From an optimization exercise on the open Yosys and OpenROAD flow, aimed at small area; shortcuts taken in it are not production practice. In this exercise RTL edits were held to simulation tests only and were not proved equivalent to the original. Not every run is shown, and edits may drop behaviour that the tests do not exercise.

--- flow/design.v ---
module VGA_Controller(clk, rst, xCount, yCount, ScreenArea, hsync, vsync, blank_n);
input clk, rst;
output reg [9:0]xCount, yCount; 
output reg ScreenArea;  
output hsync, vsync, blank_n;
reg p_hSync, p_vSync; 
localparam porchHF = 10'd640;  
localparam syncH = 10'd655; 
localparam porchHB = 10'd747;  
localparam maxH = 10'd793;  
localparam porchVF = 10'd480;  
localparam syncV = 10'd490;  
localparam porchVB = 10'd492;  
localparam maxV = 10'd525;  
always@(posedge clk)
	begin
		if(rst == 1'b1)
			xCount <= 10'd0;
		else if(xCount === maxH)
			xCount <= 10'd0;
		else
			xCount <= xCount + 10'd1;
	end
always@(posedge clk)
	begin
		if(rst == 1'b1)
			yCount <= 10'd0;
		else if(xCount === maxH)
			begin
				if(yCount === maxV)
					yCount <= 10'd0;
				else
					yCount <= yCount + 10'd1;
			end
	end
always@(posedge clk)  
	begin
		ScreenArea <= ((xCount < porchHF) && (yCount < porchVF)); 
	end
always@(posedge clk)  
	begin
		p_hSync <= ((xCount >= syncH) && (xCount < porchHB)); 
		p_vSync <= ((yCount >= syncV) && (yCount < porchVB)); 
	end
assign vsync = ~p_vSync; 
assign hsync = ~p_hSync;
assign blank_n = ScreenArea;
endmodule	
module player_frog (clk,rst,up,down,left,right,update,xCount,yCount,frog);
input clk,rst,up,down,left,right,update;
input [9:0]xCount;
input [9:0]yCount;
output reg frog;
reg [9:1] frogX;
reg [8:1] frogY;
wire [10:0] dx = {1'b0, xCount} - {1'b0, frogX, 1'b0};
wire [10:0] dy = {1'b0, yCount} - {2'b0, frogY, 1'b1};
always@(posedge clk) 
	frog <= (dx[10:4] == 7'd0) && (dx[3:0] != 4'd0) && (dx[3:0] != 4'd15) &&
	        (dy[10:4] == 7'd0) && (dy[3:0] != 4'd0) && (dy[3:0] != 4'd15);
reg [2:0]S; 
reg [2:0]NS;
localparam move_up = 3'd0, move_down = 3'd1, move_left = 3'd2, move_right = 3'd3, dont_move = 3'd4;
always @(posedge clk) if (rst == 1'b1 || update == 1'b1) 
	begin
		if (rst == 1'b1)
			S <= dont_move;
		else
			S <= NS;
	end
always @(*) 
	case (S)
		move_up:
			NS = (up == 1'b0) ? move_up : dont_move;
		move_down:
			NS = (down == 1'b0) ? move_down : dont_move;
		move_left:
			NS = (left == 1'b0) ? move_left : dont_move;
		move_right:
			NS = (right == 1'b0) ? move_right : dont_move;
		dont_move: 
			begin
				if(up == 1'b0)
					NS = move_up;
				else if (down == 1'b0)
					NS = move_down;
				else if (left == 1'b0)
					NS = move_left;
				else if (right == 1'b0)
					NS = move_right;
				else
					NS = dont_move;
			end
		default:
			NS = dont_move;
	endcase
always @(posedge clk) if (rst == 1'b1 || update == 1'b1) 
	begin
	if (rst == 1'b1)
		begin  
			frogX <= 9'd150;
			frogY <= 8'd224;
		end
	else
		case(S)
			move_up:
				frogY <= frogY - 8'd1;
			move_down:
				frogY <= frogY + 8'd1;
			move_left:
				frogX <= frogX - 9'd1;
			move_right:
				frogX <= frogX + 9'd1;
			default: ;
		endcase
	end
endmodule 
module lanes(clk, rst, update, L1_1_U, L1_1_P, L1_2_U, L1_2_P, L1_3_U, L1_3_P, L1_5_U, L1_5_P, L1_6_U, L1_6_P, L1_7_U, L1_7_P, L1_9_U, L1_9_P, L1_10_U, L1_10_P, L1_10_lap_lane10c5, L1_11_U, L1_11_P, L1_12_U, L1_12_P, L1_14_U, L1_14_P, L1_15_U, L1_15_P, L2_1_U, L2_1_P, L2_2_U, L2_2_P, L2_3_U, L2_3_P, L2_4_U, L2_4_P, L2_4_lap_lane4c0, L2_5_U, L2_5_P, L2_6_U, L2_6_P, L2_8_X, L2_9_U, L2_9_P, L2_9_lap_lane9c3, L2_10_U, L2_10_P, L2_11_U, L2_11_P, L2_11_J_lane11c5, L2_12_U, L2_12_P, L2_13_U, L2_13_P, L2_15_U, L2_15_P);
input clk, rst, update;
output [9:0] L1_1_U;
output L1_1_P;
output [9:0] L1_2_U;
output L1_2_P;
output [9:0] L1_3_U;
output L1_3_P;
output [9:0] L1_5_U;
output L1_5_P;
output [9:0] L1_6_U;
output L1_6_P;
output [9:0] L1_7_U;
output L1_7_P;
output [9:0] L1_9_U;
output L1_9_P;
output [9:0] L1_10_U;
output L1_10_P;
output L1_10_lap_lane10c5;
output [9:0] L1_11_U;
output L1_11_P;
output [9:0] L1_12_U;
output L1_12_P;
output [9:0] L1_14_U;
output L1_14_P;
output [9:0] L1_15_U;
output L1_15_P;
output [9:0] L2_1_U;
output L2_1_P;
output [9:0] L2_2_U;
output L2_2_P;
output [9:0] L2_3_U;
output L2_3_P;
output [9:0] L2_4_U;
output L2_4_P;
output L2_4_lap_lane4c0;
output [9:0] L2_5_U;
output L2_5_P;
output [9:0] L2_6_U;
output L2_6_P;
output [9:0] L2_8_X;
output [9:0] L2_9_U;
output L2_9_P;
output L2_9_lap_lane9c3;
output [9:0] L2_10_U;
output L2_10_P;
output [9:0] L2_11_U;
output L2_11_P;
output [8:0] L2_11_J_lane11c5;
output [9:0] L2_12_U;
output L2_12_P;
output [9:0] L2_13_U;
output L2_13_P;
output [9:0] L2_15_U;
output L2_15_P;
reg [9:0] L1_1_U;
wire [9:0] L1_1_Un = (L1_1_U == 10'd639) ? 10'd0 : L1_1_U + 10'd1;
reg L1_1_P;
wire L1_1_pn = (L1_1_U == 10'd619) | (L1_1_U == 10'd549) | (L1_1_U == 10'd479) | (L1_1_U == 10'd409) | (L1_1_U == 10'd339) | (L1_1_U == 10'd269) | (L1_1_U == 10'd199) | (L1_1_U == 10'd129) | (L1_1_U == 10'd59) | (L1_1_U == 10'd29);
always @(posedge clk)
	if (rst) begin
		L1_1_U <= 0; L1_1_P <= 1'b0;
	end else if (update) begin
		if (L1_1_P) begin
			L1_1_P <= 1'b0;
		end else begin
			L1_1_U <= L1_1_Un;
			L1_1_P <= L1_1_pn;
		end
	end
reg [8:0] L1_2_T;
wire [9:0] L1_2_U = {L1_2_T, 1'b0};
wire [8:0] L1_2_Tn = (L1_2_T == 9'd319) ? 9'd0 : L1_2_T + 9'd1;
wire [9:0] L1_2_Un = {L1_2_Tn, 1'b0};
reg L1_2_P;
wire L1_2_pn = (L1_2_U == 10'd618) | (L1_2_U == 10'd478) | (L1_2_U == 10'd338) | (L1_2_U == 10'd198) | (L1_2_U == 10'd58);
always @(posedge clk)
	if (rst) begin
		L1_2_T <= 0; L1_2_P <= 1'b0;
	end else if (update) begin
		if (L1_2_P) begin
			L1_2_P <= 1'b0;
		end else begin
			L1_2_T <= L1_2_Tn;
			L1_2_P <= L1_2_pn;
		end
	end
reg [8:0] L1_3_T;
wire [9:0] L1_3_U = {L1_3_T, 1'b0};
wire [8:0] L1_3_Tn = (L1_3_T == 9'd0) ? 9'd319 : L1_3_T - 9'd1;
wire [9:0] L1_3_Un = {L1_3_Tn, 1'b0};
reg L1_3_P;
wire L1_3_pn = (L1_3_U == 10'd612) | (L1_3_U == 10'd542) | (L1_3_U == 10'd402) | (L1_3_U == 10'd332) | (L1_3_U == 10'd192) | (L1_3_U == 10'd122);
always @(posedge clk)
	if (rst) begin
		L1_3_T <= 0; L1_3_P <= 1'b0;
	end else if (update) begin
		if (L1_3_P) begin
			L1_3_P <= 1'b0;
		end else begin
			L1_3_T <= L1_3_Tn;
			L1_3_P <= L1_3_pn;
		end
	end
reg [9:0] L1_5_U;
wire [9:0] L1_5_Un = (L1_5_U == 10'd0) ? 10'd639 : L1_5_U - 10'd1;
reg L1_5_P;
wire L1_5_pn = (L1_5_U == 10'd551) | (L1_5_U == 10'd481) | (L1_5_U == 10'd341) | (L1_5_U == 10'd271) | (L1_5_U == 10'd131) | (L1_5_U == 10'd61);
always @(posedge clk)
	if (rst) begin
		L1_5_U <= 0; L1_5_P <= 1'b0;
	end else if (update) begin
		if (L1_5_P) begin
			L1_5_P <= 1'b0;
		end else begin
			L1_5_U <= L1_5_Un;
			L1_5_P <= L1_5_pn;
		end
	end
reg [8:0] L1_6_T;
wire [9:0] L1_6_U = {L1_6_T, 1'b0};
wire [8:0] L1_6_Tn = (L1_6_T == 9'd0) ? 9'd319 : L1_6_T - 9'd1;
wire [9:0] L1_6_Un = {L1_6_Tn, 1'b0};
reg L1_6_P;
wire L1_6_pn = (L1_6_U == 10'd622) | (L1_6_U == 10'd482) | (L1_6_U == 10'd412) | (L1_6_U == 10'd272) | (L1_6_U == 10'd202) | (L1_6_U == 10'd62) | (L1_6_U == 10'd32) | (L1_6_U == 10'd172) | (L1_6_U == 10'd512);
always @(posedge clk)
	if (rst) begin
		L1_6_T <= 0; L1_6_P <= 1'b0;
	end else if (update) begin
		if (L1_6_P) begin
			L1_6_P <= 1'b0;
		end else begin
			L1_6_T <= L1_6_Tn;
			L1_6_P <= L1_6_pn;
		end
	end
reg [9:0] L1_7_U;
wire [9:0] L1_7_Un = (L1_7_U == 10'd639) ? 10'd0 : L1_7_U + 10'd1;
reg L1_7_P;
wire L1_7_pn = (L1_7_U == 10'd619) | (L1_7_U == 10'd524) | (L1_7_U == 10'd439) | (L1_7_U == 10'd329) | (L1_7_U == 10'd224) | (L1_7_U == 10'd69) | (L1_7_U == 10'd144);
always @(posedge clk)
	if (rst) begin
		L1_7_U <= 0; L1_7_P <= 1'b0;
	end else if (update) begin
		if (L1_7_P) begin
			L1_7_P <= 1'b0;
		end else begin
			L1_7_U <= L1_7_Un;
			L1_7_P <= L1_7_pn;
		end
	end
reg [9:0] L1_9_U;
wire [9:0] L1_9_Un = (L1_9_U == 10'd639) ? 10'd0 : L1_9_U + 10'd1;
reg L1_9_P;
wire L1_9_pn = (L1_9_U == 10'd609) | (L1_9_U == 10'd489) | (L1_9_U == 10'd384) | (L1_9_U == 10'd274) | (L1_9_U == 10'd174) | (L1_9_U == 10'd69);
always @(posedge clk)
	if (rst) begin
		L1_9_U <= 0; L1_9_P <= 1'b0;
	end else if (update) begin
		if (L1_9_P) begin
			L1_9_P <= 1'b0;
		end else begin
			L1_9_U <= L1_9_Un;
			L1_9_P <= L1_9_pn;
		end
	end
reg [8:0] L1_10_T;
wire [9:0] L1_10_U = {L1_10_T, 1'b0};
wire [8:0] L1_10_Tn = (L1_10_T == 9'd319) ? 9'd0 : L1_10_T + 9'd1;
wire [9:0] L1_10_Un = {L1_10_Tn, 1'b0};
reg L1_10_P;
reg L1_10_lap_lane10c5;
wire L1_10_pn = (L1_10_U == 10'd628) | (L1_10_U == 10'd508) | (L1_10_U == 10'd448) | (L1_10_U == 10'd388) | (L1_10_lap_lane10c5 ? (L1_10_U == 10'd324) : (L1_10_U == 10'd324)) | (L1_10_U == 10'd198) | (L1_10_U == 10'd128);
always @(posedge clk)
	if (rst) begin
		L1_10_T <= 0; L1_10_P <= 1'b0;
		L1_10_lap_lane10c5 <= 1'b0;
	end else if (update) begin
		if (L1_10_P) begin
			L1_10_P <= 1'b0;
			if (L1_10_U == 10'd326) L1_10_lap_lane10c5 <= 1'b1;
		end else begin
			L1_10_T <= L1_10_Tn;
			L1_10_P <= L1_10_pn;
		end
	end
reg [9:0] L1_11_U;
wire [9:0] L1_11_Un = (L1_11_U == 10'd0) ? 10'd639 : L1_11_U - 10'd1;
reg L1_11_P;
wire L1_11_pn = (L1_11_U == 10'd611) | (L1_11_U == 10'd541) | (L1_11_U == 10'd471) | (L1_11_U == 10'd401) | (L1_11_U == 10'd331) | (L1_11_U == 10'd256) | (L1_11_U == 10'd191) | (L1_11_U == 10'd121) | (L1_11_U == 10'd61);
always @(posedge clk)
	if (rst) begin
		L1_11_U <= 0; L1_11_P <= 1'b0;
	end else if (update) begin
		if (L1_11_P) begin
			L1_11_P <= 1'b0;
		end else begin
			L1_11_U <= L1_11_Un;
			L1_11_P <= L1_11_pn;
		end
	end
reg [8:0] L1_12_T;
wire [9:0] L1_12_U = {L1_12_T, 1'b0};
wire [8:0] L1_12_Tn = (L1_12_T == 9'd0) ? 9'd319 : L1_12_T - 9'd1;
wire [9:0] L1_12_Un = {L1_12_Tn, 1'b0};
reg L1_12_P;
wire L1_12_pn = (L1_12_U == 10'd622) | (L1_12_U == 10'd532) | (L1_12_U == 10'd432) | (L1_12_U == 10'd312) | (L1_12_U == 10'd192) | (L1_12_U == 10'd72);
always @(posedge clk)
	if (rst) begin
		L1_12_T <= 0; L1_12_P <= 1'b0;
	end else if (update) begin
		if (L1_12_P) begin
			L1_12_P <= 1'b0;
		end else begin
			L1_12_T <= L1_12_Tn;
			L1_12_P <= L1_12_pn;
		end
	end
reg [8:0] L1_14_T;
wire [9:0] L1_14_U = {L1_14_T, 1'b0};
wire [8:0] L1_14_Tn = (L1_14_T == 9'd0) ? 9'd319 : L1_14_T - 9'd1;
wire [9:0] L1_14_Un = {L1_14_Tn, 1'b0};
reg L1_14_P;
wire L1_14_pn = (L1_14_U == 10'd618) | (L1_14_U == 10'd492) | (L1_14_U == 10'd352) | (L1_14_U == 10'd202) | (L1_14_U == 10'd72);
always @(posedge clk)
	if (rst) begin
		L1_14_T <= 0; L1_14_P <= 1'b0;
	end else if (update) begin
		if (L1_14_P) begin
			L1_14_P <= 1'b0;
		end else begin
			L1_14_T <= L1_14_Tn;
			L1_14_P <= L1_14_pn;
		end
	end
reg [9:0] L1_15_U;
wire [9:0] L1_15_Un = (L1_15_U == 10'd0) ? 10'd639 : L1_15_U - 10'd1;
reg L1_15_P;
wire L1_15_pn = (L1_15_U == 10'd621) | (L1_15_U == 10'd441) | (L1_15_U == 10'd331) | (L1_15_U == 10'd226) | (L1_15_U == 10'd146);
always @(posedge clk)
	if (rst) begin
		L1_15_U <= 0; L1_15_P <= 1'b0;
	end else if (update) begin
		if (L1_15_P) begin
			L1_15_P <= 1'b0;
		end else begin
			L1_15_U <= L1_15_Un;
			L1_15_P <= L1_15_pn;
		end
	end
reg [8:0] L2_1_T;
wire [9:0] L2_1_U = {L2_1_T, 1'b0};
wire [8:0] L2_1_Tn = (L2_1_T == 9'd319) ? 9'd0 : L2_1_T + 9'd1;
wire [9:0] L2_1_Un = {L2_1_Tn, 1'b0};
reg L2_1_P;
wire L2_1_pn = (L2_1_U == 10'd618) | (L2_1_U == 10'd548) | (L2_1_U == 10'd478) | (L2_1_U == 10'd408) | (L2_1_U == 10'd338) | (L2_1_U == 10'd268) | (L2_1_U == 10'd198) | (L2_1_U == 10'd128) | (L2_1_U == 10'd58) | (L2_1_U == 10'd28);
always @(posedge clk)
	if (rst) begin
		L2_1_T <= 0; L2_1_P <= 1'b0;
	end else if (update) begin
		if (L2_1_P) begin
			L2_1_P <= 1'b0;
		end else begin
			L2_1_T <= L2_1_Tn;
			L2_1_P <= L2_1_pn;
		end
	end
reg [9:0] L2_2_U;
wire [9:0] L2_2_Un = (L2_2_U == 10'd639) ? 10'd0 : L2_2_U + 10'd1;
reg L2_2_P;
wire L2_2_pn = (L2_2_U == 10'd619) | (L2_2_U == 10'd549) | (L2_2_U == 10'd479) | (L2_2_U == 10'd409) | (L2_2_U == 10'd339) | (L2_2_U == 10'd269) | (L2_2_U == 10'd199) | (L2_2_U == 10'd129) | (L2_2_U == 10'd59) | (L2_2_U == 10'd29) | (L2_2_U == 10'd169);
always @(posedge clk)
	if (rst) begin
		L2_2_U <= 0; L2_2_P <= 1'b0;
	end else if (update) begin
		if (L2_2_P) begin
			L2_2_P <= 1'b0;
		end else begin
			L2_2_U <= L2_2_Un;
			L2_2_P <= L2_2_pn;
		end
	end
reg [9:0] L2_3_U;
wire [9:0] L2_3_Un = (L2_3_U == 10'd0) ? 10'd639 : L2_3_U - 10'd1;
reg L2_3_P;
wire L2_3_pn = (L2_3_U == 10'd611) | (L2_3_U == 10'd541) | (L2_3_U == 10'd471) | (L2_3_U == 10'd401) | (L2_3_U == 10'd331) | (L2_3_U == 10'd261) | (L2_3_U == 10'd191) | (L2_3_U == 10'd121) | (L2_3_U == 10'd61);
always @(posedge clk)
	if (rst) begin
		L2_3_U <= 0; L2_3_P <= 1'b0;
	end else if (update) begin
		if (L2_3_P) begin
			L2_3_P <= 1'b0;
		end else begin
			L2_3_U <= L2_3_Un;
			L2_3_P <= L2_3_pn;
		end
	end
reg [9:0] L2_4_U;
wire [9:0] L2_4_Un = (L2_4_U == 10'd639) ? 10'd0 : L2_4_U + 10'd3;
reg L2_4_P;
reg L2_4_lap_lane4c0;
wire L2_4_pn = (L2_4_lap_lane4c0 ? (L2_4_U == 10'd618) : (L2_4_U == 10'd618)) | (L2_4_U == 10'd549) | (L2_4_U == 10'd429) | (L2_4_U == 10'd309) | (L2_4_U == 10'd189) | (L2_4_U == 10'd69);
always @(posedge clk)
	if (rst) begin
		L2_4_U <= 0; L2_4_P <= 1'b0;
		L2_4_lap_lane4c0 <= 1'b0;
	end else if (update) begin
		if (L2_4_P) begin
			L2_4_P <= 1'b0;
			if (L2_4_U == 10'd621) L2_4_lap_lane4c0 <= 1'b1;
		end else begin
			L2_4_U <= L2_4_Un;
			L2_4_P <= L2_4_pn;
		end
	end
reg [8:0] L2_5_T;
wire [9:0] L2_5_U = {L2_5_T, 1'b0};
wire [8:0] L2_5_Tn = (L2_5_T == 9'd0) ? 9'd319 : L2_5_T - 9'd1;
wire [9:0] L2_5_Un = {L2_5_Tn, 1'b0};
reg L2_5_P;
wire L2_5_pn = (L2_5_U == 10'd622) | (L2_5_U == 10'd552) | (L2_5_U == 10'd482) | (L2_5_U == 10'd412) | (L2_5_U == 10'd342) | (L2_5_U == 10'd272) | (L2_5_U == 10'd202) | (L2_5_U == 10'd132) | (L2_5_U == 10'd62);
always @(posedge clk)
	if (rst) begin
		L2_5_T <= 0; L2_5_P <= 1'b0;
	end else if (update) begin
		if (L2_5_P) begin
			L2_5_P <= 1'b0;
		end else begin
			L2_5_T <= L2_5_Tn;
			L2_5_P <= L2_5_pn;
		end
	end
reg [9:0] L2_6_U;
wire [9:0] L2_6_Un = (L2_6_U == 10'd0) ? 10'd639 : L2_6_U - 10'd1;
reg L2_6_P;
wire L2_6_pn = (L2_6_U == 10'd621) | (L2_6_U == 10'd551) | (L2_6_U == 10'd481) | (L2_6_U == 10'd411) | (L2_6_U == 10'd341) | (L2_6_U == 10'd271) | (L2_6_U == 10'd201) | (L2_6_U == 10'd131) | (L2_6_U == 10'd61) | (L2_6_U == 10'd31) | (L2_6_U == 10'd171) | (L2_6_U == 10'd381) | (L2_6_U == 10'd511);
always @(posedge clk)
	if (rst) begin
		L2_6_U <= 0; L2_6_P <= 1'b0;
	end else if (update) begin
		if (L2_6_P) begin
			L2_6_P <= 1'b0;
		end else begin
			L2_6_U <= L2_6_Un;
			L2_6_P <= L2_6_pn;
		end
	end
reg [9:0] L2_8_X;
always @(posedge clk) if (rst) L2_8_X <= 10'd300; else if (update) L2_8_X <= (L2_8_X == 10'd0) ? 10'd640 : L2_8_X - 10'd9;
reg [9:0] L2_9_U;
wire [9:0] L2_9_Un = (L2_9_U == 10'd639) ? 10'd0 : L2_9_U + 10'd3;
reg L2_9_P;
reg L2_9_lap_lane9c3;
wire L2_9_pn = (L2_9_U == 10'd609) | (L2_9_U == 10'd489) | (L2_9_U == 10'd384) | (L2_9_lap_lane9c3 ? (L2_9_U == 10'd273) : (L2_9_U == 10'd273)) | (L2_9_U == 10'd174) | (L2_9_U == 10'd69);
always @(posedge clk)
	if (rst) begin
		L2_9_U <= 0; L2_9_P <= 1'b0;
		L2_9_lap_lane9c3 <= 1'b0;
	end else if (update) begin
		if (L2_9_P) begin
			L2_9_P <= 1'b0;
			if (L2_9_U == 10'd276) L2_9_lap_lane9c3 <= 1'b1;
		end else begin
			L2_9_U <= L2_9_Un;
			L2_9_P <= L2_9_pn;
		end
	end
reg [9:0] L2_10_U;
wire [9:0] L2_10_Un = (L2_10_U == 10'd639) ? 10'd0 : L2_10_U + 10'd1;
reg L2_10_P;
wire L2_10_pn = (L2_10_U == 10'd629) | (L2_10_U == 10'd569) | (L2_10_U == 10'd509) | (L2_10_U == 10'd449) | (L2_10_U == 10'd389) | (L2_10_U == 10'd324) | (L2_10_U == 10'd259) | (L2_10_U == 10'd199) | (L2_10_U == 10'd129) | (L2_10_U == 10'd59);
always @(posedge clk)
	if (rst) begin
		L2_10_U <= 0; L2_10_P <= 1'b0;
	end else if (update) begin
		if (L2_10_P) begin
			L2_10_P <= 1'b0;
		end else begin
			L2_10_U <= L2_10_Un;
			L2_10_P <= L2_10_pn;
		end
	end
reg [8:0] L2_11_T;
wire [9:0] L2_11_U = {L2_11_T, 1'b0};
wire [8:0] L2_11_Tn = (L2_11_T == 9'd0) ? 9'd319 : L2_11_T - 9'd1;
wire [9:0] L2_11_Un = {L2_11_Tn, 1'b0};
reg L2_11_P;
reg [8:0] L2_11_J_lane11c5;
wire L2_11_pn = (L2_11_U == 10'd612) | (L2_11_U == 10'd542) | (L2_11_U == 10'd472) | (L2_11_U == 10'd402) | (L2_11_U == 10'd332) | (L2_11_U == 10'd192) | (L2_11_U == 10'd122) | (L2_11_U == 10'd62);
always @(posedge clk)
	if (rst) begin
		L2_11_T <= 0; L2_11_P <= 1'b0;
		L2_11_J_lane11c5 <= 9'd192;
	end else if (update) begin
		if (L2_11_P) begin
			L2_11_P <= 1'b0;
		end else begin
			L2_11_T <= L2_11_Tn;
			L2_11_P <= L2_11_pn;
			L2_11_J_lane11c5 <= L2_11_J_lane11c5 - 9'd1;
		end
	end
reg [9:0] L2_12_U;
wire [9:0] L2_12_Un = (L2_12_U == 10'd0) ? 10'd639 : L2_12_U - 10'd1;
reg L2_12_P;
wire L2_12_pn = (L2_12_U == 10'd621) | (L2_12_U == 10'd531) | (L2_12_U == 10'd431) | (L2_12_U == 10'd311) | (L2_12_U == 10'd191) | (L2_12_U == 10'd71);
always @(posedge clk)
	if (rst) begin
		L2_12_U <= 0; L2_12_P <= 1'b0;
	end else if (update) begin
		if (L2_12_P) begin
			L2_12_P <= 1'b0;
		end else begin
			L2_12_U <= L2_12_Un;
			L2_12_P <= L2_12_pn;
		end
	end
reg [9:0] L2_13_U;
wire [9:0] L2_13_Un = (L2_13_U == 10'd639) ? 10'd0 : L2_13_U + 10'd1;
reg L2_13_P;
wire L2_13_pn = (L2_13_U == 10'd619) | (L2_13_U == 10'd524) | (L2_13_U == 10'd414) | (L2_13_U == 10'd304) | (L2_13_U == 10'd194) | (L2_13_U == 10'd84);
always @(posedge clk)
	if (rst) begin
		L2_13_U <= 0; L2_13_P <= 1'b0;
	end else if (update) begin
		if (L2_13_P) begin
			L2_13_P <= 1'b0;
		end else begin
			L2_13_U <= L2_13_Un;
			L2_13_P <= L2_13_pn;
		end
	end
reg [9:0] L2_15_U;
wire [9:0] L2_15_Un = (L2_15_U == 10'd0) ? 10'd639 : L2_15_U - 10'd1;
reg L2_15_P;
wire L2_15_pn = (L2_15_U == 10'd621) | (L2_15_U == 10'd526) | (L2_15_U == 10'd441) | (L2_15_U == 10'd331) | (L2_15_U == 10'd226) | (L2_15_U == 10'd71) | (L2_15_U == 10'd146);
always @(posedge clk)
	if (rst) begin
		L2_15_U <= 0; L2_15_P <= 1'b0;
	end else if (update) begin
		if (L2_15_P) begin
			L2_15_P <= 1'b0;
		end else begin
			L2_15_U <= L2_15_Un;
			L2_15_P <= L2_15_pn;
		end
	end
endmodule
module carpix(clk, xCount, yCount, L1_1_U, L1_1_P, L1_2_U, L1_2_P, L1_3_U, L1_3_P, L1_5_U, L1_5_P, L1_6_U, L1_6_P, L1_7_U, L1_7_P, L1_9_U, L1_9_P, L1_10_U, L1_10_P, L1_10_lap_lane10c5, L1_11_U, L1_11_P, L1_12_U, L1_12_P, L1_14_U, L1_14_P, L1_15_U, L1_15_P, L2_1_U, L2_1_P, L2_2_U, L2_2_P, L2_3_U, L2_3_P, L2_4_U, L2_4_P, L2_4_lap_lane4c0, L2_5_U, L2_5_P, L2_6_U, L2_6_P, L2_8_X, L2_9_U, L2_9_P, L2_9_lap_lane9c3, L2_10_U, L2_10_P, L2_11_U, L2_11_P, L2_11_J_lane11c5, L2_12_U, L2_12_P, L2_13_U, L2_13_P, L2_15_U, L2_15_P, c1, c2);
input clk;
input [9:0] xCount, yCount;
input [9:0] L1_1_U;
input L1_1_P;
input [9:0] L1_2_U;
input L1_2_P;
input [9:0] L1_3_U;
input L1_3_P;
input [9:0] L1_5_U;
input L1_5_P;
input [9:0] L1_6_U;
input L1_6_P;
input [9:0] L1_7_U;
input L1_7_P;
input [9:0] L1_9_U;
input L1_9_P;
input [9:0] L1_10_U;
input L1_10_P;
input L1_10_lap_lane10c5;
input [9:0] L1_11_U;
input L1_11_P;
input [9:0] L1_12_U;
input L1_12_P;
input [9:0] L1_14_U;
input L1_14_P;
input [9:0] L1_15_U;
input L1_15_P;
input [9:0] L2_1_U;
input L2_1_P;
input [9:0] L2_2_U;
input L2_2_P;
input [9:0] L2_3_U;
input L2_3_P;
input [9:0] L2_4_U;
input L2_4_P;
input L2_4_lap_lane4c0;
input [9:0] L2_5_U;
input L2_5_P;
input [9:0] L2_6_U;
input L2_6_P;
input [9:0] L2_8_X;
input [9:0] L2_9_U;
input L2_9_P;
input L2_9_lap_lane9c3;
input [9:0] L2_10_U;
input L2_10_P;
input [9:0] L2_11_U;
input L2_11_P;
input [8:0] L2_11_J_lane11c5;
input [9:0] L2_12_U;
input L2_12_P;
input [9:0] L2_13_U;
input L2_13_P;
input [9:0] L2_15_U;
input L2_15_P;
output reg [2:0] c1, c2;
wire Rg = (xCount >= 10'd641);
wire Lg = (xCount <= 10'd39);
wire row74 = (yCount > 10'd74) && (yCount < 10'd91);
wire row99 = (yCount > 10'd99) && (yCount < 10'd116);
wire row124 = (yCount > 10'd124) && (yCount < 10'd141);
wire row149 = (yCount > 10'd149) && (yCount < 10'd166);
wire row174 = (yCount > 10'd174) && (yCount < 10'd191);
wire row199 = (yCount > 10'd199) && (yCount < 10'd216);
wire row224 = (yCount > 10'd224) && (yCount < 10'd241);
wire row249 = (yCount > 10'd249) && (yCount < 10'd266);
wire row274 = (yCount > 10'd274) && (yCount < 10'd291);
wire row299 = (yCount > 10'd299) && (yCount < 10'd316);
wire row324 = (yCount > 10'd324) && (yCount < 10'd341);
wire row349 = (yCount > 10'd349) && (yCount < 10'd366);
wire row374 = (yCount > 10'd374) && (yCount < 10'd391);
wire row399 = (yCount > 10'd399) && (yCount < 10'd416);
wire row424 = (yCount > 10'd424) && (yCount < 10'd441);
wire [9:0] u1 = ({10{row74}} & L1_1_U) | ({10{row99}} & L1_2_U) | ({10{row124}} & L1_3_U) | ({10{row174}} & L1_5_U) | ({10{row199}} & L1_6_U) | ({10{row224}} & L1_7_U) | ({10{row274}} & L1_9_U) | ({10{row299}} & L1_10_U) | ({10{row324}} & L1_11_U) | ({10{row349}} & L1_12_U) | ({10{row399}} & L1_14_U) | ({10{row424}} & L1_15_U);
wire p1 = (row74 & L1_1_P) | (row99 & L1_2_P) | (row124 & L1_3_P) | (row174 & L1_5_P) | (row199 & L1_6_P) | (row224 & L1_7_P) | (row274 & L1_9_P) | (row299 & L1_10_P) | (row324 & L1_11_P) | (row349 & L1_12_P) | (row399 & L1_14_P) | (row424 & L1_15_P);
wire [11:0] v1 = {2'b01, xCount} - {2'b00, u1};  
wire ge1 = v1[11] | v1[10];  
wire [9:0] w1 = ge1 ? v1[9:0] : v1[9:0] + 10'd640;  
wire lgb1 = Lg & ~ge1;
wire lga1 = Lg & ge1;
wire u1_bgt38 = (u1[9:4] > 6'd38);
wire u1_b38 = (u1[9:4] == 6'd38);
wire u1_gt12 = (u1[3:0] > 4'd12);
wire u1_eq12 = (u1[3:0] == 4'd12);
wire k1_20_640_r = u1_bgt38 | (u1_b38 & (u1_gt12 | (u1_eq12 & ~p1)));
wire w1_b1 = (w1[9:4] == 6'd1);
wire w1_ge5 = (w1[3:0] >= 4'd5);
wire w1_b2 = (w1[9:4] == 6'd2);
wire w1_le4 = (w1[3:0] <= 4'd4);
wire h1_lane1c0 = row74 && ((((((w1_b1 & w1_ge5) | (w1_b2 & w1_le4))) && !(Rg && k1_20_640_r) && !(lgb1 && !k1_20_640_r))));
wire u1_bgt34 = (u1[9:4] > 6'd34);
wire u1_b34 = (u1[9:4] == 6'd34);
wire u1_gt6 = (u1[3:0] > 4'd6);
wire u1_eq6 = (u1[3:0] == 4'd6);
wire k1_90_640_r = u1_bgt34 | (u1_b34 & (u1_gt6 | (u1_eq6 & ~p1)));
wire w1_b5 = (w1[9:4] == 6'd5);
wire w1_ge11 = (w1[3:0] >= 4'd11);
wire w1_b6 = (w1[9:4] == 6'd6);
wire w1_le10 = (w1[3:0] <= 4'd10);
wire h1_lane1c1 = row74 && ((((((w1_b5 & w1_ge11) | (w1_b6 & w1_le10))) && !(Rg && k1_90_640_r) && !(lgb1 && !k1_90_640_r))));
wire u1_bgt30 = (u1[9:4] > 6'd30);
wire u1_b30 = (u1[9:4] == 6'd30);
wire u1_gt0 = (u1[3:0] > 4'd0);
wire u1_eq0 = (u1[3:0] == 4'd0);
wire k1_160_640_r = u1_bgt30 | (u1_b30 & (u1_gt0 | (u1_eq0 & ~p1)));
wire w1_b10 = (w1[9:4] == 6'd10);
wire w1_ge1 = (w1[3:0] >= 4'd1);
wire w1_b11 = (w1[9:4] == 6'd11);
wire w1_le0 = (w1[3:0] <= 4'd0);
wire h1_lane1c2 = row74 && ((((((w1_b10 & w1_ge1) | (w1_b11 & w1_le0))) && !(Rg && k1_160_640_r) && !(lgb1 && !k1_160_640_r))));
wire u1_bgt25 = (u1[9:4] > 6'd25);
wire u1_b25 = (u1[9:4] == 6'd25);
wire u1_gt10 = (u1[3:0] > 4'd10);
wire u1_eq10 = (u1[3:0] == 4'd10);
wire k1_230_640_r = u1_bgt25 | (u1_b25 & (u1_gt10 | (u1_eq10 & ~p1)));
wire w1_b14 = (w1[9:4] == 6'd14);
wire w1_ge7 = (w1[3:0] >= 4'd7);
wire w1_b15 = (w1[9:4] == 6'd15);
wire w1_le6 = (w1[3:0] <= 4'd6);
wire h1_lane1c3 = row74 && ((((((w1_b14 & w1_ge7) | (w1_b15 & w1_le6))) && !(Rg && k1_230_640_r) && !(lgb1 && !k1_230_640_r))));
wire u1_bgt21 = (u1[9:4] > 6'd21);
wire u1_b21 = (u1[9:4] == 6'd21);
wire u1_gt4 = (u1[3:0] > 4'd4);
wire u1_eq4 = (u1[3:0] == 4'd4);
wire k1_300_640_r = u1_bgt21 | (u1_b21 & (u1_gt4 | (u1_eq4 & ~p1)));
wire w1_b18 = (w1[9:4] == 6'd18);
wire w1_ge13 = (w1[3:0] >= 4'd13);
wire w1_b19 = (w1[9:4] == 6'd19);
wire w1_le12 = (w1[3:0] <= 4'd12);
wire h1_lane1c4 = row74 && ((((((w1_b18 & w1_ge13) | (w1_b19 & w1_le12))) && !(Rg && k1_300_640_r) && !(lgb1 && !k1_300_640_r))));
wire u1_bgt16 = (u1[9:4] > 6'd16);
wire u1_b16 = (u1[9:4] == 6'd16);
wire u1_gt14 = (u1[3:0] > 4'd14);
wire u1_eq14 = (u1[3:0] == 4'd14);
wire k1_370_640_r = u1_bgt16 | (u1_b16 & (u1_gt14 | (u1_eq14 & ~p1)));
wire w1_b23 = (w1[9:4] == 6'd23);
wire w1_ge3 = (w1[3:0] >= 4'd3);
wire w1_b24 = (w1[9:4] == 6'd24);
wire w1_le2 = (w1[3:0] <= 4'd2);
wire h1_lane1c5 = row74 && ((((((w1_b23 & w1_ge3) | (w1_b24 & w1_le2))) && !(Rg && k1_370_640_r) && !(lgb1 && !k1_370_640_r))));
wire u1_bgt12 = (u1[9:4] > 6'd12);
wire u1_b12 = (u1[9:4] == 6'd12);
wire u1_gt8 = (u1[3:0] > 4'd8);
wire u1_eq8 = (u1[3:0] == 4'd8);
wire k1_440_640_r = u1_bgt12 | (u1_b12 & (u1_gt8 | (u1_eq8 & ~p1)));
wire w1_b27 = (w1[9:4] == 6'd27);
wire w1_ge9 = (w1[3:0] >= 4'd9);
wire w1_b28 = (w1[9:4] == 6'd28);
wire w1_le8 = (w1[3:0] <= 4'd8);
wire h1_lane1c6 = row74 && ((((((w1_b27 & w1_ge9) | (w1_b28 & w1_le8))) && !(Rg && k1_440_640_r) && !(lgb1 && !k1_440_640_r))));
wire u1_bgt8 = (u1[9:4] > 6'd8);
wire u1_b8 = (u1[9:4] == 6'd8);
wire u1_gt2 = (u1[3:0] > 4'd2);
wire u1_eq2 = (u1[3:0] == 4'd2);
wire k1_510_640_r = u1_bgt8 | (u1_b8 & (u1_gt2 | (u1_eq2 & ~p1)));
wire w1_b31 = (w1[9:4] == 6'd31);
wire w1_ge15 = (w1[3:0] >= 4'd15);
wire w1_b32 = (w1[9:4] == 6'd32);
wire w1_le14 = (w1[3:0] <= 4'd14);
wire h1_lane1c7 = row74 && ((((((w1_b31 & w1_ge15) | (w1_b32 & w1_le14))) && !(Rg && k1_510_640_r) && !(lgb1 && !k1_510_640_r))));
wire u1_bgt3 = (u1[9:4] > 6'd3);
wire u1_b3 = (u1[9:4] == 6'd3);
wire k1_580_640_r = u1_bgt3 | (u1_b3 & (u1_gt12 | (u1_eq12 & ~p1)));
wire w1_b36 = (w1[9:4] == 6'd36);
wire w1_b37 = (w1[9:4] == 6'd37);
wire h1_lane1c8 = row74 && ((((((w1_b36 & w1_ge5) | (w1_b37 & w1_le4))) && !(Rg && k1_580_640_r) && !(lgb1 && !k1_580_640_r))));
wire u1_bgt1 = (u1[9:4] > 6'd1);
wire u1_b1 = (u1[9:4] == 6'd1);
wire k1_610_640_r = u1_bgt1 | (u1_b1 & (u1_gt14 | (u1_eq14 & ~p1)));
wire w1_b38 = (w1[9:4] == 6'd38);
wire w1_b39 = (w1[9:4] == 6'd39);
wire h1_lane1c9 = row74 && ((((((w1_b38 & w1_ge3) | (w1_b39 & w1_le2))) && !(Rg && k1_610_640_r) && !(lgb1 && !k1_610_640_r))));
wire h1_lane2c0 = row99 && ((((((w1_b1 & w1_ge5) | (w1_b2 & w1_le4))) && !(Rg && k1_20_640_r) && !(lgb1 && !k1_20_640_r))));
wire h1_lane2c2 = row99 && ((((((w1_b10 & w1_ge1) | (w1_b11 & w1_le0))) && !(Rg && k1_160_640_r) && !(lgb1 && !k1_160_640_r))));
wire h1_lane2c4 = row99 && ((((((w1_b18 & w1_ge13) | (w1_b19 & w1_le12))) && !(Rg && k1_300_640_r) && !(lgb1 && !k1_300_640_r))));
wire h1_lane2c6 = row99 && ((((((w1_b27 & w1_ge9) | (w1_b28 & w1_le8))) && !(Rg && k1_440_640_r) && !(lgb1 && !k1_440_640_r))));
wire h1_lane2c8 = row99 && ((((((w1_b36 & w1_ge5) | (w1_b37 & w1_le4))) && !(Rg && k1_580_640_r) && !(lgb1 && !k1_580_640_r))));
wire k1_30_640_l = u1_bgt38 | (u1_b38 & (u1_gt2 | (u1_eq2 & p1)));
wire h1_lane3c0 = row124 && ((((((w1_b1 & w1_ge15) | (w1_b2 & w1_le14))) && !(Rg && k1_30_640_l) && !(lgb1 && !k1_30_640_l))));
wire u1_bgt33 = (u1[9:4] > 6'd33);
wire u1_b33 = (u1[9:4] == 6'd33);
wire k1_100_640_l = u1_bgt33 | (u1_b33 & (u1_gt12 | (u1_eq12 & p1)));
wire w1_b7 = (w1[9:4] == 6'd7);
wire h1_lane3c1 = row124 && ((((((w1_b6 & w1_ge5) | (w1_b7 & w1_le4))) && !(Rg && k1_100_640_l) && !(lgb1 && !k1_100_640_l))));
wire k1_240_640_l = u1_bgt25 | (u1_b25 & (u1_gt0 | (u1_eq0 & p1)));
wire w1_b16 = (w1[9:4] == 6'd16);
wire h1_lane3c3 = row124 && ((((((w1_b15 & w1_ge1) | (w1_b16 & w1_le0))) && !(Rg && k1_240_640_l) && !(lgb1 && !k1_240_640_l))));
wire u1_bgt20 = (u1[9:4] > 6'd20);
wire u1_b20 = (u1[9:4] == 6'd20);
wire k1_310_640_l = u1_bgt20 | (u1_b20 & (u1_gt10 | (u1_eq10 & p1)));
wire w1_b20 = (w1[9:4] == 6'd20);
wire h1_lane3c4 = row124 && ((((((w1_b19 & w1_ge7) | (w1_b20 & w1_le6))) && !(Rg && k1_310_640_l) && !(lgb1 && !k1_310_640_l))));
wire u1_bgt11 = (u1[9:4] > 6'd11);
wire u1_b11 = (u1[9:4] == 6'd11);
wire k1_450_640_l = u1_bgt11 | (u1_b11 & (u1_gt14 | (u1_eq14 & p1)));
wire w1_b29 = (w1[9:4] == 6'd29);
wire h1_lane3c6 = row124 && ((((((w1_b28 & w1_ge3) | (w1_b29 & w1_le2))) && !(Rg && k1_450_640_l) && !(lgb1 && !k1_450_640_l))));
wire u1_bgt7 = (u1[9:4] > 6'd7);
wire u1_b7 = (u1[9:4] == 6'd7);
wire k1_520_640_l = u1_bgt7 | (u1_b7 & (u1_gt8 | (u1_eq8 & p1)));
wire w1_b33 = (w1[9:4] == 6'd33);
wire h1_lane3c7 = row124 && ((((((w1_b32 & w1_ge9) | (w1_b33 & w1_le8))) && !(Rg && k1_520_640_l) && !(lgb1 && !k1_520_640_l))));
wire k1_90_640_l = u1_bgt34 | (u1_b34 & (u1_gt6 | (u1_eq6 & p1)));
wire h1_lane5c1 = row174 && ((((((w1_b5 & w1_ge11) | (w1_b6 & w1_le10))) && !(Rg && k1_90_640_l) && !(lgb1 && !k1_90_640_l))));
wire k1_160_640_l = u1_bgt30 | (u1_b30 & (u1_gt0 | (u1_eq0 & p1)));
wire h1_lane5c2 = row174 && ((((((w1_b10 & w1_ge1) | (w1_b11 & w1_le0))) && !(Rg && k1_160_640_l) && !(lgb1 && !k1_160_640_l))));
wire k1_300_640_l = u1_bgt21 | (u1_b21 & (u1_gt4 | (u1_eq4 & p1)));
wire h1_lane5c4 = row174 && ((((((w1_b18 & w1_ge13) | (w1_b19 & w1_le12))) && !(Rg && k1_300_640_l) && !(lgb1 && !k1_300_640_l))));
wire k1_370_640_l = u1_bgt16 | (u1_b16 & (u1_gt14 | (u1_eq14 & p1)));
wire h1_lane5c5 = row174 && ((((((w1_b23 & w1_ge3) | (w1_b24 & w1_le2))) && !(Rg && k1_370_640_l) && !(lgb1 && !k1_370_640_l))));
wire k1_510_640_l = u1_bgt8 | (u1_b8 & (u1_gt2 | (u1_eq2 & p1)));
wire h1_lane5c7 = row174 && ((((((w1_b31 & w1_ge15) | (w1_b32 & w1_le14))) && !(Rg && k1_510_640_l) && !(lgb1 && !k1_510_640_l))));
wire k1_580_640_l = u1_bgt3 | (u1_b3 & (u1_gt12 | (u1_eq12 & p1)));
wire h1_lane5c8 = row174 && ((((((w1_b36 & w1_ge5) | (w1_b37 & w1_le4))) && !(Rg && k1_580_640_l) && !(lgb1 && !k1_580_640_l))));
wire k1_20_640_l = u1_bgt38 | (u1_b38 & (u1_gt12 | (u1_eq12 & p1)));
wire h1_lane6c0 = row199 && ((((((w1_b1 & w1_ge5) | (w1_b2 & w1_le4))) && !(Rg && k1_20_640_l) && !(lgb1 && !k1_20_640_l))));
wire h1_lane6c2 = row199 && ((((((w1_b10 & w1_ge1) | (w1_b11 & w1_le0))) && !(Rg && k1_160_640_l) && !(lgb1 && !k1_160_640_l))));
wire k1_230_640_l = u1_bgt25 | (u1_b25 & (u1_gt10 | (u1_eq10 & p1)));
wire h1_lane6c3 = row199 && ((((((w1_b14 & w1_ge7) | (w1_b15 & w1_le6))) && !(Rg && k1_230_640_l) && !(lgb1 && !k1_230_640_l))));
wire h1_lane6c5 = row199 && ((((((w1_b23 & w1_ge3) | (w1_b24 & w1_le2))) && !(Rg && k1_370_640_l) && !(lgb1 && !k1_370_640_l))));
wire k1_440_640_l = u1_bgt12 | (u1_b12 & (u1_gt8 | (u1_eq8 & p1)));
wire h1_lane6c6 = row199 && ((((((w1_b27 & w1_ge9) | (w1_b28 & w1_le8))) && !(Rg && k1_440_640_l) && !(lgb1 && !k1_440_640_l))));
wire h1_lane6c8 = row199 && ((((((w1_b36 & w1_ge5) | (w1_b37 & w1_le4))) && !(Rg && k1_580_640_l) && !(lgb1 && !k1_580_640_l))));
wire k1_610_640_l = u1_bgt1 | (u1_b1 & (u1_gt14 | (u1_eq14 & p1)));
wire h1_lane6c9 = row199 && ((((((w1_b38 & w1_ge3) | (w1_b39 & w1_le2))) && !(Rg && k1_610_640_l) && !(lgb1 && !k1_610_640_l))));
wire u1_bgt10 = (u1[9:4] > 6'd10);
wire u1_b10 = (u1[9:4] == 6'd10);
wire k1_470_640_l = u1_bgt10 | (u1_b10 & (u1_gt10 | (u1_eq10 & p1)));
wire w1_b30 = (w1[9:4] == 6'd30);
wire h1_lane6c10 = row199 && ((((((w1_b29 & w1_ge7) | (w1_b30 & w1_le6))) && !(Rg && k1_470_640_l) && !(lgb1 && !k1_470_640_l))));
wire u1_bgt31 = (u1[9:4] > 6'd31);
wire u1_b31 = (u1[9:4] == 6'd31);
wire k1_130_640_l = u1_bgt31 | (u1_b31 & (u1_gt14 | (u1_eq14 & p1)));
wire w1_b8 = (w1[9:4] == 6'd8);
wire w1_b9 = (w1[9:4] == 6'd9);
wire h1_lane6c12 = row199 && ((((((w1_b8 & w1_ge3) | (w1_b9 & w1_le2))) && !(Rg && k1_130_640_l) && !(lgb1 && !k1_130_640_l))));
wire h1_lane7c0 = row224 && ((((((w1_b1 & w1_ge5) | (w1_b2 & w1_le4))) && !(Rg && k1_20_640_r) && !(lgb1 && !k1_20_640_r))));
wire u1_bgt32 = (u1[9:4] > 6'd32);
wire u1_b32 = (u1[9:4] == 6'd32);
wire u1_gt13 = (u1[3:0] > 4'd13);
wire u1_eq13 = (u1[3:0] == 4'd13);
wire k1_115_640_r = u1_bgt32 | (u1_b32 & (u1_gt13 | (u1_eq13 & ~p1)));
wire w1_ge4 = (w1[3:0] >= 4'd4);
wire w1_le3 = (w1[3:0] <= 4'd3);
wire h1_lane7c1 = row224 && ((((((w1_b7 & w1_ge4) | (w1_b8 & w1_le3))) && !(Rg && k1_115_640_r) && !(lgb1 && !k1_115_640_r))));
wire u1_bgt27 = (u1[9:4] > 6'd27);
wire u1_b27 = (u1[9:4] == 6'd27);
wire k1_200_640_r = u1_bgt27 | (u1_b27 & (u1_gt8 | (u1_eq8 & ~p1)));
wire w1_b12 = (w1[9:4] == 6'd12);
wire w1_b13 = (w1[9:4] == 6'd13);
wire h1_lane7c2 = row224 && ((((((w1_b12 & w1_ge9) | (w1_b13 & w1_le8))) && !(Rg && k1_200_640_r) && !(lgb1 && !k1_200_640_r))));
wire k1_310_640_r = u1_bgt20 | (u1_b20 & (u1_gt10 | (u1_eq10 & ~p1)));
wire h1_lane7c3 = row224 && ((((((w1_b19 & w1_ge7) | (w1_b20 & w1_le6))) && !(Rg && k1_310_640_r) && !(lgb1 && !k1_310_640_r))));
wire u1_bgt14 = (u1[9:4] > 6'd14);
wire u1_b14 = (u1[9:4] == 6'd14);
wire u1_gt1 = (u1[3:0] > 4'd1);
wire u1_eq1 = (u1[3:0] == 4'd1);
wire k1_415_640_r = u1_bgt14 | (u1_b14 & (u1_gt1 | (u1_eq1 & ~p1)));
wire w1_b26 = (w1[9:4] == 6'd26);
wire h1_lane7c4 = row224 && ((((((w1_b26))) && !(Rg && k1_415_640_r) && !(lgb1 && !k1_415_640_r))));
wire u1_bgt4 = (u1[9:4] > 6'd4);
wire u1_b4 = (u1[9:4] == 6'd4);
wire k1_570_640_r = u1_bgt4 | (u1_b4 & (u1_gt6 | (u1_eq6 & ~p1)));
wire w1_b35 = (w1[9:4] == 6'd35);
wire h1_lane7c5 = row224 && ((((((w1_b35 & w1_ge11) | (w1_b36 & w1_le10))) && !(Rg && k1_570_640_r) && !(lgb1 && !k1_570_640_r))));
wire u1_bgt9 = (u1[9:4] > 6'd9);
wire u1_b9 = (u1[9:4] == 6'd9);
wire k1_495_640_r = u1_bgt9 | (u1_b9 & (u1_gt1 | (u1_eq1 & ~p1)));
wire h1_lane7c6 = row224 && ((((((w1_b31))) && !(Rg && k1_495_640_r) && !(lgb1 && !k1_495_640_r))));
wire k1_30_640_r = u1_bgt38 | (u1_b38 & (u1_gt2 | (u1_eq2 & ~p1)));
wire h1_lane9c0 = row274 && ((((((w1_b1 & w1_ge15) | (w1_b2 & w1_le14))) && !(Rg && k1_30_640_r) && !(lgb1 && !k1_30_640_r))));
wire k1_150_640_r = u1_bgt30 | (u1_b30 & (u1_gt10 | (u1_eq10 & ~p1)));
wire h1_lane9c1 = row274 && ((((((w1_b9 & w1_ge7) | (w1_b10 & w1_le6))) && !(Rg && k1_150_640_r) && !(lgb1 && !k1_150_640_r))));
wire u1_bgt24 = (u1[9:4] > 6'd24);
wire u1_b24 = (u1[9:4] == 6'd24);
wire k1_255_640_r = u1_bgt24 | (u1_b24 & (u1_gt1 | (u1_eq1 & ~p1)));
wire h1_lane9c2 = row274 && ((((((w1_b16))) && !(Rg && k1_255_640_r) && !(lgb1 && !k1_255_640_r))));
wire u1_bgt17 = (u1[9:4] > 6'd17);
wire u1_b17 = (u1[9:4] == 6'd17);
wire u1_gt3 = (u1[3:0] > 4'd3);
wire u1_eq3 = (u1[3:0] == 4'd3);
wire k1_365_640_r = u1_bgt17 | (u1_b17 & (u1_gt3 | (u1_eq3 & ~p1)));
wire w1_b22 = (w1[9:4] == 6'd22);
wire w1_ge14 = (w1[3:0] >= 4'd14);
wire w1_le13 = (w1[3:0] <= 4'd13);
wire h1_lane9c3 = row274 && ((((((w1_b22 & w1_ge14) | (w1_b23 & w1_le13))) && !(Rg && k1_365_640_r) && !(lgb1 && !k1_365_640_r))));
wire u1_eq15 = (u1[3:0] == 4'd15);
wire k1_465_640_r = u1_bgt10 | (u1_b10 & (1'b0 | (u1_eq15 & ~p1)));
wire w1_ge2 = (w1[3:0] >= 4'd2);
wire w1_le1 = (w1[3:0] <= 4'd1);
wire h1_lane9c4 = row274 && ((((((w1_b29 & w1_ge2) | (w1_b30 & w1_le1))) && !(Rg && k1_465_640_r) && !(lgb1 && !k1_465_640_r))));
wire h1_lane9c5 = row274 && ((((((w1_b35 & w1_ge11) | (w1_b36 & w1_le10))) && !(Rg && k1_570_640_r) && !(lgb1 && !k1_570_640_r))));
wire u1_bgt39 = (u1[9:4] > 6'd39);
wire u1_b39 = (u1[9:4] == 6'd39);
wire k1_10_640_r = u1_bgt39 | (u1_b39 & (u1_gt6 | (u1_eq6 & ~p1)));
wire w1_b0 = (w1[9:4] == 6'd0);
wire h1_lane10c0 = row299 && ((((((w1_b0 & w1_ge11) | (w1_b1 & w1_le10))) && !(Rg && k1_10_640_r) && !(lgb1 && !k1_10_640_r))));
wire k1_130_640_r = u1_bgt31 | (u1_b31 & (u1_gt14 | (u1_eq14 & ~p1)));
wire h1_lane10c2 = row299 && ((((((w1_b8 & w1_ge3) | (w1_b9 & w1_le2))) && !(Rg && k1_130_640_r) && !(lgb1 && !k1_130_640_r))));
wire u1_bgt28 = (u1[9:4] > 6'd28);
wire u1_b28 = (u1[9:4] == 6'd28);
wire k1_190_640_r = u1_bgt28 | (u1_b28 & (u1_gt2 | (u1_eq2 & ~p1)));
wire h1_lane10c3 = row299 && ((((((w1_b11 & w1_ge15) | (w1_b12 & w1_le14))) && !(Rg && k1_190_640_r) && !(lgb1 && !k1_190_640_r))));
wire k1_250_640_r = u1_bgt24 | (u1_b24 & (u1_gt6 | (u1_eq6 & ~p1)));
wire h1_lane10c4 = row299 && ((((((w1_b15 & w1_ge11) | (w1_b16 & w1_le10))) && !(Rg && k1_250_640_r) && !(lgb1 && !k1_250_640_r))));
wire w1_ge12 = (w1[3:0] >= 4'd12);
wire w1_le11 = (w1[3:0] <= 4'd11);
wire k1_314_640_r = u1_bgt20 | (u1_b20 & (u1_gt6 | (u1_eq6 & ~p1)));
wire h1_lane10c5 = row299 && (((!L1_10_lap_lane10c5 && ge1 && (((w1_b19 & w1_ge12) | (w1_b20 & w1_le11)))) || (L1_10_lap_lane10c5 && (((((w1_b19 & w1_ge11) | (w1_b20 & w1_le10))) && !(Rg && k1_314_640_r) && !(lgb1 && !k1_314_640_r))))));
wire h1_lane10c7 = row299 && ((((((w1_b27 & w1_ge9) | (w1_b28 & w1_le8))) && !(Rg && k1_440_640_r) && !(lgb1 && !k1_440_640_r))));
wire h1_lane10c8 = row299 && ((((((w1_b31 & w1_ge15) | (w1_b32 & w1_le14))) && !(Rg && k1_510_640_r) && !(lgb1 && !k1_510_640_r))));
wire h1_lane11c0 = row324 && ((((((w1_b1 & w1_ge15) | (w1_b2 & w1_le14))) && !(Rg && k1_30_640_l) && !(lgb1 && !k1_30_640_l))));
wire h1_lane11c1 = row324 && ((((((w1_b6 & w1_ge5) | (w1_b7 & w1_le4))) && !(Rg && k1_100_640_l) && !(lgb1 && !k1_100_640_l))));
wire u1_bgt29 = (u1[9:4] > 6'd29);
wire u1_b29 = (u1[9:4] == 6'd29);
wire k1_170_640_l = u1_bgt29 | (u1_b29 & (u1_gt6 | (u1_eq6 & p1)));
wire h1_lane11c2 = row324 && ((((((w1_b10 & w1_ge11) | (w1_b11 & w1_le10))) && !(Rg && k1_170_640_l) && !(lgb1 && !k1_170_640_l))));
wire h1_lane11c3 = row324 && ((((((w1_b15 & w1_ge1) | (w1_b16 & w1_le0))) && !(Rg && k1_240_640_l) && !(lgb1 && !k1_240_640_l))));
wire h1_lane11c4 = row324 && ((((((w1_b19 & w1_ge7) | (w1_b20 & w1_le6))) && !(Rg && k1_310_640_l) && !(lgb1 && !k1_310_640_l))));
wire u1_bgt15 = (u1[9:4] > 6'd15);
wire u1_b15 = (u1[9:4] == 6'd15);
wire k1_385_640_l = u1_bgt15 | (u1_b15 & (1'b0 | (u1_eq15 & p1)));
wire w1_b25 = (w1[9:4] == 6'd25);
wire h1_lane11c5 = row324 && ((((((w1_b24 & w1_ge2) | (w1_b25 & w1_le1))) && !(Rg && k1_385_640_l) && !(lgb1 && !k1_385_640_l))));
wire h1_lane11c6 = row324 && ((((((w1_b28 & w1_ge3) | (w1_b29 & w1_le2))) && !(Rg && k1_450_640_l) && !(lgb1 && !k1_450_640_l))));
wire h1_lane11c7 = row324 && ((((((w1_b32 & w1_ge9) | (w1_b33 & w1_le8))) && !(Rg && k1_520_640_l) && !(lgb1 && !k1_520_640_l))));
wire h1_lane11c8 = row324 && ((((((w1_b36 & w1_ge5) | (w1_b37 & w1_le4))) && !(Rg && k1_580_640_l) && !(lgb1 && !k1_580_640_l))));
wire h1_lane12c0 = row349 && ((((((w1_b1 & w1_ge5) | (w1_b2 & w1_le4))) && !(Rg && k1_20_640_l) && !(lgb1 && !k1_20_640_l))));
wire k1_110_640_l = u1_bgt33 | (u1_b33 & (u1_gt2 | (u1_eq2 & p1)));
wire h1_lane12c1 = row349 && ((((((w1_b6 & w1_ge15) | (w1_b7 & w1_le14))) && !(Rg && k1_110_640_l) && !(lgb1 && !k1_110_640_l))));
wire u1_bgt26 = (u1[9:4] > 6'd26);
wire u1_b26 = (u1[9:4] == 6'd26);
wire k1_210_640_l = u1_bgt26 | (u1_b26 & (u1_gt14 | (u1_eq14 & p1)));
wire h1_lane12c2 = row349 && ((((((w1_b13 & w1_ge3) | (w1_b14 & w1_le2))) && !(Rg && k1_210_640_l) && !(lgb1 && !k1_210_640_l))));
wire u1_bgt19 = (u1[9:4] > 6'd19);
wire u1_b19 = (u1[9:4] == 6'd19);
wire k1_330_640_l = u1_bgt19 | (u1_b19 & (u1_gt6 | (u1_eq6 & p1)));
wire w1_b21 = (w1[9:4] == 6'd21);
wire h1_lane12c3 = row349 && ((((((w1_b20 & w1_ge11) | (w1_b21 & w1_le10))) && !(Rg && k1_330_640_l) && !(lgb1 && !k1_330_640_l))));
wire h1_lane12c4 = row349 && ((((((w1_b28 & w1_ge3) | (w1_b29 & w1_le2))) && !(Rg && k1_450_640_l) && !(lgb1 && !k1_450_640_l))));
wire k1_570_640_l = u1_bgt4 | (u1_b4 & (u1_gt6 | (u1_eq6 & p1)));
wire h1_lane12c5 = row349 && ((((((w1_b35 & w1_ge11) | (w1_b36 & w1_le10))) && !(Rg && k1_570_640_l) && !(lgb1 && !k1_570_640_l))));
wire k1_24_640_l = u1_bgt38 | (u1_b38 & (u1_gt8 | (u1_eq8 & p1)));
wire h1_lane14c0 = row399 && ((((((w1_b1 & w1_ge9) | (w1_b2 & w1_le8))) && !(Rg && k1_24_640_l) && !(lgb1 && !k1_24_640_l))));
wire k1_150_640_l = u1_bgt30 | (u1_b30 & (u1_gt10 | (u1_eq10 & p1)));
wire h1_lane14c1 = row399 && ((((((w1_b9 & w1_ge7) | (w1_b10 & w1_le6))) && !(Rg && k1_150_640_l) && !(lgb1 && !k1_150_640_l))));
wire k1_290_640_l = u1_bgt21 | (u1_b21 & (u1_gt14 | (u1_eq14 & p1)));
wire h1_lane14c2 = row399 && ((((((w1_b18 & w1_ge3) | (w1_b19 & w1_le2))) && !(Rg && k1_290_640_l) && !(lgb1 && !k1_290_640_l))));
wire h1_lane14c3 = row399 && ((((((w1_b27 & w1_ge9) | (w1_b28 & w1_le8))) && !(Rg && k1_440_640_l) && !(lgb1 && !k1_440_640_l))));
wire h1_lane14c4 = row399 && ((((((w1_b35 & w1_ge11) | (w1_b36 & w1_le10))) && !(Rg && k1_570_640_l) && !(lgb1 && !k1_570_640_l))));
wire h1_lane15c0 = row424 && ((((((w1_b1 & w1_ge5) | (w1_b2 & w1_le4))) && !(Rg && k1_20_640_l) && !(lgb1 && !k1_20_640_l))));
wire k1_200_640_l = u1_bgt27 | (u1_b27 & (u1_gt8 | (u1_eq8 & p1)));
wire h1_lane15c2 = row424 && ((((((w1_b12 & w1_ge9) | (w1_b13 & w1_le8))) && !(Rg && k1_200_640_l) && !(lgb1 && !k1_200_640_l))));
wire h1_lane15c3 = row424 && ((((((w1_b19 & w1_ge7) | (w1_b20 & w1_le6))) && !(Rg && k1_310_640_l) && !(lgb1 && !k1_310_640_l))));
wire k1_415_640_l = u1_bgt14 | (u1_b14 & (u1_gt1 | (u1_eq1 & p1)));
wire h1_lane15c4 = row424 && ((((((w1_b26))) && !(Rg && k1_415_640_l) && !(lgb1 && !k1_415_640_l))));
wire k1_495_640_l = u1_bgt9 | (u1_b9 & (u1_gt1 | (u1_eq1 & p1)));
wire h1_lane15c6 = row424 && ((((((w1_b31))) && !(Rg && k1_495_640_l) && !(lgb1 && !k1_495_640_l))));
always @(posedge clk) c1 <= {(h1_lane1c0 | h1_lane1c2 | h1_lane1c3 | h1_lane1c5 | h1_lane1c7 | h1_lane2c4 | h1_lane2c6 | h1_lane3c0 | h1_lane3c3 | h1_lane3c7 | h1_lane5c4 | h1_lane5c7 | h1_lane5c8 | h1_lane6c0 | h1_lane6c3 | h1_lane6c5 | h1_lane6c9 | h1_lane6c10 | h1_lane6c12 | h1_lane7c0 | h1_lane7c2 | h1_lane7c3 | h1_lane7c4 | h1_lane9c1 | h1_lane9c2 | h1_lane9c4 | h1_lane9c5 | h1_lane10c3 | h1_lane10c5 | h1_lane10c7 | h1_lane11c0 | h1_lane11c2 | h1_lane11c4 | h1_lane11c6 | h1_lane11c7 | h1_lane11c8 | h1_lane12c0 | h1_lane12c1 | h1_lane12c4 | h1_lane12c5 | h1_lane14c0 | h1_lane14c2 | h1_lane14c4 | h1_lane15c0 | h1_lane15c3 | h1_lane15c6), (h1_lane1c4 | h1_lane1c5 | h1_lane1c6 | h1_lane1c7 | h1_lane1c9 | h1_lane2c2 | h1_lane2c6 | h1_lane2c8 | h1_lane3c0 | h1_lane3c1 | h1_lane3c3 | h1_lane3c4 | h1_lane5c1 | h1_lane5c2 | h1_lane5c4 | h1_lane5c5 | h1_lane5c8 | h1_lane6c3 | h1_lane6c6 | h1_lane6c8 | h1_lane6c10 | h1_lane6c12 | h1_lane7c1 | h1_lane7c3 | h1_lane7c4 | h1_lane7c5 | h1_lane9c0 | h1_lane9c2 | h1_lane9c4 | h1_lane10c0 | h1_lane10c4 | h1_lane10c5 | h1_lane10c7 | h1_lane11c0 | h1_lane11c1 | h1_lane11c3 | h1_lane11c4 | h1_lane11c8 | h1_lane12c1 | h1_lane12c2 | h1_lane12c3 | h1_lane12c5 | h1_lane14c3 | h1_lane14c4 | h1_lane15c0 | h1_lane15c2), (h1_lane1c0 | h1_lane1c1 | h1_lane1c3 | h1_lane1c4 | h1_lane1c5 | h1_lane1c8 | h1_lane1c9 | h1_lane2c0 | h1_lane2c6 | h1_lane3c0 | h1_lane3c1 | h1_lane3c6 | h1_lane3c7 | h1_lane5c2 | h1_lane5c4 | h1_lane5c5 | h1_lane5c8 | h1_lane6c0 | h1_lane6c2 | h1_lane6c3 | h1_lane6c5 | h1_lane6c6 | h1_lane6c10 | h1_lane7c1 | h1_lane7c2 | h1_lane7c4 | h1_lane7c6 | h1_lane9c1 | h1_lane9c3 | h1_lane9c4 | h1_lane10c0 | h1_lane10c2 | h1_lane10c3 | h1_lane10c5 | h1_lane10c8 | h1_lane11c0 | h1_lane11c2 | h1_lane11c3 | h1_lane11c5 | h1_lane11c7 | h1_lane12c0 | h1_lane12c1 | h1_lane12c3 | h1_lane14c1 | h1_lane14c2 | h1_lane14c3 | h1_lane15c4 | h1_lane15c6)};
wire [9:0] u2 = ({10{row74}} & L2_1_U) | ({10{row99}} & L2_2_U) | ({10{row124}} & L2_3_U) | ({10{row149}} & L2_4_U) | ({10{row174}} & L2_5_U) | ({10{row199}} & L2_6_U) | ({10{row224}} & L1_7_U) | ({10{row249}} & L2_8_X) | ({10{row274}} & L2_9_U) | ({10{row299}} & L2_10_U) | ({10{row324}} & L2_11_U) | ({10{row349}} & L2_12_U) | ({10{row374}} & L2_13_U) | ({10{row399}} & L1_14_U) | ({10{row424}} & L2_15_U);
wire p2 = (row74 & L2_1_P) | (row99 & L2_2_P) | (row124 & L2_3_P) | (row149 & L2_4_P) | (row174 & L2_5_P) | (row199 & L2_6_P) | (row224 & L1_7_P) | (row274 & L2_9_P) | (row299 & L2_10_P) | (row324 & L2_11_P) | (row349 & L2_12_P) | (row374 & L2_13_P) | (row399 & L1_14_P) | (row424 & L2_15_P);
wire [11:0] v2 = {2'b01, xCount} - {2'b00, u2};  
wire ge2 = v2[11] | v2[10];  
wire [9:0] w2 = ge2 ? v2[9:0] : v2[9:0] + {8'd160, row149 | row274, 1'b0};  
wire lgb2 = Lg & ~ge2;
wire lga2 = Lg & ge2;
wire u2_bgt38 = (u2[9:4] > 6'd38);
wire u2_b38 = (u2[9:4] == 6'd38);
wire u2_gt12 = (u2[3:0] > 4'd12);
wire u2_eq12 = (u2[3:0] == 4'd12);
wire k2_20_640_r = u2_bgt38 | (u2_b38 & (u2_gt12 | (u2_eq12 & ~p2)));
wire w2_b1 = (w2[9:4] == 6'd1);
wire w2_ge5 = (w2[3:0] >= 4'd5);
wire w2_b2 = (w2[9:4] == 6'd2);
wire w2_le4 = (w2[3:0] <= 4'd4);
wire h2_lane1c0 = row74 && ((((((w2_b1 & w2_ge5) | (w2_b2 & w2_le4))) && !(Rg && k2_20_640_r) && !(lgb2 && !k2_20_640_r))));
wire u2_bgt34 = (u2[9:4] > 6'd34);
wire u2_b34 = (u2[9:4] == 6'd34);
wire u2_gt6 = (u2[3:0] > 4'd6);
wire u2_eq6 = (u2[3:0] == 4'd6);
wire k2_90_640_r = u2_bgt34 | (u2_b34 & (u2_gt6 | (u2_eq6 & ~p2)));
wire w2_b5 = (w2[9:4] == 6'd5);
wire w2_ge11 = (w2[3:0] >= 4'd11);
wire w2_b6 = (w2[9:4] == 6'd6);
wire w2_b7 = (w2[9:4] == 6'd7);
wire w2_le7 = (w2[3:0] <= 4'd7);
wire h2_lane1c1 = row74 && ((((((w2_b5 & w2_ge11) | (w2_b6) | (w2_b7 & w2_le7))) && !(Rg && k2_90_640_r) && !(lgb2 && !k2_90_640_r))));
wire u2_bgt30 = (u2[9:4] > 6'd30);
wire u2_b30 = (u2[9:4] == 6'd30);
wire u2_gt0 = (u2[3:0] > 4'd0);
wire u2_eq0 = (u2[3:0] == 4'd0);
wire k2_160_640_r = u2_bgt30 | (u2_b30 & (u2_gt0 | (u2_eq0 & ~p2)));
wire w2_b10 = (w2[9:4] == 6'd10);
wire w2_ge1 = (w2[3:0] >= 4'd1);
wire w2_b11 = (w2[9:4] == 6'd11);
wire w2_le0 = (w2[3:0] <= 4'd0);
wire h2_lane1c2 = row74 && ((((((w2_b10 & w2_ge1) | (w2_b11 & w2_le0))) && !(Rg && k2_160_640_r) && !(lgb2 && !k2_160_640_r))));
wire u2_bgt25 = (u2[9:4] > 6'd25);
wire u2_b25 = (u2[9:4] == 6'd25);
wire u2_gt10 = (u2[3:0] > 4'd10);
wire u2_eq10 = (u2[3:0] == 4'd10);
wire k2_230_640_r = u2_bgt25 | (u2_b25 & (u2_gt10 | (u2_eq10 & ~p2)));
wire w2_b14 = (w2[9:4] == 6'd14);
wire w2_ge7 = (w2[3:0] >= 4'd7);
wire w2_b15 = (w2[9:4] == 6'd15);
wire w2_le14 = (w2[3:0] <= 4'd14);
wire h2_lane1c3 = row74 && ((((((w2_b14 & w2_ge7) | (w2_b15 & w2_le14))) && !(Rg && k2_230_640_r) && !(lgb2 && !k2_230_640_r))));
wire u2_bgt21 = (u2[9:4] > 6'd21);
wire u2_b21 = (u2[9:4] == 6'd21);
wire u2_gt4 = (u2[3:0] > 4'd4);
wire u2_eq4 = (u2[3:0] == 4'd4);
wire k2_300_640_r = u2_bgt21 | (u2_b21 & (u2_gt4 | (u2_eq4 & ~p2)));
wire w2_b18 = (w2[9:4] == 6'd18);
wire w2_ge13 = (w2[3:0] >= 4'd13);
wire w2_b19 = (w2[9:4] == 6'd19);
wire w2_le12 = (w2[3:0] <= 4'd12);
wire h2_lane1c4 = row74 && ((((((w2_b18 & w2_ge13) | (w2_b19 & w2_le12))) && !(Rg && k2_300_640_r) && !(lgb2 && !k2_300_640_r))));
wire u2_bgt16 = (u2[9:4] > 6'd16);
wire u2_b16 = (u2[9:4] == 6'd16);
wire u2_gt14 = (u2[3:0] > 4'd14);
wire u2_eq14 = (u2[3:0] == 4'd14);
wire k2_370_640_r = u2_bgt16 | (u2_b16 & (u2_gt14 | (u2_eq14 & ~p2)));
wire w2_b23 = (w2[9:4] == 6'd23);
wire w2_ge3 = (w2[3:0] >= 4'd3);
wire w2_b24 = (w2[9:4] == 6'd24);
wire h2_lane1c5 = row74 && ((((((w2_b23 & w2_ge3) | (w2_b24 & w2_le12))) && !(Rg && k2_370_640_r) && !(lgb2 && !k2_370_640_r))));
wire u2_bgt12 = (u2[9:4] > 6'd12);
wire u2_b12 = (u2[9:4] == 6'd12);
wire u2_gt8 = (u2[3:0] > 4'd8);
wire u2_eq8 = (u2[3:0] == 4'd8);
wire k2_440_640_r = u2_bgt12 | (u2_b12 & (u2_gt8 | (u2_eq8 & ~p2)));
wire w2_b27 = (w2[9:4] == 6'd27);
wire w2_ge9 = (w2[3:0] >= 4'd9);
wire w2_b28 = (w2[9:4] == 6'd28);
wire w2_le8 = (w2[3:0] <= 4'd8);
wire h2_lane1c6 = row74 && ((((((w2_b27 & w2_ge9) | (w2_b28 & w2_le8))) && !(Rg && k2_440_640_r) && !(lgb2 && !k2_440_640_r))));
wire u2_bgt8 = (u2[9:4] > 6'd8);
wire u2_b8 = (u2[9:4] == 6'd8);
wire u2_gt2 = (u2[3:0] > 4'd2);
wire u2_eq2 = (u2[3:0] == 4'd2);
wire k2_510_640_r = u2_bgt8 | (u2_b8 & (u2_gt2 | (u2_eq2 & ~p2)));
wire w2_b31 = (w2[9:4] == 6'd31);
wire w2_ge15 = (w2[3:0] >= 4'd15);
wire w2_b32 = (w2[9:4] == 6'd32);
wire w2_b33 = (w2[9:4] == 6'd33);
wire h2_lane1c7 = row74 && ((((((w2_b31 & w2_ge15) | (w2_b32) | (w2_b33 & w2_le14))) && !(Rg && k2_510_640_r) && !(lgb2 && !k2_510_640_r))));
wire u2_bgt3 = (u2[9:4] > 6'd3);
wire u2_b3 = (u2[9:4] == 6'd3);
wire k2_580_640_r = u2_bgt3 | (u2_b3 & (u2_gt12 | (u2_eq12 & ~p2)));
wire w2_b36 = (w2[9:4] == 6'd36);
wire w2_b37 = (w2[9:4] == 6'd37);
wire h2_lane1c8 = row74 && ((((((w2_b36 & w2_ge5) | (w2_b37 & w2_le4))) && !(Rg && k2_580_640_r) && !(lgb2 && !k2_580_640_r))));
wire u2_bgt1 = (u2[9:4] > 6'd1);
wire u2_b1 = (u2[9:4] == 6'd1);
wire k2_610_640_r = u2_bgt1 | (u2_b1 & (u2_gt14 | (u2_eq14 & ~p2)));
wire w2_b38 = (w2[9:4] == 6'd38);
wire w2_b39 = (w2[9:4] == 6'd39);
wire w2_b40 = (w2[9:4] == 6'd40);
wire w2_b0 = (w2[9:4] == 6'd0);
wire h2_lane1c9 = row74 && ((((((w2_b38 & w2_ge3) | (w2_b39) | (w2_b40 & w2_le0))) && !(Rg && k2_610_640_r) && !(lgb2 && !k2_610_640_r)) || (ge2 && (((w2_b0 & w2_le0))) && !(lga2 && !k2_610_640_r))));
wire h2_lane2c0 = row99 && ((((((w2_b1 & w2_ge5) | (w2_b2 & w2_le4))) && !(Rg && k2_20_640_r) && !(lgb2 && !k2_20_640_r))));
wire w2_le10 = (w2[3:0] <= 4'd10);
wire h2_lane2c1 = row99 && ((((((w2_b5 & w2_ge11) | (w2_b6 & w2_le10))) && !(Rg && k2_90_640_r) && !(lgb2 && !k2_90_640_r))));
wire w2_le9 = (w2[3:0] <= 4'd9);
wire h2_lane2c2 = row99 && ((((((w2_b10 & w2_ge1) | (w2_b11 & w2_le9))) && !(Rg && k2_160_640_r) && !(lgb2 && !k2_160_640_r))));
wire w2_le6 = (w2[3:0] <= 4'd6);
wire h2_lane2c3 = row99 && ((((((w2_b14 & w2_ge7) | (w2_b15 & w2_le6))) && !(Rg && k2_230_640_r) && !(lgb2 && !k2_230_640_r))));
wire h2_lane2c4 = row99 && ((((((w2_b18 & w2_ge13) | (w2_b19 & w2_le12))) && !(Rg && k2_300_640_r) && !(lgb2 && !k2_300_640_r))));
wire w2_le2 = (w2[3:0] <= 4'd2);
wire h2_lane2c5 = row99 && ((((((w2_b23 & w2_ge3) | (w2_b24 & w2_le2))) && !(Rg && k2_370_640_r) && !(lgb2 && !k2_370_640_r))));
wire h2_lane2c6 = row99 && ((((((w2_b27 & w2_ge9) | (w2_b28 & w2_le8))) && !(Rg && k2_440_640_r) && !(lgb2 && !k2_440_640_r))));
wire h2_lane2c7 = row99 && ((((((w2_b31 & w2_ge15) | (w2_b32 & w2_le14))) && !(Rg && k2_510_640_r) && !(lgb2 && !k2_510_640_r))));
wire h2_lane2c8 = row99 && ((((((w2_b36 & w2_ge5) | (w2_b37 & w2_le4))) && !(Rg && k2_580_640_r) && !(lgb2 && !k2_580_640_r))));
wire h2_lane2c9 = row99 && ((((((w2_b38 & w2_ge3) | (w2_b39 & w2_le2))) && !(Rg && k2_610_640_r) && !(lgb2 && !k2_610_640_r))));
wire u2_bgt10 = (u2[9:4] > 6'd10);
wire u2_b10 = (u2[9:4] == 6'd10);
wire k2_470_640_r = u2_bgt10 | (u2_b10 & (u2_gt10 | (u2_eq10 & ~p2)));
wire w2_b29 = (w2[9:4] == 6'd29);
wire w2_b30 = (w2[9:4] == 6'd30);
wire h2_lane2c10 = row99 && ((((((w2_b29 & w2_ge7) | (w2_b30 & w2_le6))) && !(Rg && k2_470_640_r) && !(lgb2 && !k2_470_640_r))));
wire k2_30_640_l = u2_bgt38 | (u2_b38 & (u2_gt2 | (u2_eq2 & p2)));
wire h2_lane3c0 = row124 && ((((((w2_b1 & w2_ge15) | (w2_b2 & w2_le14))) && !(Rg && k2_30_640_l) && !(lgb2 && !k2_30_640_l))));
wire u2_bgt33 = (u2[9:4] > 6'd33);
wire u2_b33 = (u2[9:4] == 6'd33);
wire k2_100_640_l = u2_bgt33 | (u2_b33 & (u2_gt12 | (u2_eq12 & p2)));
wire h2_lane3c1 = row124 && ((((((w2_b6 & w2_ge5) | (w2_b7 & w2_le4))) && !(Rg && k2_100_640_l) && !(lgb2 && !k2_100_640_l))));
wire u2_bgt29 = (u2[9:4] > 6'd29);
wire u2_b29 = (u2[9:4] == 6'd29);
wire k2_170_640_l = u2_bgt29 | (u2_b29 & (u2_gt6 | (u2_eq6 & p2)));
wire h2_lane3c2 = row124 && ((((((w2_b10 & w2_ge11) | (w2_b11 & w2_le10))) && !(Rg && k2_170_640_l) && !(lgb2 && !k2_170_640_l))));
wire k2_240_640_l = u2_bgt25 | (u2_b25 & (u2_gt0 | (u2_eq0 & p2)));
wire w2_b16 = (w2[9:4] == 6'd16);
wire h2_lane3c3 = row124 && ((((((w2_b15 & w2_ge1) | (w2_b16 & w2_le0))) && !(Rg && k2_240_640_l) && !(lgb2 && !k2_240_640_l))));
wire u2_bgt20 = (u2[9:4] > 6'd20);
wire u2_b20 = (u2[9:4] == 6'd20);
wire k2_310_640_l = u2_bgt20 | (u2_b20 & (u2_gt10 | (u2_eq10 & p2)));
wire w2_b20 = (w2[9:4] == 6'd20);
wire h2_lane3c4 = row124 && ((((((w2_b19 & w2_ge7) | (w2_b20 & w2_le6))) && !(Rg && k2_310_640_l) && !(lgb2 && !k2_310_640_l))));
wire k2_380_640_l = u2_bgt16 | (u2_b16 & (u2_gt4 | (u2_eq4 & p2)));
wire h2_lane3c5 = row124 && ((((((w2_b23 & w2_ge13) | (w2_b24 & w2_le12))) && !(Rg && k2_380_640_l) && !(lgb2 && !k2_380_640_l))));
wire u2_bgt11 = (u2[9:4] > 6'd11);
wire u2_b11 = (u2[9:4] == 6'd11);
wire k2_450_640_l = u2_bgt11 | (u2_b11 & (u2_gt14 | (u2_eq14 & p2)));
wire h2_lane3c6 = row124 && ((((((w2_b28 & w2_ge3) | (w2_b29 & w2_le2))) && !(Rg && k2_450_640_l) && !(lgb2 && !k2_450_640_l))));
wire u2_bgt7 = (u2[9:4] > 6'd7);
wire u2_b7 = (u2[9:4] == 6'd7);
wire k2_520_640_l = u2_bgt7 | (u2_b7 & (u2_gt8 | (u2_eq8 & p2)));
wire h2_lane3c7 = row124 && ((((((w2_b32 & w2_ge9) | (w2_b33 & w2_le8))) && !(Rg && k2_520_640_l) && !(lgb2 && !k2_520_640_l))));
wire k2_580_640_l = u2_bgt3 | (u2_b3 & (u2_gt12 | (u2_eq12 & p2)));
wire h2_lane3c8 = row124 && ((((((w2_b36 & w2_ge5) | (w2_b37 & w2_le4))) && !(Rg && k2_580_640_l) && !(lgb2 && !k2_580_640_l))));
wire u2_gt13 = (u2[3:0] > 4'd13);
wire u2_eq13 = (u2[3:0] == 4'd13);
wire k2_21_642_r = u2_bgt38 | (u2_b38 & (u2_gt13 | (u2_eq13 & ~p2)));
wire w2_ge6 = (w2[3:0] >= 4'd6);
wire w2_le5 = (w2[3:0] <= 4'd5);
wire h2_lane4c0 = row149 && (((!L2_4_lap_lane4c0 && ge2 && (((w2_b1 & w2_ge5) | (w2_b2 & w2_le4)))) || (L2_4_lap_lane4c0 && (((((w2_b1 & w2_ge6) | (w2_b2 & w2_le5))) && !(Rg && k2_21_642_r) && !(lgb2 && !k2_21_642_r))))));
wire k2_90_642_r = u2_bgt34 | (u2_b34 & (u2_gt8 | (u2_eq8 & ~p2)));
wire w2_b8 = (w2[9:4] == 6'd8);
wire w2_le1 = (w2[3:0] <= 4'd1);
wire h2_lane4c1 = row149 && ((((((w2_b5 & w2_ge11) | (w2_b6) | (w2_b7) | (w2_b8 & w2_le1))) && !(Rg && k2_90_642_r) && !(lgb2 && !k2_90_642_r))));
wire u2_bgt27 = (u2[9:4] > 6'd27);
wire u2_b27 = (u2[9:4] == 6'd27);
wire k2_210_642_r = u2_bgt27 | (u2_b27 & (u2_gt0 | (u2_eq0 & ~p2)));
wire w2_b13 = (w2[9:4] == 6'd13);
wire h2_lane4c2 = row149 && ((((((w2_b13 & w2_ge3) | (w2_b14) | (w2_b15 & w2_le4))) && !(Rg && k2_210_642_r) && !(lgb2 && !k2_210_642_r))));
wire u2_bgt19 = (u2[9:4] > 6'd19);
wire u2_b19 = (u2[9:4] == 6'd19);
wire k2_330_642_r = u2_bgt19 | (u2_b19 & (u2_gt8 | (u2_eq8 & ~p2)));
wire w2_b21 = (w2[9:4] == 6'd21);
wire w2_b22 = (w2[9:4] == 6'd22);
wire h2_lane4c3 = row149 && ((((((w2_b20 & w2_ge11) | (w2_b21) | (w2_b22 & w2_le2))) && !(Rg && k2_330_642_r) && !(lgb2 && !k2_330_642_r))));
wire k2_450_642_r = u2_bgt12 | (u2_b12 & (u2_gt0 | (u2_eq0 & ~p2)));
wire h2_lane4c4 = row149 && ((((((w2_b28 & w2_ge3) | (w2_b29 & w2_le2))) && !(Rg && k2_450_642_r) && !(lgb2 && !k2_450_642_r))));
wire u2_bgt4 = (u2[9:4] > 6'd4);
wire u2_b4 = (u2[9:4] == 6'd4);
wire k2_570_642_r = u2_bgt4 | (u2_b4 & (u2_gt8 | (u2_eq8 & ~p2)));
wire w2_b35 = (w2[9:4] == 6'd35);
wire h2_lane4c5 = row149 && ((((((w2_b35 & w2_ge11) | (w2_b36) | (w2_b37 & w2_le7))) && !(Rg && k2_570_642_r) && !(lgb2 && !k2_570_642_r))));
wire k2_20_640_l = u2_bgt38 | (u2_b38 & (u2_gt12 | (u2_eq12 & p2)));
wire h2_lane5c0 = row174 && ((((((w2_b1 & w2_ge5) | (w2_b2 & w2_le4))) && !(Rg && k2_20_640_l) && !(lgb2 && !k2_20_640_l))));
wire k2_90_640_l = u2_bgt34 | (u2_b34 & (u2_gt6 | (u2_eq6 & p2)));
wire h2_lane5c1 = row174 && ((((((w2_b5 & w2_ge11) | (w2_b6 & w2_le10))) && !(Rg && k2_90_640_l) && !(lgb2 && !k2_90_640_l))));
wire k2_160_640_l = u2_bgt30 | (u2_b30 & (u2_gt0 | (u2_eq0 & p2)));
wire h2_lane5c2 = row174 && ((((((w2_b10 & w2_ge1) | (w2_b11 & w2_le0))) && !(Rg && k2_160_640_l) && !(lgb2 && !k2_160_640_l))));
wire k2_230_640_l = u2_bgt25 | (u2_b25 & (u2_gt10 | (u2_eq10 & p2)));
wire h2_lane5c3 = row174 && ((((((w2_b14 & w2_ge7) | (w2_b15 & w2_le6))) && !(Rg && k2_230_640_l) && !(lgb2 && !k2_230_640_l))));
wire k2_300_640_l = u2_bgt21 | (u2_b21 & (u2_gt4 | (u2_eq4 & p2)));
wire h2_lane5c4 = row174 && ((((((w2_b18 & w2_ge13) | (w2_b19 & w2_le12))) && !(Rg && k2_300_640_l) && !(lgb2 && !k2_300_640_l))));
wire k2_370_640_l = u2_bgt16 | (u2_b16 & (u2_gt14 | (u2_eq14 & p2)));
wire h2_lane5c5 = row174 && ((((((w2_b23 & w2_ge3) | (w2_b24 & w2_le2))) && !(Rg && k2_370_640_l) && !(lgb2 && !k2_370_640_l))));
wire k2_440_640_l = u2_bgt12 | (u2_b12 & (u2_gt8 | (u2_eq8 & p2)));
wire h2_lane5c6 = row174 && ((((((w2_b27 & w2_ge9) | (w2_b28 & w2_le8))) && !(Rg && k2_440_640_l) && !(lgb2 && !k2_440_640_l))));
wire k2_510_640_l = u2_bgt8 | (u2_b8 & (u2_gt2 | (u2_eq2 & p2)));
wire h2_lane5c7 = row174 && ((((((w2_b31 & w2_ge15) | (w2_b32 & w2_le14))) && !(Rg && k2_510_640_l) && !(lgb2 && !k2_510_640_l))));
wire h2_lane5c8 = row174 && ((((((w2_b36 & w2_ge5) | (w2_b37 & w2_le4))) && !(Rg && k2_580_640_l) && !(lgb2 && !k2_580_640_l))));
wire h2_lane6c0 = row199 && ((((((w2_b1 & w2_ge5) | (w2_b2 & w2_le4))) && !(Rg && k2_20_640_l) && !(lgb2 && !k2_20_640_l))));
wire h2_lane6c1 = row199 && ((((((w2_b5 & w2_ge11) | (w2_b6 & w2_le10))) && !(Rg && k2_90_640_l) && !(lgb2 && !k2_90_640_l))));
wire h2_lane6c2 = row199 && ((((((w2_b10 & w2_ge1) | (w2_b11 & w2_le0))) && !(Rg && k2_160_640_l) && !(lgb2 && !k2_160_640_l))));
wire h2_lane6c3 = row199 && ((((((w2_b14 & w2_ge7) | (w2_b15 & w2_le6))) && !(Rg && k2_230_640_l) && !(lgb2 && !k2_230_640_l))));
wire h2_lane6c4 = row199 && ((((((w2_b18 & w2_ge13) | (w2_b19 & w2_le12))) && !(Rg && k2_300_640_l) && !(lgb2 && !k2_300_640_l))));
wire h2_lane6c5 = row199 && ((((((w2_b23 & w2_ge3) | (w2_b24 & w2_le2))) && !(Rg && k2_370_640_l) && !(lgb2 && !k2_370_640_l))));
wire h2_lane6c6 = row199 && ((((((w2_b27 & w2_ge9) | (w2_b28 & w2_le8))) && !(Rg && k2_440_640_l) && !(lgb2 && !k2_440_640_l))));
wire h2_lane6c7 = row199 && ((((((w2_b31 & w2_ge15) | (w2_b32 & w2_le14))) && !(Rg && k2_510_640_l) && !(lgb2 && !k2_510_640_l))));
wire h2_lane6c8 = row199 && ((((((w2_b36 & w2_ge5) | (w2_b37 & w2_le4))) && !(Rg && k2_580_640_l) && !(lgb2 && !k2_580_640_l))));
wire k2_610_640_l = u2_bgt1 | (u2_b1 & (u2_gt14 | (u2_eq14 & p2)));
wire h2_lane6c9 = row199 && ((((((w2_b38 & w2_ge3) | (w2_b39 & w2_le2))) && !(Rg && k2_610_640_l) && !(lgb2 && !k2_610_640_l))));
wire k2_470_640_l = u2_bgt10 | (u2_b10 & (u2_gt10 | (u2_eq10 & p2)));
wire h2_lane6c10 = row199 && ((((((w2_b29 & w2_ge7) | (w2_b30 & w2_le6))) && !(Rg && k2_470_640_l) && !(lgb2 && !k2_470_640_l))));
wire u2_bgt23 = (u2[9:4] > 6'd23);
wire u2_b23 = (u2[9:4] == 6'd23);
wire k2_260_640_l = u2_bgt23 | (u2_b23 & (u2_gt12 | (u2_eq12 & p2)));
wire w2_b17 = (w2[9:4] == 6'd17);
wire h2_lane6c11 = row199 && ((((((w2_b16 & w2_ge5) | (w2_b17 & w2_le4))) && !(Rg && k2_260_640_l) && !(lgb2 && !k2_260_640_l))));
wire u2_bgt31 = (u2[9:4] > 6'd31);
wire u2_b31 = (u2[9:4] == 6'd31);
wire k2_130_640_l = u2_bgt31 | (u2_b31 & (u2_gt14 | (u2_eq14 & p2)));
wire w2_b9 = (w2[9:4] == 6'd9);
wire h2_lane6c12 = row199 && ((((((w2_b8 & w2_ge3) | (w2_b9 & w2_le2))) && !(Rg && k2_130_640_l) && !(lgb2 && !k2_130_640_l))));
wire h2_lane7c0 = row224 && ((((((w2_b1 & w2_ge5) | (w2_b2 & w2_le12))) && !(Rg && k2_20_640_r) && !(lgb2 && !k2_20_640_r))));
wire u2_bgt32 = (u2[9:4] > 6'd32);
wire u2_b32 = (u2[9:4] == 6'd32);
wire k2_115_640_r = u2_bgt32 | (u2_b32 & (u2_gt13 | (u2_eq13 & ~p2)));
wire w2_ge4 = (w2[3:0] >= 4'd4);
wire w2_le11 = (w2[3:0] <= 4'd11);
wire h2_lane7c1 = row224 && ((((((w2_b7 & w2_ge4) | (w2_b8 & w2_le11))) && !(Rg && k2_115_640_r) && !(lgb2 && !k2_115_640_r))));
wire k2_200_640_r = u2_bgt27 | (u2_b27 & (u2_gt8 | (u2_eq8 & ~p2)));
wire w2_b12 = (w2[9:4] == 6'd12);
wire h2_lane7c2 = row224 && ((((((w2_b12 & w2_ge9) | (w2_b13) | (w2_b14 & w2_le0))) && !(Rg && k2_200_640_r) && !(lgb2 && !k2_200_640_r))));
wire k2_310_640_r = u2_bgt20 | (u2_b20 & (u2_gt10 | (u2_eq10 & ~p2)));
wire h2_lane7c3 = row224 && ((((((w2_b19 & w2_ge7) | (w2_b20 & w2_le14))) && !(Rg && k2_310_640_r) && !(lgb2 && !k2_310_640_r))));
wire u2_bgt14 = (u2[9:4] > 6'd14);
wire u2_b14 = (u2[9:4] == 6'd14);
wire u2_gt1 = (u2[3:0] > 4'd1);
wire u2_eq1 = (u2[3:0] == 4'd1);
wire k2_415_640_r = u2_bgt14 | (u2_b14 & (u2_gt1 | (u2_eq1 & ~p2)));
wire w2_b26 = (w2[9:4] == 6'd26);
wire h2_lane7c4 = row224 && ((((((w2_b26) | (w2_b27 & w2_le7))) && !(Rg && k2_415_640_r) && !(lgb2 && !k2_415_640_r))));
wire k2_570_640_r = u2_bgt4 | (u2_b4 & (u2_gt6 | (u2_eq6 & ~p2)));
wire h2_lane7c5 = row224 && ((((((w2_b35 & w2_ge11) | (w2_b36) | (w2_b37 & w2_le2))) && !(Rg && k2_570_640_r) && !(lgb2 && !k2_570_640_r))));
wire u2_bgt9 = (u2[9:4] > 6'd9);
wire u2_b9 = (u2[9:4] == 6'd9);
wire k2_495_640_r = u2_bgt9 | (u2_b9 & (u2_gt1 | (u2_eq1 & ~p2)));
wire h2_lane7c6 = row224 && ((((((w2_b31) | (w2_b32 & w2_le7))) && !(Rg && k2_495_640_r) && !(lgb2 && !k2_495_640_r))));
wire h2_lane8c0 = row249 && (ge2 && ((w2_b0 & w2_ge1) | (w2_b1 & w2_le0)));
wire k2_30_642_r = u2_bgt38 | (u2_b38 & (u2_gt4 | (u2_eq4 & ~p2)));
wire w2_b3 = (w2[9:4] == 6'd3);
wire h2_lane9c0 = row274 && ((((((w2_b1 & w2_ge15) | (w2_b2) | (w2_b3 & w2_le1))) && !(Rg && k2_30_642_r) && !(lgb2 && !k2_30_642_r))));
wire k2_150_642_r = u2_bgt30 | (u2_b30 & (u2_gt12 | (u2_eq12 & ~p2)));
wire h2_lane9c1 = row274 && ((((((w2_b9 & w2_ge7) | (w2_b10 & w2_le9))) && !(Rg && k2_150_642_r) && !(lgb2 && !k2_150_642_r))));
wire u2_bgt24 = (u2[9:4] > 6'd24);
wire u2_b24 = (u2[9:4] == 6'd24);
wire u2_gt3 = (u2[3:0] > 4'd3);
wire u2_eq3 = (u2[3:0] == 4'd3);
wire k2_255_642_r = u2_bgt24 | (u2_b24 & (u2_gt3 | (u2_eq3 & ~p2)));
wire h2_lane9c2 = row274 && ((((((w2_b16) | (w2_b17 & w2_le2))) && !(Rg && k2_255_642_r) && !(lgb2 && !k2_255_642_r))));
wire w2_ge14 = (w2[3:0] >= 4'd14);
wire u2_bgt17 = (u2[9:4] > 6'd17);
wire u2_b17 = (u2[9:4] == 6'd17);
wire k2_366_642_r = u2_bgt17 | (u2_b17 & (u2_gt4 | (u2_eq4 & ~p2)));
wire h2_lane9c3 = row274 && (((!L2_9_lap_lane9c3 && ge2 && (((w2_b22 & w2_ge14) | (w2_b23) | (w2_b24 & w2_le0)))) || (L2_9_lap_lane9c3 && (((((w2_b22 & w2_ge15) | (w2_b23) | (w2_b24 & w2_le1))) && !(Rg && k2_366_642_r) && !(lgb2 && !k2_366_642_r))))));
wire k2_465_642_r = u2_bgt11 | (u2_b11 & (u2_gt1 | (u2_eq1 & ~p2)));
wire w2_ge2 = (w2[3:0] >= 4'd2);
wire h2_lane9c4 = row274 && ((((((w2_b29 & w2_ge2) | (w2_b30 & w2_le4))) && !(Rg && k2_465_642_r) && !(lgb2 && !k2_465_642_r))));
wire w2_le13 = (w2[3:0] <= 4'd13);
wire h2_lane9c5 = row274 && ((((((w2_b35 & w2_ge11) | (w2_b36 & w2_le13))) && !(Rg && k2_570_642_r) && !(lgb2 && !k2_570_642_r))));
wire u2_bgt39 = (u2[9:4] > 6'd39);
wire u2_b39 = (u2[9:4] == 6'd39);
wire k2_10_640_r = u2_bgt39 | (u2_b39 & (u2_gt6 | (u2_eq6 & ~p2)));
wire h2_lane10c0 = row299 && ((((((w2_b0 & w2_ge11) | (w2_b1 & w2_le10))) && !(Rg && k2_10_640_r) && !(lgb2 && !k2_10_640_r))));
wire u2_bgt35 = (u2[9:4] > 6'd35);
wire u2_b35 = (u2[9:4] == 6'd35);
wire k2_70_640_r = u2_bgt35 | (u2_b35 & (u2_gt10 | (u2_eq10 & ~p2)));
wire w2_b4 = (w2[9:4] == 6'd4);
wire h2_lane10c1 = row299 && ((((((w2_b4 & w2_ge7) | (w2_b5 & w2_le6))) && !(Rg && k2_70_640_r) && !(lgb2 && !k2_70_640_r))));
wire k2_130_640_r = u2_bgt31 | (u2_b31 & (u2_gt14 | (u2_eq14 & ~p2)));
wire h2_lane10c2 = row299 && ((((((w2_b8 & w2_ge3) | (w2_b9 & w2_le2))) && !(Rg && k2_130_640_r) && !(lgb2 && !k2_130_640_r))));
wire u2_bgt28 = (u2[9:4] > 6'd28);
wire u2_b28 = (u2[9:4] == 6'd28);
wire k2_190_640_r = u2_bgt28 | (u2_b28 & (u2_gt2 | (u2_eq2 & ~p2)));
wire h2_lane10c3 = row299 && ((((((w2_b11 & w2_ge15) | (w2_b12 & w2_le14))) && !(Rg && k2_190_640_r) && !(lgb2 && !k2_190_640_r))));
wire k2_250_640_r = u2_bgt24 | (u2_b24 & (u2_gt6 | (u2_eq6 & ~p2)));
wire h2_lane10c4 = row299 && ((((((w2_b15 & w2_ge11) | (w2_b16 & w2_le10))) && !(Rg && k2_250_640_r) && !(lgb2 && !k2_250_640_r))));
wire u2_gt5 = (u2[3:0] > 4'd5);
wire u2_eq5 = (u2[3:0] == 4'd5);
wire k2_315_640_r = u2_bgt20 | (u2_b20 & (u2_gt5 | (u2_eq5 & ~p2)));
wire w2_ge12 = (w2[3:0] >= 4'd12);
wire h2_lane10c5 = row299 && ((((((w2_b19 & w2_ge12) | (w2_b20 & w2_le11))) && !(Rg && k2_315_640_r) && !(lgb2 && !k2_315_640_r))));
wire k2_380_640_r = u2_bgt16 | (u2_b16 & (u2_gt4 | (u2_eq4 & ~p2)));
wire h2_lane10c6 = row299 && ((((((w2_b23 & w2_ge13) | (w2_b24 & w2_le12))) && !(Rg && k2_380_640_r) && !(lgb2 && !k2_380_640_r))));
wire h2_lane10c7 = row299 && ((((((w2_b27 & w2_ge9) | (w2_b28 & w2_le8))) && !(Rg && k2_440_640_r) && !(lgb2 && !k2_440_640_r))));
wire h2_lane10c8 = row299 && ((((((w2_b31 & w2_ge15) | (w2_b32 & w2_le14))) && !(Rg && k2_510_640_r) && !(lgb2 && !k2_510_640_r))));
wire h2_lane10c9 = row299 && ((((((w2_b36 & w2_ge5) | (w2_b37 & w2_le4))) && !(Rg && k2_580_640_r) && !(lgb2 && !k2_580_640_r))));
wire h2_lane11c0 = row324 && ((((((w2_b1 & w2_ge15) | (w2_b2 & w2_le14))) && !(Rg && k2_30_640_l) && !(lgb2 && !k2_30_640_l))));
wire h2_lane11c1 = row324 && ((((((w2_b6 & w2_ge5) | (w2_b7 & w2_le4))) && !(Rg && k2_100_640_l) && !(lgb2 && !k2_100_640_l))));
wire h2_lane11c2 = row324 && ((((((w2_b10 & w2_ge11) | (w2_b11 & w2_le10))) && !(Rg && k2_170_640_l) && !(lgb2 && !k2_170_640_l))));
wire h2_lane11c3 = row324 && ((((((w2_b15 & w2_ge1) | (w2_b16 & w2_le0))) && !(Rg && k2_240_640_l) && !(lgb2 && !k2_240_640_l))));
wire h2_lane11c4 = row324 && ((((((w2_b19 & w2_ge7) | (w2_b20 & w2_le6))) && !(Rg && k2_310_640_l) && !(lgb2 && !k2_310_640_l))));
wire [11:0] vo2_lane11c5 = {2'b01, xCount} - {2'b00, L2_11_J_lane11c5, 1'b1};
wire h2_lane11c5 = row324 && ((vo2_lane11c5 >= 12'd1025) && (vo2_lane11c5 <= 12'd1040));
wire h2_lane11c6 = row324 && ((((((w2_b28 & w2_ge3) | (w2_b29 & w2_le2))) && !(Rg && k2_450_640_l) && !(lgb2 && !k2_450_640_l))));
wire h2_lane11c7 = row324 && ((((((w2_b32 & w2_ge9) | (w2_b33 & w2_le8))) && !(Rg && k2_520_640_l) && !(lgb2 && !k2_520_640_l))));
wire h2_lane11c8 = row324 && ((((((w2_b36 & w2_ge5) | (w2_b37 & w2_le4))) && !(Rg && k2_580_640_l) && !(lgb2 && !k2_580_640_l))));
wire h2_lane12c0 = row349 && ((((((w2_b1 & w2_ge5) | (w2_b2 & w2_le4))) && !(Rg && k2_20_640_l) && !(lgb2 && !k2_20_640_l))));
wire k2_110_640_l = u2_bgt33 | (u2_b33 & (u2_gt2 | (u2_eq2 & p2)));
wire h2_lane12c1 = row349 && ((((((w2_b6 & w2_ge15) | (w2_b7 & w2_le14))) && !(Rg && k2_110_640_l) && !(lgb2 && !k2_110_640_l))));
wire u2_bgt26 = (u2[9:4] > 6'd26);
wire u2_b26 = (u2[9:4] == 6'd26);
wire k2_210_640_l = u2_bgt26 | (u2_b26 & (u2_gt14 | (u2_eq14 & p2)));
wire h2_lane12c2 = row349 && ((((((w2_b13 & w2_ge3) | (w2_b14 & w2_le2))) && !(Rg && k2_210_640_l) && !(lgb2 && !k2_210_640_l))));
wire k2_330_640_l = u2_bgt19 | (u2_b19 & (u2_gt6 | (u2_eq6 & p2)));
wire h2_lane12c3 = row349 && ((((((w2_b20 & w2_ge11) | (w2_b21 & w2_le10))) && !(Rg && k2_330_640_l) && !(lgb2 && !k2_330_640_l))));
wire h2_lane12c4 = row349 && ((((((w2_b28 & w2_ge3) | (w2_b29 & w2_le2))) && !(Rg && k2_450_640_l) && !(lgb2 && !k2_450_640_l))));
wire k2_570_640_l = u2_bgt4 | (u2_b4 & (u2_gt6 | (u2_eq6 & p2)));
wire h2_lane12c5 = row349 && ((((((w2_b35 & w2_ge11) | (w2_b36 & w2_le10))) && !(Rg && k2_570_640_l) && !(lgb2 && !k2_570_640_l))));
wire h2_lane13c0 = row374 && ((((((w2_b1 & w2_ge5) | (w2_b2 & w2_le9))) && !(Rg && k2_20_640_r) && !(lgb2 && !k2_20_640_r))));
wire h2_lane13c1 = row374 && ((((((w2_b7 & w2_ge4) | (w2_b8 & w2_le8))) && !(Rg && k2_115_640_r) && !(lgb2 && !k2_115_640_r))));
wire u2_eq15 = (u2[3:0] == 4'd15);
wire k2_225_640_r = u2_bgt25 | (u2_b25 & (1'b0 | (u2_eq15 & ~p2)));
wire h2_lane13c2 = row374 && ((((((w2_b14 & w2_ge2) | (w2_b15 & w2_le6))) && !(Rg && k2_225_640_r) && !(lgb2 && !k2_225_640_r))));
wire k2_335_640_r = u2_bgt19 | (u2_b19 & (u2_gt1 | (u2_eq1 & ~p2)));
wire h2_lane13c3 = row374 && ((((((w2_b21) | (w2_b22 & w2_le4))) && !(Rg && k2_335_640_r) && !(lgb2 && !k2_335_640_r))));
wire k2_445_640_r = u2_bgt12 | (u2_b12 & (u2_gt3 | (u2_eq3 & ~p2)));
wire h2_lane13c4 = row374 && ((((((w2_b27 & w2_ge14) | (w2_b28) | (w2_b29 & w2_le2))) && !(Rg && k2_445_640_r) && !(lgb2 && !k2_445_640_r))));
wire u2_bgt5 = (u2[9:4] > 6'd5);
wire u2_b5 = (u2[9:4] == 6'd5);
wire k2_555_640_r = u2_bgt5 | (u2_b5 & (u2_gt5 | (u2_eq5 & ~p2)));
wire w2_b34 = (w2[9:4] == 6'd34);
wire h2_lane13c5 = row374 && ((((((w2_b34 & w2_ge12) | (w2_b35) | (w2_b36 & w2_le0))) && !(Rg && k2_555_640_r) && !(lgb2 && !k2_555_640_r))));
wire k2_24_640_l = u2_bgt38 | (u2_b38 & (u2_gt8 | (u2_eq8 & p2)));
wire h2_lane14c0 = row399 && ((((((w2_b1 & w2_ge9) | (w2_b2) | (w2_b3 & w2_le5))) && !(Rg && k2_24_640_l) && !(lgb2 && !k2_24_640_l))));
wire k2_150_640_l = u2_bgt30 | (u2_b30 & (u2_gt10 | (u2_eq10 & p2)));
wire w2_le3 = (w2[3:0] <= 4'd3);
wire h2_lane14c1 = row399 && ((((((w2_b9 & w2_ge7) | (w2_b10) | (w2_b11 & w2_le3))) && !(Rg && k2_150_640_l) && !(lgb2 && !k2_150_640_l))));
wire k2_290_640_l = u2_bgt21 | (u2_b21 & (u2_gt14 | (u2_eq14 & p2)));
wire h2_lane14c2 = row399 && ((((((w2_b18 & w2_ge3) | (w2_b19))) && !(Rg && k2_290_640_l) && !(lgb2 && !k2_290_640_l))));
wire h2_lane14c3 = row399 && ((((((w2_b27 & w2_ge9) | (w2_b28) | (w2_b29 & w2_le5))) && !(Rg && k2_440_640_l) && !(lgb2 && !k2_440_640_l))));
wire h2_lane14c4 = row399 && ((((((w2_b35 & w2_ge11) | (w2_b36) | (w2_b37 & w2_le7))) && !(Rg && k2_570_640_l) && !(lgb2 && !k2_570_640_l))));
wire h2_lane15c0 = row424 && ((((((w2_b1 & w2_ge5) | (w2_b2 & w2_le4))) && !(Rg && k2_20_640_l) && !(lgb2 && !k2_20_640_l))));
wire k2_115_640_l = u2_bgt32 | (u2_b32 & (u2_gt13 | (u2_eq13 & p2)));
wire h2_lane15c1 = row424 && ((((((w2_b7 & w2_ge4) | (w2_b8 & w2_le3))) && !(Rg && k2_115_640_l) && !(lgb2 && !k2_115_640_l))));
wire k2_200_640_l = u2_bgt27 | (u2_b27 & (u2_gt8 | (u2_eq8 & p2)));
wire h2_lane15c2 = row424 && ((((((w2_b12 & w2_ge9) | (w2_b13 & w2_le8))) && !(Rg && k2_200_640_l) && !(lgb2 && !k2_200_640_l))));
wire h2_lane15c3 = row424 && ((((((w2_b19 & w2_ge7) | (w2_b20 & w2_le6))) && !(Rg && k2_310_640_l) && !(lgb2 && !k2_310_640_l))));
wire k2_415_640_l = u2_bgt14 | (u2_b14 & (u2_gt1 | (u2_eq1 & p2)));
wire h2_lane15c4 = row424 && ((((((w2_b26))) && !(Rg && k2_415_640_l) && !(lgb2 && !k2_415_640_l))));
wire h2_lane15c5 = row424 && ((((((w2_b35 & w2_ge11) | (w2_b36 & w2_le10))) && !(Rg && k2_570_640_l) && !(lgb2 && !k2_570_640_l))));
wire k2_495_640_l = u2_bgt9 | (u2_b9 & (u2_gt1 | (u2_eq1 & p2)));
wire h2_lane15c6 = row424 && ((((((w2_b31))) && !(Rg && k2_495_640_l) && !(lgb2 && !k2_495_640_l))));
always @(posedge clk) c2 <= {(h2_lane1c0 | h2_lane1c2 | h2_lane1c3 | h2_lane1c5 | h2_lane1c7 | h2_lane2c1 | h2_lane2c4 | h2_lane2c6 | h2_lane2c10 | h2_lane3c0 | h2_lane3c3 | h2_lane3c5 | h2_lane3c7 | h2_lane4c0 | h2_lane4c1 | h2_lane4c2 | h2_lane4c5 | h2_lane5c3 | h2_lane5c4 | h2_lane5c6 | h2_lane5c7 | h2_lane5c8 | h2_lane6c0 | h2_lane6c1 | h2_lane6c3 | h2_lane6c5 | h2_lane6c7 | h2_lane6c9 | h2_lane6c10 | h2_lane6c12 | h2_lane7c0 | h2_lane7c2 | h2_lane7c3 | h2_lane7c4 | h2_lane8c0 | h2_lane9c1 | h2_lane9c2 | h2_lane9c4 | h2_lane9c5 | h2_lane10c1 | h2_lane10c3 | h2_lane10c5 | h2_lane10c6 | h2_lane10c7 | h2_lane11c0 | h2_lane11c2 | h2_lane11c4 | h2_lane11c6 | h2_lane11c7 | h2_lane11c8 | h2_lane12c0 | h2_lane12c1 | h2_lane12c4 | h2_lane12c5 | h2_lane13c1 | h2_lane13c3 | h2_lane13c4 | h2_lane14c0 | h2_lane14c2 | h2_lane14c4 | h2_lane15c0 | h2_lane15c1 | h2_lane15c3 | h2_lane15c6), (h2_lane1c4 | h2_lane1c5 | h2_lane1c6 | h2_lane1c7 | h2_lane1c9 | h2_lane2c2 | h2_lane2c3 | h2_lane2c6 | h2_lane2c7 | h2_lane2c8 | h2_lane2c9 | h2_lane2c10 | h2_lane3c0 | h2_lane3c1 | h2_lane3c3 | h2_lane3c4 | h2_lane4c1 | h2_lane4c4 | h2_lane4c5 | h2_lane5c1 | h2_lane5c2 | h2_lane5c4 | h2_lane5c5 | h2_lane5c6 | h2_lane5c8 | h2_lane6c1 | h2_lane6c3 | h2_lane6c4 | h2_lane6c6 | h2_lane6c8 | h2_lane6c10 | h2_lane6c12 | h2_lane7c1 | h2_lane7c3 | h2_lane7c4 | h2_lane7c5 | h2_lane8c0 | h2_lane9c0 | h2_lane9c2 | h2_lane9c4 | h2_lane10c0 | h2_lane10c4 | h2_lane10c5 | h2_lane10c7 | h2_lane10c9 | h2_lane11c0 | h2_lane11c1 | h2_lane11c3 | h2_lane11c4 | h2_lane11c8 | h2_lane12c1 | h2_lane12c2 | h2_lane12c3 | h2_lane12c5 | h2_lane13c1 | h2_lane13c2 | h2_lane13c4 | h2_lane13c5 | h2_lane14c3 | h2_lane14c4 | h2_lane15c0 | h2_lane15c1 | h2_lane15c2 | h2_lane15c5), (h2_lane1c0 | h2_lane1c1 | h2_lane1c3 | h2_lane1c4 | h2_lane1c5 | h2_lane1c8 | h2_lane1c9 | h2_lane2c0 | h2_lane2c1 | h2_lane2c3 | h2_lane2c5 | h2_lane2c6 | h2_lane2c7 | h2_lane2c9 | h2_lane3c0 | h2_lane3c1 | h2_lane3c2 | h2_lane3c6 | h2_lane3c7 | h2_lane3c8 | h2_lane4c0 | h2_lane4c2 | h2_lane4c3 | h2_lane4c4 | h2_lane4c5 | h2_lane5c0 | h2_lane5c2 | h2_lane5c4 | h2_lane5c5 | h2_lane5c8 | h2_lane6c0 | h2_lane6c2 | h2_lane6c3 | h2_lane6c5 | h2_lane6c6 | h2_lane6c10 | h2_lane6c11 | h2_lane7c1 | h2_lane7c2 | h2_lane7c4 | h2_lane7c6 | h2_lane8c0 | h2_lane9c1 | h2_lane9c3 | h2_lane9c4 | h2_lane10c0 | h2_lane10c2 | h2_lane10c3 | h2_lane10c5 | h2_lane10c8 | h2_lane11c0 | h2_lane11c2 | h2_lane11c3 | h2_lane11c5 | h2_lane11c7 | h2_lane12c0 | h2_lane12c1 | h2_lane12c3 | h2_lane13c0 | h2_lane13c2 | h2_lane13c4 | h2_lane14c1 | h2_lane14c2 | h2_lane14c3 | h2_lane15c1 | h2_lane15c4 | h2_lane15c5 | h2_lane15c6)};
endmodule
module cars(clk, rst, update, xCount, yCount, c1, c2);
input clk, rst, update;
input [9:0] xCount, yCount;
output [2:0] c1, c2;
wire [9:0] L1_1_U;
wire L1_1_P;
wire [9:0] L1_2_U;
wire L1_2_P;
wire [9:0] L1_3_U;
wire L1_3_P;
wire [9:0] L1_5_U;
wire L1_5_P;
wire [9:0] L1_6_U;
wire L1_6_P;
wire [9:0] L1_7_U;
wire L1_7_P;
wire [9:0] L1_9_U;
wire L1_9_P;
wire [9:0] L1_10_U;
wire L1_10_P;
wire L1_10_lap_lane10c5;
wire [9:0] L1_11_U;
wire L1_11_P;
wire [9:0] L1_12_U;
wire L1_12_P;
wire [9:0] L1_14_U;
wire L1_14_P;
wire [9:0] L1_15_U;
wire L1_15_P;
wire [9:0] L2_1_U;
wire L2_1_P;
wire [9:0] L2_2_U;
wire L2_2_P;
wire [9:0] L2_3_U;
wire L2_3_P;
wire [9:0] L2_4_U;
wire L2_4_P;
wire L2_4_lap_lane4c0;
wire [9:0] L2_5_U;
wire L2_5_P;
wire [9:0] L2_6_U;
wire L2_6_P;
wire [9:0] L2_8_X;
wire [9:0] L2_9_U;
wire L2_9_P;
wire L2_9_lap_lane9c3;
wire [9:0] L2_10_U;
wire L2_10_P;
wire [9:0] L2_11_U;
wire L2_11_P;
wire [8:0] L2_11_J_lane11c5;
wire [9:0] L2_12_U;
wire L2_12_P;
wire [9:0] L2_13_U;
wire L2_13_P;
wire [9:0] L2_15_U;
wire L2_15_P;
lanes st(.clk(clk), .rst(rst), .update(update), .L1_1_U(L1_1_U), .L1_1_P(L1_1_P), .L1_2_U(L1_2_U), .L1_2_P(L1_2_P), .L1_3_U(L1_3_U), .L1_3_P(L1_3_P), .L1_5_U(L1_5_U), .L1_5_P(L1_5_P), .L1_6_U(L1_6_U), .L1_6_P(L1_6_P), .L1_7_U(L1_7_U), .L1_7_P(L1_7_P), .L1_9_U(L1_9_U), .L1_9_P(L1_9_P), .L1_10_U(L1_10_U), .L1_10_P(L1_10_P), .L1_10_lap_lane10c5(L1_10_lap_lane10c5), .L1_11_U(L1_11_U), .L1_11_P(L1_11_P), .L1_12_U(L1_12_U), .L1_12_P(L1_12_P), .L1_14_U(L1_14_U), .L1_14_P(L1_14_P), .L1_15_U(L1_15_U), .L1_15_P(L1_15_P), .L2_1_U(L2_1_U), .L2_1_P(L2_1_P), .L2_2_U(L2_2_U), .L2_2_P(L2_2_P), .L2_3_U(L2_3_U), .L2_3_P(L2_3_P), .L2_4_U(L2_4_U), .L2_4_P(L2_4_P), .L2_4_lap_lane4c0(L2_4_lap_lane4c0), .L2_5_U(L2_5_U), .L2_5_P(L2_5_P), .L2_6_U(L2_6_U), .L2_6_P(L2_6_P), .L2_8_X(L2_8_X), .L2_9_U(L2_9_U), .L2_9_P(L2_9_P), .L2_9_lap_lane9c3(L2_9_lap_lane9c3), .L2_10_U(L2_10_U), .L2_10_P(L2_10_P), .L2_11_U(L2_11_U), .L2_11_P(L2_11_P), .L2_11_J_lane11c5(L2_11_J_lane11c5), .L2_12_U(L2_12_U), .L2_12_P(L2_12_P), .L2_13_U(L2_13_U), .L2_13_P(L2_13_P), .L2_15_U(L2_15_U), .L2_15_P(L2_15_P));
carpix pix(.clk(clk), .xCount(xCount), .yCount(yCount), .L1_1_U(L1_1_U), .L1_1_P(L1_1_P), .L1_2_U(L1_2_U), .L1_2_P(L1_2_P), .L1_3_U(L1_3_U), .L1_3_P(L1_3_P), .L1_5_U(L1_5_U), .L1_5_P(L1_5_P), .L1_6_U(L1_6_U), .L1_6_P(L1_6_P), .L1_7_U(L1_7_U), .L1_7_P(L1_7_P), .L1_9_U(L1_9_U), .L1_9_P(L1_9_P), .L1_10_U(L1_10_U), .L1_10_P(L1_10_P), .L1_10_lap_lane10c5(L1_10_lap_lane10c5), .L1_11_U(L1_11_U), .L1_11_P(L1_11_P), .L1_12_U(L1_12_U), .L1_12_P(L1_12_P), .L1_14_U(L1_14_U), .L1_14_P(L1_14_P), .L1_15_U(L1_15_U), .L1_15_P(L1_15_P), .L2_1_U(L2_1_U), .L2_1_P(L2_1_P), .L2_2_U(L2_2_U), .L2_2_P(L2_2_P), .L2_3_U(L2_3_U), .L2_3_P(L2_3_P), .L2_4_U(L2_4_U), .L2_4_P(L2_4_P), .L2_4_lap_lane4c0(L2_4_lap_lane4c0), .L2_5_U(L2_5_U), .L2_5_P(L2_5_P), .L2_6_U(L2_6_U), .L2_6_P(L2_6_P), .L2_8_X(L2_8_X), .L2_9_U(L2_9_U), .L2_9_P(L2_9_P), .L2_9_lap_lane9c3(L2_9_lap_lane9c3), .L2_10_U(L2_10_U), .L2_10_P(L2_10_P), .L2_11_U(L2_11_U), .L2_11_P(L2_11_P), .L2_11_J_lane11c5(L2_11_J_lane11c5), .L2_12_U(L2_12_U), .L2_12_P(L2_12_P), .L2_13_U(L2_13_U), .L2_13_P(L2_13_P), .L2_15_U(L2_15_U), .L2_15_P(L2_15_P), .c1(c1), .c2(c2));
endmodule
module collision (clk,rst,frog,traffic_any,border,end_zone,win,game_over); 
input clk, rst, frog, border, end_zone;
input traffic_any;  
output reg win, game_over;  
wire splash = frog && end_zone;  
wire squish = frog && (border || traffic_any);  
localparam alive = 2'd0, winner = 2'd1, loser = 2'd2;
reg [1:0]S;
reg [1:0]NS;
always @(posedge clk)
	begin
		if (rst == 1'b1)
			S <= alive;
		else
			S <= NS;
	end
always @(*) 
	case (S)
		alive: 
			begin
				if (splash == 1'b1)
					NS = winner;
				else if (squish == 1'b1)
					NS = loser;
				else
					NS = alive;
			end
		winner:
			NS = winner;
		loser:
			NS = loser;
		default:
			NS = alive;
	endcase
always @(posedge clk) 
	begin
		if (rst == 1'b1)
			begin
				win <= 1'b0;
				game_over <= 1'b0;
			end
		else
			begin
				case (S)
					alive:
						begin
							win <= 1'b0;
							game_over <= 1'b0;
						end
					winner:
						win <= 1'b1;
					loser:
						game_over <= 1'b1;
				endcase
			end
	end
endmodule
module text(xCount,yCount,game_over_text,win_text,level_text,level_num1_text,level_num2_text,safezone);
input [9:0] xCount;
input [9:0] yCount;
output game_over_text, win_text, level_text, level_num1_text, level_num2_text, safezone;
wire go1 = ((yCount >= (9'd200 + 9'd0))  && (yCount < (9'd200 + 9'd10)))  &&  ( ( (xCount >= (10'd200 + 10'd10)) && (xCount < (10'd200 + 10'd50)) ) || ( (xCount >= (10'd200 + 10'd90)) && (xCount < (10'd200 + 10'd100)) ) || ( (xCount >= (10'd200 + 10'd140)) && (xCount < (10'd200 + 10'd150)) ) || ( (xCount >= (10'd200 + 10'd180)) && (xCount < (10'd200 + 10'd190)) ) || ( (xCount >= (10'd200 + 10'd210)) && (xCount < (10'd200 + 10'd260)) )  );
wire go2 = ((yCount >= (9'd200 + 9'd10)) && (yCount < (9'd200 + 9'd20)))  &&  ( ( (xCount >= (10'd200 + 10'd0)) && (xCount < (10'd200 + 10'd10)) ) || ( (xCount >= (10'd200 + 10'd80)) && (xCount < (10'd200 + 10'd90)) ) || ( (xCount >= (10'd200 + 10'd100)) && (xCount < (10'd200 + 10'd110)) ) || ( (xCount >= (10'd200 + 10'd140)) && (xCount < (10'd200 + 10'd160)) ) || ( (xCount >= (10'd200 + 10'd170)) && (xCount < (10'd200 + 10'd190)) ) || ( (xCount >= (10'd200 + 10'd210)) && (xCount < (10'd200 + 10'd220)) ) );
wire go3 = ((yCount >= (9'd200 + 9'd20)) && (yCount < (9'd200 + 9'd30)))  &&  ( ( (xCount >= (10'd200 + 10'd0)) && (xCount < (10'd200 + 10'd10)) ) || ( (xCount >= (10'd200 + 10'd30)) && (xCount < (10'd200 + 10'd50)) ) || ( (xCount >= (10'd200 + 10'd70)) && (xCount < (10'd200 + 10'd80)) ) || ( (xCount >= (10'd200 + 10'd110)) && (xCount < (10'd200 + 10'd120)) ) || ( (xCount >= (10'd200 + 10'd140)) && (xCount < (10'd200 + 10'd150)) ) || ( (xCount >= (10'd200 + 10'd160)) && (xCount < (10'd200 + 10'd170)) ) || ( (xCount >= (10'd200 + 10'd180)) && (xCount < (10'd200 + 10'd190)) ) || ( (xCount >= (10'd200 + 10'd210)) && (xCount < (10'd200 + 10'd240)) ) );
wire go4 = ((yCount >= (9'd200 + 9'd30)) && (yCount < (9'd200 + 9'd40)))  &&  ( ( (xCount >= (10'd200 + 10'd0)) && (xCount < (10'd200 + 10'd10)) ) || ( (xCount >= (10'd200 + 10'd40)) && (xCount < (10'd200 + 10'd50)) ) || ( (xCount >= (10'd200 + 10'd70)) && (xCount < (10'd200 + 10'd120)) ) || ( (xCount >= (10'd200 + 10'd140)) && (xCount < (10'd200 + 10'd150)) ) || ( (xCount >= (10'd200 + 10'd180)) && (xCount < (10'd200 + 10'd190)) ) || ( (xCount >= (10'd200 + 10'd210)) && (xCount < (10'd200 + 10'd220)) ) );
wire go5 = ((yCount >= (9'd200 + 9'd40)) && (yCount < (9'd200 + 9'd50)))  &&  ( ( (xCount >= (10'd200 + 10'd10)) && (xCount < (10'd200 + 10'd50)) ) || ( (xCount >= (10'd200 + 10'd70)) && (xCount < (10'd200 + 10'd80)) ) || ( (xCount >= (10'd200 + 10'd110)) && (xCount < (10'd200 + 10'd120)) ) || ( (xCount >= (10'd200 + 10'd140)) && (xCount < (10'd200 + 10'd150)) ) || ( (xCount >= (10'd200 + 10'd180)) && (xCount < (10'd200 + 10'd190)) ) || ( (xCount >= (10'd200 + 10'd210)) && (xCount < (10'd200 + 10'd260)) ) );
wire go6 = ((yCount >= (9'd200 + 9'd60))  && (yCount < (9'd200 + 9'd70)))  &&  ( ( (xCount >= (10'd200 + 10'd10)) && (xCount < (10'd200 + 10'd40)) ) || ( (xCount >= (10'd200 + 10'd70)) && (xCount < (10'd200 + 10'd80)) ) || ( (xCount >= (10'd200 + 10'd110)) && (xCount < (10'd200 + 10'd120)) ) || ( (xCount >= (10'd200 + 10'd140)) && (xCount < (10'd200 + 10'd190)) ) || ( (xCount >= (10'd200 + 10'd210)) && (xCount < (10'd200 + 10'd250)) ) );
wire go7 = ((yCount >= (9'd200 + 9'd70))  && (yCount < (9'd200 + 9'd80)))  &&  ( ( (xCount >= (10'd200 + 10'd0)) && (xCount < (10'd200 + 10'd10)) ) || ( (xCount >= (10'd200 + 10'd40)) && (xCount < (10'd200 + 10'd50)) ) || ( (xCount >= (10'd200 + 10'd70)) && (xCount < (10'd200 + 10'd80)) ) || ( (xCount >= (10'd200 + 10'd110)) && (xCount < (10'd200 + 10'd120)) ) || ( (xCount >= (10'd200 + 10'd140)) && (xCount < (10'd200 + 10'd150)) ) || ( (xCount >= (10'd200 + 10'd210)) && (xCount < (10'd200 + 10'd220)) ) || ( (xCount >= (10'd200 + 10'd250)) && (xCount < (10'd200 + 10'd260)) ) );
wire go8 = ((yCount >= (9'd200 + 9'd80))  && (yCount < (9'd200 + 9'd90)))  &&  ( ( (xCount >= (10'd200 + 10'd0)) && (xCount < (10'd200 + 10'd10)) ) || ( (xCount >= (10'd200 + 10'd40)) && (xCount < (10'd200 + 10'd50)) ) || ( (xCount >= (10'd200 + 10'd70)) && (xCount < (10'd200 + 10'd80)) ) || ( (xCount >= (10'd200 + 10'd110)) && (xCount < (10'd200 + 10'd120)) ) || ( (xCount >= (10'd200 + 10'd140)) && (xCount < (10'd200 + 10'd170)) ) || ( (xCount >= (10'd200 + 10'd210)) && (xCount < (10'd200 + 10'd250)) ) );
wire go9 = ((yCount >= (9'd200 + 9'd90))  && (yCount < (9'd200 + 9'd100))) &&  ( ( (xCount >= (10'd200 + 10'd0)) && (xCount < (10'd200 + 10'd10)) ) || ( (xCount >= (10'd200 + 10'd40)) && (xCount < (10'd200 + 10'd50)) ) || ( (xCount >= (10'd200 + 10'd80)) && (xCount < (10'd200 + 10'd90)) ) || ( (xCount >= (10'd200 + 10'd100)) && (xCount < (10'd200 + 10'd110)) ) || ( (xCount >= (10'd200 + 10'd140)) && (xCount < (10'd200 + 10'd150)) ) || ( (xCount >= (10'd200 + 10'd210)) && (xCount < (10'd200 + 10'd220)) ) || ( (xCount >= (10'd200 + 10'd250)) && (xCount < (10'd200 + 10'd260)) ) );
wire go10 = ((yCount >= (9'd200 + 9'd100)) && (yCount < (9'd200 + 9'd110))) &&  ( ( (xCount >= (10'd200 + 10'd10)) && (xCount < (10'd200 + 10'd40)) ) || ( (xCount >= (10'd200 + 10'd90)) && (xCount < (10'd200 + 10'd100)) ) || ( (xCount >= (10'd200 + 10'd140)) && (xCount < (10'd200 + 10'd190)) ) || ( (xCount >= (10'd200 + 10'd210)) && (xCount < (10'd200 + 10'd220)) ) || ( (xCount >= (10'd200 + 10'd250)) && (xCount < (10'd200 + 10'd260)) ) );
wire win1 = ((yCount >= (9'd230 + 9'd0))  && (yCount < (9'd230 + 9'd10)))  && ( ( (xCount >= (10'd230 + 10'd0)) && (xCount < (10'd230 + 10'd10)) ) || ( (xCount >= (10'd230 + 10'd40)) && (xCount < (10'd230 + 10'd50)) ) || ( (xCount >= (10'd230 + 10'd70)) && (xCount < (10'd230 + 10'd120)) ) || ( (xCount >= (10'd230 + 10'd140)) && (xCount < (10'd230 + 10'd150)) ) || ((xCount >= (10'd230 + 10'd180)) && (xCount < (10'd230 + 10'd190)) ) || ( (xCount >= (10'd230 + 10'd200)) && (xCount < (10'd230 + 10'd210)) ) );
wire win2 = ((yCount >= (9'd230 + 9'd10)) && (yCount < (9'd230 + 9'd20)))  && ( ( (xCount >= (10'd230 + 10'd0)) && (xCount < (10'd230 + 10'd10)) ) || ( (xCount >= (10'd230 + 10'd40)) && (xCount < (10'd230 + 10'd50)) ) || ( (xCount >= (10'd230 + 10'd90)) && (xCount < (10'd230 + 10'd100)) ) || ( (xCount >= (10'd230 + 10'd140)) && (xCount < (10'd230 + 10'd160)) ) || ((xCount >= (10'd230 + 10'd180)) && (xCount < (10'd230 + 10'd190)) ) || ( (xCount >= (10'd230 + 10'd200)) && (xCount < (10'd230 + 10'd210)) ) );
wire win3 = ((yCount >= (9'd230 + 9'd20)) && (yCount < (9'd230 + 9'd30)))  && ( ( (xCount >= (10'd230 + 10'd0)) && (xCount < (10'd230 + 10'd10)) ) || ( (xCount >= (10'd230 + 10'd20)) && (xCount < (10'd230 + 10'd30)) ) || ( (xCount >= (10'd230 + 10'd40)) && (xCount < (10'd230 + 10'd50)) ) || ( (xCount >= (10'd230 + 10'd90)) && (xCount < (10'd230 + 10'd100)) ) || ( (xCount >= (10'd230 + 10'd140)) && (xCount < (10'd230 + 10'd150)) ) || ((xCount >= (10'd230 + 10'd160)) && (xCount < (10'd230 + 10'd170)) ) || ( (xCount >= (10'd230 + 10'd180)) && (xCount < (10'd230 + 10'd190)) ) || ( (xCount >= (10'd230 + 10'd200)) && (xCount < (10'd230 + 10'd210)) ) );
wire win4 = ((yCount >= (9'd230 + 9'd30)) && (yCount < (9'd230 + 9'd40)))  && ( ( (xCount >= (10'd230 + 10'd0)) && (xCount < (10'd230 + 10'd20)) ) || ( (xCount >= (10'd230 + 10'd30)) && (xCount < (10'd230 + 10'd50)) ) || ( (xCount >= (10'd230 + 10'd90)) && (xCount < (10'd230 + 10'd100)) ) || ( (xCount >= (10'd230 + 10'd140)) && (xCount < (10'd230 + 10'd150)) ) || ((xCount >= (10'd230 + 10'd170)) && (xCount < (10'd230 + 10'd190)) ) );
wire win5 = ((yCount >= (9'd230 + 9'd40)) && (yCount < (9'd230 + 9'd50)))  && ( ( (xCount >= (10'd230 + 10'd0)) && (xCount < (10'd230 + 10'd10)) ) || ( (xCount >= (10'd230 + 10'd40)) && (xCount < (10'd230 + 10'd50)) ) || ( (xCount >= (10'd230 + 10'd70)) && (xCount < (10'd230 + 10'd120)) ) || ( (xCount >= (10'd230 + 10'd140)) && (xCount < (10'd230 + 10'd150)) ) || ((xCount >= (10'd230 + 10'd180)) && (xCount < (10'd230 + 10'd190)) ) || ( (xCount >= (10'd230 + 10'd200)) && (xCount < (10'd230 + 10'd210)) ) );
wire lvl1 = ((yCount >= (9'd3 + 9'd0))  && (yCount < (9'd3 + 9'd2)))  && ( ( (xCount >= (10'd15 + 10'd0)) && (xCount < (10'd15 + 10'd2)) )  || ( (xCount >= (10'd15 + 10'd12)) && (xCount < (10'd15 + 10'd22)) ) || ( (xCount >= (10'd15 + 10'd24)) && (xCount < (10'd15 + 10'd26)) ) || ( (xCount >= (10'd15 + 10'd32)) && (xCount < (10'd15 + 10'd34)) ) || ( (xCount >= (10'd15 + 10'd36)) && (xCount < (10'd15 + 10'd46)) ) || ( (xCount >= (10'd15 + 10'd48)) && (xCount < (10'd15 + 10'd50)) ) );
wire lvl2 = ((yCount >= (9'd3 + 9'd2))  && (yCount < (9'd3 + 9'd4)))  && ( ( (xCount >= (10'd15 + 10'd0)) && (xCount < (10'd15 + 10'd2)) )  || ( (xCount >= (10'd15 + 10'd12)) && (xCount < (10'd15 + 10'd14)) ) || ( (xCount >= (10'd15 + 10'd24)) && (xCount < (10'd15 + 10'd26)) ) || ( (xCount >= (10'd15 + 10'd32)) && (xCount < (10'd15 + 10'd34)) ) || ( (xCount >= (10'd15 + 10'd36)) && (xCount < (10'd15 + 10'd38)) ) || ( (xCount >= (10'd15 + 10'd48)) && (xCount < (10'd15 + 10'd50)) ) );
wire lvl3 = ((yCount >= (9'd3 + 9'd4))  && (yCount < (9'd3 + 9'd6)))  && ( ( (xCount >= (10'd15 + 10'd0)) && (xCount < (10'd15 + 10'd2)) )  || ( (xCount >= (10'd15 + 10'd12)) && (xCount < (10'd15 + 10'd18)) ) || ( (xCount >= (10'd15 + 10'd24)) && (xCount < (10'd15 + 10'd26)) ) || ( (xCount >= (10'd15 + 10'd32)) && (xCount < (10'd15 + 10'd34)) ) || ( (xCount >= (10'd15 + 10'd36)) && (xCount < (10'd15 + 10'd42)) ) || ( (xCount >= (10'd15 + 10'd48)) && (xCount < (10'd15 + 10'd50)) ) );
wire lvl4 = ((yCount >= (9'd3 + 9'd6))  && (yCount < (9'd3 + 9'd8)))  && ( ( (xCount >= (10'd15 + 10'd0)) && (xCount < (10'd15 + 10'd2)) )  || ( (xCount >= (10'd15 + 10'd12)) && (xCount < (10'd15 + 10'd14)) ) || ( (xCount >= (10'd15 + 10'd26)) && (xCount < (10'd15 + 10'd28)) ) || ( (xCount >= (10'd15 + 10'd30)) && (xCount < (10'd15 + 10'd32)) ) || ( (xCount >= (10'd15 + 10'd36)) && (xCount < (10'd15 + 10'd38)) ) || ( (xCount >= (10'd15 + 10'd48)) && (xCount < (10'd15 + 10'd50)) ) );
wire lvl5 = ((yCount >= (9'd3 + 9'd8))  && (yCount < (9'd3 + 9'd10))) && ( ( (xCount >= (10'd15 + 10'd0)) && (xCount < (10'd15 + 10'd10)) ) || ( (xCount >= (10'd15 + 10'd12)) && (xCount < (10'd15 + 10'd22)) ) || ( (xCount >= (10'd15 + 10'd28)) && (xCount < (10'd15 + 10'd30)) ) || ( (xCount >= (10'd15 + 10'd36)) && (xCount < (10'd15 + 10'd46)) ) || ( (xCount >= (10'd15 + 10'd48)) && (xCount < (10'd15 + 10'd58)) )  );
wire lvone1 = ((yCount >= (9'd3 + 9'd0))  && (yCount < (9'd3 + 9'd2)))   && ( (xCount >= (10'd15 + 10'd62)) && (xCount < (10'd15 + 10'd66)) );
wire lvone2 = ((yCount >= (9'd3 + 9'd2))  && (yCount < (9'd3 + 9'd4)))   && ( (xCount >= (10'd15 + 10'd64)) && (xCount < (10'd15 + 10'd66)) );
wire lvone3 = ((yCount >= (9'd3 + 9'd4))  && (yCount < (9'd3 + 9'd6)))   && ( (xCount >= (10'd15 + 10'd64)) && (xCount < (10'd15 + 10'd66)) );
wire lvone4 = ((yCount >= (9'd3 + 9'd6))  && (yCount < (9'd3 + 9'd8)))   && ( (xCount >= (10'd15 + 10'd64)) && (xCount < (10'd15 + 10'd66)) );
wire lvone5 = ((yCount >= (9'd3 + 9'd8))  && (yCount < (9'd3 + 9'd10)))  && ( (xCount >= (10'd15 + 10'd62)) && (xCount < (10'd15 + 10'd68)) );
wire lvtwo1 = ((yCount >= (9'd3 + 9'd0))  && (yCount < (9'd3 + 9'd2)))   && ( (xCount >= (10'd15 + 10'd60)) && (xCount < (10'd15 + 10'd68)) );
wire lvtwo2 = ((yCount >= (9'd3 + 9'd2))  && (yCount < (9'd3 + 9'd4)))   && ( (xCount >= (10'd15 + 10'd68)) && (xCount < (10'd15 + 10'd70)) );
wire lvtwo3 = ((yCount >= (9'd3 + 9'd4))  && (yCount < (9'd3 + 9'd6)))   && ( (xCount >= (10'd15 + 10'd62)) && (xCount < (10'd15 + 10'd68)) );
wire lvtwo4 = ((yCount >= (9'd3 + 9'd6))  && (yCount < (9'd3 + 9'd8)))   && ( (xCount >= (10'd15 + 10'd60)) && (xCount < (10'd15 + 10'd62)) );
wire lvtwo5 = ((yCount >= (9'd3 + 9'd8))  && (yCount < (9'd3 + 9'd10)))  && ( (xCount >= (10'd15 + 10'd60)) && (xCount < (10'd15 + 10'd70)) );
wire s4_1 = ((yCount >= (9'd150 + 9'd0))  && (yCount < (9'd150 + 9'd3)))   && ( ( (xCount >= (10'd20 + 10'd3)) && (xCount < (10'd20 + 10'd15)) ) || ( (xCount >= (10'd20 + 10'd24)) && (xCount < (10'd20 + 10'd27)) ) || ( (xCount >= (10'd20 + 10'd36)) && (xCount < (10'd20 + 10'd51)) ) || ( (xCount >= (10'd20 + 10'd54)) && (xCount < (10'd20 + 10'd69)) ) || ( (xCount >= (10'd20 + 10'd72)) && (xCount < (10'd20 + 10'd87)) ) || ( (xCount >= (10'd20 + 10'd93)) && (xCount < (10'd20 + 10'd102)) ) || ( (xCount >= (10'd20 + 10'd108)) && (xCount < (10'd20 + 10'd111)) ) || ( (xCount >= (10'd20 + 10'd120)) && (xCount < (10'd20 + 10'd123)) ) || ( (xCount >= (10'd20 + 10'd126)) && (xCount < (10'd20 + 10'd141)) ) );
wire s4_2 = ((yCount >= (9'd150 + 9'd3))  && (yCount < (9'd150 + 9'd6)))   && ( ( (xCount >= (10'd20 + 10'd0)) && (xCount < (10'd20 + 10'd3)) ) ||  ( (xCount >= (10'd20 + 10'd21)) && (xCount < (10'd20 + 10'd24)) ) || ( (xCount >= (10'd20 + 10'd27)) && (xCount < (10'd20 + 10'd30)) ) || ( (xCount >= (10'd20 + 10'd36)) && (xCount < (10'd20 + 10'd39)) ) || ( (xCount >= (10'd20 + 10'd54)) && (xCount < (10'd20 + 10'd57)) ) || ( (xCount >= (10'd20 + 10'd81)) && (xCount < (10'd20 + 10'd84)) ) || ( (xCount >= (10'd20 + 10'd90)) && (xCount < (10'd20 + 10'd93)) ) || ( (xCount >= (10'd20 + 10'd102)) && (xCount < (10'd20 + 10'd105)) ) || ( (xCount >= (10'd20 + 10'd108)) && (xCount < (10'd20 + 10'd114)) ) || ( (xCount >= (10'd20 + 10'd120)) && (xCount < (10'd20 + 10'd123)) ) || ( (xCount >= (10'd20 + 10'd126)) && (xCount < (10'd20 + 10'd129)) ) );
wire s4_3 = ((yCount >= (9'd150 + 9'd6))  && (yCount < (9'd150 + 9'd9)))   && ( ( (xCount >= (10'd20 + 10'd3)) && (xCount < (10'd20 + 10'd12)) ) ||  ( (xCount >= (10'd20 + 10'd18)) && (xCount < (10'd20 + 10'd21)) ) || ( (xCount >= (10'd20 + 10'd30)) && (xCount < (10'd20 + 10'd33)) ) || ( (xCount >= (10'd20 + 10'd36)) && (xCount < (10'd20 + 10'd45)) ) || ( (xCount >= (10'd20 + 10'd54)) && (xCount < (10'd20 + 10'd63)) ) || ( (xCount >= (10'd20 + 10'd78)) && (xCount < (10'd20 + 10'd81)) ) || ( (xCount >= (10'd20 + 10'd90)) && (xCount < (10'd20 + 10'd93)) ) || ( (xCount >= (10'd20 + 10'd102)) && (xCount < (10'd20 + 10'd105)) ) || ( (xCount >= (10'd20 + 10'd108)) && (xCount < (10'd20 + 10'd111)) ) || ( (xCount >= (10'd20 + 10'd114)) && (xCount < (10'd20 + 10'd117)) ) || ( (xCount >= (10'd20 + 10'd120)) && (xCount < (10'd20 + 10'd123)) ) || ( (xCount >= (10'd20 + 10'd126)) && (xCount < (10'd20 + 10'd135)) ) );
wire s4_4 = ((yCount >= (9'd150 + 9'd9))  && (yCount < (9'd150 + 9'd12)))  && ( ( (xCount >= (10'd20 + 10'd12)) && (xCount < (10'd20 + 10'd15)) ) || ( (xCount >= (10'd20 + 10'd18)) && (xCount < (10'd20 + 10'd33)) ) || ( (xCount >= (10'd20 + 10'd36)) && (xCount < (10'd20 + 10'd39)) ) || ( (xCount >= (10'd20 + 10'd54)) && (xCount < (10'd20 + 10'd57)) ) || ( (xCount >= (10'd20 + 10'd75)) && (xCount < (10'd20 + 10'd78)) ) || ( (xCount >= (10'd20 + 10'd90)) && (xCount < (10'd20 + 10'd93)) ) || ( (xCount >= (10'd20 + 10'd102)) && (xCount < (10'd20 + 10'd105)) ) || ( (xCount >= (10'd20 + 10'd108)) && (xCount < (10'd20 + 10'd111)) ) || ( (xCount >= (10'd20 + 10'd117)) && (xCount < (10'd20 + 10'd123)) ) || ( (xCount >= (10'd20 + 10'd126)) && (xCount < (10'd20 + 10'd129)) ) );
wire s4_5 = ((yCount >= (9'd150 + 9'd12)) && (yCount < (9'd150 + 9'd15)))  && ( ( (xCount >= (10'd20 + 10'd0)) && (xCount < (10'd20 + 10'd12)) ) || ( (xCount >= (10'd20 + 10'd18)) && (xCount < (10'd20 + 10'd21)) ) || ( (xCount >= (10'd20 + 10'd30)) && (xCount < (10'd20 + 10'd33)) ) || ( (xCount >= (10'd20 + 10'd36)) && (xCount < (10'd20 + 10'd39)) ) || ( (xCount >= (10'd20 + 10'd54)) && (xCount < (10'd20 + 10'd69)) ) || ( (xCount >= (10'd20 + 10'd72)) && (xCount < (10'd20 + 10'd87)) ) || ( (xCount >= (10'd20 + 10'd93)) && (xCount < (10'd20 + 10'd102)) ) || ( (xCount >= (10'd20 + 10'd108)) && (xCount < (10'd20 + 10'd111)) ) || ( (xCount >= (10'd20 + 10'd120)) && (xCount < (10'd20 + 10'd123)) ) || ( (xCount >= (10'd20 + 10'd126)) && (xCount < (10'd20 + 10'd141)) ) );
wire s8_1 = ((yCount >= (9'd250 + 9'd0))  && (yCount < (9'd250 + 9'd3)))   && ( ( (xCount >= (10'd20 + 10'd3)) && (xCount < (10'd20 + 10'd15)) ) || ( (xCount >= (10'd20 + 10'd24)) && (xCount < (10'd20 + 10'd27)) ) || ( (xCount >= (10'd20 + 10'd36)) && (xCount < (10'd20 + 10'd51)) ) || ( (xCount >= (10'd20 + 10'd54)) && (xCount < (10'd20 + 10'd69)) ) || ( (xCount >= (10'd20 + 10'd72)) && (xCount < (10'd20 + 10'd87)) ) || ( (xCount >= (10'd20 + 10'd93)) && (xCount < (10'd20 + 10'd102)) ) || ( (xCount >= (10'd20 + 10'd108)) && (xCount < (10'd20 + 10'd111)) ) || ( (xCount >= (10'd20 + 10'd120)) && (xCount < (10'd20 + 10'd123)) ) || ( (xCount >= (10'd20 + 10'd126)) && (xCount < (10'd20 + 10'd141)) ) );
wire s8_2 = ((yCount >= (9'd250 + 9'd3))  && (yCount < (9'd250 + 9'd6)))   && ( ( (xCount >= (10'd20 + 10'd0)) && (xCount < (10'd20 + 10'd3)) ) ||  ( (xCount >= (10'd20 + 10'd21)) && (xCount < (10'd20 + 10'd24)) ) || ( (xCount >= (10'd20 + 10'd27)) && (xCount < (10'd20 + 10'd30)) ) || ( (xCount >= (10'd20 + 10'd36)) && (xCount < (10'd20 + 10'd39)) ) || ( (xCount >= (10'd20 + 10'd54)) && (xCount < (10'd20 + 10'd57)) ) || ( (xCount >= (10'd20 + 10'd81)) && (xCount < (10'd20 + 10'd84)) ) || ( (xCount >= (10'd20 + 10'd90)) && (xCount < (10'd20 + 10'd93)) ) || ( (xCount >= (10'd20 + 10'd102)) && (xCount < (10'd20 + 10'd105)) ) || ( (xCount >= (10'd20 + 10'd108)) && (xCount < (10'd20 + 10'd114)) ) || ( (xCount >= (10'd20 + 10'd120)) && (xCount < (10'd20 + 10'd123)) ) || ( (xCount >= (10'd20 + 10'd126)) && (xCount < (10'd20 + 10'd129)) ) );
wire s8_3 = ((yCount >= (9'd250 + 9'd6))  && (yCount < (9'd250 + 9'd9)))   && ( ( (xCount >= (10'd20 + 10'd3)) && (xCount < (10'd20 + 10'd12)) ) ||  ( (xCount >= (10'd20 + 10'd18)) && (xCount < (10'd20 + 10'd21)) ) || ( (xCount >= (10'd20 + 10'd30)) && (xCount < (10'd20 + 10'd33)) ) || ( (xCount >= (10'd20 + 10'd36)) && (xCount < (10'd20 + 10'd45)) ) || ( (xCount >= (10'd20 + 10'd54)) && (xCount < (10'd20 + 10'd63)) ) ||  ( (xCount >= (10'd20 + 10'd78)) && (xCount < (10'd20 + 10'd81)) ) || ( (xCount >= (10'd20 + 10'd90)) && (xCount < (10'd20 + 10'd93)) ) || ( (xCount >= (10'd20 + 10'd102)) && (xCount < (10'd20 + 10'd105)) ) || ( (xCount >= (10'd20 + 10'd108)) && (xCount < (10'd20 + 10'd111)) ) || ( (xCount >= (10'd20 + 10'd114)) && (xCount < (10'd20 + 10'd117)) ) || ( (xCount >= (10'd20 + 10'd120)) && (xCount < (10'd20 + 10'd123)) ) || ( (xCount >= (10'd20 + 10'd126)) && (xCount < (10'd20 + 10'd135)) ) );
wire s8_4 = ((yCount >= (9'd250 + 9'd9))  && (yCount < (9'd250 + 9'd12)))  && ( ( (xCount >= (10'd20 + 10'd12)) && (xCount < (10'd20 + 10'd15)) ) || ( (xCount >= (10'd20 + 10'd18)) && (xCount < (10'd20 + 10'd33)) ) || ( (xCount >= (10'd20 + 10'd36)) && (xCount < (10'd20 + 10'd39)) ) || ( (xCount >= (10'd20 + 10'd54)) && (xCount < (10'd20 + 10'd57)) ) || ( (xCount >= (10'd20 + 10'd75)) && (xCount < (10'd20 + 10'd78)) ) || ( (xCount >= (10'd20 + 10'd90)) && (xCount < (10'd20 + 10'd93)) ) || ( (xCount >= (10'd20 + 10'd102)) && (xCount < (10'd20 + 10'd105)) ) || ( (xCount >= (10'd20 + 10'd108)) && (xCount < (10'd20 + 10'd111)) ) || ( (xCount >= (10'd20 + 10'd117)) && (xCount < (10'd20 + 10'd123)) ) || ( (xCount >= (10'd20 + 10'd126)) && (xCount < (10'd20 + 10'd129)) ) );
wire s8_5 = ((yCount >= (9'd250 + 9'd12)) && (yCount < (9'd250 + 9'd15)))  && ( ( (xCount >= (10'd20 + 10'd0)) && (xCount < (10'd20 + 10'd12)) ) || ( (xCount >= (10'd20 + 10'd18)) && (xCount < (10'd20 + 10'd21)) ) || ( (xCount >= (10'd20 + 10'd30)) && (xCount < (10'd20 + 10'd33)) ) || ( (xCount >= (10'd20 + 10'd36)) && (xCount < (10'd20 + 10'd39)) ) || ( (xCount >= (10'd20 + 10'd54)) && (xCount < (10'd20 + 10'd69)) ) || ( (xCount >= (10'd20 + 10'd72)) && (xCount < (10'd20 + 10'd87)) ) || ( (xCount >= (10'd20 + 10'd93)) && (xCount < (10'd20 + 10'd102)) ) || ( (xCount >= (10'd20 + 10'd108)) && (xCount < (10'd20 + 10'd111)) ) || ( (xCount >= (10'd20 + 10'd120)) && (xCount < (10'd20 + 10'd123)) ) || ( (xCount >= (10'd20 + 10'd126)) && (xCount < (10'd20 + 10'd141)) ) );
wire s13_1 = ((yCount >= (9'd375 + 9'd0))  && (yCount < (9'd375 + 9'd3)))   && ( ( (xCount >= (10'd20 + 10'd3)) && (xCount < (10'd20 + 10'd15)) ) || ( (xCount >= (10'd20 + 10'd24)) && (xCount < (10'd20 + 10'd27)) ) || ( (xCount >= (10'd20 + 10'd36)) && (xCount < (10'd20 + 10'd51)) ) || ( (xCount >= (10'd20 + 10'd54)) && (xCount < (10'd20 + 10'd69)) ) || ( (xCount >= (10'd20 + 10'd72)) && (xCount < (10'd20 + 10'd87)) ) || ( (xCount >= (10'd20 + 10'd93)) && (xCount < (10'd20 + 10'd102)) ) || ( (xCount >= (10'd20 + 10'd108)) && (xCount < (10'd20 + 10'd111)) ) || ( (xCount >= (10'd20 + 10'd120)) && (xCount < (10'd20 + 10'd123)) ) || ( (xCount >= (10'd20 + 10'd126)) && (xCount < (10'd20 + 10'd141)) ) );
wire s13_2 = ((yCount >= (9'd375 + 9'd3))  && (yCount < (9'd375 + 9'd6)))   && ( ( (xCount >= (10'd20 + 10'd0)) && (xCount < (10'd20 + 10'd3)) ) ||  ( (xCount >= (10'd20 + 10'd21)) && (xCount < (10'd20 + 10'd24)) ) || ( (xCount >= (10'd20 + 10'd27)) && (xCount < (10'd20 + 10'd30)) ) || ( (xCount >= (10'd20 + 10'd36)) && (xCount < (10'd20 + 10'd39)) ) || ( (xCount >= (10'd20 + 10'd54)) && (xCount < (10'd20 + 10'd57)) ) || ( (xCount >= (10'd20 + 10'd81)) && (xCount < (10'd20 + 10'd84)) ) || ( (xCount >= (10'd20 + 10'd90)) && (xCount < (10'd20 + 10'd93)) ) || ( (xCount >= (10'd20 + 10'd102)) && (xCount < (10'd20 + 10'd105)) ) || ( (xCount >= (10'd20 + 10'd108)) && (xCount < (10'd20 + 10'd114)) ) || ( (xCount >= (10'd20 + 10'd120)) && (xCount < (10'd20 + 10'd123)) ) || ( (xCount >= (10'd20 + 10'd126)) && (xCount < (10'd20 + 10'd129)) ) );
wire s13_3 = ((yCount >= (9'd375 + 9'd6))  && (yCount < (9'd375 + 9'd9)))   && ( ( (xCount >= (10'd20 + 10'd3)) && (xCount < (10'd20 + 10'd12)) ) ||  ( (xCount >= (10'd20 + 10'd18)) && (xCount < (10'd20 + 10'd21)) ) || ( (xCount >= (10'd20 + 10'd30)) && (xCount < (10'd20 + 10'd33)) ) || ( (xCount >= (10'd20 + 10'd36)) && (xCount < (10'd20 + 10'd45)) ) || ( (xCount >= (10'd20 + 10'd54)) && (xCount < (10'd20 + 10'd63)) ) ||  ( (xCount >= (10'd20 + 10'd78)) && (xCount < (10'd20 + 10'd81)) ) || ( (xCount >= (10'd20 + 10'd90)) && (xCount < (10'd20 + 10'd93)) ) || ( (xCount >= (10'd20 + 10'd102)) && (xCount < (10'd20 + 10'd105)) ) || ( (xCount >= (10'd20 + 10'd108)) && (xCount < (10'd20 + 10'd111)) ) || ( (xCount >= (10'd20 + 10'd114)) && (xCount < (10'd20 + 10'd117)) ) || ( (xCount >= (10'd20 + 10'd120)) && (xCount < (10'd20 + 10'd123)) ) || ( (xCount >= (10'd20 + 10'd126)) && (xCount < (10'd20 + 10'd135)) ) );
wire s13_4 = ((yCount >= (9'd375 + 9'd9))  && (yCount < (9'd375 + 9'd12)))  && ( ( (xCount >= (10'd20 + 10'd12)) && (xCount < (10'd20 + 10'd15)) ) || ( (xCount >= (10'd20 + 10'd18)) && (xCount < (10'd20 + 10'd33)) ) || ( (xCount >= (10'd20 + 10'd36)) && (xCount < (10'd20 + 10'd39)) ) || ( (xCount >= (10'd20 + 10'd54)) && (xCount < (10'd20 + 10'd57)) ) || ( (xCount >= (10'd20 + 10'd75)) && (xCount < (10'd20 + 10'd78)) ) || ( (xCount >= (10'd20 + 10'd90)) && (xCount < (10'd20 + 10'd93)) ) || ( (xCount >= (10'd20 + 10'd102)) && (xCount < (10'd20 + 10'd105)) ) || ( (xCount >= (10'd20 + 10'd108)) && (xCount < (10'd20 + 10'd111)) ) || ( (xCount >= (10'd20 + 10'd117)) && (xCount < (10'd20 + 10'd123)) ) || ( (xCount >= (10'd20 + 10'd126)) && (xCount < (10'd20 + 10'd129)) ) );
wire s13_5 = ((yCount >= (9'd375 + 9'd12)) && (yCount < (9'd375 + 9'd15)))  && ( ( (xCount >= (10'd20 + 10'd0)) && (xCount < (10'd20 + 10'd12)) ) || ( (xCount >= (10'd20 + 10'd18)) && (xCount < (10'd20 + 10'd21)) ) || ( (xCount >= (10'd20 + 10'd30)) && (xCount < (10'd20 + 10'd33)) ) || ( (xCount >= (10'd20 + 10'd36)) && (xCount < (10'd20 + 10'd39)) ) || ( (xCount >= (10'd20 + 10'd54)) && (xCount < (10'd20 + 10'd69)) ) || ( (xCount >= (10'd20 + 10'd72)) && (xCount < (10'd20 + 10'd87)) ) || ( (xCount >= (10'd20 + 10'd93)) && (xCount < (10'd20 + 10'd102)) ) || ( (xCount >= (10'd20 + 10'd108)) && (xCount < (10'd20 + 10'd111)) ) || ( (xCount >= (10'd20 + 10'd120)) && (xCount < (10'd20 + 10'd123)) ) || ( (xCount >= (10'd20 + 10'd126)) && (xCount < (10'd20 + 10'd141)) ) );
assign game_over_text = go1 || go2 || go3 || go4 || go5 || go6 || go7 || go8 || go9 || go10;
assign win_text = win1 || win2 || win3 || win4 || win5;
assign level_text = lvl1 || lvl2 || lvl3 || lvl4 || lvl5;
assign level_num1_text = lvone1 || lvone2 || lvone3 || lvone4 || lvone5;
assign level_num2_text = lvtwo1 || lvtwo2 || lvtwo3 || lvtwo4 || lvtwo5;
assign safezone = s4_1 || s4_2 || s4_3 || s4_4 || s4_5 || s8_1 || s8_2 || s8_3 || s8_4 || s8_5 || s13_1 || s13_2 || s13_3 || s13_4 || s13_5;
endmodule
module frogger (clk, rst, update, VGA_R, VGA_G, VGA_B, hsync, vsync, blank_n, up, down, left, right, levelselect);
input clk, rst;  
input update;  
input up,down,left,right;   
input levelselect;  
output hsync, vsync, blank_n;  
output [7:0] VGA_R, VGA_G, VGA_B;
wire [9:0] xCount; 
wire [9:0] yCount;
wire ScreenArea;
VGA_Controller VGA(clk, rst, xCount, yCount, ScreenArea, hsync, vsync, blank_n);
wire frog;
player_frog froggy (clk,rst,up,down,left,right,update,xCount,yCount,frog);
wire [2:0] c1, c2;
cars traffic_gen(clk, rst, update, xCount, yCount, c1, c2);
reg [2:0] traffic;  
always @(posedge clk)
	traffic <= levelselect ? c2 : c1;
wire game_over;
wire win;
reg border, end_zone;
collision WL(clk,rst,frog,|traffic,border,end_zone,win,game_over);
wire game_over_text_c, win_text_c, level_text_c, level_num1_text_c, level_num2_text_c, safezone_c;
text words(xCount,yCount,game_over_text_c,win_text_c,level_text_c,level_num1_text_c,level_num2_text_c,safezone_c);
wire border_c = (((xCount >= 0) && (xCount < 15) || (xCount >= 630) && (xCount < 641)) || ((yCount >= 0) && (yCount < 15) || (yCount >= 465) && (yCount < 481)));
wire yellow_c = ( ((yCount >= 69) && (yCount <= 70 )) || ((yCount >= 119) && (yCount <= 120 )) || ((yCount >= 144) && (yCount <= 145 )) || ((yCount >= 169) && (yCount <= 170 )) || ((yCount >= 219) && (yCount <= 220 )) || ((yCount >= 244) && (yCount <= 245 )) || ((yCount >= 269) && (yCount <= 270)) || ((yCount >= 319) && (yCount <= 320 )) || ((yCount >= 369) && (yCount <= 370 )) || ((yCount >= 394) && (yCount <= 395 )) || ((yCount >= 444) && (yCount <= 445 )) );
wire white_c = (( ((xCount > 15) && (xCount <= 30)) || ((xCount >= 45) && (xCount <= 60)) || ((xCount >= 75) && (xCount <= 90)) || ((xCount >= 105) && (xCount <= 120)) || ((xCount >= 135) && (xCount <= 150)) || ((xCount >= 165) && (xCount <= 180)) || ((xCount >= 195) && (xCount <= 210)) || ((xCount >= 225) && (xCount <= 240)) || ((xCount >= 255) && (xCount <= 270)) || ((xCount >= 285) && (xCount <= 300)) || ((xCount >= 315) && (xCount <= 330)) || ((xCount >= 345) && (xCount <= 360)) || ((xCount >= 375) && (xCount <= 390)) || ((xCount >= 405) && (xCount <= 420)) || ((xCount >= 435) && (xCount <= 450)) || ((xCount >= 465) && (xCount <= 480)) || ((xCount >= 495) && (xCount <= 510)) || ((xCount >= 525) && (xCount <= 540)) || ((xCount >= 555) && (xCount <= 570)) || ((xCount >= 585) && (xCount <= 600)) || ((xCount >= 615) && (xCount < 630)) ) && (((yCount >= 94) && (yCount <= 95 )) || ((yCount >= 194) && (yCount <= 195 )) || ((yCount >= 294) && (yCount <= 295 )) || ((yCount >= 344) && (yCount <= 345 )) || ((yCount >= 419) && (yCount <= 420 )) ));
reg border1, border2;  
reg safezone, roadlines, white_roadlines;
reg game_over_text, win_text;
always @(posedge clk)
	begin
		end_zone <= ((yCount >= 15) && (yCount <= 65)) ;
		border <= border_c;
		border1 <= border_c && !level_text_c && !level_num1_text_c;
		border2 <= border_c && !level_text_c && !level_num2_text_c;
		safezone <= safezone_c;
		roadlines <= yellow_c || white_c;
		white_roadlines <= white_c;
		game_over_text <= game_over_text_c;
		win_text <= win_text_c;
	end
reg R, G, B;
always @(posedge clk)
	begin
		if (game_over == 1'b1)
			begin
				R <= ScreenArea & !game_over_text;
				G <= 1'b0;
				B <= 1'b0;
			end
		else if (win == 1'b1)
			begin
				R <= 1'b0;
				G <= ScreenArea & !win_text;
				B <= 1'b0;
			end
		else if (levelselect == 1'b0)
			begin
				R <= border1 || (!frog && (safezone || roadlines)) || traffic[0];
				G <= border1 || frog || end_zone || safezone || roadlines || traffic[1];
				B <= !frog && (border1 || end_zone || safezone || white_roadlines || traffic[2]);
			end
		else
			begin
				R <= border2 || (!frog && roadlines) || traffic[0];
				G <= border2 || frog || end_zone || roadlines || traffic[1];
				B <= !frog && (border2 || end_zone || white_roadlines || traffic[2]);
			end
	end
reg VR, VG, VB;
always @(posedge clk)
	begin
		VR <= R;
		VG <= G;
		VB <= B;
	end
assign VGA_R = {8{VR}};
assign VGA_G = {8{VG}};
assign VGA_B = {8{VB}};
endmodule
--- flow/run.sh ---
#!/bin/bash
# synth_recipe.tcl (not shown) runs the flow's synth.tcl, then flattens the netlist and writes it again
# the make line also repeats each setting of config.mk as NAME=value (left out here)
make -C /OpenROAD-flow-scripts/flow DESIGN_CONFIG=/design/flow/config.mk WORK_HOME=/design/flow/orfs CLKGATE_MAP_FILE= SYNTH_SCRIPT=/design/flow/synth_recipe.tcl finish
--- flow/config.mk ---
export PLATFORM = sky130hd
export DESIGN_NAME = frogger
export DESIGN_NICKNAME = frogger
export VERILOG_FILES = /design/flow/design.v
export SDC_FILE = /design/flow/constraint.sdc
export NUM_CORES = 4
export LEC_CHECK = 0
export CAP_MARGIN = 20
export CORE_MARGIN = 2
export CORE_UTILIZATION = 30
export CTS_BUF_LIST = sky130_fd_sc_hd__clkbuf_4
export CTS_CLUSTER_SIZE = 50
export SLEW_MARGIN = 20
--- flow/constraint.sdc ---
create_clock -name core_clock -period 20.0 [get_ports {clk}]
set_input_delay 4.0000 -clock core_clock [delete_from_list [all_inputs] [get_ports {clk}]]
set_output_delay 4.0000 -clock core_clock [all_outputs]
set_load 0.01 [all_outputs]
==> summary.txt, run 1 <==
synth top area cells=dfxtp_1, nor2_1, ha_1; mean cell area of the mapped netlist=7.00 sq um; slew at the pin closest to its max-slew limit=~1100 ps; final net count=5010; post-synthesis sequential area ratio=approximately a fifth; Post-DP HPWL=116000 um; Post-CTS Resized=0; Iter 0 DRT Violations=around 5500; Hold Crit Depth=0; drt first pass iters=7; largest family of logic cells by synthesized area=simple AND/OR/NAND/NOR gates; most common cell after layout, fill and taps aside=nor2_1; Vias=40500; cell area after synthesis=~35000 sq um; number of synthesized register bits=349; top cell category=multi-input gates; crit path kind=flip-flop to flip-flop; largest net degree at the start of global routing=66; antenna violations before repair=5; CP bufs+invs=5; post-placement cell count=between 6000 and 7000; XOR/XNOR Fraction of Synth Area=6.09%; Register Area=7190 sq um; dpl cell area=36400 sq um; compound-cell area share of the yosys netlist=26.3%; tap cells=1524; Top Layer Used=met5; Synth Area in Simple Gates=32.3%; post-synth top area share=roughly a fifth; worst hold start=G$_SDFF_PP0_; syn_nets=5179; root buffer cell=clkbuf_4; gr busiest metal=met2; outcome=complete, no violations; Period minus WS final=10080 ps; M1 wire length=65500 um; Crit path depth=27; commonest non-fill, non-tap cells in the layout=nor2_1, nand2_1, dfxtp_1; met3 GRT Util=5.36%; ClkCell Share=3.46%; slowest library cell on the worst path=dfxtp_1
run 1: sequential cells by signal, summed over array words and instances (netlist names), 10 cells and up:
name,flops
traffic_gen.st.L2_15_U,10
traffic_gen.st.L1_7_U,10
traffic_gen.st.L2_12_U,10
traffic_gen.st.L2_9_U,10
traffic_gen.st.L2_3_U,10
traffic_gen.st.L1_1_U,10
traffic_gen.st.L1_11_U,10
VGA.yCount,10
traffic_gen.st.L1_9_U,10
traffic_gen.st.L2_6_U,10
traffic_gen.st.L2_10_U,10
traffic_gen.st.L1_15_U,10
traffic_gen.st.L1_5_U,10
traffic_gen.st.L2_2_U,10
VGA.xCount,10
traffic_gen.st.L2_4_U,10
traffic_gen.st.L2_8_X,10
traffic_gen.st.L2_13_U,10
run 1: Yosys cell counts, types with 94 or more instances:
cell,number
xnor2_1,146
dfxtp_1,329
nand2_1,463
inv_1,164
nor3_1,208
clkbuf_1,299
nand4_1,126
o21ai_0,258
nor2b_1,94
a31oi_1,101
ha_1,157
xor2_1,98
a21oi_1,305
nand3_1,216
nor2_1,602
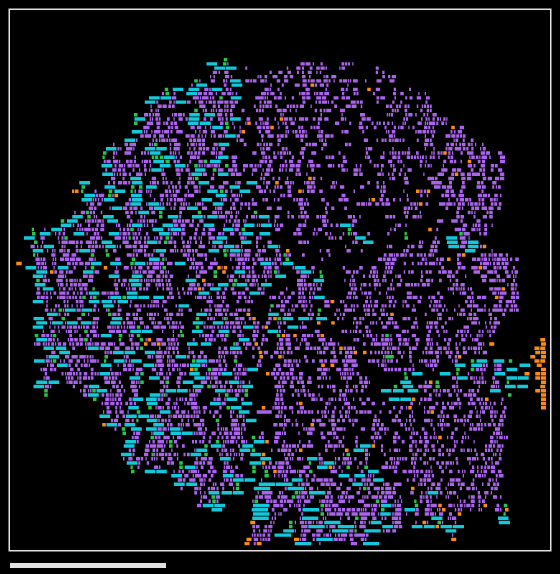
run_1/cell_classes.png
Bar = 100 um.
| class | colour | cells | share of their area |
|---|---|---|---|
| clock drivers and dummy loads | green | 187 | 3.6% |
| flops | cyan | 349 | 20% |
| other buffers and delay cells | orange | 120 | 2.7% |
| all other logic | purple | 4264 | 74% |
Row Count: 125
Seq/total area: 19.1%
Final Instance Area: 37700 sq um
Core ar.: 116000 sq um
final core utilization: 32.5%

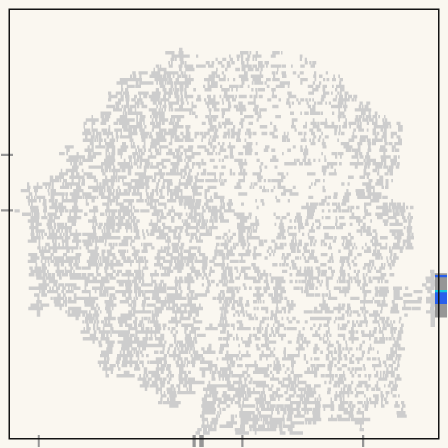
run_1/pins.png
Pins as bars across the die edge, other pins in grey.
| port | colour | pins | direction | edge |
|---|---|---|---|---|
| VGA_B | blue | 8 | output | right |
| blank_n | cyan | 1 | output | right |
all pins by edge: 26 right, 7 bottom, 2 left
die outline width: 346 um
IO buf count: 34
Die Span Y: 346 um

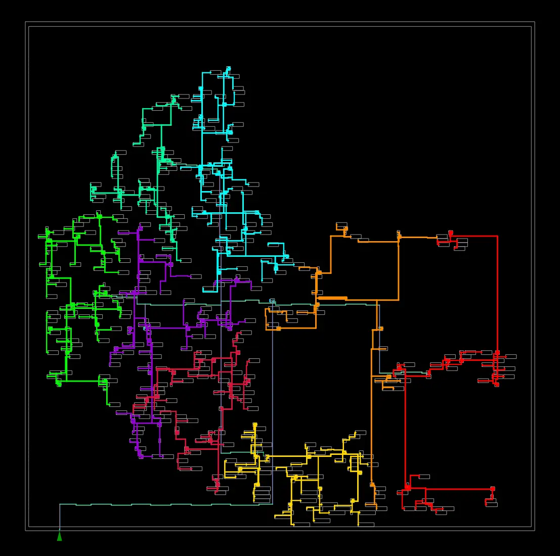
run_1/cts_layout.png
Num CTS Buffers: 105
CTS H-tree lvls: 3
Clock Sinks: 349

run_1/metal_stack.png
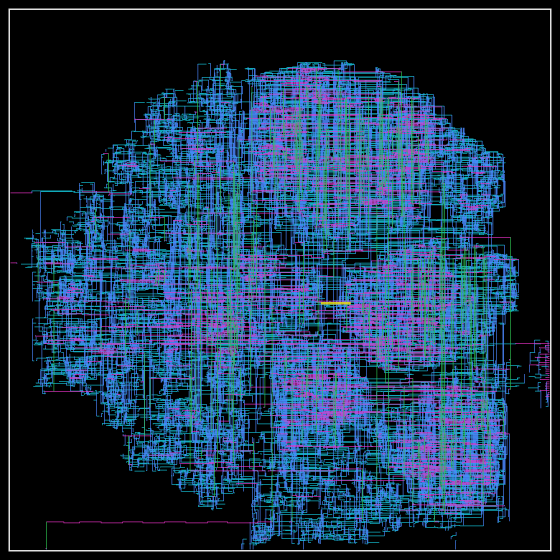

==> run 2: changes to the inputs <==
--- a/flow/config.mk
+++ b/flow/config.mk
@@ -9,5 +9,3 @@
 export CORE_MARGIN = 2
-export CORE_UTILIZATION = 30
-export CTS_BUF_LIST = sky130_fd_sc_hd__clkbuf_4
-export CTS_CLUSTER_SIZE = 50
+export CORE_UTILIZATION = 40
 export SLEW_MARGIN = 20
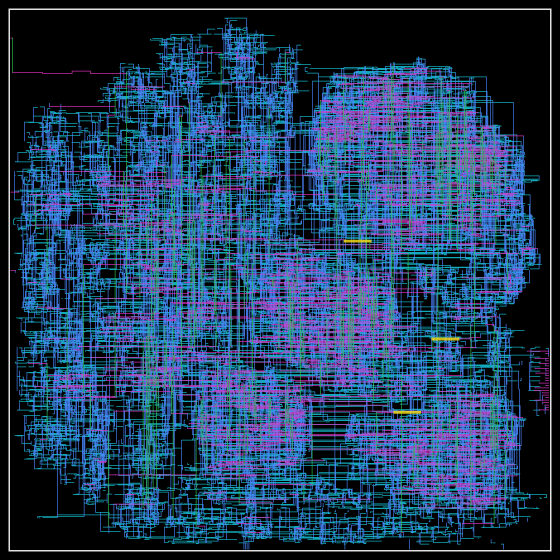
run_2/metal_stack.png
| layer | colour | wire length |
|---|---|---|
| met5 | yellow | 41.4 um |
| met4 | green | 8340 um |
| met3 | magenta | 17800 um |
| met2 | blue | 62.4 mm |
| met1 | cyan | 62.3 mm |
WL/cell: 25.3 um
total wire length: 151000 um
Vias: 39800
GRT Resource Usage Total: 31.9%

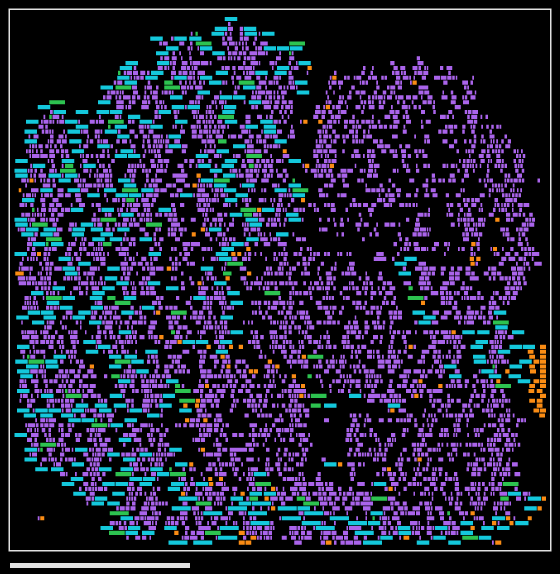
run_2/cell_classes.png
Bar = 100 um.
| class | colour | cells | share of their area |
|---|---|---|---|
| clock drivers and dummy loads | green | 80 | 4.0% |
| other buffers and delay cells | orange | 120 | 2.7% |
| all other logic | purple | 4264 | 73% |
| flops | cyan | 349 | 20% |
Core ar.: 86900 sq um
Row Count: 108

==> run 2 against run 1 <==
Effect of this change:
- count of clock-buffer cells in the layout fell by 89
- highest routed layer unchanged
- clock skew fell by 91 ps
- global-route usage increased by 6.9 points
- first-iteration DRC count up 4.7%
- setup slack worse by 440 ps
- critical endpoint unchanged
- area after synthesis unchanged
- via count shrank 1.6%
- critical path depth fell by 2
- routed wire length shrank 3.6%
==> summary.txt, run 2 <==
RePlAce Congestion=1.04; Crit Path Max Fanout=28; met3 GRT Util=7.64%; post-synthesis mux area share=2.29%; drt first pass iters=10; Vias per Instance=6.67; met2 WL=62400 um; Final Instance Area=~37000 sq um; Num CTS Buffers=44; most frequent cell after synthesis=nor2_1; number of synthesized register bits=approximately 350; compound-cell area share of the yosys netlist=26.3%; syn_nets=slightly above 5000; Async SR Flop Fraction=0%; gr busiest metal=met2; antenna violations before repair=6; Die Span Y=300 um; IO buf count=34; final slew viol count=0; post-synthesis adder-cell area fraction=just under 6%; commonest non-fill, non-tap cells in the layout=nor2_1, nand2_1, dfxtp_1; Post-DP HPWL=roughly 110000 um; Hold WC Path Type=flip-flop to flip-flop; count of cell types in the netlist=107; most common cell after layout, fill and taps aside=nor2_1; Synth top cells by count=nor2_1, nand2_1, dfxtp_1; final net count=roughly 4900; max incr delay on CP=1110 ps; final setup violation count=0; post-detailed-route DRC marker count=0; GR met2 Demand/Resource=47.6%; # fillers=about 9000; mean cell area of the mapped netlist=7.00 sq um; root buffer cell=clkbuf_16; GRT met1 Usage=43.4%; Longest Clk Path Bufs=3; CTS H-tree lvls=2; cell area after synthesis=approximately 35000 sq um; slew at the pin closest to its max-slew limit=1330 ps; worst relative slew slack=9.27%; Worst Path Required=20530 ps; CP bufs+invs=5; M1 wire length=62300 um; synth top area cells=dfxtp_1, nor2_1, ha_1; crit path kind=flip-flop to flip-flop; synth warn=6; Top Layer Used=met5; die outline width=between 300 and 400 um; Synth area leader=dfxtp_1; post-synthesis sequential area ratio=20.5%; dominant synthesized flop cell=dfxtp_1; first-pass GRT wire length=between 200000 and 250000 um; final worst-path cycle share=52.6%; Post-CTS Resized=0; Clock Sinks=349; CP Capture Type=flip-flop; clk latency of the worst-skew pair=600 ps; Clock Skews=21.8 ps; layout cells sized above 1=5.90%; IO Pins=35; CP Data Arrival Time=11050 ps; post-synth top area share=18.8%; Max Freq=between 90 and 100 MHz; dpl cell area=36000 sq um; routed wl met3=about 18000 um; Synth Area in Simple Gates=32.3%; largest family of logic cells by synthesized area=simple AND/OR/NAND/NOR gates; final core utilization=a little over two fifths; Top cell by count, worst path=buf_4; antenna viol nets, final=0; Startpoint Class=flip-flop; setup TNS=0 ps; CP delay by family, top=compound AO/OA/AOI/OAI gates; XOR/XNOR Fraction of Synth Area=6.09%; endpoints failing hold=0; Post-CTS Setup Repair Bufs=0; largest net degree at the start of global routing=between 80 and 90; Hold Buf Count CTS=0; Setup WS post-layout=9480 ps; vias in the first global route=35400; slowest library cell on the worst path=a2111oi_0; Period minus WS final=10520 ps; Iter 0 DRT Violations=5745; max-cap viol count=0; Post-synth EDFFs=20; outcome=complete, no violations
## run 2: metrics by stage
stage | std cells | hold slack [ps]
detailed placement | 5888 | 312
floorplan | 5009 | 310
finish | 5969 | 324
global route | 5968 | 331
global placement | 5888 | 310
CTS | 5968 | 325
## run 2: layout make-up
| type | instances | area [sq um] | share of cell area [%] |
|---|---|---|---|
| Inverter | 173 | 649 | 1.73 |
| Clock buffer | 61 | 1310 | 3.49 |
| Tap cell | 1155 | 1450 | 3.86 |
| Antenna cell | 1 | 2.50 | 0.00668 |
| Sequential cell | 349 | 7190 | 19.2 |
| Clock inverter | 19 | 146 | 0.391 |
| Multi-Input combinational cell | 4091 | 25700 | 68.7 |
| Timing Repair Buffer | 120 | 985 | 2.63 |
## run 2: final timing paths
path | startpoint | depth (start not counted) | end
setup / recovery | VGA.yCount[1]$_SDFFE_PP0P_ | 25 | traffic_gen.pix.c2[1]$_DFF_P_
hold / removal | R$_DFF_P_ | 0 | VR$_DFF_P_
setup reg to reg | VGA.yCount[1]$_SDFFE_PP0P_ | 25 | traffic_gen.pix.c2[1]$_DFF_P_
hold reg to reg | R$_DFF_P_ | 0 | VR$_DFF_P_
run_2/cts_layout.png
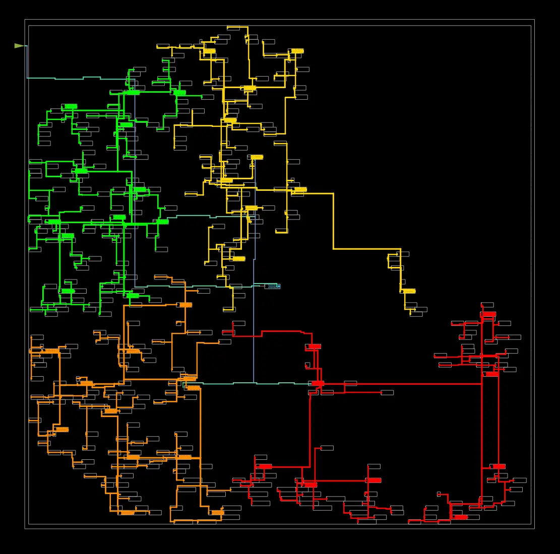

--- run 3: outline of the changes from run 2 ---
flow/design.v: 1530 -> 1741 lines; modules unchanged: 5
  lanes: edited, 448 -> 562 lines
  text: edited, 56 -> 156 lines
  frogger: edited, 81 -> 78 lines
==> module frogger as of run 3 <==
module frogger (clk, rst, update, VGA_R, VGA_G, VGA_B, hsync, vsync, blank_n, up, down, left, right, levelselect);
input clk, rst;  
input update;  
input up,down,left,right;   
input levelselect;  
output hsync, vsync, blank_n;  
output [7:0] VGA_R, VGA_G, VGA_B;
wire [9:0] xCount; 
wire [9:0] yCount;
wire ScreenArea;
VGA_Controller VGA(clk, rst, xCount, yCount, ScreenArea, hsync, vsync, blank_n);
wire frog;
player_frog froggy (clk,rst,up,down,left,right,update,xCount,yCount,frog);
wire [2:0] c1, c2;
cars traffic_gen(clk, rst, update, xCount, yCount, c1, c2);
reg [2:0] traffic;  
always @(posedge clk)
	traffic <= levelselect ? c2 : c1;
wire game_over;
wire win;
reg border, end_zone;
collision WL(clk,rst,frog,|traffic,border,end_zone,win,game_over);
wire border_c, end_zone_c, border1_c, border2_c, safezone_c, roadlines_c, white_c, game_over_text_c, win_text_c;
text words(xCount, yCount, border_c, end_zone_c, border1_c, border2_c, safezone_c, roadlines_c, white_c, game_over_text_c, win_text_c);
reg border1, border2;  
reg safezone, roadlines, white_roadlines;
reg game_over_text, win_text;
always @(posedge clk)
	begin
		end_zone <= end_zone_c;
		border <= border_c;
		border1 <= border1_c;
		border2 <= border2_c;
		safezone <= safezone_c;
		roadlines <= roadlines_c;
		white_roadlines <= white_c;
		game_over_text <= game_over_text_c;
		win_text <= win_text_c;
	end
reg R, G, B;
always @(posedge clk)
	begin
		if (game_over == 1'b1)
			begin
				R <= ScreenArea & !game_over_text;
				G <= 1'b0;
				B <= 1'b0;
			end
		else if (win == 1'b1)
			begin
				R <= 1'b0;
				G <= ScreenArea & !win_text;
				B <= 1'b0;
			end
		else if (levelselect == 1'b0)
			begin
				R <= border1 || (!frog && (safezone || roadlines)) || traffic[0];
				G <= border1 || frog || end_zone || safezone || roadlines || traffic[1];
				B <= !frog && (border1 || end_zone || safezone || white_roadlines || traffic[2]);
			end
		else
			begin
				R <= border2 || (!frog && roadlines) || traffic[0];
				G <= border2 || frog || end_zone || roadlines || traffic[1];
				B <= !frog && (border2 || end_zone || white_roadlines || traffic[2]);
			end
	end
reg VR, VG, VB;
always @(posedge clk)
	begin
		VR <= R;
		VG <= G;
		VB <= B;
	end
assign VGA_R = {8{VR}};
assign VGA_G = {8{VG}};
assign VGA_B = {8{VB}};
endmodule
--- a/flow/config.mk
+++ b/flow/config.mk
@@ -8,4 +8,6 @@
 export CAP_MARGIN = 20
 export CORE_MARGIN = 2
-export CORE_UTILIZATION = 40
+export CORE_UTILIZATION = 30
+export CTS_CLUSTER_DIAMETER = 150
+export CTS_CLUSTER_SIZE = 16
 export SLEW_MARGIN = 20
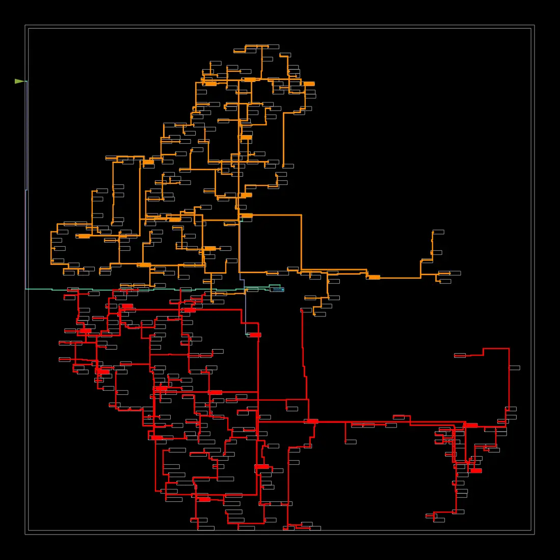
run_3/cts_layout.png
Num CTS Buffers: 26
CTS H-tree lvls: 1

==> run 3 against run 2 <==
Effect of this change:
- still clean
- cell count fell by 2.9%
- final area fell by 5.1%
- critical path depth decreased by 3
==> summary.txt, run 3 <==
Longest Clk Path Bufs=3; antenna viol nets, final=0; Post-DP HPWL=around 120000 um; outcome=complete, no violations; Hold WC Path Type=flip-flop to flip-flop; RSZ-0062 raised after global routing=no; R2R Path End=traffic_gen.pix.c2[0]$_DFF_P_; max-cap viol count=0; Critical Path, Cell by Cell=buf_4 -> and2_1 -> a32o_1 -> a211oi_4 -> buf_4 -> a2111oi_0 -> nand3_1 -> inv_2 -> ha_1 -> nor2b_1 -> o311ai_0 -> nor3_1 -> a2111oi_1 -> o41ai_1 -> a31oi_1 -> nand2_1 -> nand2_1 -> nor3_1 -> a22o_1 -> or4_1 -> nor4_1 -> nand4_1; depth of the worst register-to-register path=22; layout cells sized above 1=4.99%; Crit path depth=22; Post-CTS Resized=0; dominant synthesized flop cell=dfxtp_1; Crit Path Max Fanout=36; multi-input logic area=24000 sq um; syn_nets=4718; IO buf count=34; Startpoint Class=flip-flop; worst r2r src=VGA.yCount[2]$_SDFFE_PP0P_; slowest library cell on the worst path=a2111oi_1; Critical path origin=VGA.yCount[2]$_SDFFE_PP0P_; final net count=4574; Hold Crit Depth=0; Hold Buf Count CTS=0; synth warn=6; Iter 0 DRT Violations=between 5000 and 6000; Register Area=7190 sq um; slew at the pin closest to its max-slew limit=approximately 1100 ps; clk latency of the worst-skew pair=620 ps; drt first pass iters=10; first-pass GRT wire length=226000 um; Async SR Flop Fraction=0%; setup TNS=0 ps; Synth top cells by count=nor2_1, a21oi_1, nand2_1; number of diodes=0; CP Capture Type=flip-flop; CP bufs+invs=3; antenna violations before repair=2; post-synthesis sequential area ratio=21.6%; post-synth top area share=roughly a fifth; Max Freq=approximately 100 MHz; IO Pins=35; GR Overflow Total=0; final worst-path cycle share=48.3%; count of cell types in the netlist=117; largest net degree at the start of global routing=90; most frequent cell after synthesis=nor2_1; crit path capture=traffic_gen.pix.c2[0]$_DFF_P_; worst hold start=B$_SDFF_PP0_; die outline width=337 um; synth top area cells=dfxtp_1, ha_1, a21oi_1; final slew viol count=0; Vias per Instance=between 6 and 7; Die Span Y=337 um; final setup violation count=0; Core ar.=around 110000 sq um; post-detailed-route DRC marker count=0; RePlAce Congestion=roughly 1.1; Worst Path Required=20450 ps; # fillers=between 10000 and 15000; cell area after synthesis=approximately 33000 sq um; Post-synth EDFFs=20; endpoints failing hold=0; root buffer cell=clkbuf_16; CP delay by family, top=compound AO/OA/AOI/OAI gates; Clock Skews=35.3 ps; Period minus WS final=9660 ps; commonest non-fill, non-tap cells in the layout=nor2_1, a21oi_1, nand2_1; Post-CTS Setup Repair Bufs=0; worst relative slew slack=24.9%; vias in the first global route=33600; Clock Sinks=349; max incr delay on CP=around 910 ps; CP Data Arrival Time=10110 ps; Synth area leader=dfxtp_1; mean cell area of the mapped netlist=7.48 sq um; crit path kind=flip-flop to flip-flop; Hold EP=VB$_DFF_P_; most common cell after layout, fill and taps aside=nor2_1; number of synthesized register bits=about 350; Row Count=122
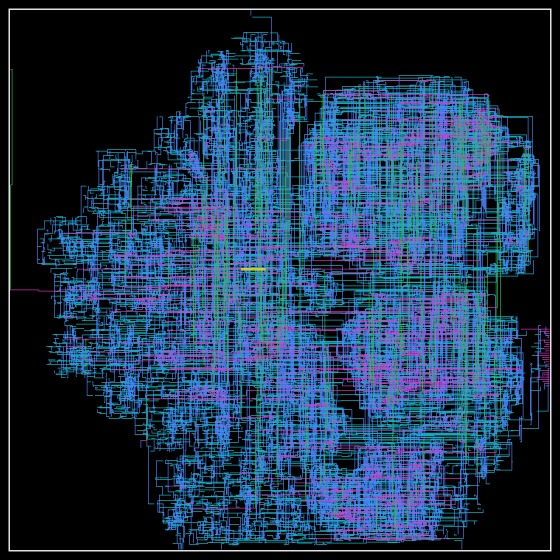
run_3/metal_stack.png
total wire length: 153000 um
GRT Resource Usage Total: 26.0%
Vias: 36500
WL/cell: 26.3 um

run 3: cell type report:
class                           instances  share of cell area [%]
Multi-Input combinational cell       3595                    67.6
Tap cell                             1488                    5.24
Sequential cell                       349                    20.2
Inverter                              220                    2.34
Clock inverter                          2                  0.0669
Timing Repair Buffer                  106                    2.47
Clock buffer                           33                    1.99
run 3: routing by layer:
| metal | share of wire, % | GRT usage (%) | vias up |
|---|---|---|---|
| met5 | 0.0085 | 0 | - |
| li1 | - | - | 16600 |
| met1 | 42 | 34.7 | 17400 |
| met4 | 6.9 | 14.3 | 2 |
| met2 | 41 | 39.1 | 2100 |
| met3 | 9.8 | 5.27 | 512 |
run 3: logic make-up after synthesis:
kind of cell    share of synthesized area [%]
buf+inv                                  6.34
mux                                      2.67
compound gates                           27.4
flops                                    21.6
simple gates                             28.3
xor+xnor                                 3.35
fa+ha+maj                                10.2
run 3: stage by stage:
step           instances  hold slack (ps)  setup WS, ps  area (sq um)  util, %
2_1_floorplan       4442              310         13050         33200        -
3_3_place_gp        5758              318         10710         34800     31.5
3_5_place_dp        5758              323         10890         34800     31.6
4_1_cts             5793              342         10800         35500     32.2
5_1_grt             5793              352          9850         35500     32.2
6_report            5793              336         10340         35500     32.2
run_3/cell_classes.png
Bar = 100 um.
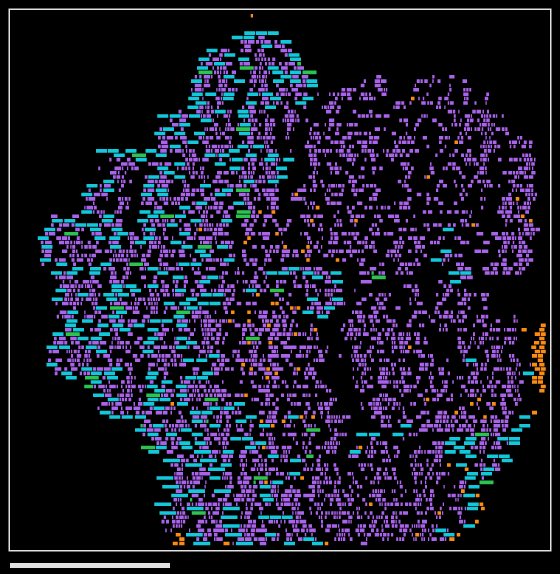

==> run 4: changes to the inputs <==
==> flow/flow/run.sh (new file) <==
#!/bin/bash
# Layout flow: the standard synthesis, then an area-oriented re-mapping of the
# combinational logic only (every flip-flop instance of the standard synthesis is kept
# as it is, same name and cell), then the standard layout from floorplan to finish.
# Each tool's output goes to a log file of its own in this folder.
set -euo pipefail
WORK=$(pwd)
R=$WORK/orfs/results/$FLOW_PLATFORM/frogger/base
LIB=$FLOW_HOME/platforms/$FLOW_PLATFORM/lib/sky130_fd_sc_hd__tt_025C_1v80.lib
YOSYS=$FLOW_HOME/../tools/install/yosys/bin/yosys

# 1. standard synthesis
bash standard.sh synth > $WORK/log_1_standard_synth.log 2>&1

# 2. re-map the combinational logic for area
cp $R/1_2_yosys.v $WORK/standard_synth.v
python3 flow/libmodels.py $LIB $FLOW_HOME/platforms/$FLOW_PLATFORM/config.mk $WORK/comb_cells.v $WORK/dont_use.txt > $WORK/log_2_libmodels.log 2>&1
$YOSYS -p "read_liberty -lib $LIB; read_verilog $WORK/standard_synth.v; hierarchy -top $FLOW_TOP; \
  techmap -map $WORK/comb_cells.v; techmap; opt -purge; \
  abc -liberty $LIB $(cat $WORK/dont_use.txt) -script $WORK/flow/resyn.abc; opt_clean -purge; \
  hilomap -singleton -hicell sky130_fd_sc_hd__conb_1 HI -locell sky130_fd_sc_hd__conb_1 LO; \
  splitnets; opt_clean -purge; insbuf -buf sky130_fd_sc_hd__buf_4 A X; check -assert -mapped; \
  tee -o $WORK/resyn_stat.txt stat -liberty $LIB; \
  write_verilog -noattr -nohex -nodec $WORK/resyn.v" > $WORK/log_3_resyn_yosys.log 2>&1

ffs() { grep -oE '^\s*sky130_fd_sc_hd__[a-z]*df[a-z0-9_]* +[^ (]+' "$1" | sed -E 's/_[0-9]+ +/ /; s/^\s+//' | sort; }
if ! diff <(ffs $WORK/standard_synth.v) <(ffs $WORK/resyn.v) > $WORK/log_4_ffcheck.log 2>&1 || [ ! -s $WORK/resyn.v ]; then
  echo "flip-flops differ; using the standard synthesis" >> $WORK/log_4_ffcheck.log
  cp $WORK/standard_synth.v $WORK/resyn.v
fi
cp $WORK/resyn.v $R/1_2_yosys.v
rm -f $R/1_synth.odb $R/1_synth.sdc

# 3. standard layout from the re-mapped netlist
bash standard.sh > $WORK/log_5_standard_layout.log 2>&1
==> flow/flow/libmodels.py (new file) <==
"""Write Verilog models (one assign per output pin) of the combinational cells of a
liberty file, so Yosys can turn a mapped netlist's logic cells back into gates, and
the -dont_use arguments for the platform's don't-use cells.
usage: libmodels.py LIB PLATFORM_CONFIG_MK OUT_MODELS_V OUT_DONTUSE_TXT"""
import re, sys
lib = open(sys.argv[1]).read()
out = []
for c in re.split(r'\n\s*cell\s*\(\s*"?', lib)[1:]:
    name = re.match(r'(\w+)', c).group(1)
    if re.search(r'\b(ff|latch|statetable)\s*\(', c):   # sequential cells stay as they are
        continue
    ins, outs = [], []
    for pn, body in re.findall(r'pin\s*\(\s*"?(\w+)"?\s*\)\s*\{(.*?)\n\s{8}\}', c, re.S):
        d = re.search(r'direction\s*:\s*"?(\w+)', body)
        if not d: continue
        if d.group(1) == 'input': ins.append(pn)
        elif d.group(1) == 'output':
            f = re.search(r'function\s*:\s*"([^"]*)"', body)
            if f: outs.append((pn, f.group(1)))
    if not outs: continue
    def conv(f):
        f = f.replace('!', '~')
        f = re.sub(r'\)\s*\(', ') & (', f)
        for _ in range(2): f = re.sub(r'(\w)\s+(\w)', r'\1 & \2', f)
        f = re.sub(r'(\w)\s+\(', r'\1 & (', f)
        f = re.sub(r'\)\s+(\w)', r') & \1', f)
        return f
    out.append(f"module {name}({', '.join(ins + [o for o, _ in outs])});")
    out += [f"  input {i};" for i in ins]
    for o, f in outs: out.append(f"  output {o};\n  assign {o} = {conv(f)};")
    out.append("endmodule")
open(sys.argv[3], 'w').write('\n'.join(out) + '\n')
cfg = open(sys.argv[2]).read()
m = re.search(r'export DONT_USE_CELLS \+= \\\n((?:.*\\\n)*.*\n)', cfg)
open(sys.argv[4], 'w').write(' '.join('-dont_use ' + c for c in re.findall(r'sky130_fd_sc_hd__\w+', m.group(1))))
==> flow/flow/resyn.abc (new file) <==
strash
dc2
&get -n
&st
&dch -f
&nf -R 2000 -a
&put
mfs2 -a
strash
&get -n
&st
&dch -f
&nf -R 2000
&put
topo
dnsize -c
==> flow/standard.sh (new file) <==
#!/bin/bash
# synth_recipe.tcl (not shown) runs the flow's synth.tcl, then flattens the netlist and writes it again
# the make line also repeats each setting of config.mk as NAME=value (left out here)
make -C /OpenROAD-flow-scripts/flow DESIGN_CONFIG=/design/flow/config.mk WORK_HOME=/design/flow/orfs CLKGATE_MAP_FILE= SYNTH_SCRIPT=/design/flow/synth_recipe.tcl "${@:-finish}"
removed: flow/run.sh
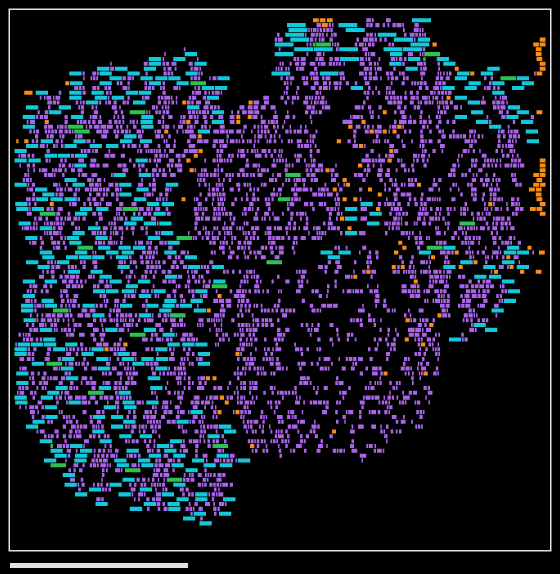
run_4/cell_classes.png
Bar = 100 um.
| class | colour | cells | share of their area |
|---|---|---|---|
| other buffers and delay cells | orange | 117 | 3.4% |
| flops | cyan | 349 | 25% |
| all other logic | purple | 3512 | 69% |
| clock drivers and dummy loads | green | 29 | 2.3% |
Seq/total area: 24.0%
Row Count: 109
Final Instance Area: 29900 sq um
final core utilization: 33.8%
Core ar.: 88600 sq um

==> run 4 against run 3 <==
Effect of this change:
- still clean
- critical path depth grew 10
- worst hold slack lost 19 ps
- fmax shrank 5.3%
- die area shrank 19%
- routed wire length shrank 19%
- clock skew shrank 9.2 ps
- register-to-register slack lost 550 ps
- global-route usage shrank 0.54 points
- count of clock-buffer cells in the layout shrank 6
- flip-flop and latch count is the same
==> summary.txt, run 4 <==
outcome=complete, no violations; CP bufs+invs=4; Clock Skews=about 26 ps; Iter 0 DRT Violations=around 4300; Top Layer Used=met5; crit path kind=flip-flop to flip-flop; multi-input logic area=roughly 19000 sq um; worst slack, placed=10190 ps; gr busiest metal=met2; GRT met1 Usage=approximately a third; Layout Cells excl Fill=5172; die area=92200 sq um; Hold WC Path Type=flip-flop to flip-flop; post-placement cell count=approximately 5100; CP delay by family, top=simple AND/OR/NAND/NOR gates; Vias per Instance=6.32; Mapped Cells=just under 4000; GR Overflow Total=0; slowest library cell on the worst path=dfxtp_1; CP Capture Type=flip-flop; # fillers=9733; Hold WS=~320 ps; Crit Path Max Fanout=33; vias in the first global route=29100; cell area after synthesis=26900 sq um; clk slew on worst S/H paths=90 ps; GR met2 Demand/Resource=approximately two fifths; IO buf count=34; Post-CTS Setup Repair Bufs=0; commonest non-fill, non-tap cells in the layout=nor2_1, nand2_1, a21oi_1; setup TNS=0 ps; layout cells sized above 1=3.24%; worst relative slew slack=21.9%; Hold Buf Count CTS=0; post-detailed-route DRC marker count=0; Startpoint Class=flip-flop; final net count=4013; die outline width=roughly 300 um; Num CTS Buffers=25; Register Area=7190 sq um; final worst-path cycle share=roughly half; mean cell area of the mapped netlist=6.93 sq um; IO Pins=35; max-cap viol count=0; CTS H-tree lvls=1; M1 wire length=about 52000 um; RSZ-0062 raised after global routing=no; Setup WS post-layout=9790 ps; synth warn=6; slew at the pin closest to its max-slew limit=1160 ps; met2 WL=52800 um; clk latency of the worst-skew pair=approximately 610 ps; Post-DP HPWL=about 92000 um; endpoints failing hold=0; final slew viol count=0; first-pass GRT wire length=185000 um; RePlAce Congestion=1.03; Clock Sinks=349; drt first pass iters=9; root buffer cell=clkbuf_16; CP Data Arrival Time=10670 ps; routed wl met3=between 10000 and 15000 um; Longest Clk Path Bufs=3; WL/cell=23.9 um; dpl cell area=29300 sq um; Period minus WS final=10210 ps; Post-CTS Resized=0; met3 GRT Util=under 10%; antenna violations before repair=2; TritonCTS clock tree=built; Max Freq=98.0 MHz; Initial Util=30.4%; largest net degree at the start of global routing=82; Synth-to-Final Area Change=11.1%; Worst Path Required=20470 ps; antenna viol nets, final=0; number of diodes=0; most common cell after layout, fill and taps aside=nor2_1; Die Span Y=a little over 300 um; final setup violation count=0; max incr delay on CP=900 ps; syn_nets=~3900
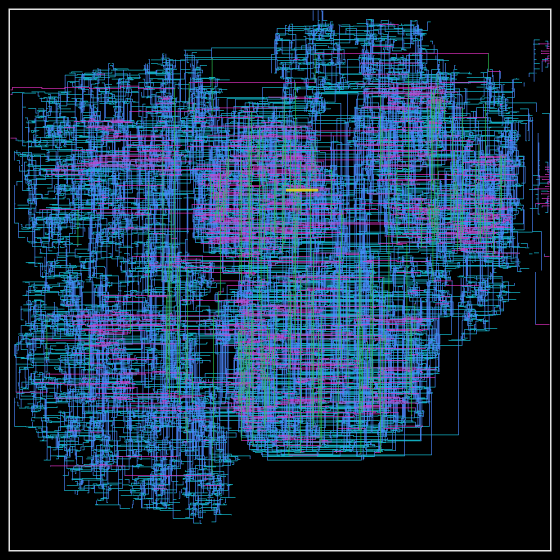
run_4/metal_stack.png
total wire length: 124000 um
Vias: 32700
GRT Resource Usage Total: 25.5%

## run 4: layout make-up
class                           count  area share [%]
Clock buffer                       27            2.12
Clock inverter                      2          0.0836
Inverter                           63           0.790
Multi-Input combinational cell   3449            64.9
Sequential cell                   349            24.0
Tap cell                         1165            4.87
Timing Repair Buffer              117            3.21
## run 4: final timing paths
path | startpoint | endpoint | cells after the start | slack [ps]
worst max-delay path | VGA.yCount[1]$_SDFFE_PP0P_ | traffic_gen.pix.c2[0]$_DFF_P_ | 32 | 9790
worst max register to register | VGA.yCount[1]$_SDFFE_PP0P_ | traffic_gen.pix.c2[0]$_DFF_P_ | 32 | 9790
worst min register to register | G$_SDFF_PP0_ | VG$_DFF_P_ | 0 | 320
worst min-delay path | G$_SDFF_PP0_ | VG$_DFF_P_ | 0 | 320
## run 4: per-stage QoR
step | utilization, %
2_1_floorplan | -
3_3_place_gp | 33.0
3_5_place_dp | 33.0
4_1_cts | 33.8
5_1_grt | 33.8
6_report | 33.8
run_4/cts_layout.png
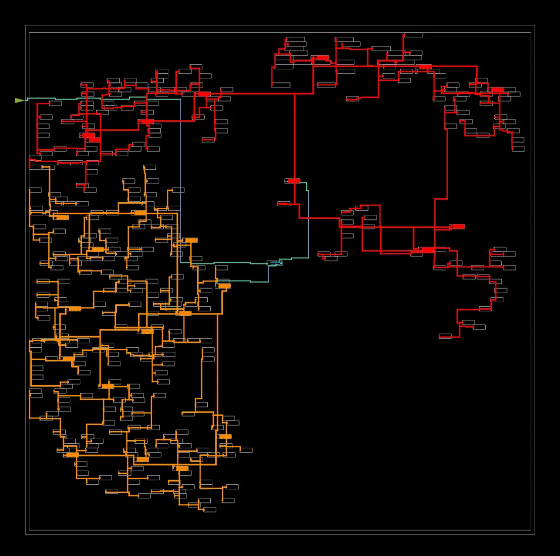

==> run 5: changes to the inputs <==
--- a/flow/flow/resyn.abc
+++ b/flow/flow/resyn.abc
@@ -1,2 +1,6 @@
 strash
+&get -n
+&st
+&deepsyn -T 300
+&put
 dc2
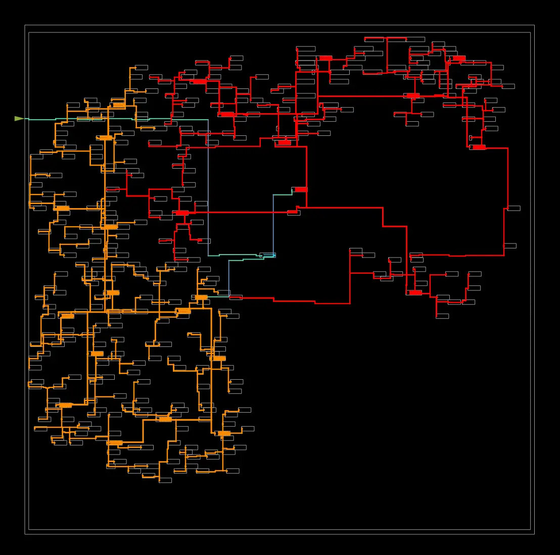
run_5/cts_layout.png
num sequential: 349
Num CTS Buffers: 25

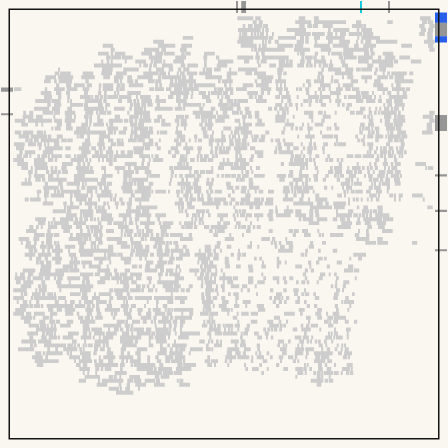
run_5/pins.png
Pins as bars across the die edge, other pins in grey.
| port | colour | pins | direction | edge |
|---|---|---|---|---|
| blank_n | cyan | 1 | output | top |
| VGA_B | blue | 8 | output | right |
all pins by edge: 26 right, 6 top, 3 left
Die Span Y: 295 um
die outline width: 295 um

==> run 5 against run 4 <==
Effect of this change:
- cell count shrank 5.0%
- utilization about the same
- critical endpoint is now traffic_gen.pix.c2[2]$_DFF_P_
- area after synthesis decreased by 5.5%
- count of clock-buffer cells in the layout grew 4
- sequential share of layout area is 1.4 points higher
- flip-flop and latch count unchanged
- critical path depth increased by 5
- largest cell class unchanged
- non-clock buffer count is 15 lower
- still clean
==> summary.txt, run 5 <==
post-placement cell count=4880; worst hold start=G$_SDFF_PP0_; drt first pass iters=8; Worst Path Required=between 20000 and 25000 ps; Post-CTS Setup Repair Bufs=0; outcome=complete, no violations; antenna violations before repair=2; Post-CTS Resized=0; # fillers=approximately 9200; WL/cell=23.5 um; tap cells=1134; mean cell area of the mapped netlist=6.94 sq um; crit path kind=flip-flop to flip-flop; final slew viol count=0; antenna viol nets, final=0; Post-DP HPWL=86000 um; Row Count=approximately 110; Top cell by count, worst path=nand2_1; depth of the worst register-to-register path=37; root buffer cell=clkbuf_16; Core ar.=83800 sq um; slowest library cell on the worst path=nor2_1; IO buf count=34; Hold Crit Depth=0; Non-clock buffers=102; max-cap viol count=0; layout cells sized above 1=2.94%; clk latency of the worst-skew pair=610 ps; final core utilization=33.8%; max incr delay on CP=860 ps; GR Overflow Total=0; worst r2r src=VGA.yCount[3]$_SDFFE_PP0P_; Layout Cells excl Fill=~4900; TritonCTS clock tree=built; Hold Buf Count CTS=0; Critical path origin=VGA.yCount[3]$_SDFFE_PP0P_; CP delay by family, top=compound AO/OA/AOI/OAI gates; CP Capture Type=flip-flop; worst relative slew slack=roughly an eighth; clk slew on worst S/H paths=~90 ps; CP Data Arrival Time=12060 ps; syn_nets=3676; setup TNS=0 ps; number of diodes=0; first-pass GRT wire length=174000 um; Period minus WS final=11570 ps; RePlAce Congestion=~1.1; total wire length=116000 um; Clock Sinks=349; Inverters=86; commonest non-fill, non-tap cells in the layout=nor2_1, nand2_1, a21oi_1; comb_multi_in=between 3000 and 4000; Synth-to-Final Area Change=11.2%; GRT Resource Usage Total=between 20% and 30%; die area=87200 sq um; Seq/total area=25.4%; final setup violation count=0; Crit Path Max Fanout=28; slew at the pin closest to its max-slew limit=1310 ps; Hold WS=330 ps; Hold EP=VG$_DFF_P_; Longest Clk Path Bufs=3; Vias per Instance=6.21; multi-input logic area=17800 sq um; R2R Path End=traffic_gen.pix.c2[2]$_DFF_P_; flop2flop setup slack=~8400 ps; IO Pins=35; Hold WC Path Type=flip-flop to flip-flop; Startpoint Class=flip-flop; Crit path depth=37; number of clock buffers in the layout=31; Register Area=7190 sq um; CTS H-tree lvls=1; final net count=3781; Non-Clock Buffer Area Fraction=around 3.0%; CP bufs+invs=3; dpl cell area=27600 sq um; fraction of area in multi-input gates=63.1%; Initial Util=between 30% and 40%; vias in the first global route=27400; Mapped Cells=3668; ClkCell Share=2.40%; Final Instance Area=approximately 28000 sq um
[run 5: cell count changes in the layout (fill, tap and decap cells not counted), moves of 11 or more]
cell and delta:
nand3_1 -30, a222oi_1 +18, a22oi_1 -21, clkinv_1 +23
o211ai_1 -18, nand2_1 -22, o21ai_0 -13, a21oi_1 -29
nor4_1 -14, buf_4 -15, o2111ai_1 -11, a31oi_1 -25
xor2_1 -17, nor2b_1 +13
[run 5: stage by stage]
step | setup WS, ps
after floorplan | 10180
after global placement | 8900
after detailed placement | 8880
after CTS | 8880
after global routing | 7660
final | 8430
[run 5: layer usage]
layer / GRT usage (%) / vias up / wire [um] / share of wire (%)
met5: 0 / - / 36 / 0.031
met4: 10.3 / 2 / 5660 / 4.9
met3: 4.83 / 390 / 12600 / 11
met2: 39.4 / 1950 / 49000 / 42
met1: 35.3 / 14100 / 48300 / 42
li1: - / 14000 / - / -
run_5/hierarchy.png
Bar = 100 um. Other sequential cells in the stronger grey, the rest of the logic in the fainter grey.
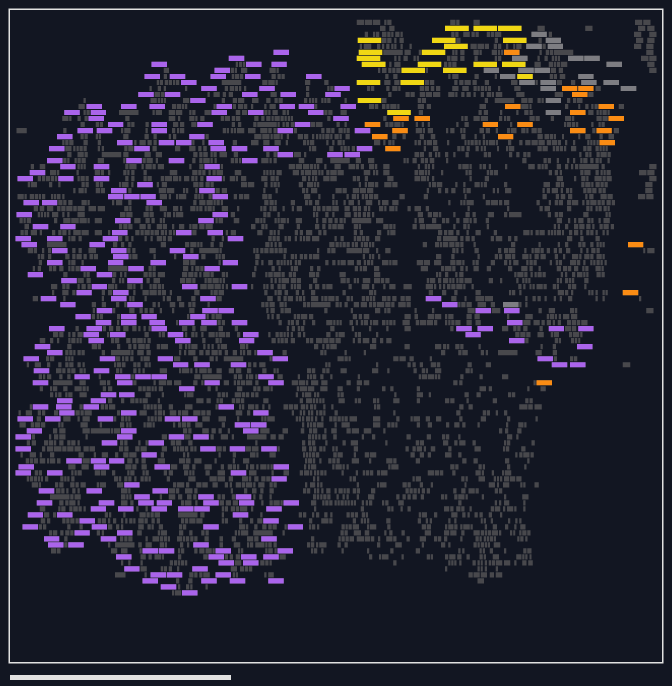

==> run 6: changes to the inputs <==
--- a/flow/flow/resyn.abc
+++ b/flow/flow/resyn.abc
@@ -3,3 +3,3 @@
 &st
-&deepsyn -T 300
+&deepsyn -T 600
 &put
--- a/flow/config.mk
+++ b/flow/config.mk
@@ -10,4 +10,4 @@
 export CORE_UTILIZATION = 30
-export CTS_CLUSTER_DIAMETER = 150
-export CTS_CLUSTER_SIZE = 16
+export CTS_CLUSTER_DIAMETER = 200
+export CTS_CLUSTER_SIZE = 20
 export SLEW_MARGIN = 20
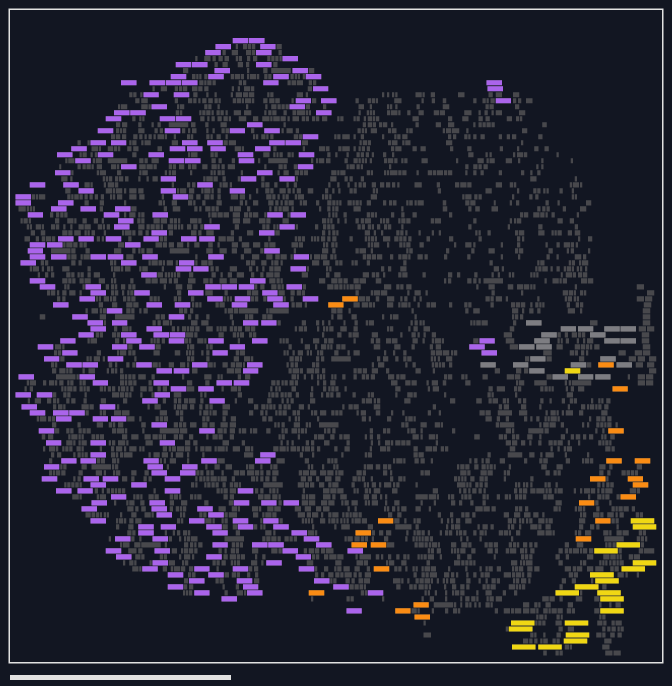
run_6/hierarchy.png
Bar = 100 um. Other sequential cells in the stronger grey, the rest of the logic in the fainter grey.
| scope | colour | placed flops |
|---|---|---|
| VGA | orange | 23 |
| froggy | yellow | 21 |
| traffic_gen | purple | 283 |
not coloured: 22
die area: 87300 sq um
final core utilization: 33.7%

==> run 6 against run 5 <==
Effect of this change:
- fmax grew 6.7%
- setup slack better by 730 ps
- via count decreased by 1.0%
- cell count is 0.63% lower
- area after synthesis about the same
- global-route usage increased by 0.77 points
- sequential share of layout area up 0.062 points
- flip-flop and latch count is the same
- final area shrank 0.24%
- still clean
==> summary.txt, run 6 <==
outcome=complete, no violations; layout cells sized above 1=between 2 and 3%; first-pass GRT wire length=177000 um; # fillers=9185; final net count=3753; most common cell after layout, fill and taps aside=nor2_1; depth of the worst register-to-register path=37; drt first pass iters=11; clk slew on worst S/H paths=110 ps; endpoints failing hold=0; final slew viol count=0; Hold Crit Depth=0; RePlAce Congestion=1.04; Hold Buf Count CTS=0; Synth-to-Final Area Change=10.8%; CP bufs+invs=2; flop2flop setup slack=9160 ps; max incr delay on CP=820 ps; cell area after synthesis=25500 sq um; Initial Util=30.4%; Vias=30200; RSZ-0062 raised after global routing=no; syn_nets=roughly 3700; Post-CTS Setup Repair Bufs=0; max-cap viol count=0; R2R Path End=traffic_gen.pix.c2[0]$_DFF_P_; Iter 0 DRT Violations=4474; number of diodes=0; slew at the pin closest to its max-slew limit=1040 ps; die outline width=295 um; mean cell area of the mapped netlist=approximately 7.0 sq um; commonest non-fill, non-tap cells in the layout=nor2_1, nand2_1, a21oi_1; post-placement cell count=4856; final worst-path cycle share=between 50% and 60%; Clock Skews=approximately 27 ps; dpl cell area=27700 sq um; Mapped Cells=3646; crit path capture=traffic_gen.pix.c2[0]$_DFF_P_; Crit Path Max Fanout=35; largest net degree at the start of global routing=104; CP Capture Type=flip-flop; Post-CTS Resized=0; setup TNS=0 ps; total wire length=119000 um
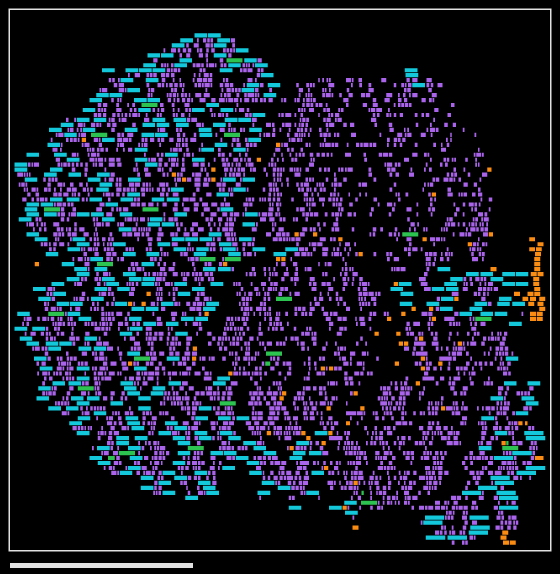
run_6/cell_classes.png
Bar = 100 um.
| class | colour | cells | share of their area |
|---|---|---|---|
| flops | cyan | 349 | 27% |
| clock drivers and dummy loads | green | 25 | 2.1% |
| other buffers and delay cells | orange | 100 | 3.1% |
| all other logic | purple | 3273 | 68% |
Core ar.: 83800 sq um
Seq/total area: 25.5%
Row Count: 106
Final Instance Area: 28200 sq um

[run 6: cell type report]
class / count / area, sq um / area share, %
sequential: 349 / 7190 / 25.5
tap: 1134 / 1420 / 5.03
clock buffer: 23 / 533 / 1.89
inverter: 87 / 327 / 1.16
multi-input combinational: 3186 / 17900 / 63.5
timing repair buffer: 100 / 835 / 2.96
clock inverter: 2 / 20.0 / 0.0709
[run 6: worst register-to-register path: cells and delay by family (launching register included)]
family | cells | cell delay (ps)
AND/OR/NAND/NOR | 20 | 4190
AO/OA/AOI/OAI | 13 | 4170
flip-flops | 1 | 820
buffers and inverters | 2 | 810
adder cells (fa/ha/maj) | 2 | 710
[run 6: layer usage]
| metal | GRT usage, % | vias to the layer above | routed length [um] |
|---|---|---|---|
| li1 | - | 13900 | - |
| met1 | 35.7 | 14200 | 49900 |
| met4 | 12.2 | 4 | 6460 |
| met2 | 40.7 | 1663 | 50700 |
| met5 | 0 | - | 27 |
| met3 | 4.84 | 344 | 11800 |
run_6/metal_stack.png
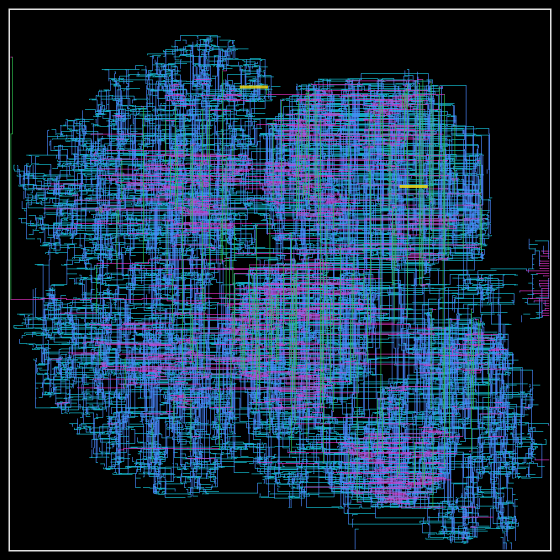

==> run 7: changes to the inputs <==
--- a/flow/flow/run.sh
+++ b/flow/flow/run.sh
@@ -33,3 +33,5 @@
 
-# 3. standard layout from the re-mapped netlist
+# 3. standard layout from the re-mapped netlist; every input and output port still
+#    gets its own buffer, the smallest buffer cell instead of clkdlybuf4s50_1
+export BUFFER_PORTS_ARGS="-buffer_cell sky130_fd_sc_hd__buf_1"
 bash standard.sh > $WORK/log_5_standard_layout.log 2>&1
==> flow/flow/resyn.abc (replaced) <==
strash
&get -n
&st
&deepsyn -T 300
&put
dc2
&get -n
&st
&dch -f
&nf -R 5000 -a
&put
mfs2 -a -W 6
strash
&get -n
&st
&dch -f
&nf -R 5000 -a
&put
mfs2 -a -W 6
strash
&get -n
&st
&dch -f
&nf -R 5000
&put
topo
dnsize -c
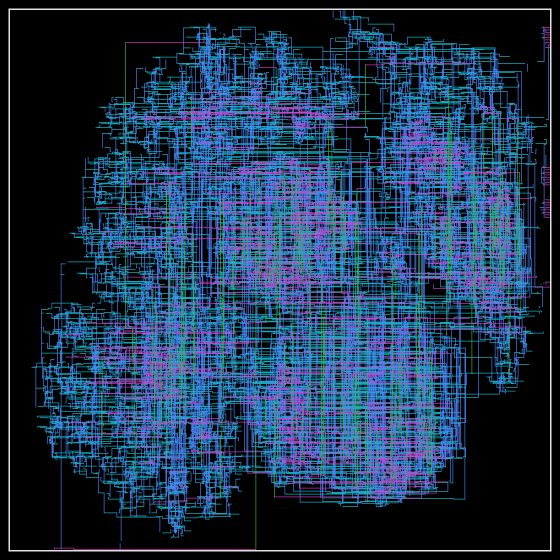
run_7/metal_stack.png
GRT Resource Usage Total: 26.8%
WL/cell: 25.1 um
total wire length: 121000 um
Vias: 30400

==> run 7 against run 6 <==
Effect of this change:
- critical path depth is 3 higher
- fmax is 1.9% lower
- non-clock buffer count is 2 higher
- routed wire length is 1.5% higher
- die area is 0.90% lower
- critical path type unchanged
==> summary.txt, run 7 <==
outcome=complete, no violations; Post-DP HPWL=between 90000 and 100000 um; R2R Path End=traffic_gen.pix.c2[1]$_DFF_P_; Startpoint Class=flip-flop; flop2flop setup slack=approximately 9000 ps; Top cell by count, worst path=a21oi_1; drt first pass iters=9; first-pass GRT wire length=179000 um; vias in the first global route=27100; Final Instance Area=27700 sq um; final setup violation count=0; clk latency of the worst-skew pair=600 ps; Clock Skews=about 27 ps; cell area after synthesis=25200 sq um; Post-CTS Setup Repair Bufs=0; met2 WL=about 51000 um; syn_nets=3629; Synth-to-Final Area Change=9.84%; post-detailed-route DRC marker count=0; antenna viol nets, final=0; worst r2r src=VGA.yCount[2]$_SDFFE_PP0P_; Mapped Cells=~3600; Hold Buf Count CTS=0; Iter 0 DRT Violations=4656; CP Capture Type=flip-flop; Worst Path Required=slightly above 20000 ps; final core utilization=33.2%; CP Data Arrival Time=approximately 11000 ps; max-cap viol count=0; IO Pins=35; die area=86500 sq um; Hold Crit Depth=0; RePlAce Congestion=between 1 and 1.5; final net count=between 3000 and 4000; M1 wire length=50200 um; RSZ-0062 raised after global routing=no; endpoints failing hold=0; clk slew on worst S/H paths=100 ps; dpl cell area=around 27000 sq um; Hold EP=VB$_DFF_P_; Critical path origin=VGA.yCount[2]$_SDFFE_PP0P_; IO buf count=34; Crit Path Max Fanout=35; max incr delay on CP=930 ps; Longest Clk Path Bufs=3; worst relative slew slack=20.3%; Max Freq=90.6 MHz; routed wl met3=12700 um; commonest non-fill, non-tap cells in the layout=nand2_1, nor2_1, a21oi_1; antenna violations before repair=5; Hold WS=332 ps; die outline width=around 300 um; gr busiest metal=met2; crit path capture=traffic_gen.pix.c2[1]$_DFF_P_; final worst-path cycle share=55.2%; Initial Util=30.2%; synth warn=6; slew at the pin closest to its max-slew limit=1180 ps; Row Count=about 110; final slew viol count=0; Hold WC Path Type=flip-flop to flip-flop; largest net degree at the start of global routing=70; GR met2 Demand/Resource=40.8%; worst slack, placed=9470 ps; Layout Cells excl Fill=between 4000 and 5000; worst hold start=B$_SDFF_PP0_; mean cell area of the mapped netlist=around 7 sq um; Setup WS post-layout=8960 ps; GRT met1 Usage=36.6%; Clock Sinks=~350; TritonCTS clock tree=built; Core ar.=83600 sq um; Top Layer Used=met4; crit path kind=flip-flop to flip-flop; depth of the worst register-to-register path=40; met3 GRT Util=4.56%; Post-CTS Resized=0; CTS H-tree lvls=1; most common cell after layout, fill and taps aside=nand2_1
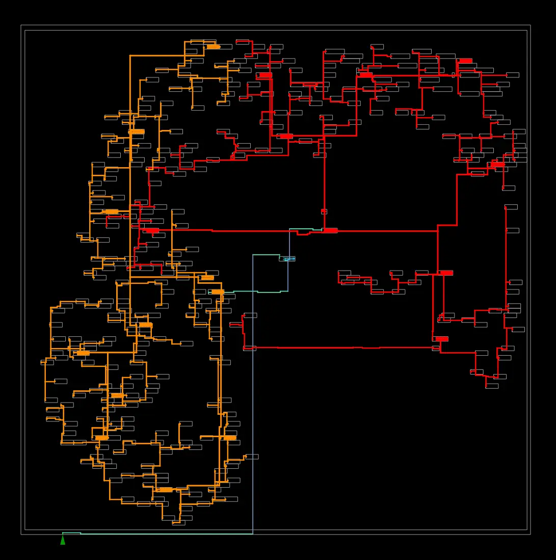
run_7/cts_layout.png
Num CTS Buffers: 21
root buffer cell: clkbuf_16

[run 7: cell types whose count changed in the layout (fill, tap and decap cells not counted), sizes merged, moves of 11 or more]
| cell | previous run | this run |
|---|---|---|
| o21ai | 303 | 355 |
| and3 | 54 | 65 |
| nor2 | 534 | 474 |
| nor2b | 55 | 37 |
| a22oi | 52 | 39 |
| a21o | 22 | 11 |
| nand2b | 76 | 56 |
| buf | 67 | 100 |
| clkdlybuf4s50 | 32 | 0 |
| nand2 | 457 | 484 |
| a21oi | 375 | 421 |
[run 7: worst max-delay path: cells and delay by family, from the launching register on]
kind	cells	cell delay [ps]
flip-flops	1	520
AND/OR/NAND/NOR	19	4260
AO/OA/AOI/OAI	13	3450
buffers and inverters	3	900
adder cells (fa/ha/maj)	5	1700
[run 7: final cells by class]
| cell class | count | area, sq um |
|---|---|---|
| fillers | 9161 | 55800 |
| multi-input cells | 3169 | 17700 |
| flip-flops and latches | 349 | 7190 |
| well taps | 1080 | 1350 |
| repair buffers | 102 | 643 |
| clock buffers | 24 | 547 |
| inverters | 79 | 297 |
| clock inverters | 2 | 20.0 |
| diodes | 2 | 5.00 |
run_7/cell_classes.png
Bar = 100 um.
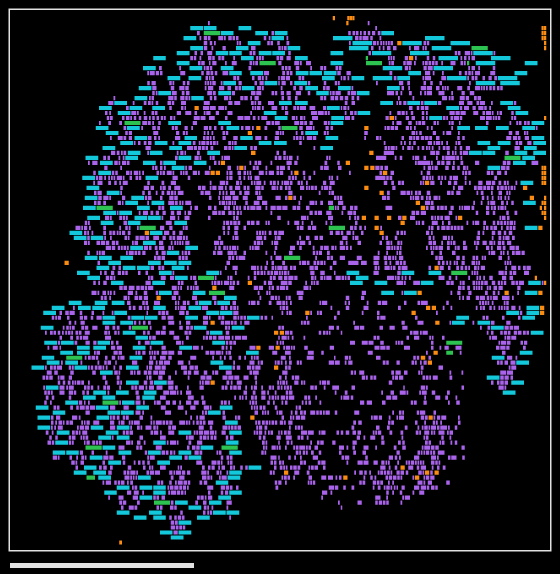

==> run 8: changes to the inputs <==
--- a/flow/flow/run.sh
+++ b/flow/flow/run.sh
@@ -23,3 +23,12 @@
   tee -o $WORK/resyn_stat.txt stat -liberty $LIB; \
-  write_verilog -noattr -nohex -nodec $WORK/resyn.v" > $WORK/log_3_resyn_yosys.log 2>&1
+  write_verilog -noattr -nohex -nodec $WORK/resyn1.v" > $WORK/log_3_resyn_yosys.log 2>&1
+# a second area pass on the re-mapped netlist
+$YOSYS -p "read_liberty -lib $LIB; read_verilog $WORK/resyn1.v; hierarchy -top $FLOW_TOP; \
+  techmap -map $WORK/comb_cells.v; techmap; opt -purge; \
+  abc -liberty $LIB $(cat $WORK/dont_use.txt) -script $WORK/flow/resyn2.abc; opt_clean -purge; \
+  hilomap -singleton -hicell sky130_fd_sc_hd__conb_1 HI -locell sky130_fd_sc_hd__conb_1 LO; \
+  splitnets; opt_clean -purge; insbuf -buf sky130_fd_sc_hd__buf_4 A X; check -assert -mapped; \
+  tee -o $WORK/resyn_stat2.txt stat -liberty $LIB; \
+  write_verilog -noattr -nohex -nodec $WORK/resyn.v" > $WORK/log_3b_resyn_yosys.log 2>&1 || cp $WORK/resyn1.v $WORK/resyn.v
+[ -s $WORK/resyn.v ] || cp $WORK/resyn1.v $WORK/resyn.v
 
==> flow/flow/resyn2.abc (new file) <==
strash
&get -n
&st
&deepsyn -T 240
&put
dc2
&get -n
&st
&dch -f
&nf -R 5000 -a
&put
mfs2 -a -W 6
strash
&get -n
&st
&dch -f
&nf -R 5000 -a
&put
mfs2 -a -W 6
strash
&get -n
&st
&dch -f
&nf -R 5000
&put
topo
dnsize -c
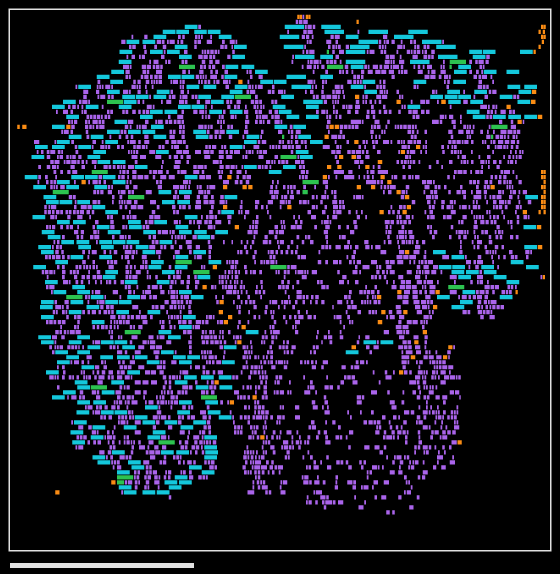
run_8/cell_classes.png
Bar = 100 um.
| class | colour | cells | share of their area |
|---|---|---|---|
| other buffers and delay cells | orange | 108 | 2.6% |
| all other logic | purple | 3210 | 68% |
| flops | cyan | 349 | 27% |
| clock drivers and dummy loads | green | 27 | 2.1% |
Final Instance Area: 27600 sq um
Core ar.: 83300 sq um
Seq/total area: 26.0%
final core utilization: 33.2%

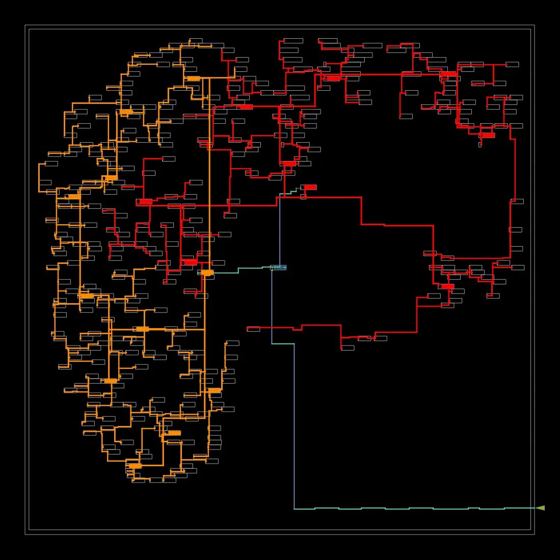
run_8/cts_layout.png

==> run 8 against run 7 <==
Effect of this change:
- fmax fell by 5.7%
- setup slack got worse by 670 ps
- first-iteration DRC count shrank 12%
- area after synthesis is 0.50% lower
- routed wire length is 0.55% lower
- via count fell by 1.3%
- cell count fell by 0.64%
- synthesized cell count fell by 1.0%
- die area down 0.49%
==> summary.txt, run 8 <==
endpoints failing hold=0; IO buf count=34; # fillers=9122; final net count=around 3700; CP Data Arrival Time=about 12000 ps; post-detailed-route DRC marker count=0; Hold WC Path Type=flip-flop to flip-flop; final slew viol count=0; GR Overflow Total=0; max-cap viol count=0; Vias=30000; Mapped Cells=3583; Startpoint Class=flip-flop; R2R Path End=traffic_gen.pix.c2[2]$_DFF_P_; mean cell area of the mapped netlist=7.01 sq um; crit path capture=traffic_gen.pix.c2[2]$_DFF_P_; flop2flop setup slack=between 8000 and 9000 ps; Initial Util=approximately 30%; CP Capture Type=flip-flop; largest net degree at the start of global routing=69; RePlAce Congestion=1.03; Crit path depth=41; worst hold start=B$_SDFF_PP0_; outcome=complete, no violations; Row Count=roughly 110; worst r2r src=VGA.yCount[3]$_SDFFE_PP0P_; antenna violations before repair=1; root buffer cell=clkbuf_16; final setup violation count=0; Period minus WS final=11710 ps; Hold WS=336 ps; synth warn=6; worst slack, placed=8630 ps; CP delay by family, top=simple AND/OR/NAND/NOR gates; Critical path origin=VGA.yCount[3]$_SDFFE_PP0P_; clk latency of the worst-skew pair=600 ps; Hold Crit Depth=0; cell area after synthesis=25100 sq um; Crit Path Max Fanout=33; Clock Sinks=349; die outline width=293 um; final worst-path cycle share=58.6%; setup TNS=0 ps; die area=86100 sq um; CP bufs+invs=3; post-placement cell count=4747; Synth-to-Final Area Change=10.1%; max incr delay on CP=between 800 and 900 ps; TritonCTS clock tree=built; layout cells sized above 1=3.09%; Post-CTS Setup Repair Bufs=0; Layout Cells excl Fill=4776; first-pass GRT wire length=177000 um; Vias per Instance=about 6.3; total wire length=120000 um; syn_nets=3591; slew at the pin closest to its max-slew limit=1170 ps; Post-DP HPWL=between 80000 and 90000 um; antenna viol nets, final=0; depth of the worst register-to-register path=a little over 40; Clock Skews=29.4 ps; Max Freq=~85 MHz; clk slew on worst S/H paths=100 ps; WL/cell=roughly 25 um; GRT Resource Usage Total=26.7%; Iter 0 DRT Violations=4093; Hold Buf Count CTS=0; vias in the first global route=27000; slowest library cell on the worst path=xnor2_1; Worst Path Required=slightly above 20000 ps; CTS H-tree lvls=1; Setup WS post-layout=8290 ps; crit path kind=flip-flop to flip-flop; worst relative slew slack=22.2%; commonest non-fill, non-tap cells in the layout=nor2_1, nand2_1, a21oi_1; Longest Clk Path Bufs=3; Hold EP=VB$_DFF_P_; Die Span Y=293 um; Num CTS Buffers=21; IO Pins=35; most common cell after layout, fill and taps aside=nor2_1; drt first pass iters=12; Post-CTS Resized=0; RSZ-0062 raised after global routing=no; dpl cell area=27100 sq um
run 8: changes by cell type in the layout (fill, tap and decap cells not counted), sizes merged, moves of 9 or more:
cell | before | now
a221oi | 27 | 18
or2 | 46 | 34
o21ai | 355 | 337
xor2 | 58 | 67
nand2b | 56 | 69
nor2 | 474 | 488
and3 | 65 | 53
nor3 | 189 | 203
and2 | 52 | 43
nand4 | 34 | 43
nand2 | 484 | 452
a21oi | 421 | 401
run 8: layout make-up:
class	instances	area (sq um)	share of cell area, %
timing repair buffer	108	688	2.49
sequential	349	7190	26.0
clock inverter	2	20.0	0.0724
tap	1080	1350	4.89
multi-input combinational	3129	17600	63.5
antenna	2	5.00	0.0181
clock buffer	25	541	1.95
inverter	81	304	1.10
run 8: metal layers:
metal,part of all wire [%],track usage [%]
met5,0,0
met4,5.2,12.1
met3,9.5,4.59
met2,42,40.7
met1,43,36.7

re-timing with driven ports:
In the flow no input, the clock included, has a driving cell. The finished layouts below were timed again as built, in two steps.
Step 1 (the two cells are an assumption about what drives the block):
set clk [get_ports {clk}]
set_driving_cell -lib_cell sky130_fd_sc_hd__clkbuf_16 $clk
set_driving_cell -lib_cell sky130_fd_sc_hd__buf_2 [delete_from_list [all_inputs] $clk]
Step 2 adds t to the input delays and takes it off the output delays; t is the mean of the earliest and latest rising clock arrival at the registers after step 1. Input paths then give back, and output paths get back, about the clock's delay inside the block.
Three values: ideal ports, drivers, drivers and shift; two values: the first two.
run | t (ns) | slack for setup (ns) | clock arrival spread, ns | worst register clock-pin slew, ns | cell pins on the clock port's net
run 1 | 1.011 | 9.919 / 9.919 / 9.919 | 0.113 / 0.114 | 0.08 / 0.08 | 1
run 2 | 0.657 | 9.479 / 9.479 / 9.479 | 0.022 / 0.023 | 0.07 / 0.07 | 1
run 3 | 0.663 | 10.340 / 10.340 / 10.340 | 0.047 / 0.047 | 0.10 / 0.10 | 1
run 4 | 0.664 | 9.794 / 9.794 / 9.794 | 0.026 / 0.026 | 0.10 / 0.10 | 1
run 5 | 0.651 | 8.432 / 8.432 / 8.432 | 0.042 / 0.042 | 0.09 / 0.09 | 1
run 6 | 0.641 | 9.163 / 9.163 / 9.163 | 0.029 / 0.029 | 0.11 / 0.11 | 1
run 7 | 0.649 | 8.959 / 8.959 / 8.959 | 0.030 / 0.031 | 0.10 / 0.10 | 1
run 8 | 0.650 | 8.287 / 8.287 / 8.287 | 0.031 / 0.030 | 0.10 / 0.10 | 1
After both steps every run listed still meets setup and hold.
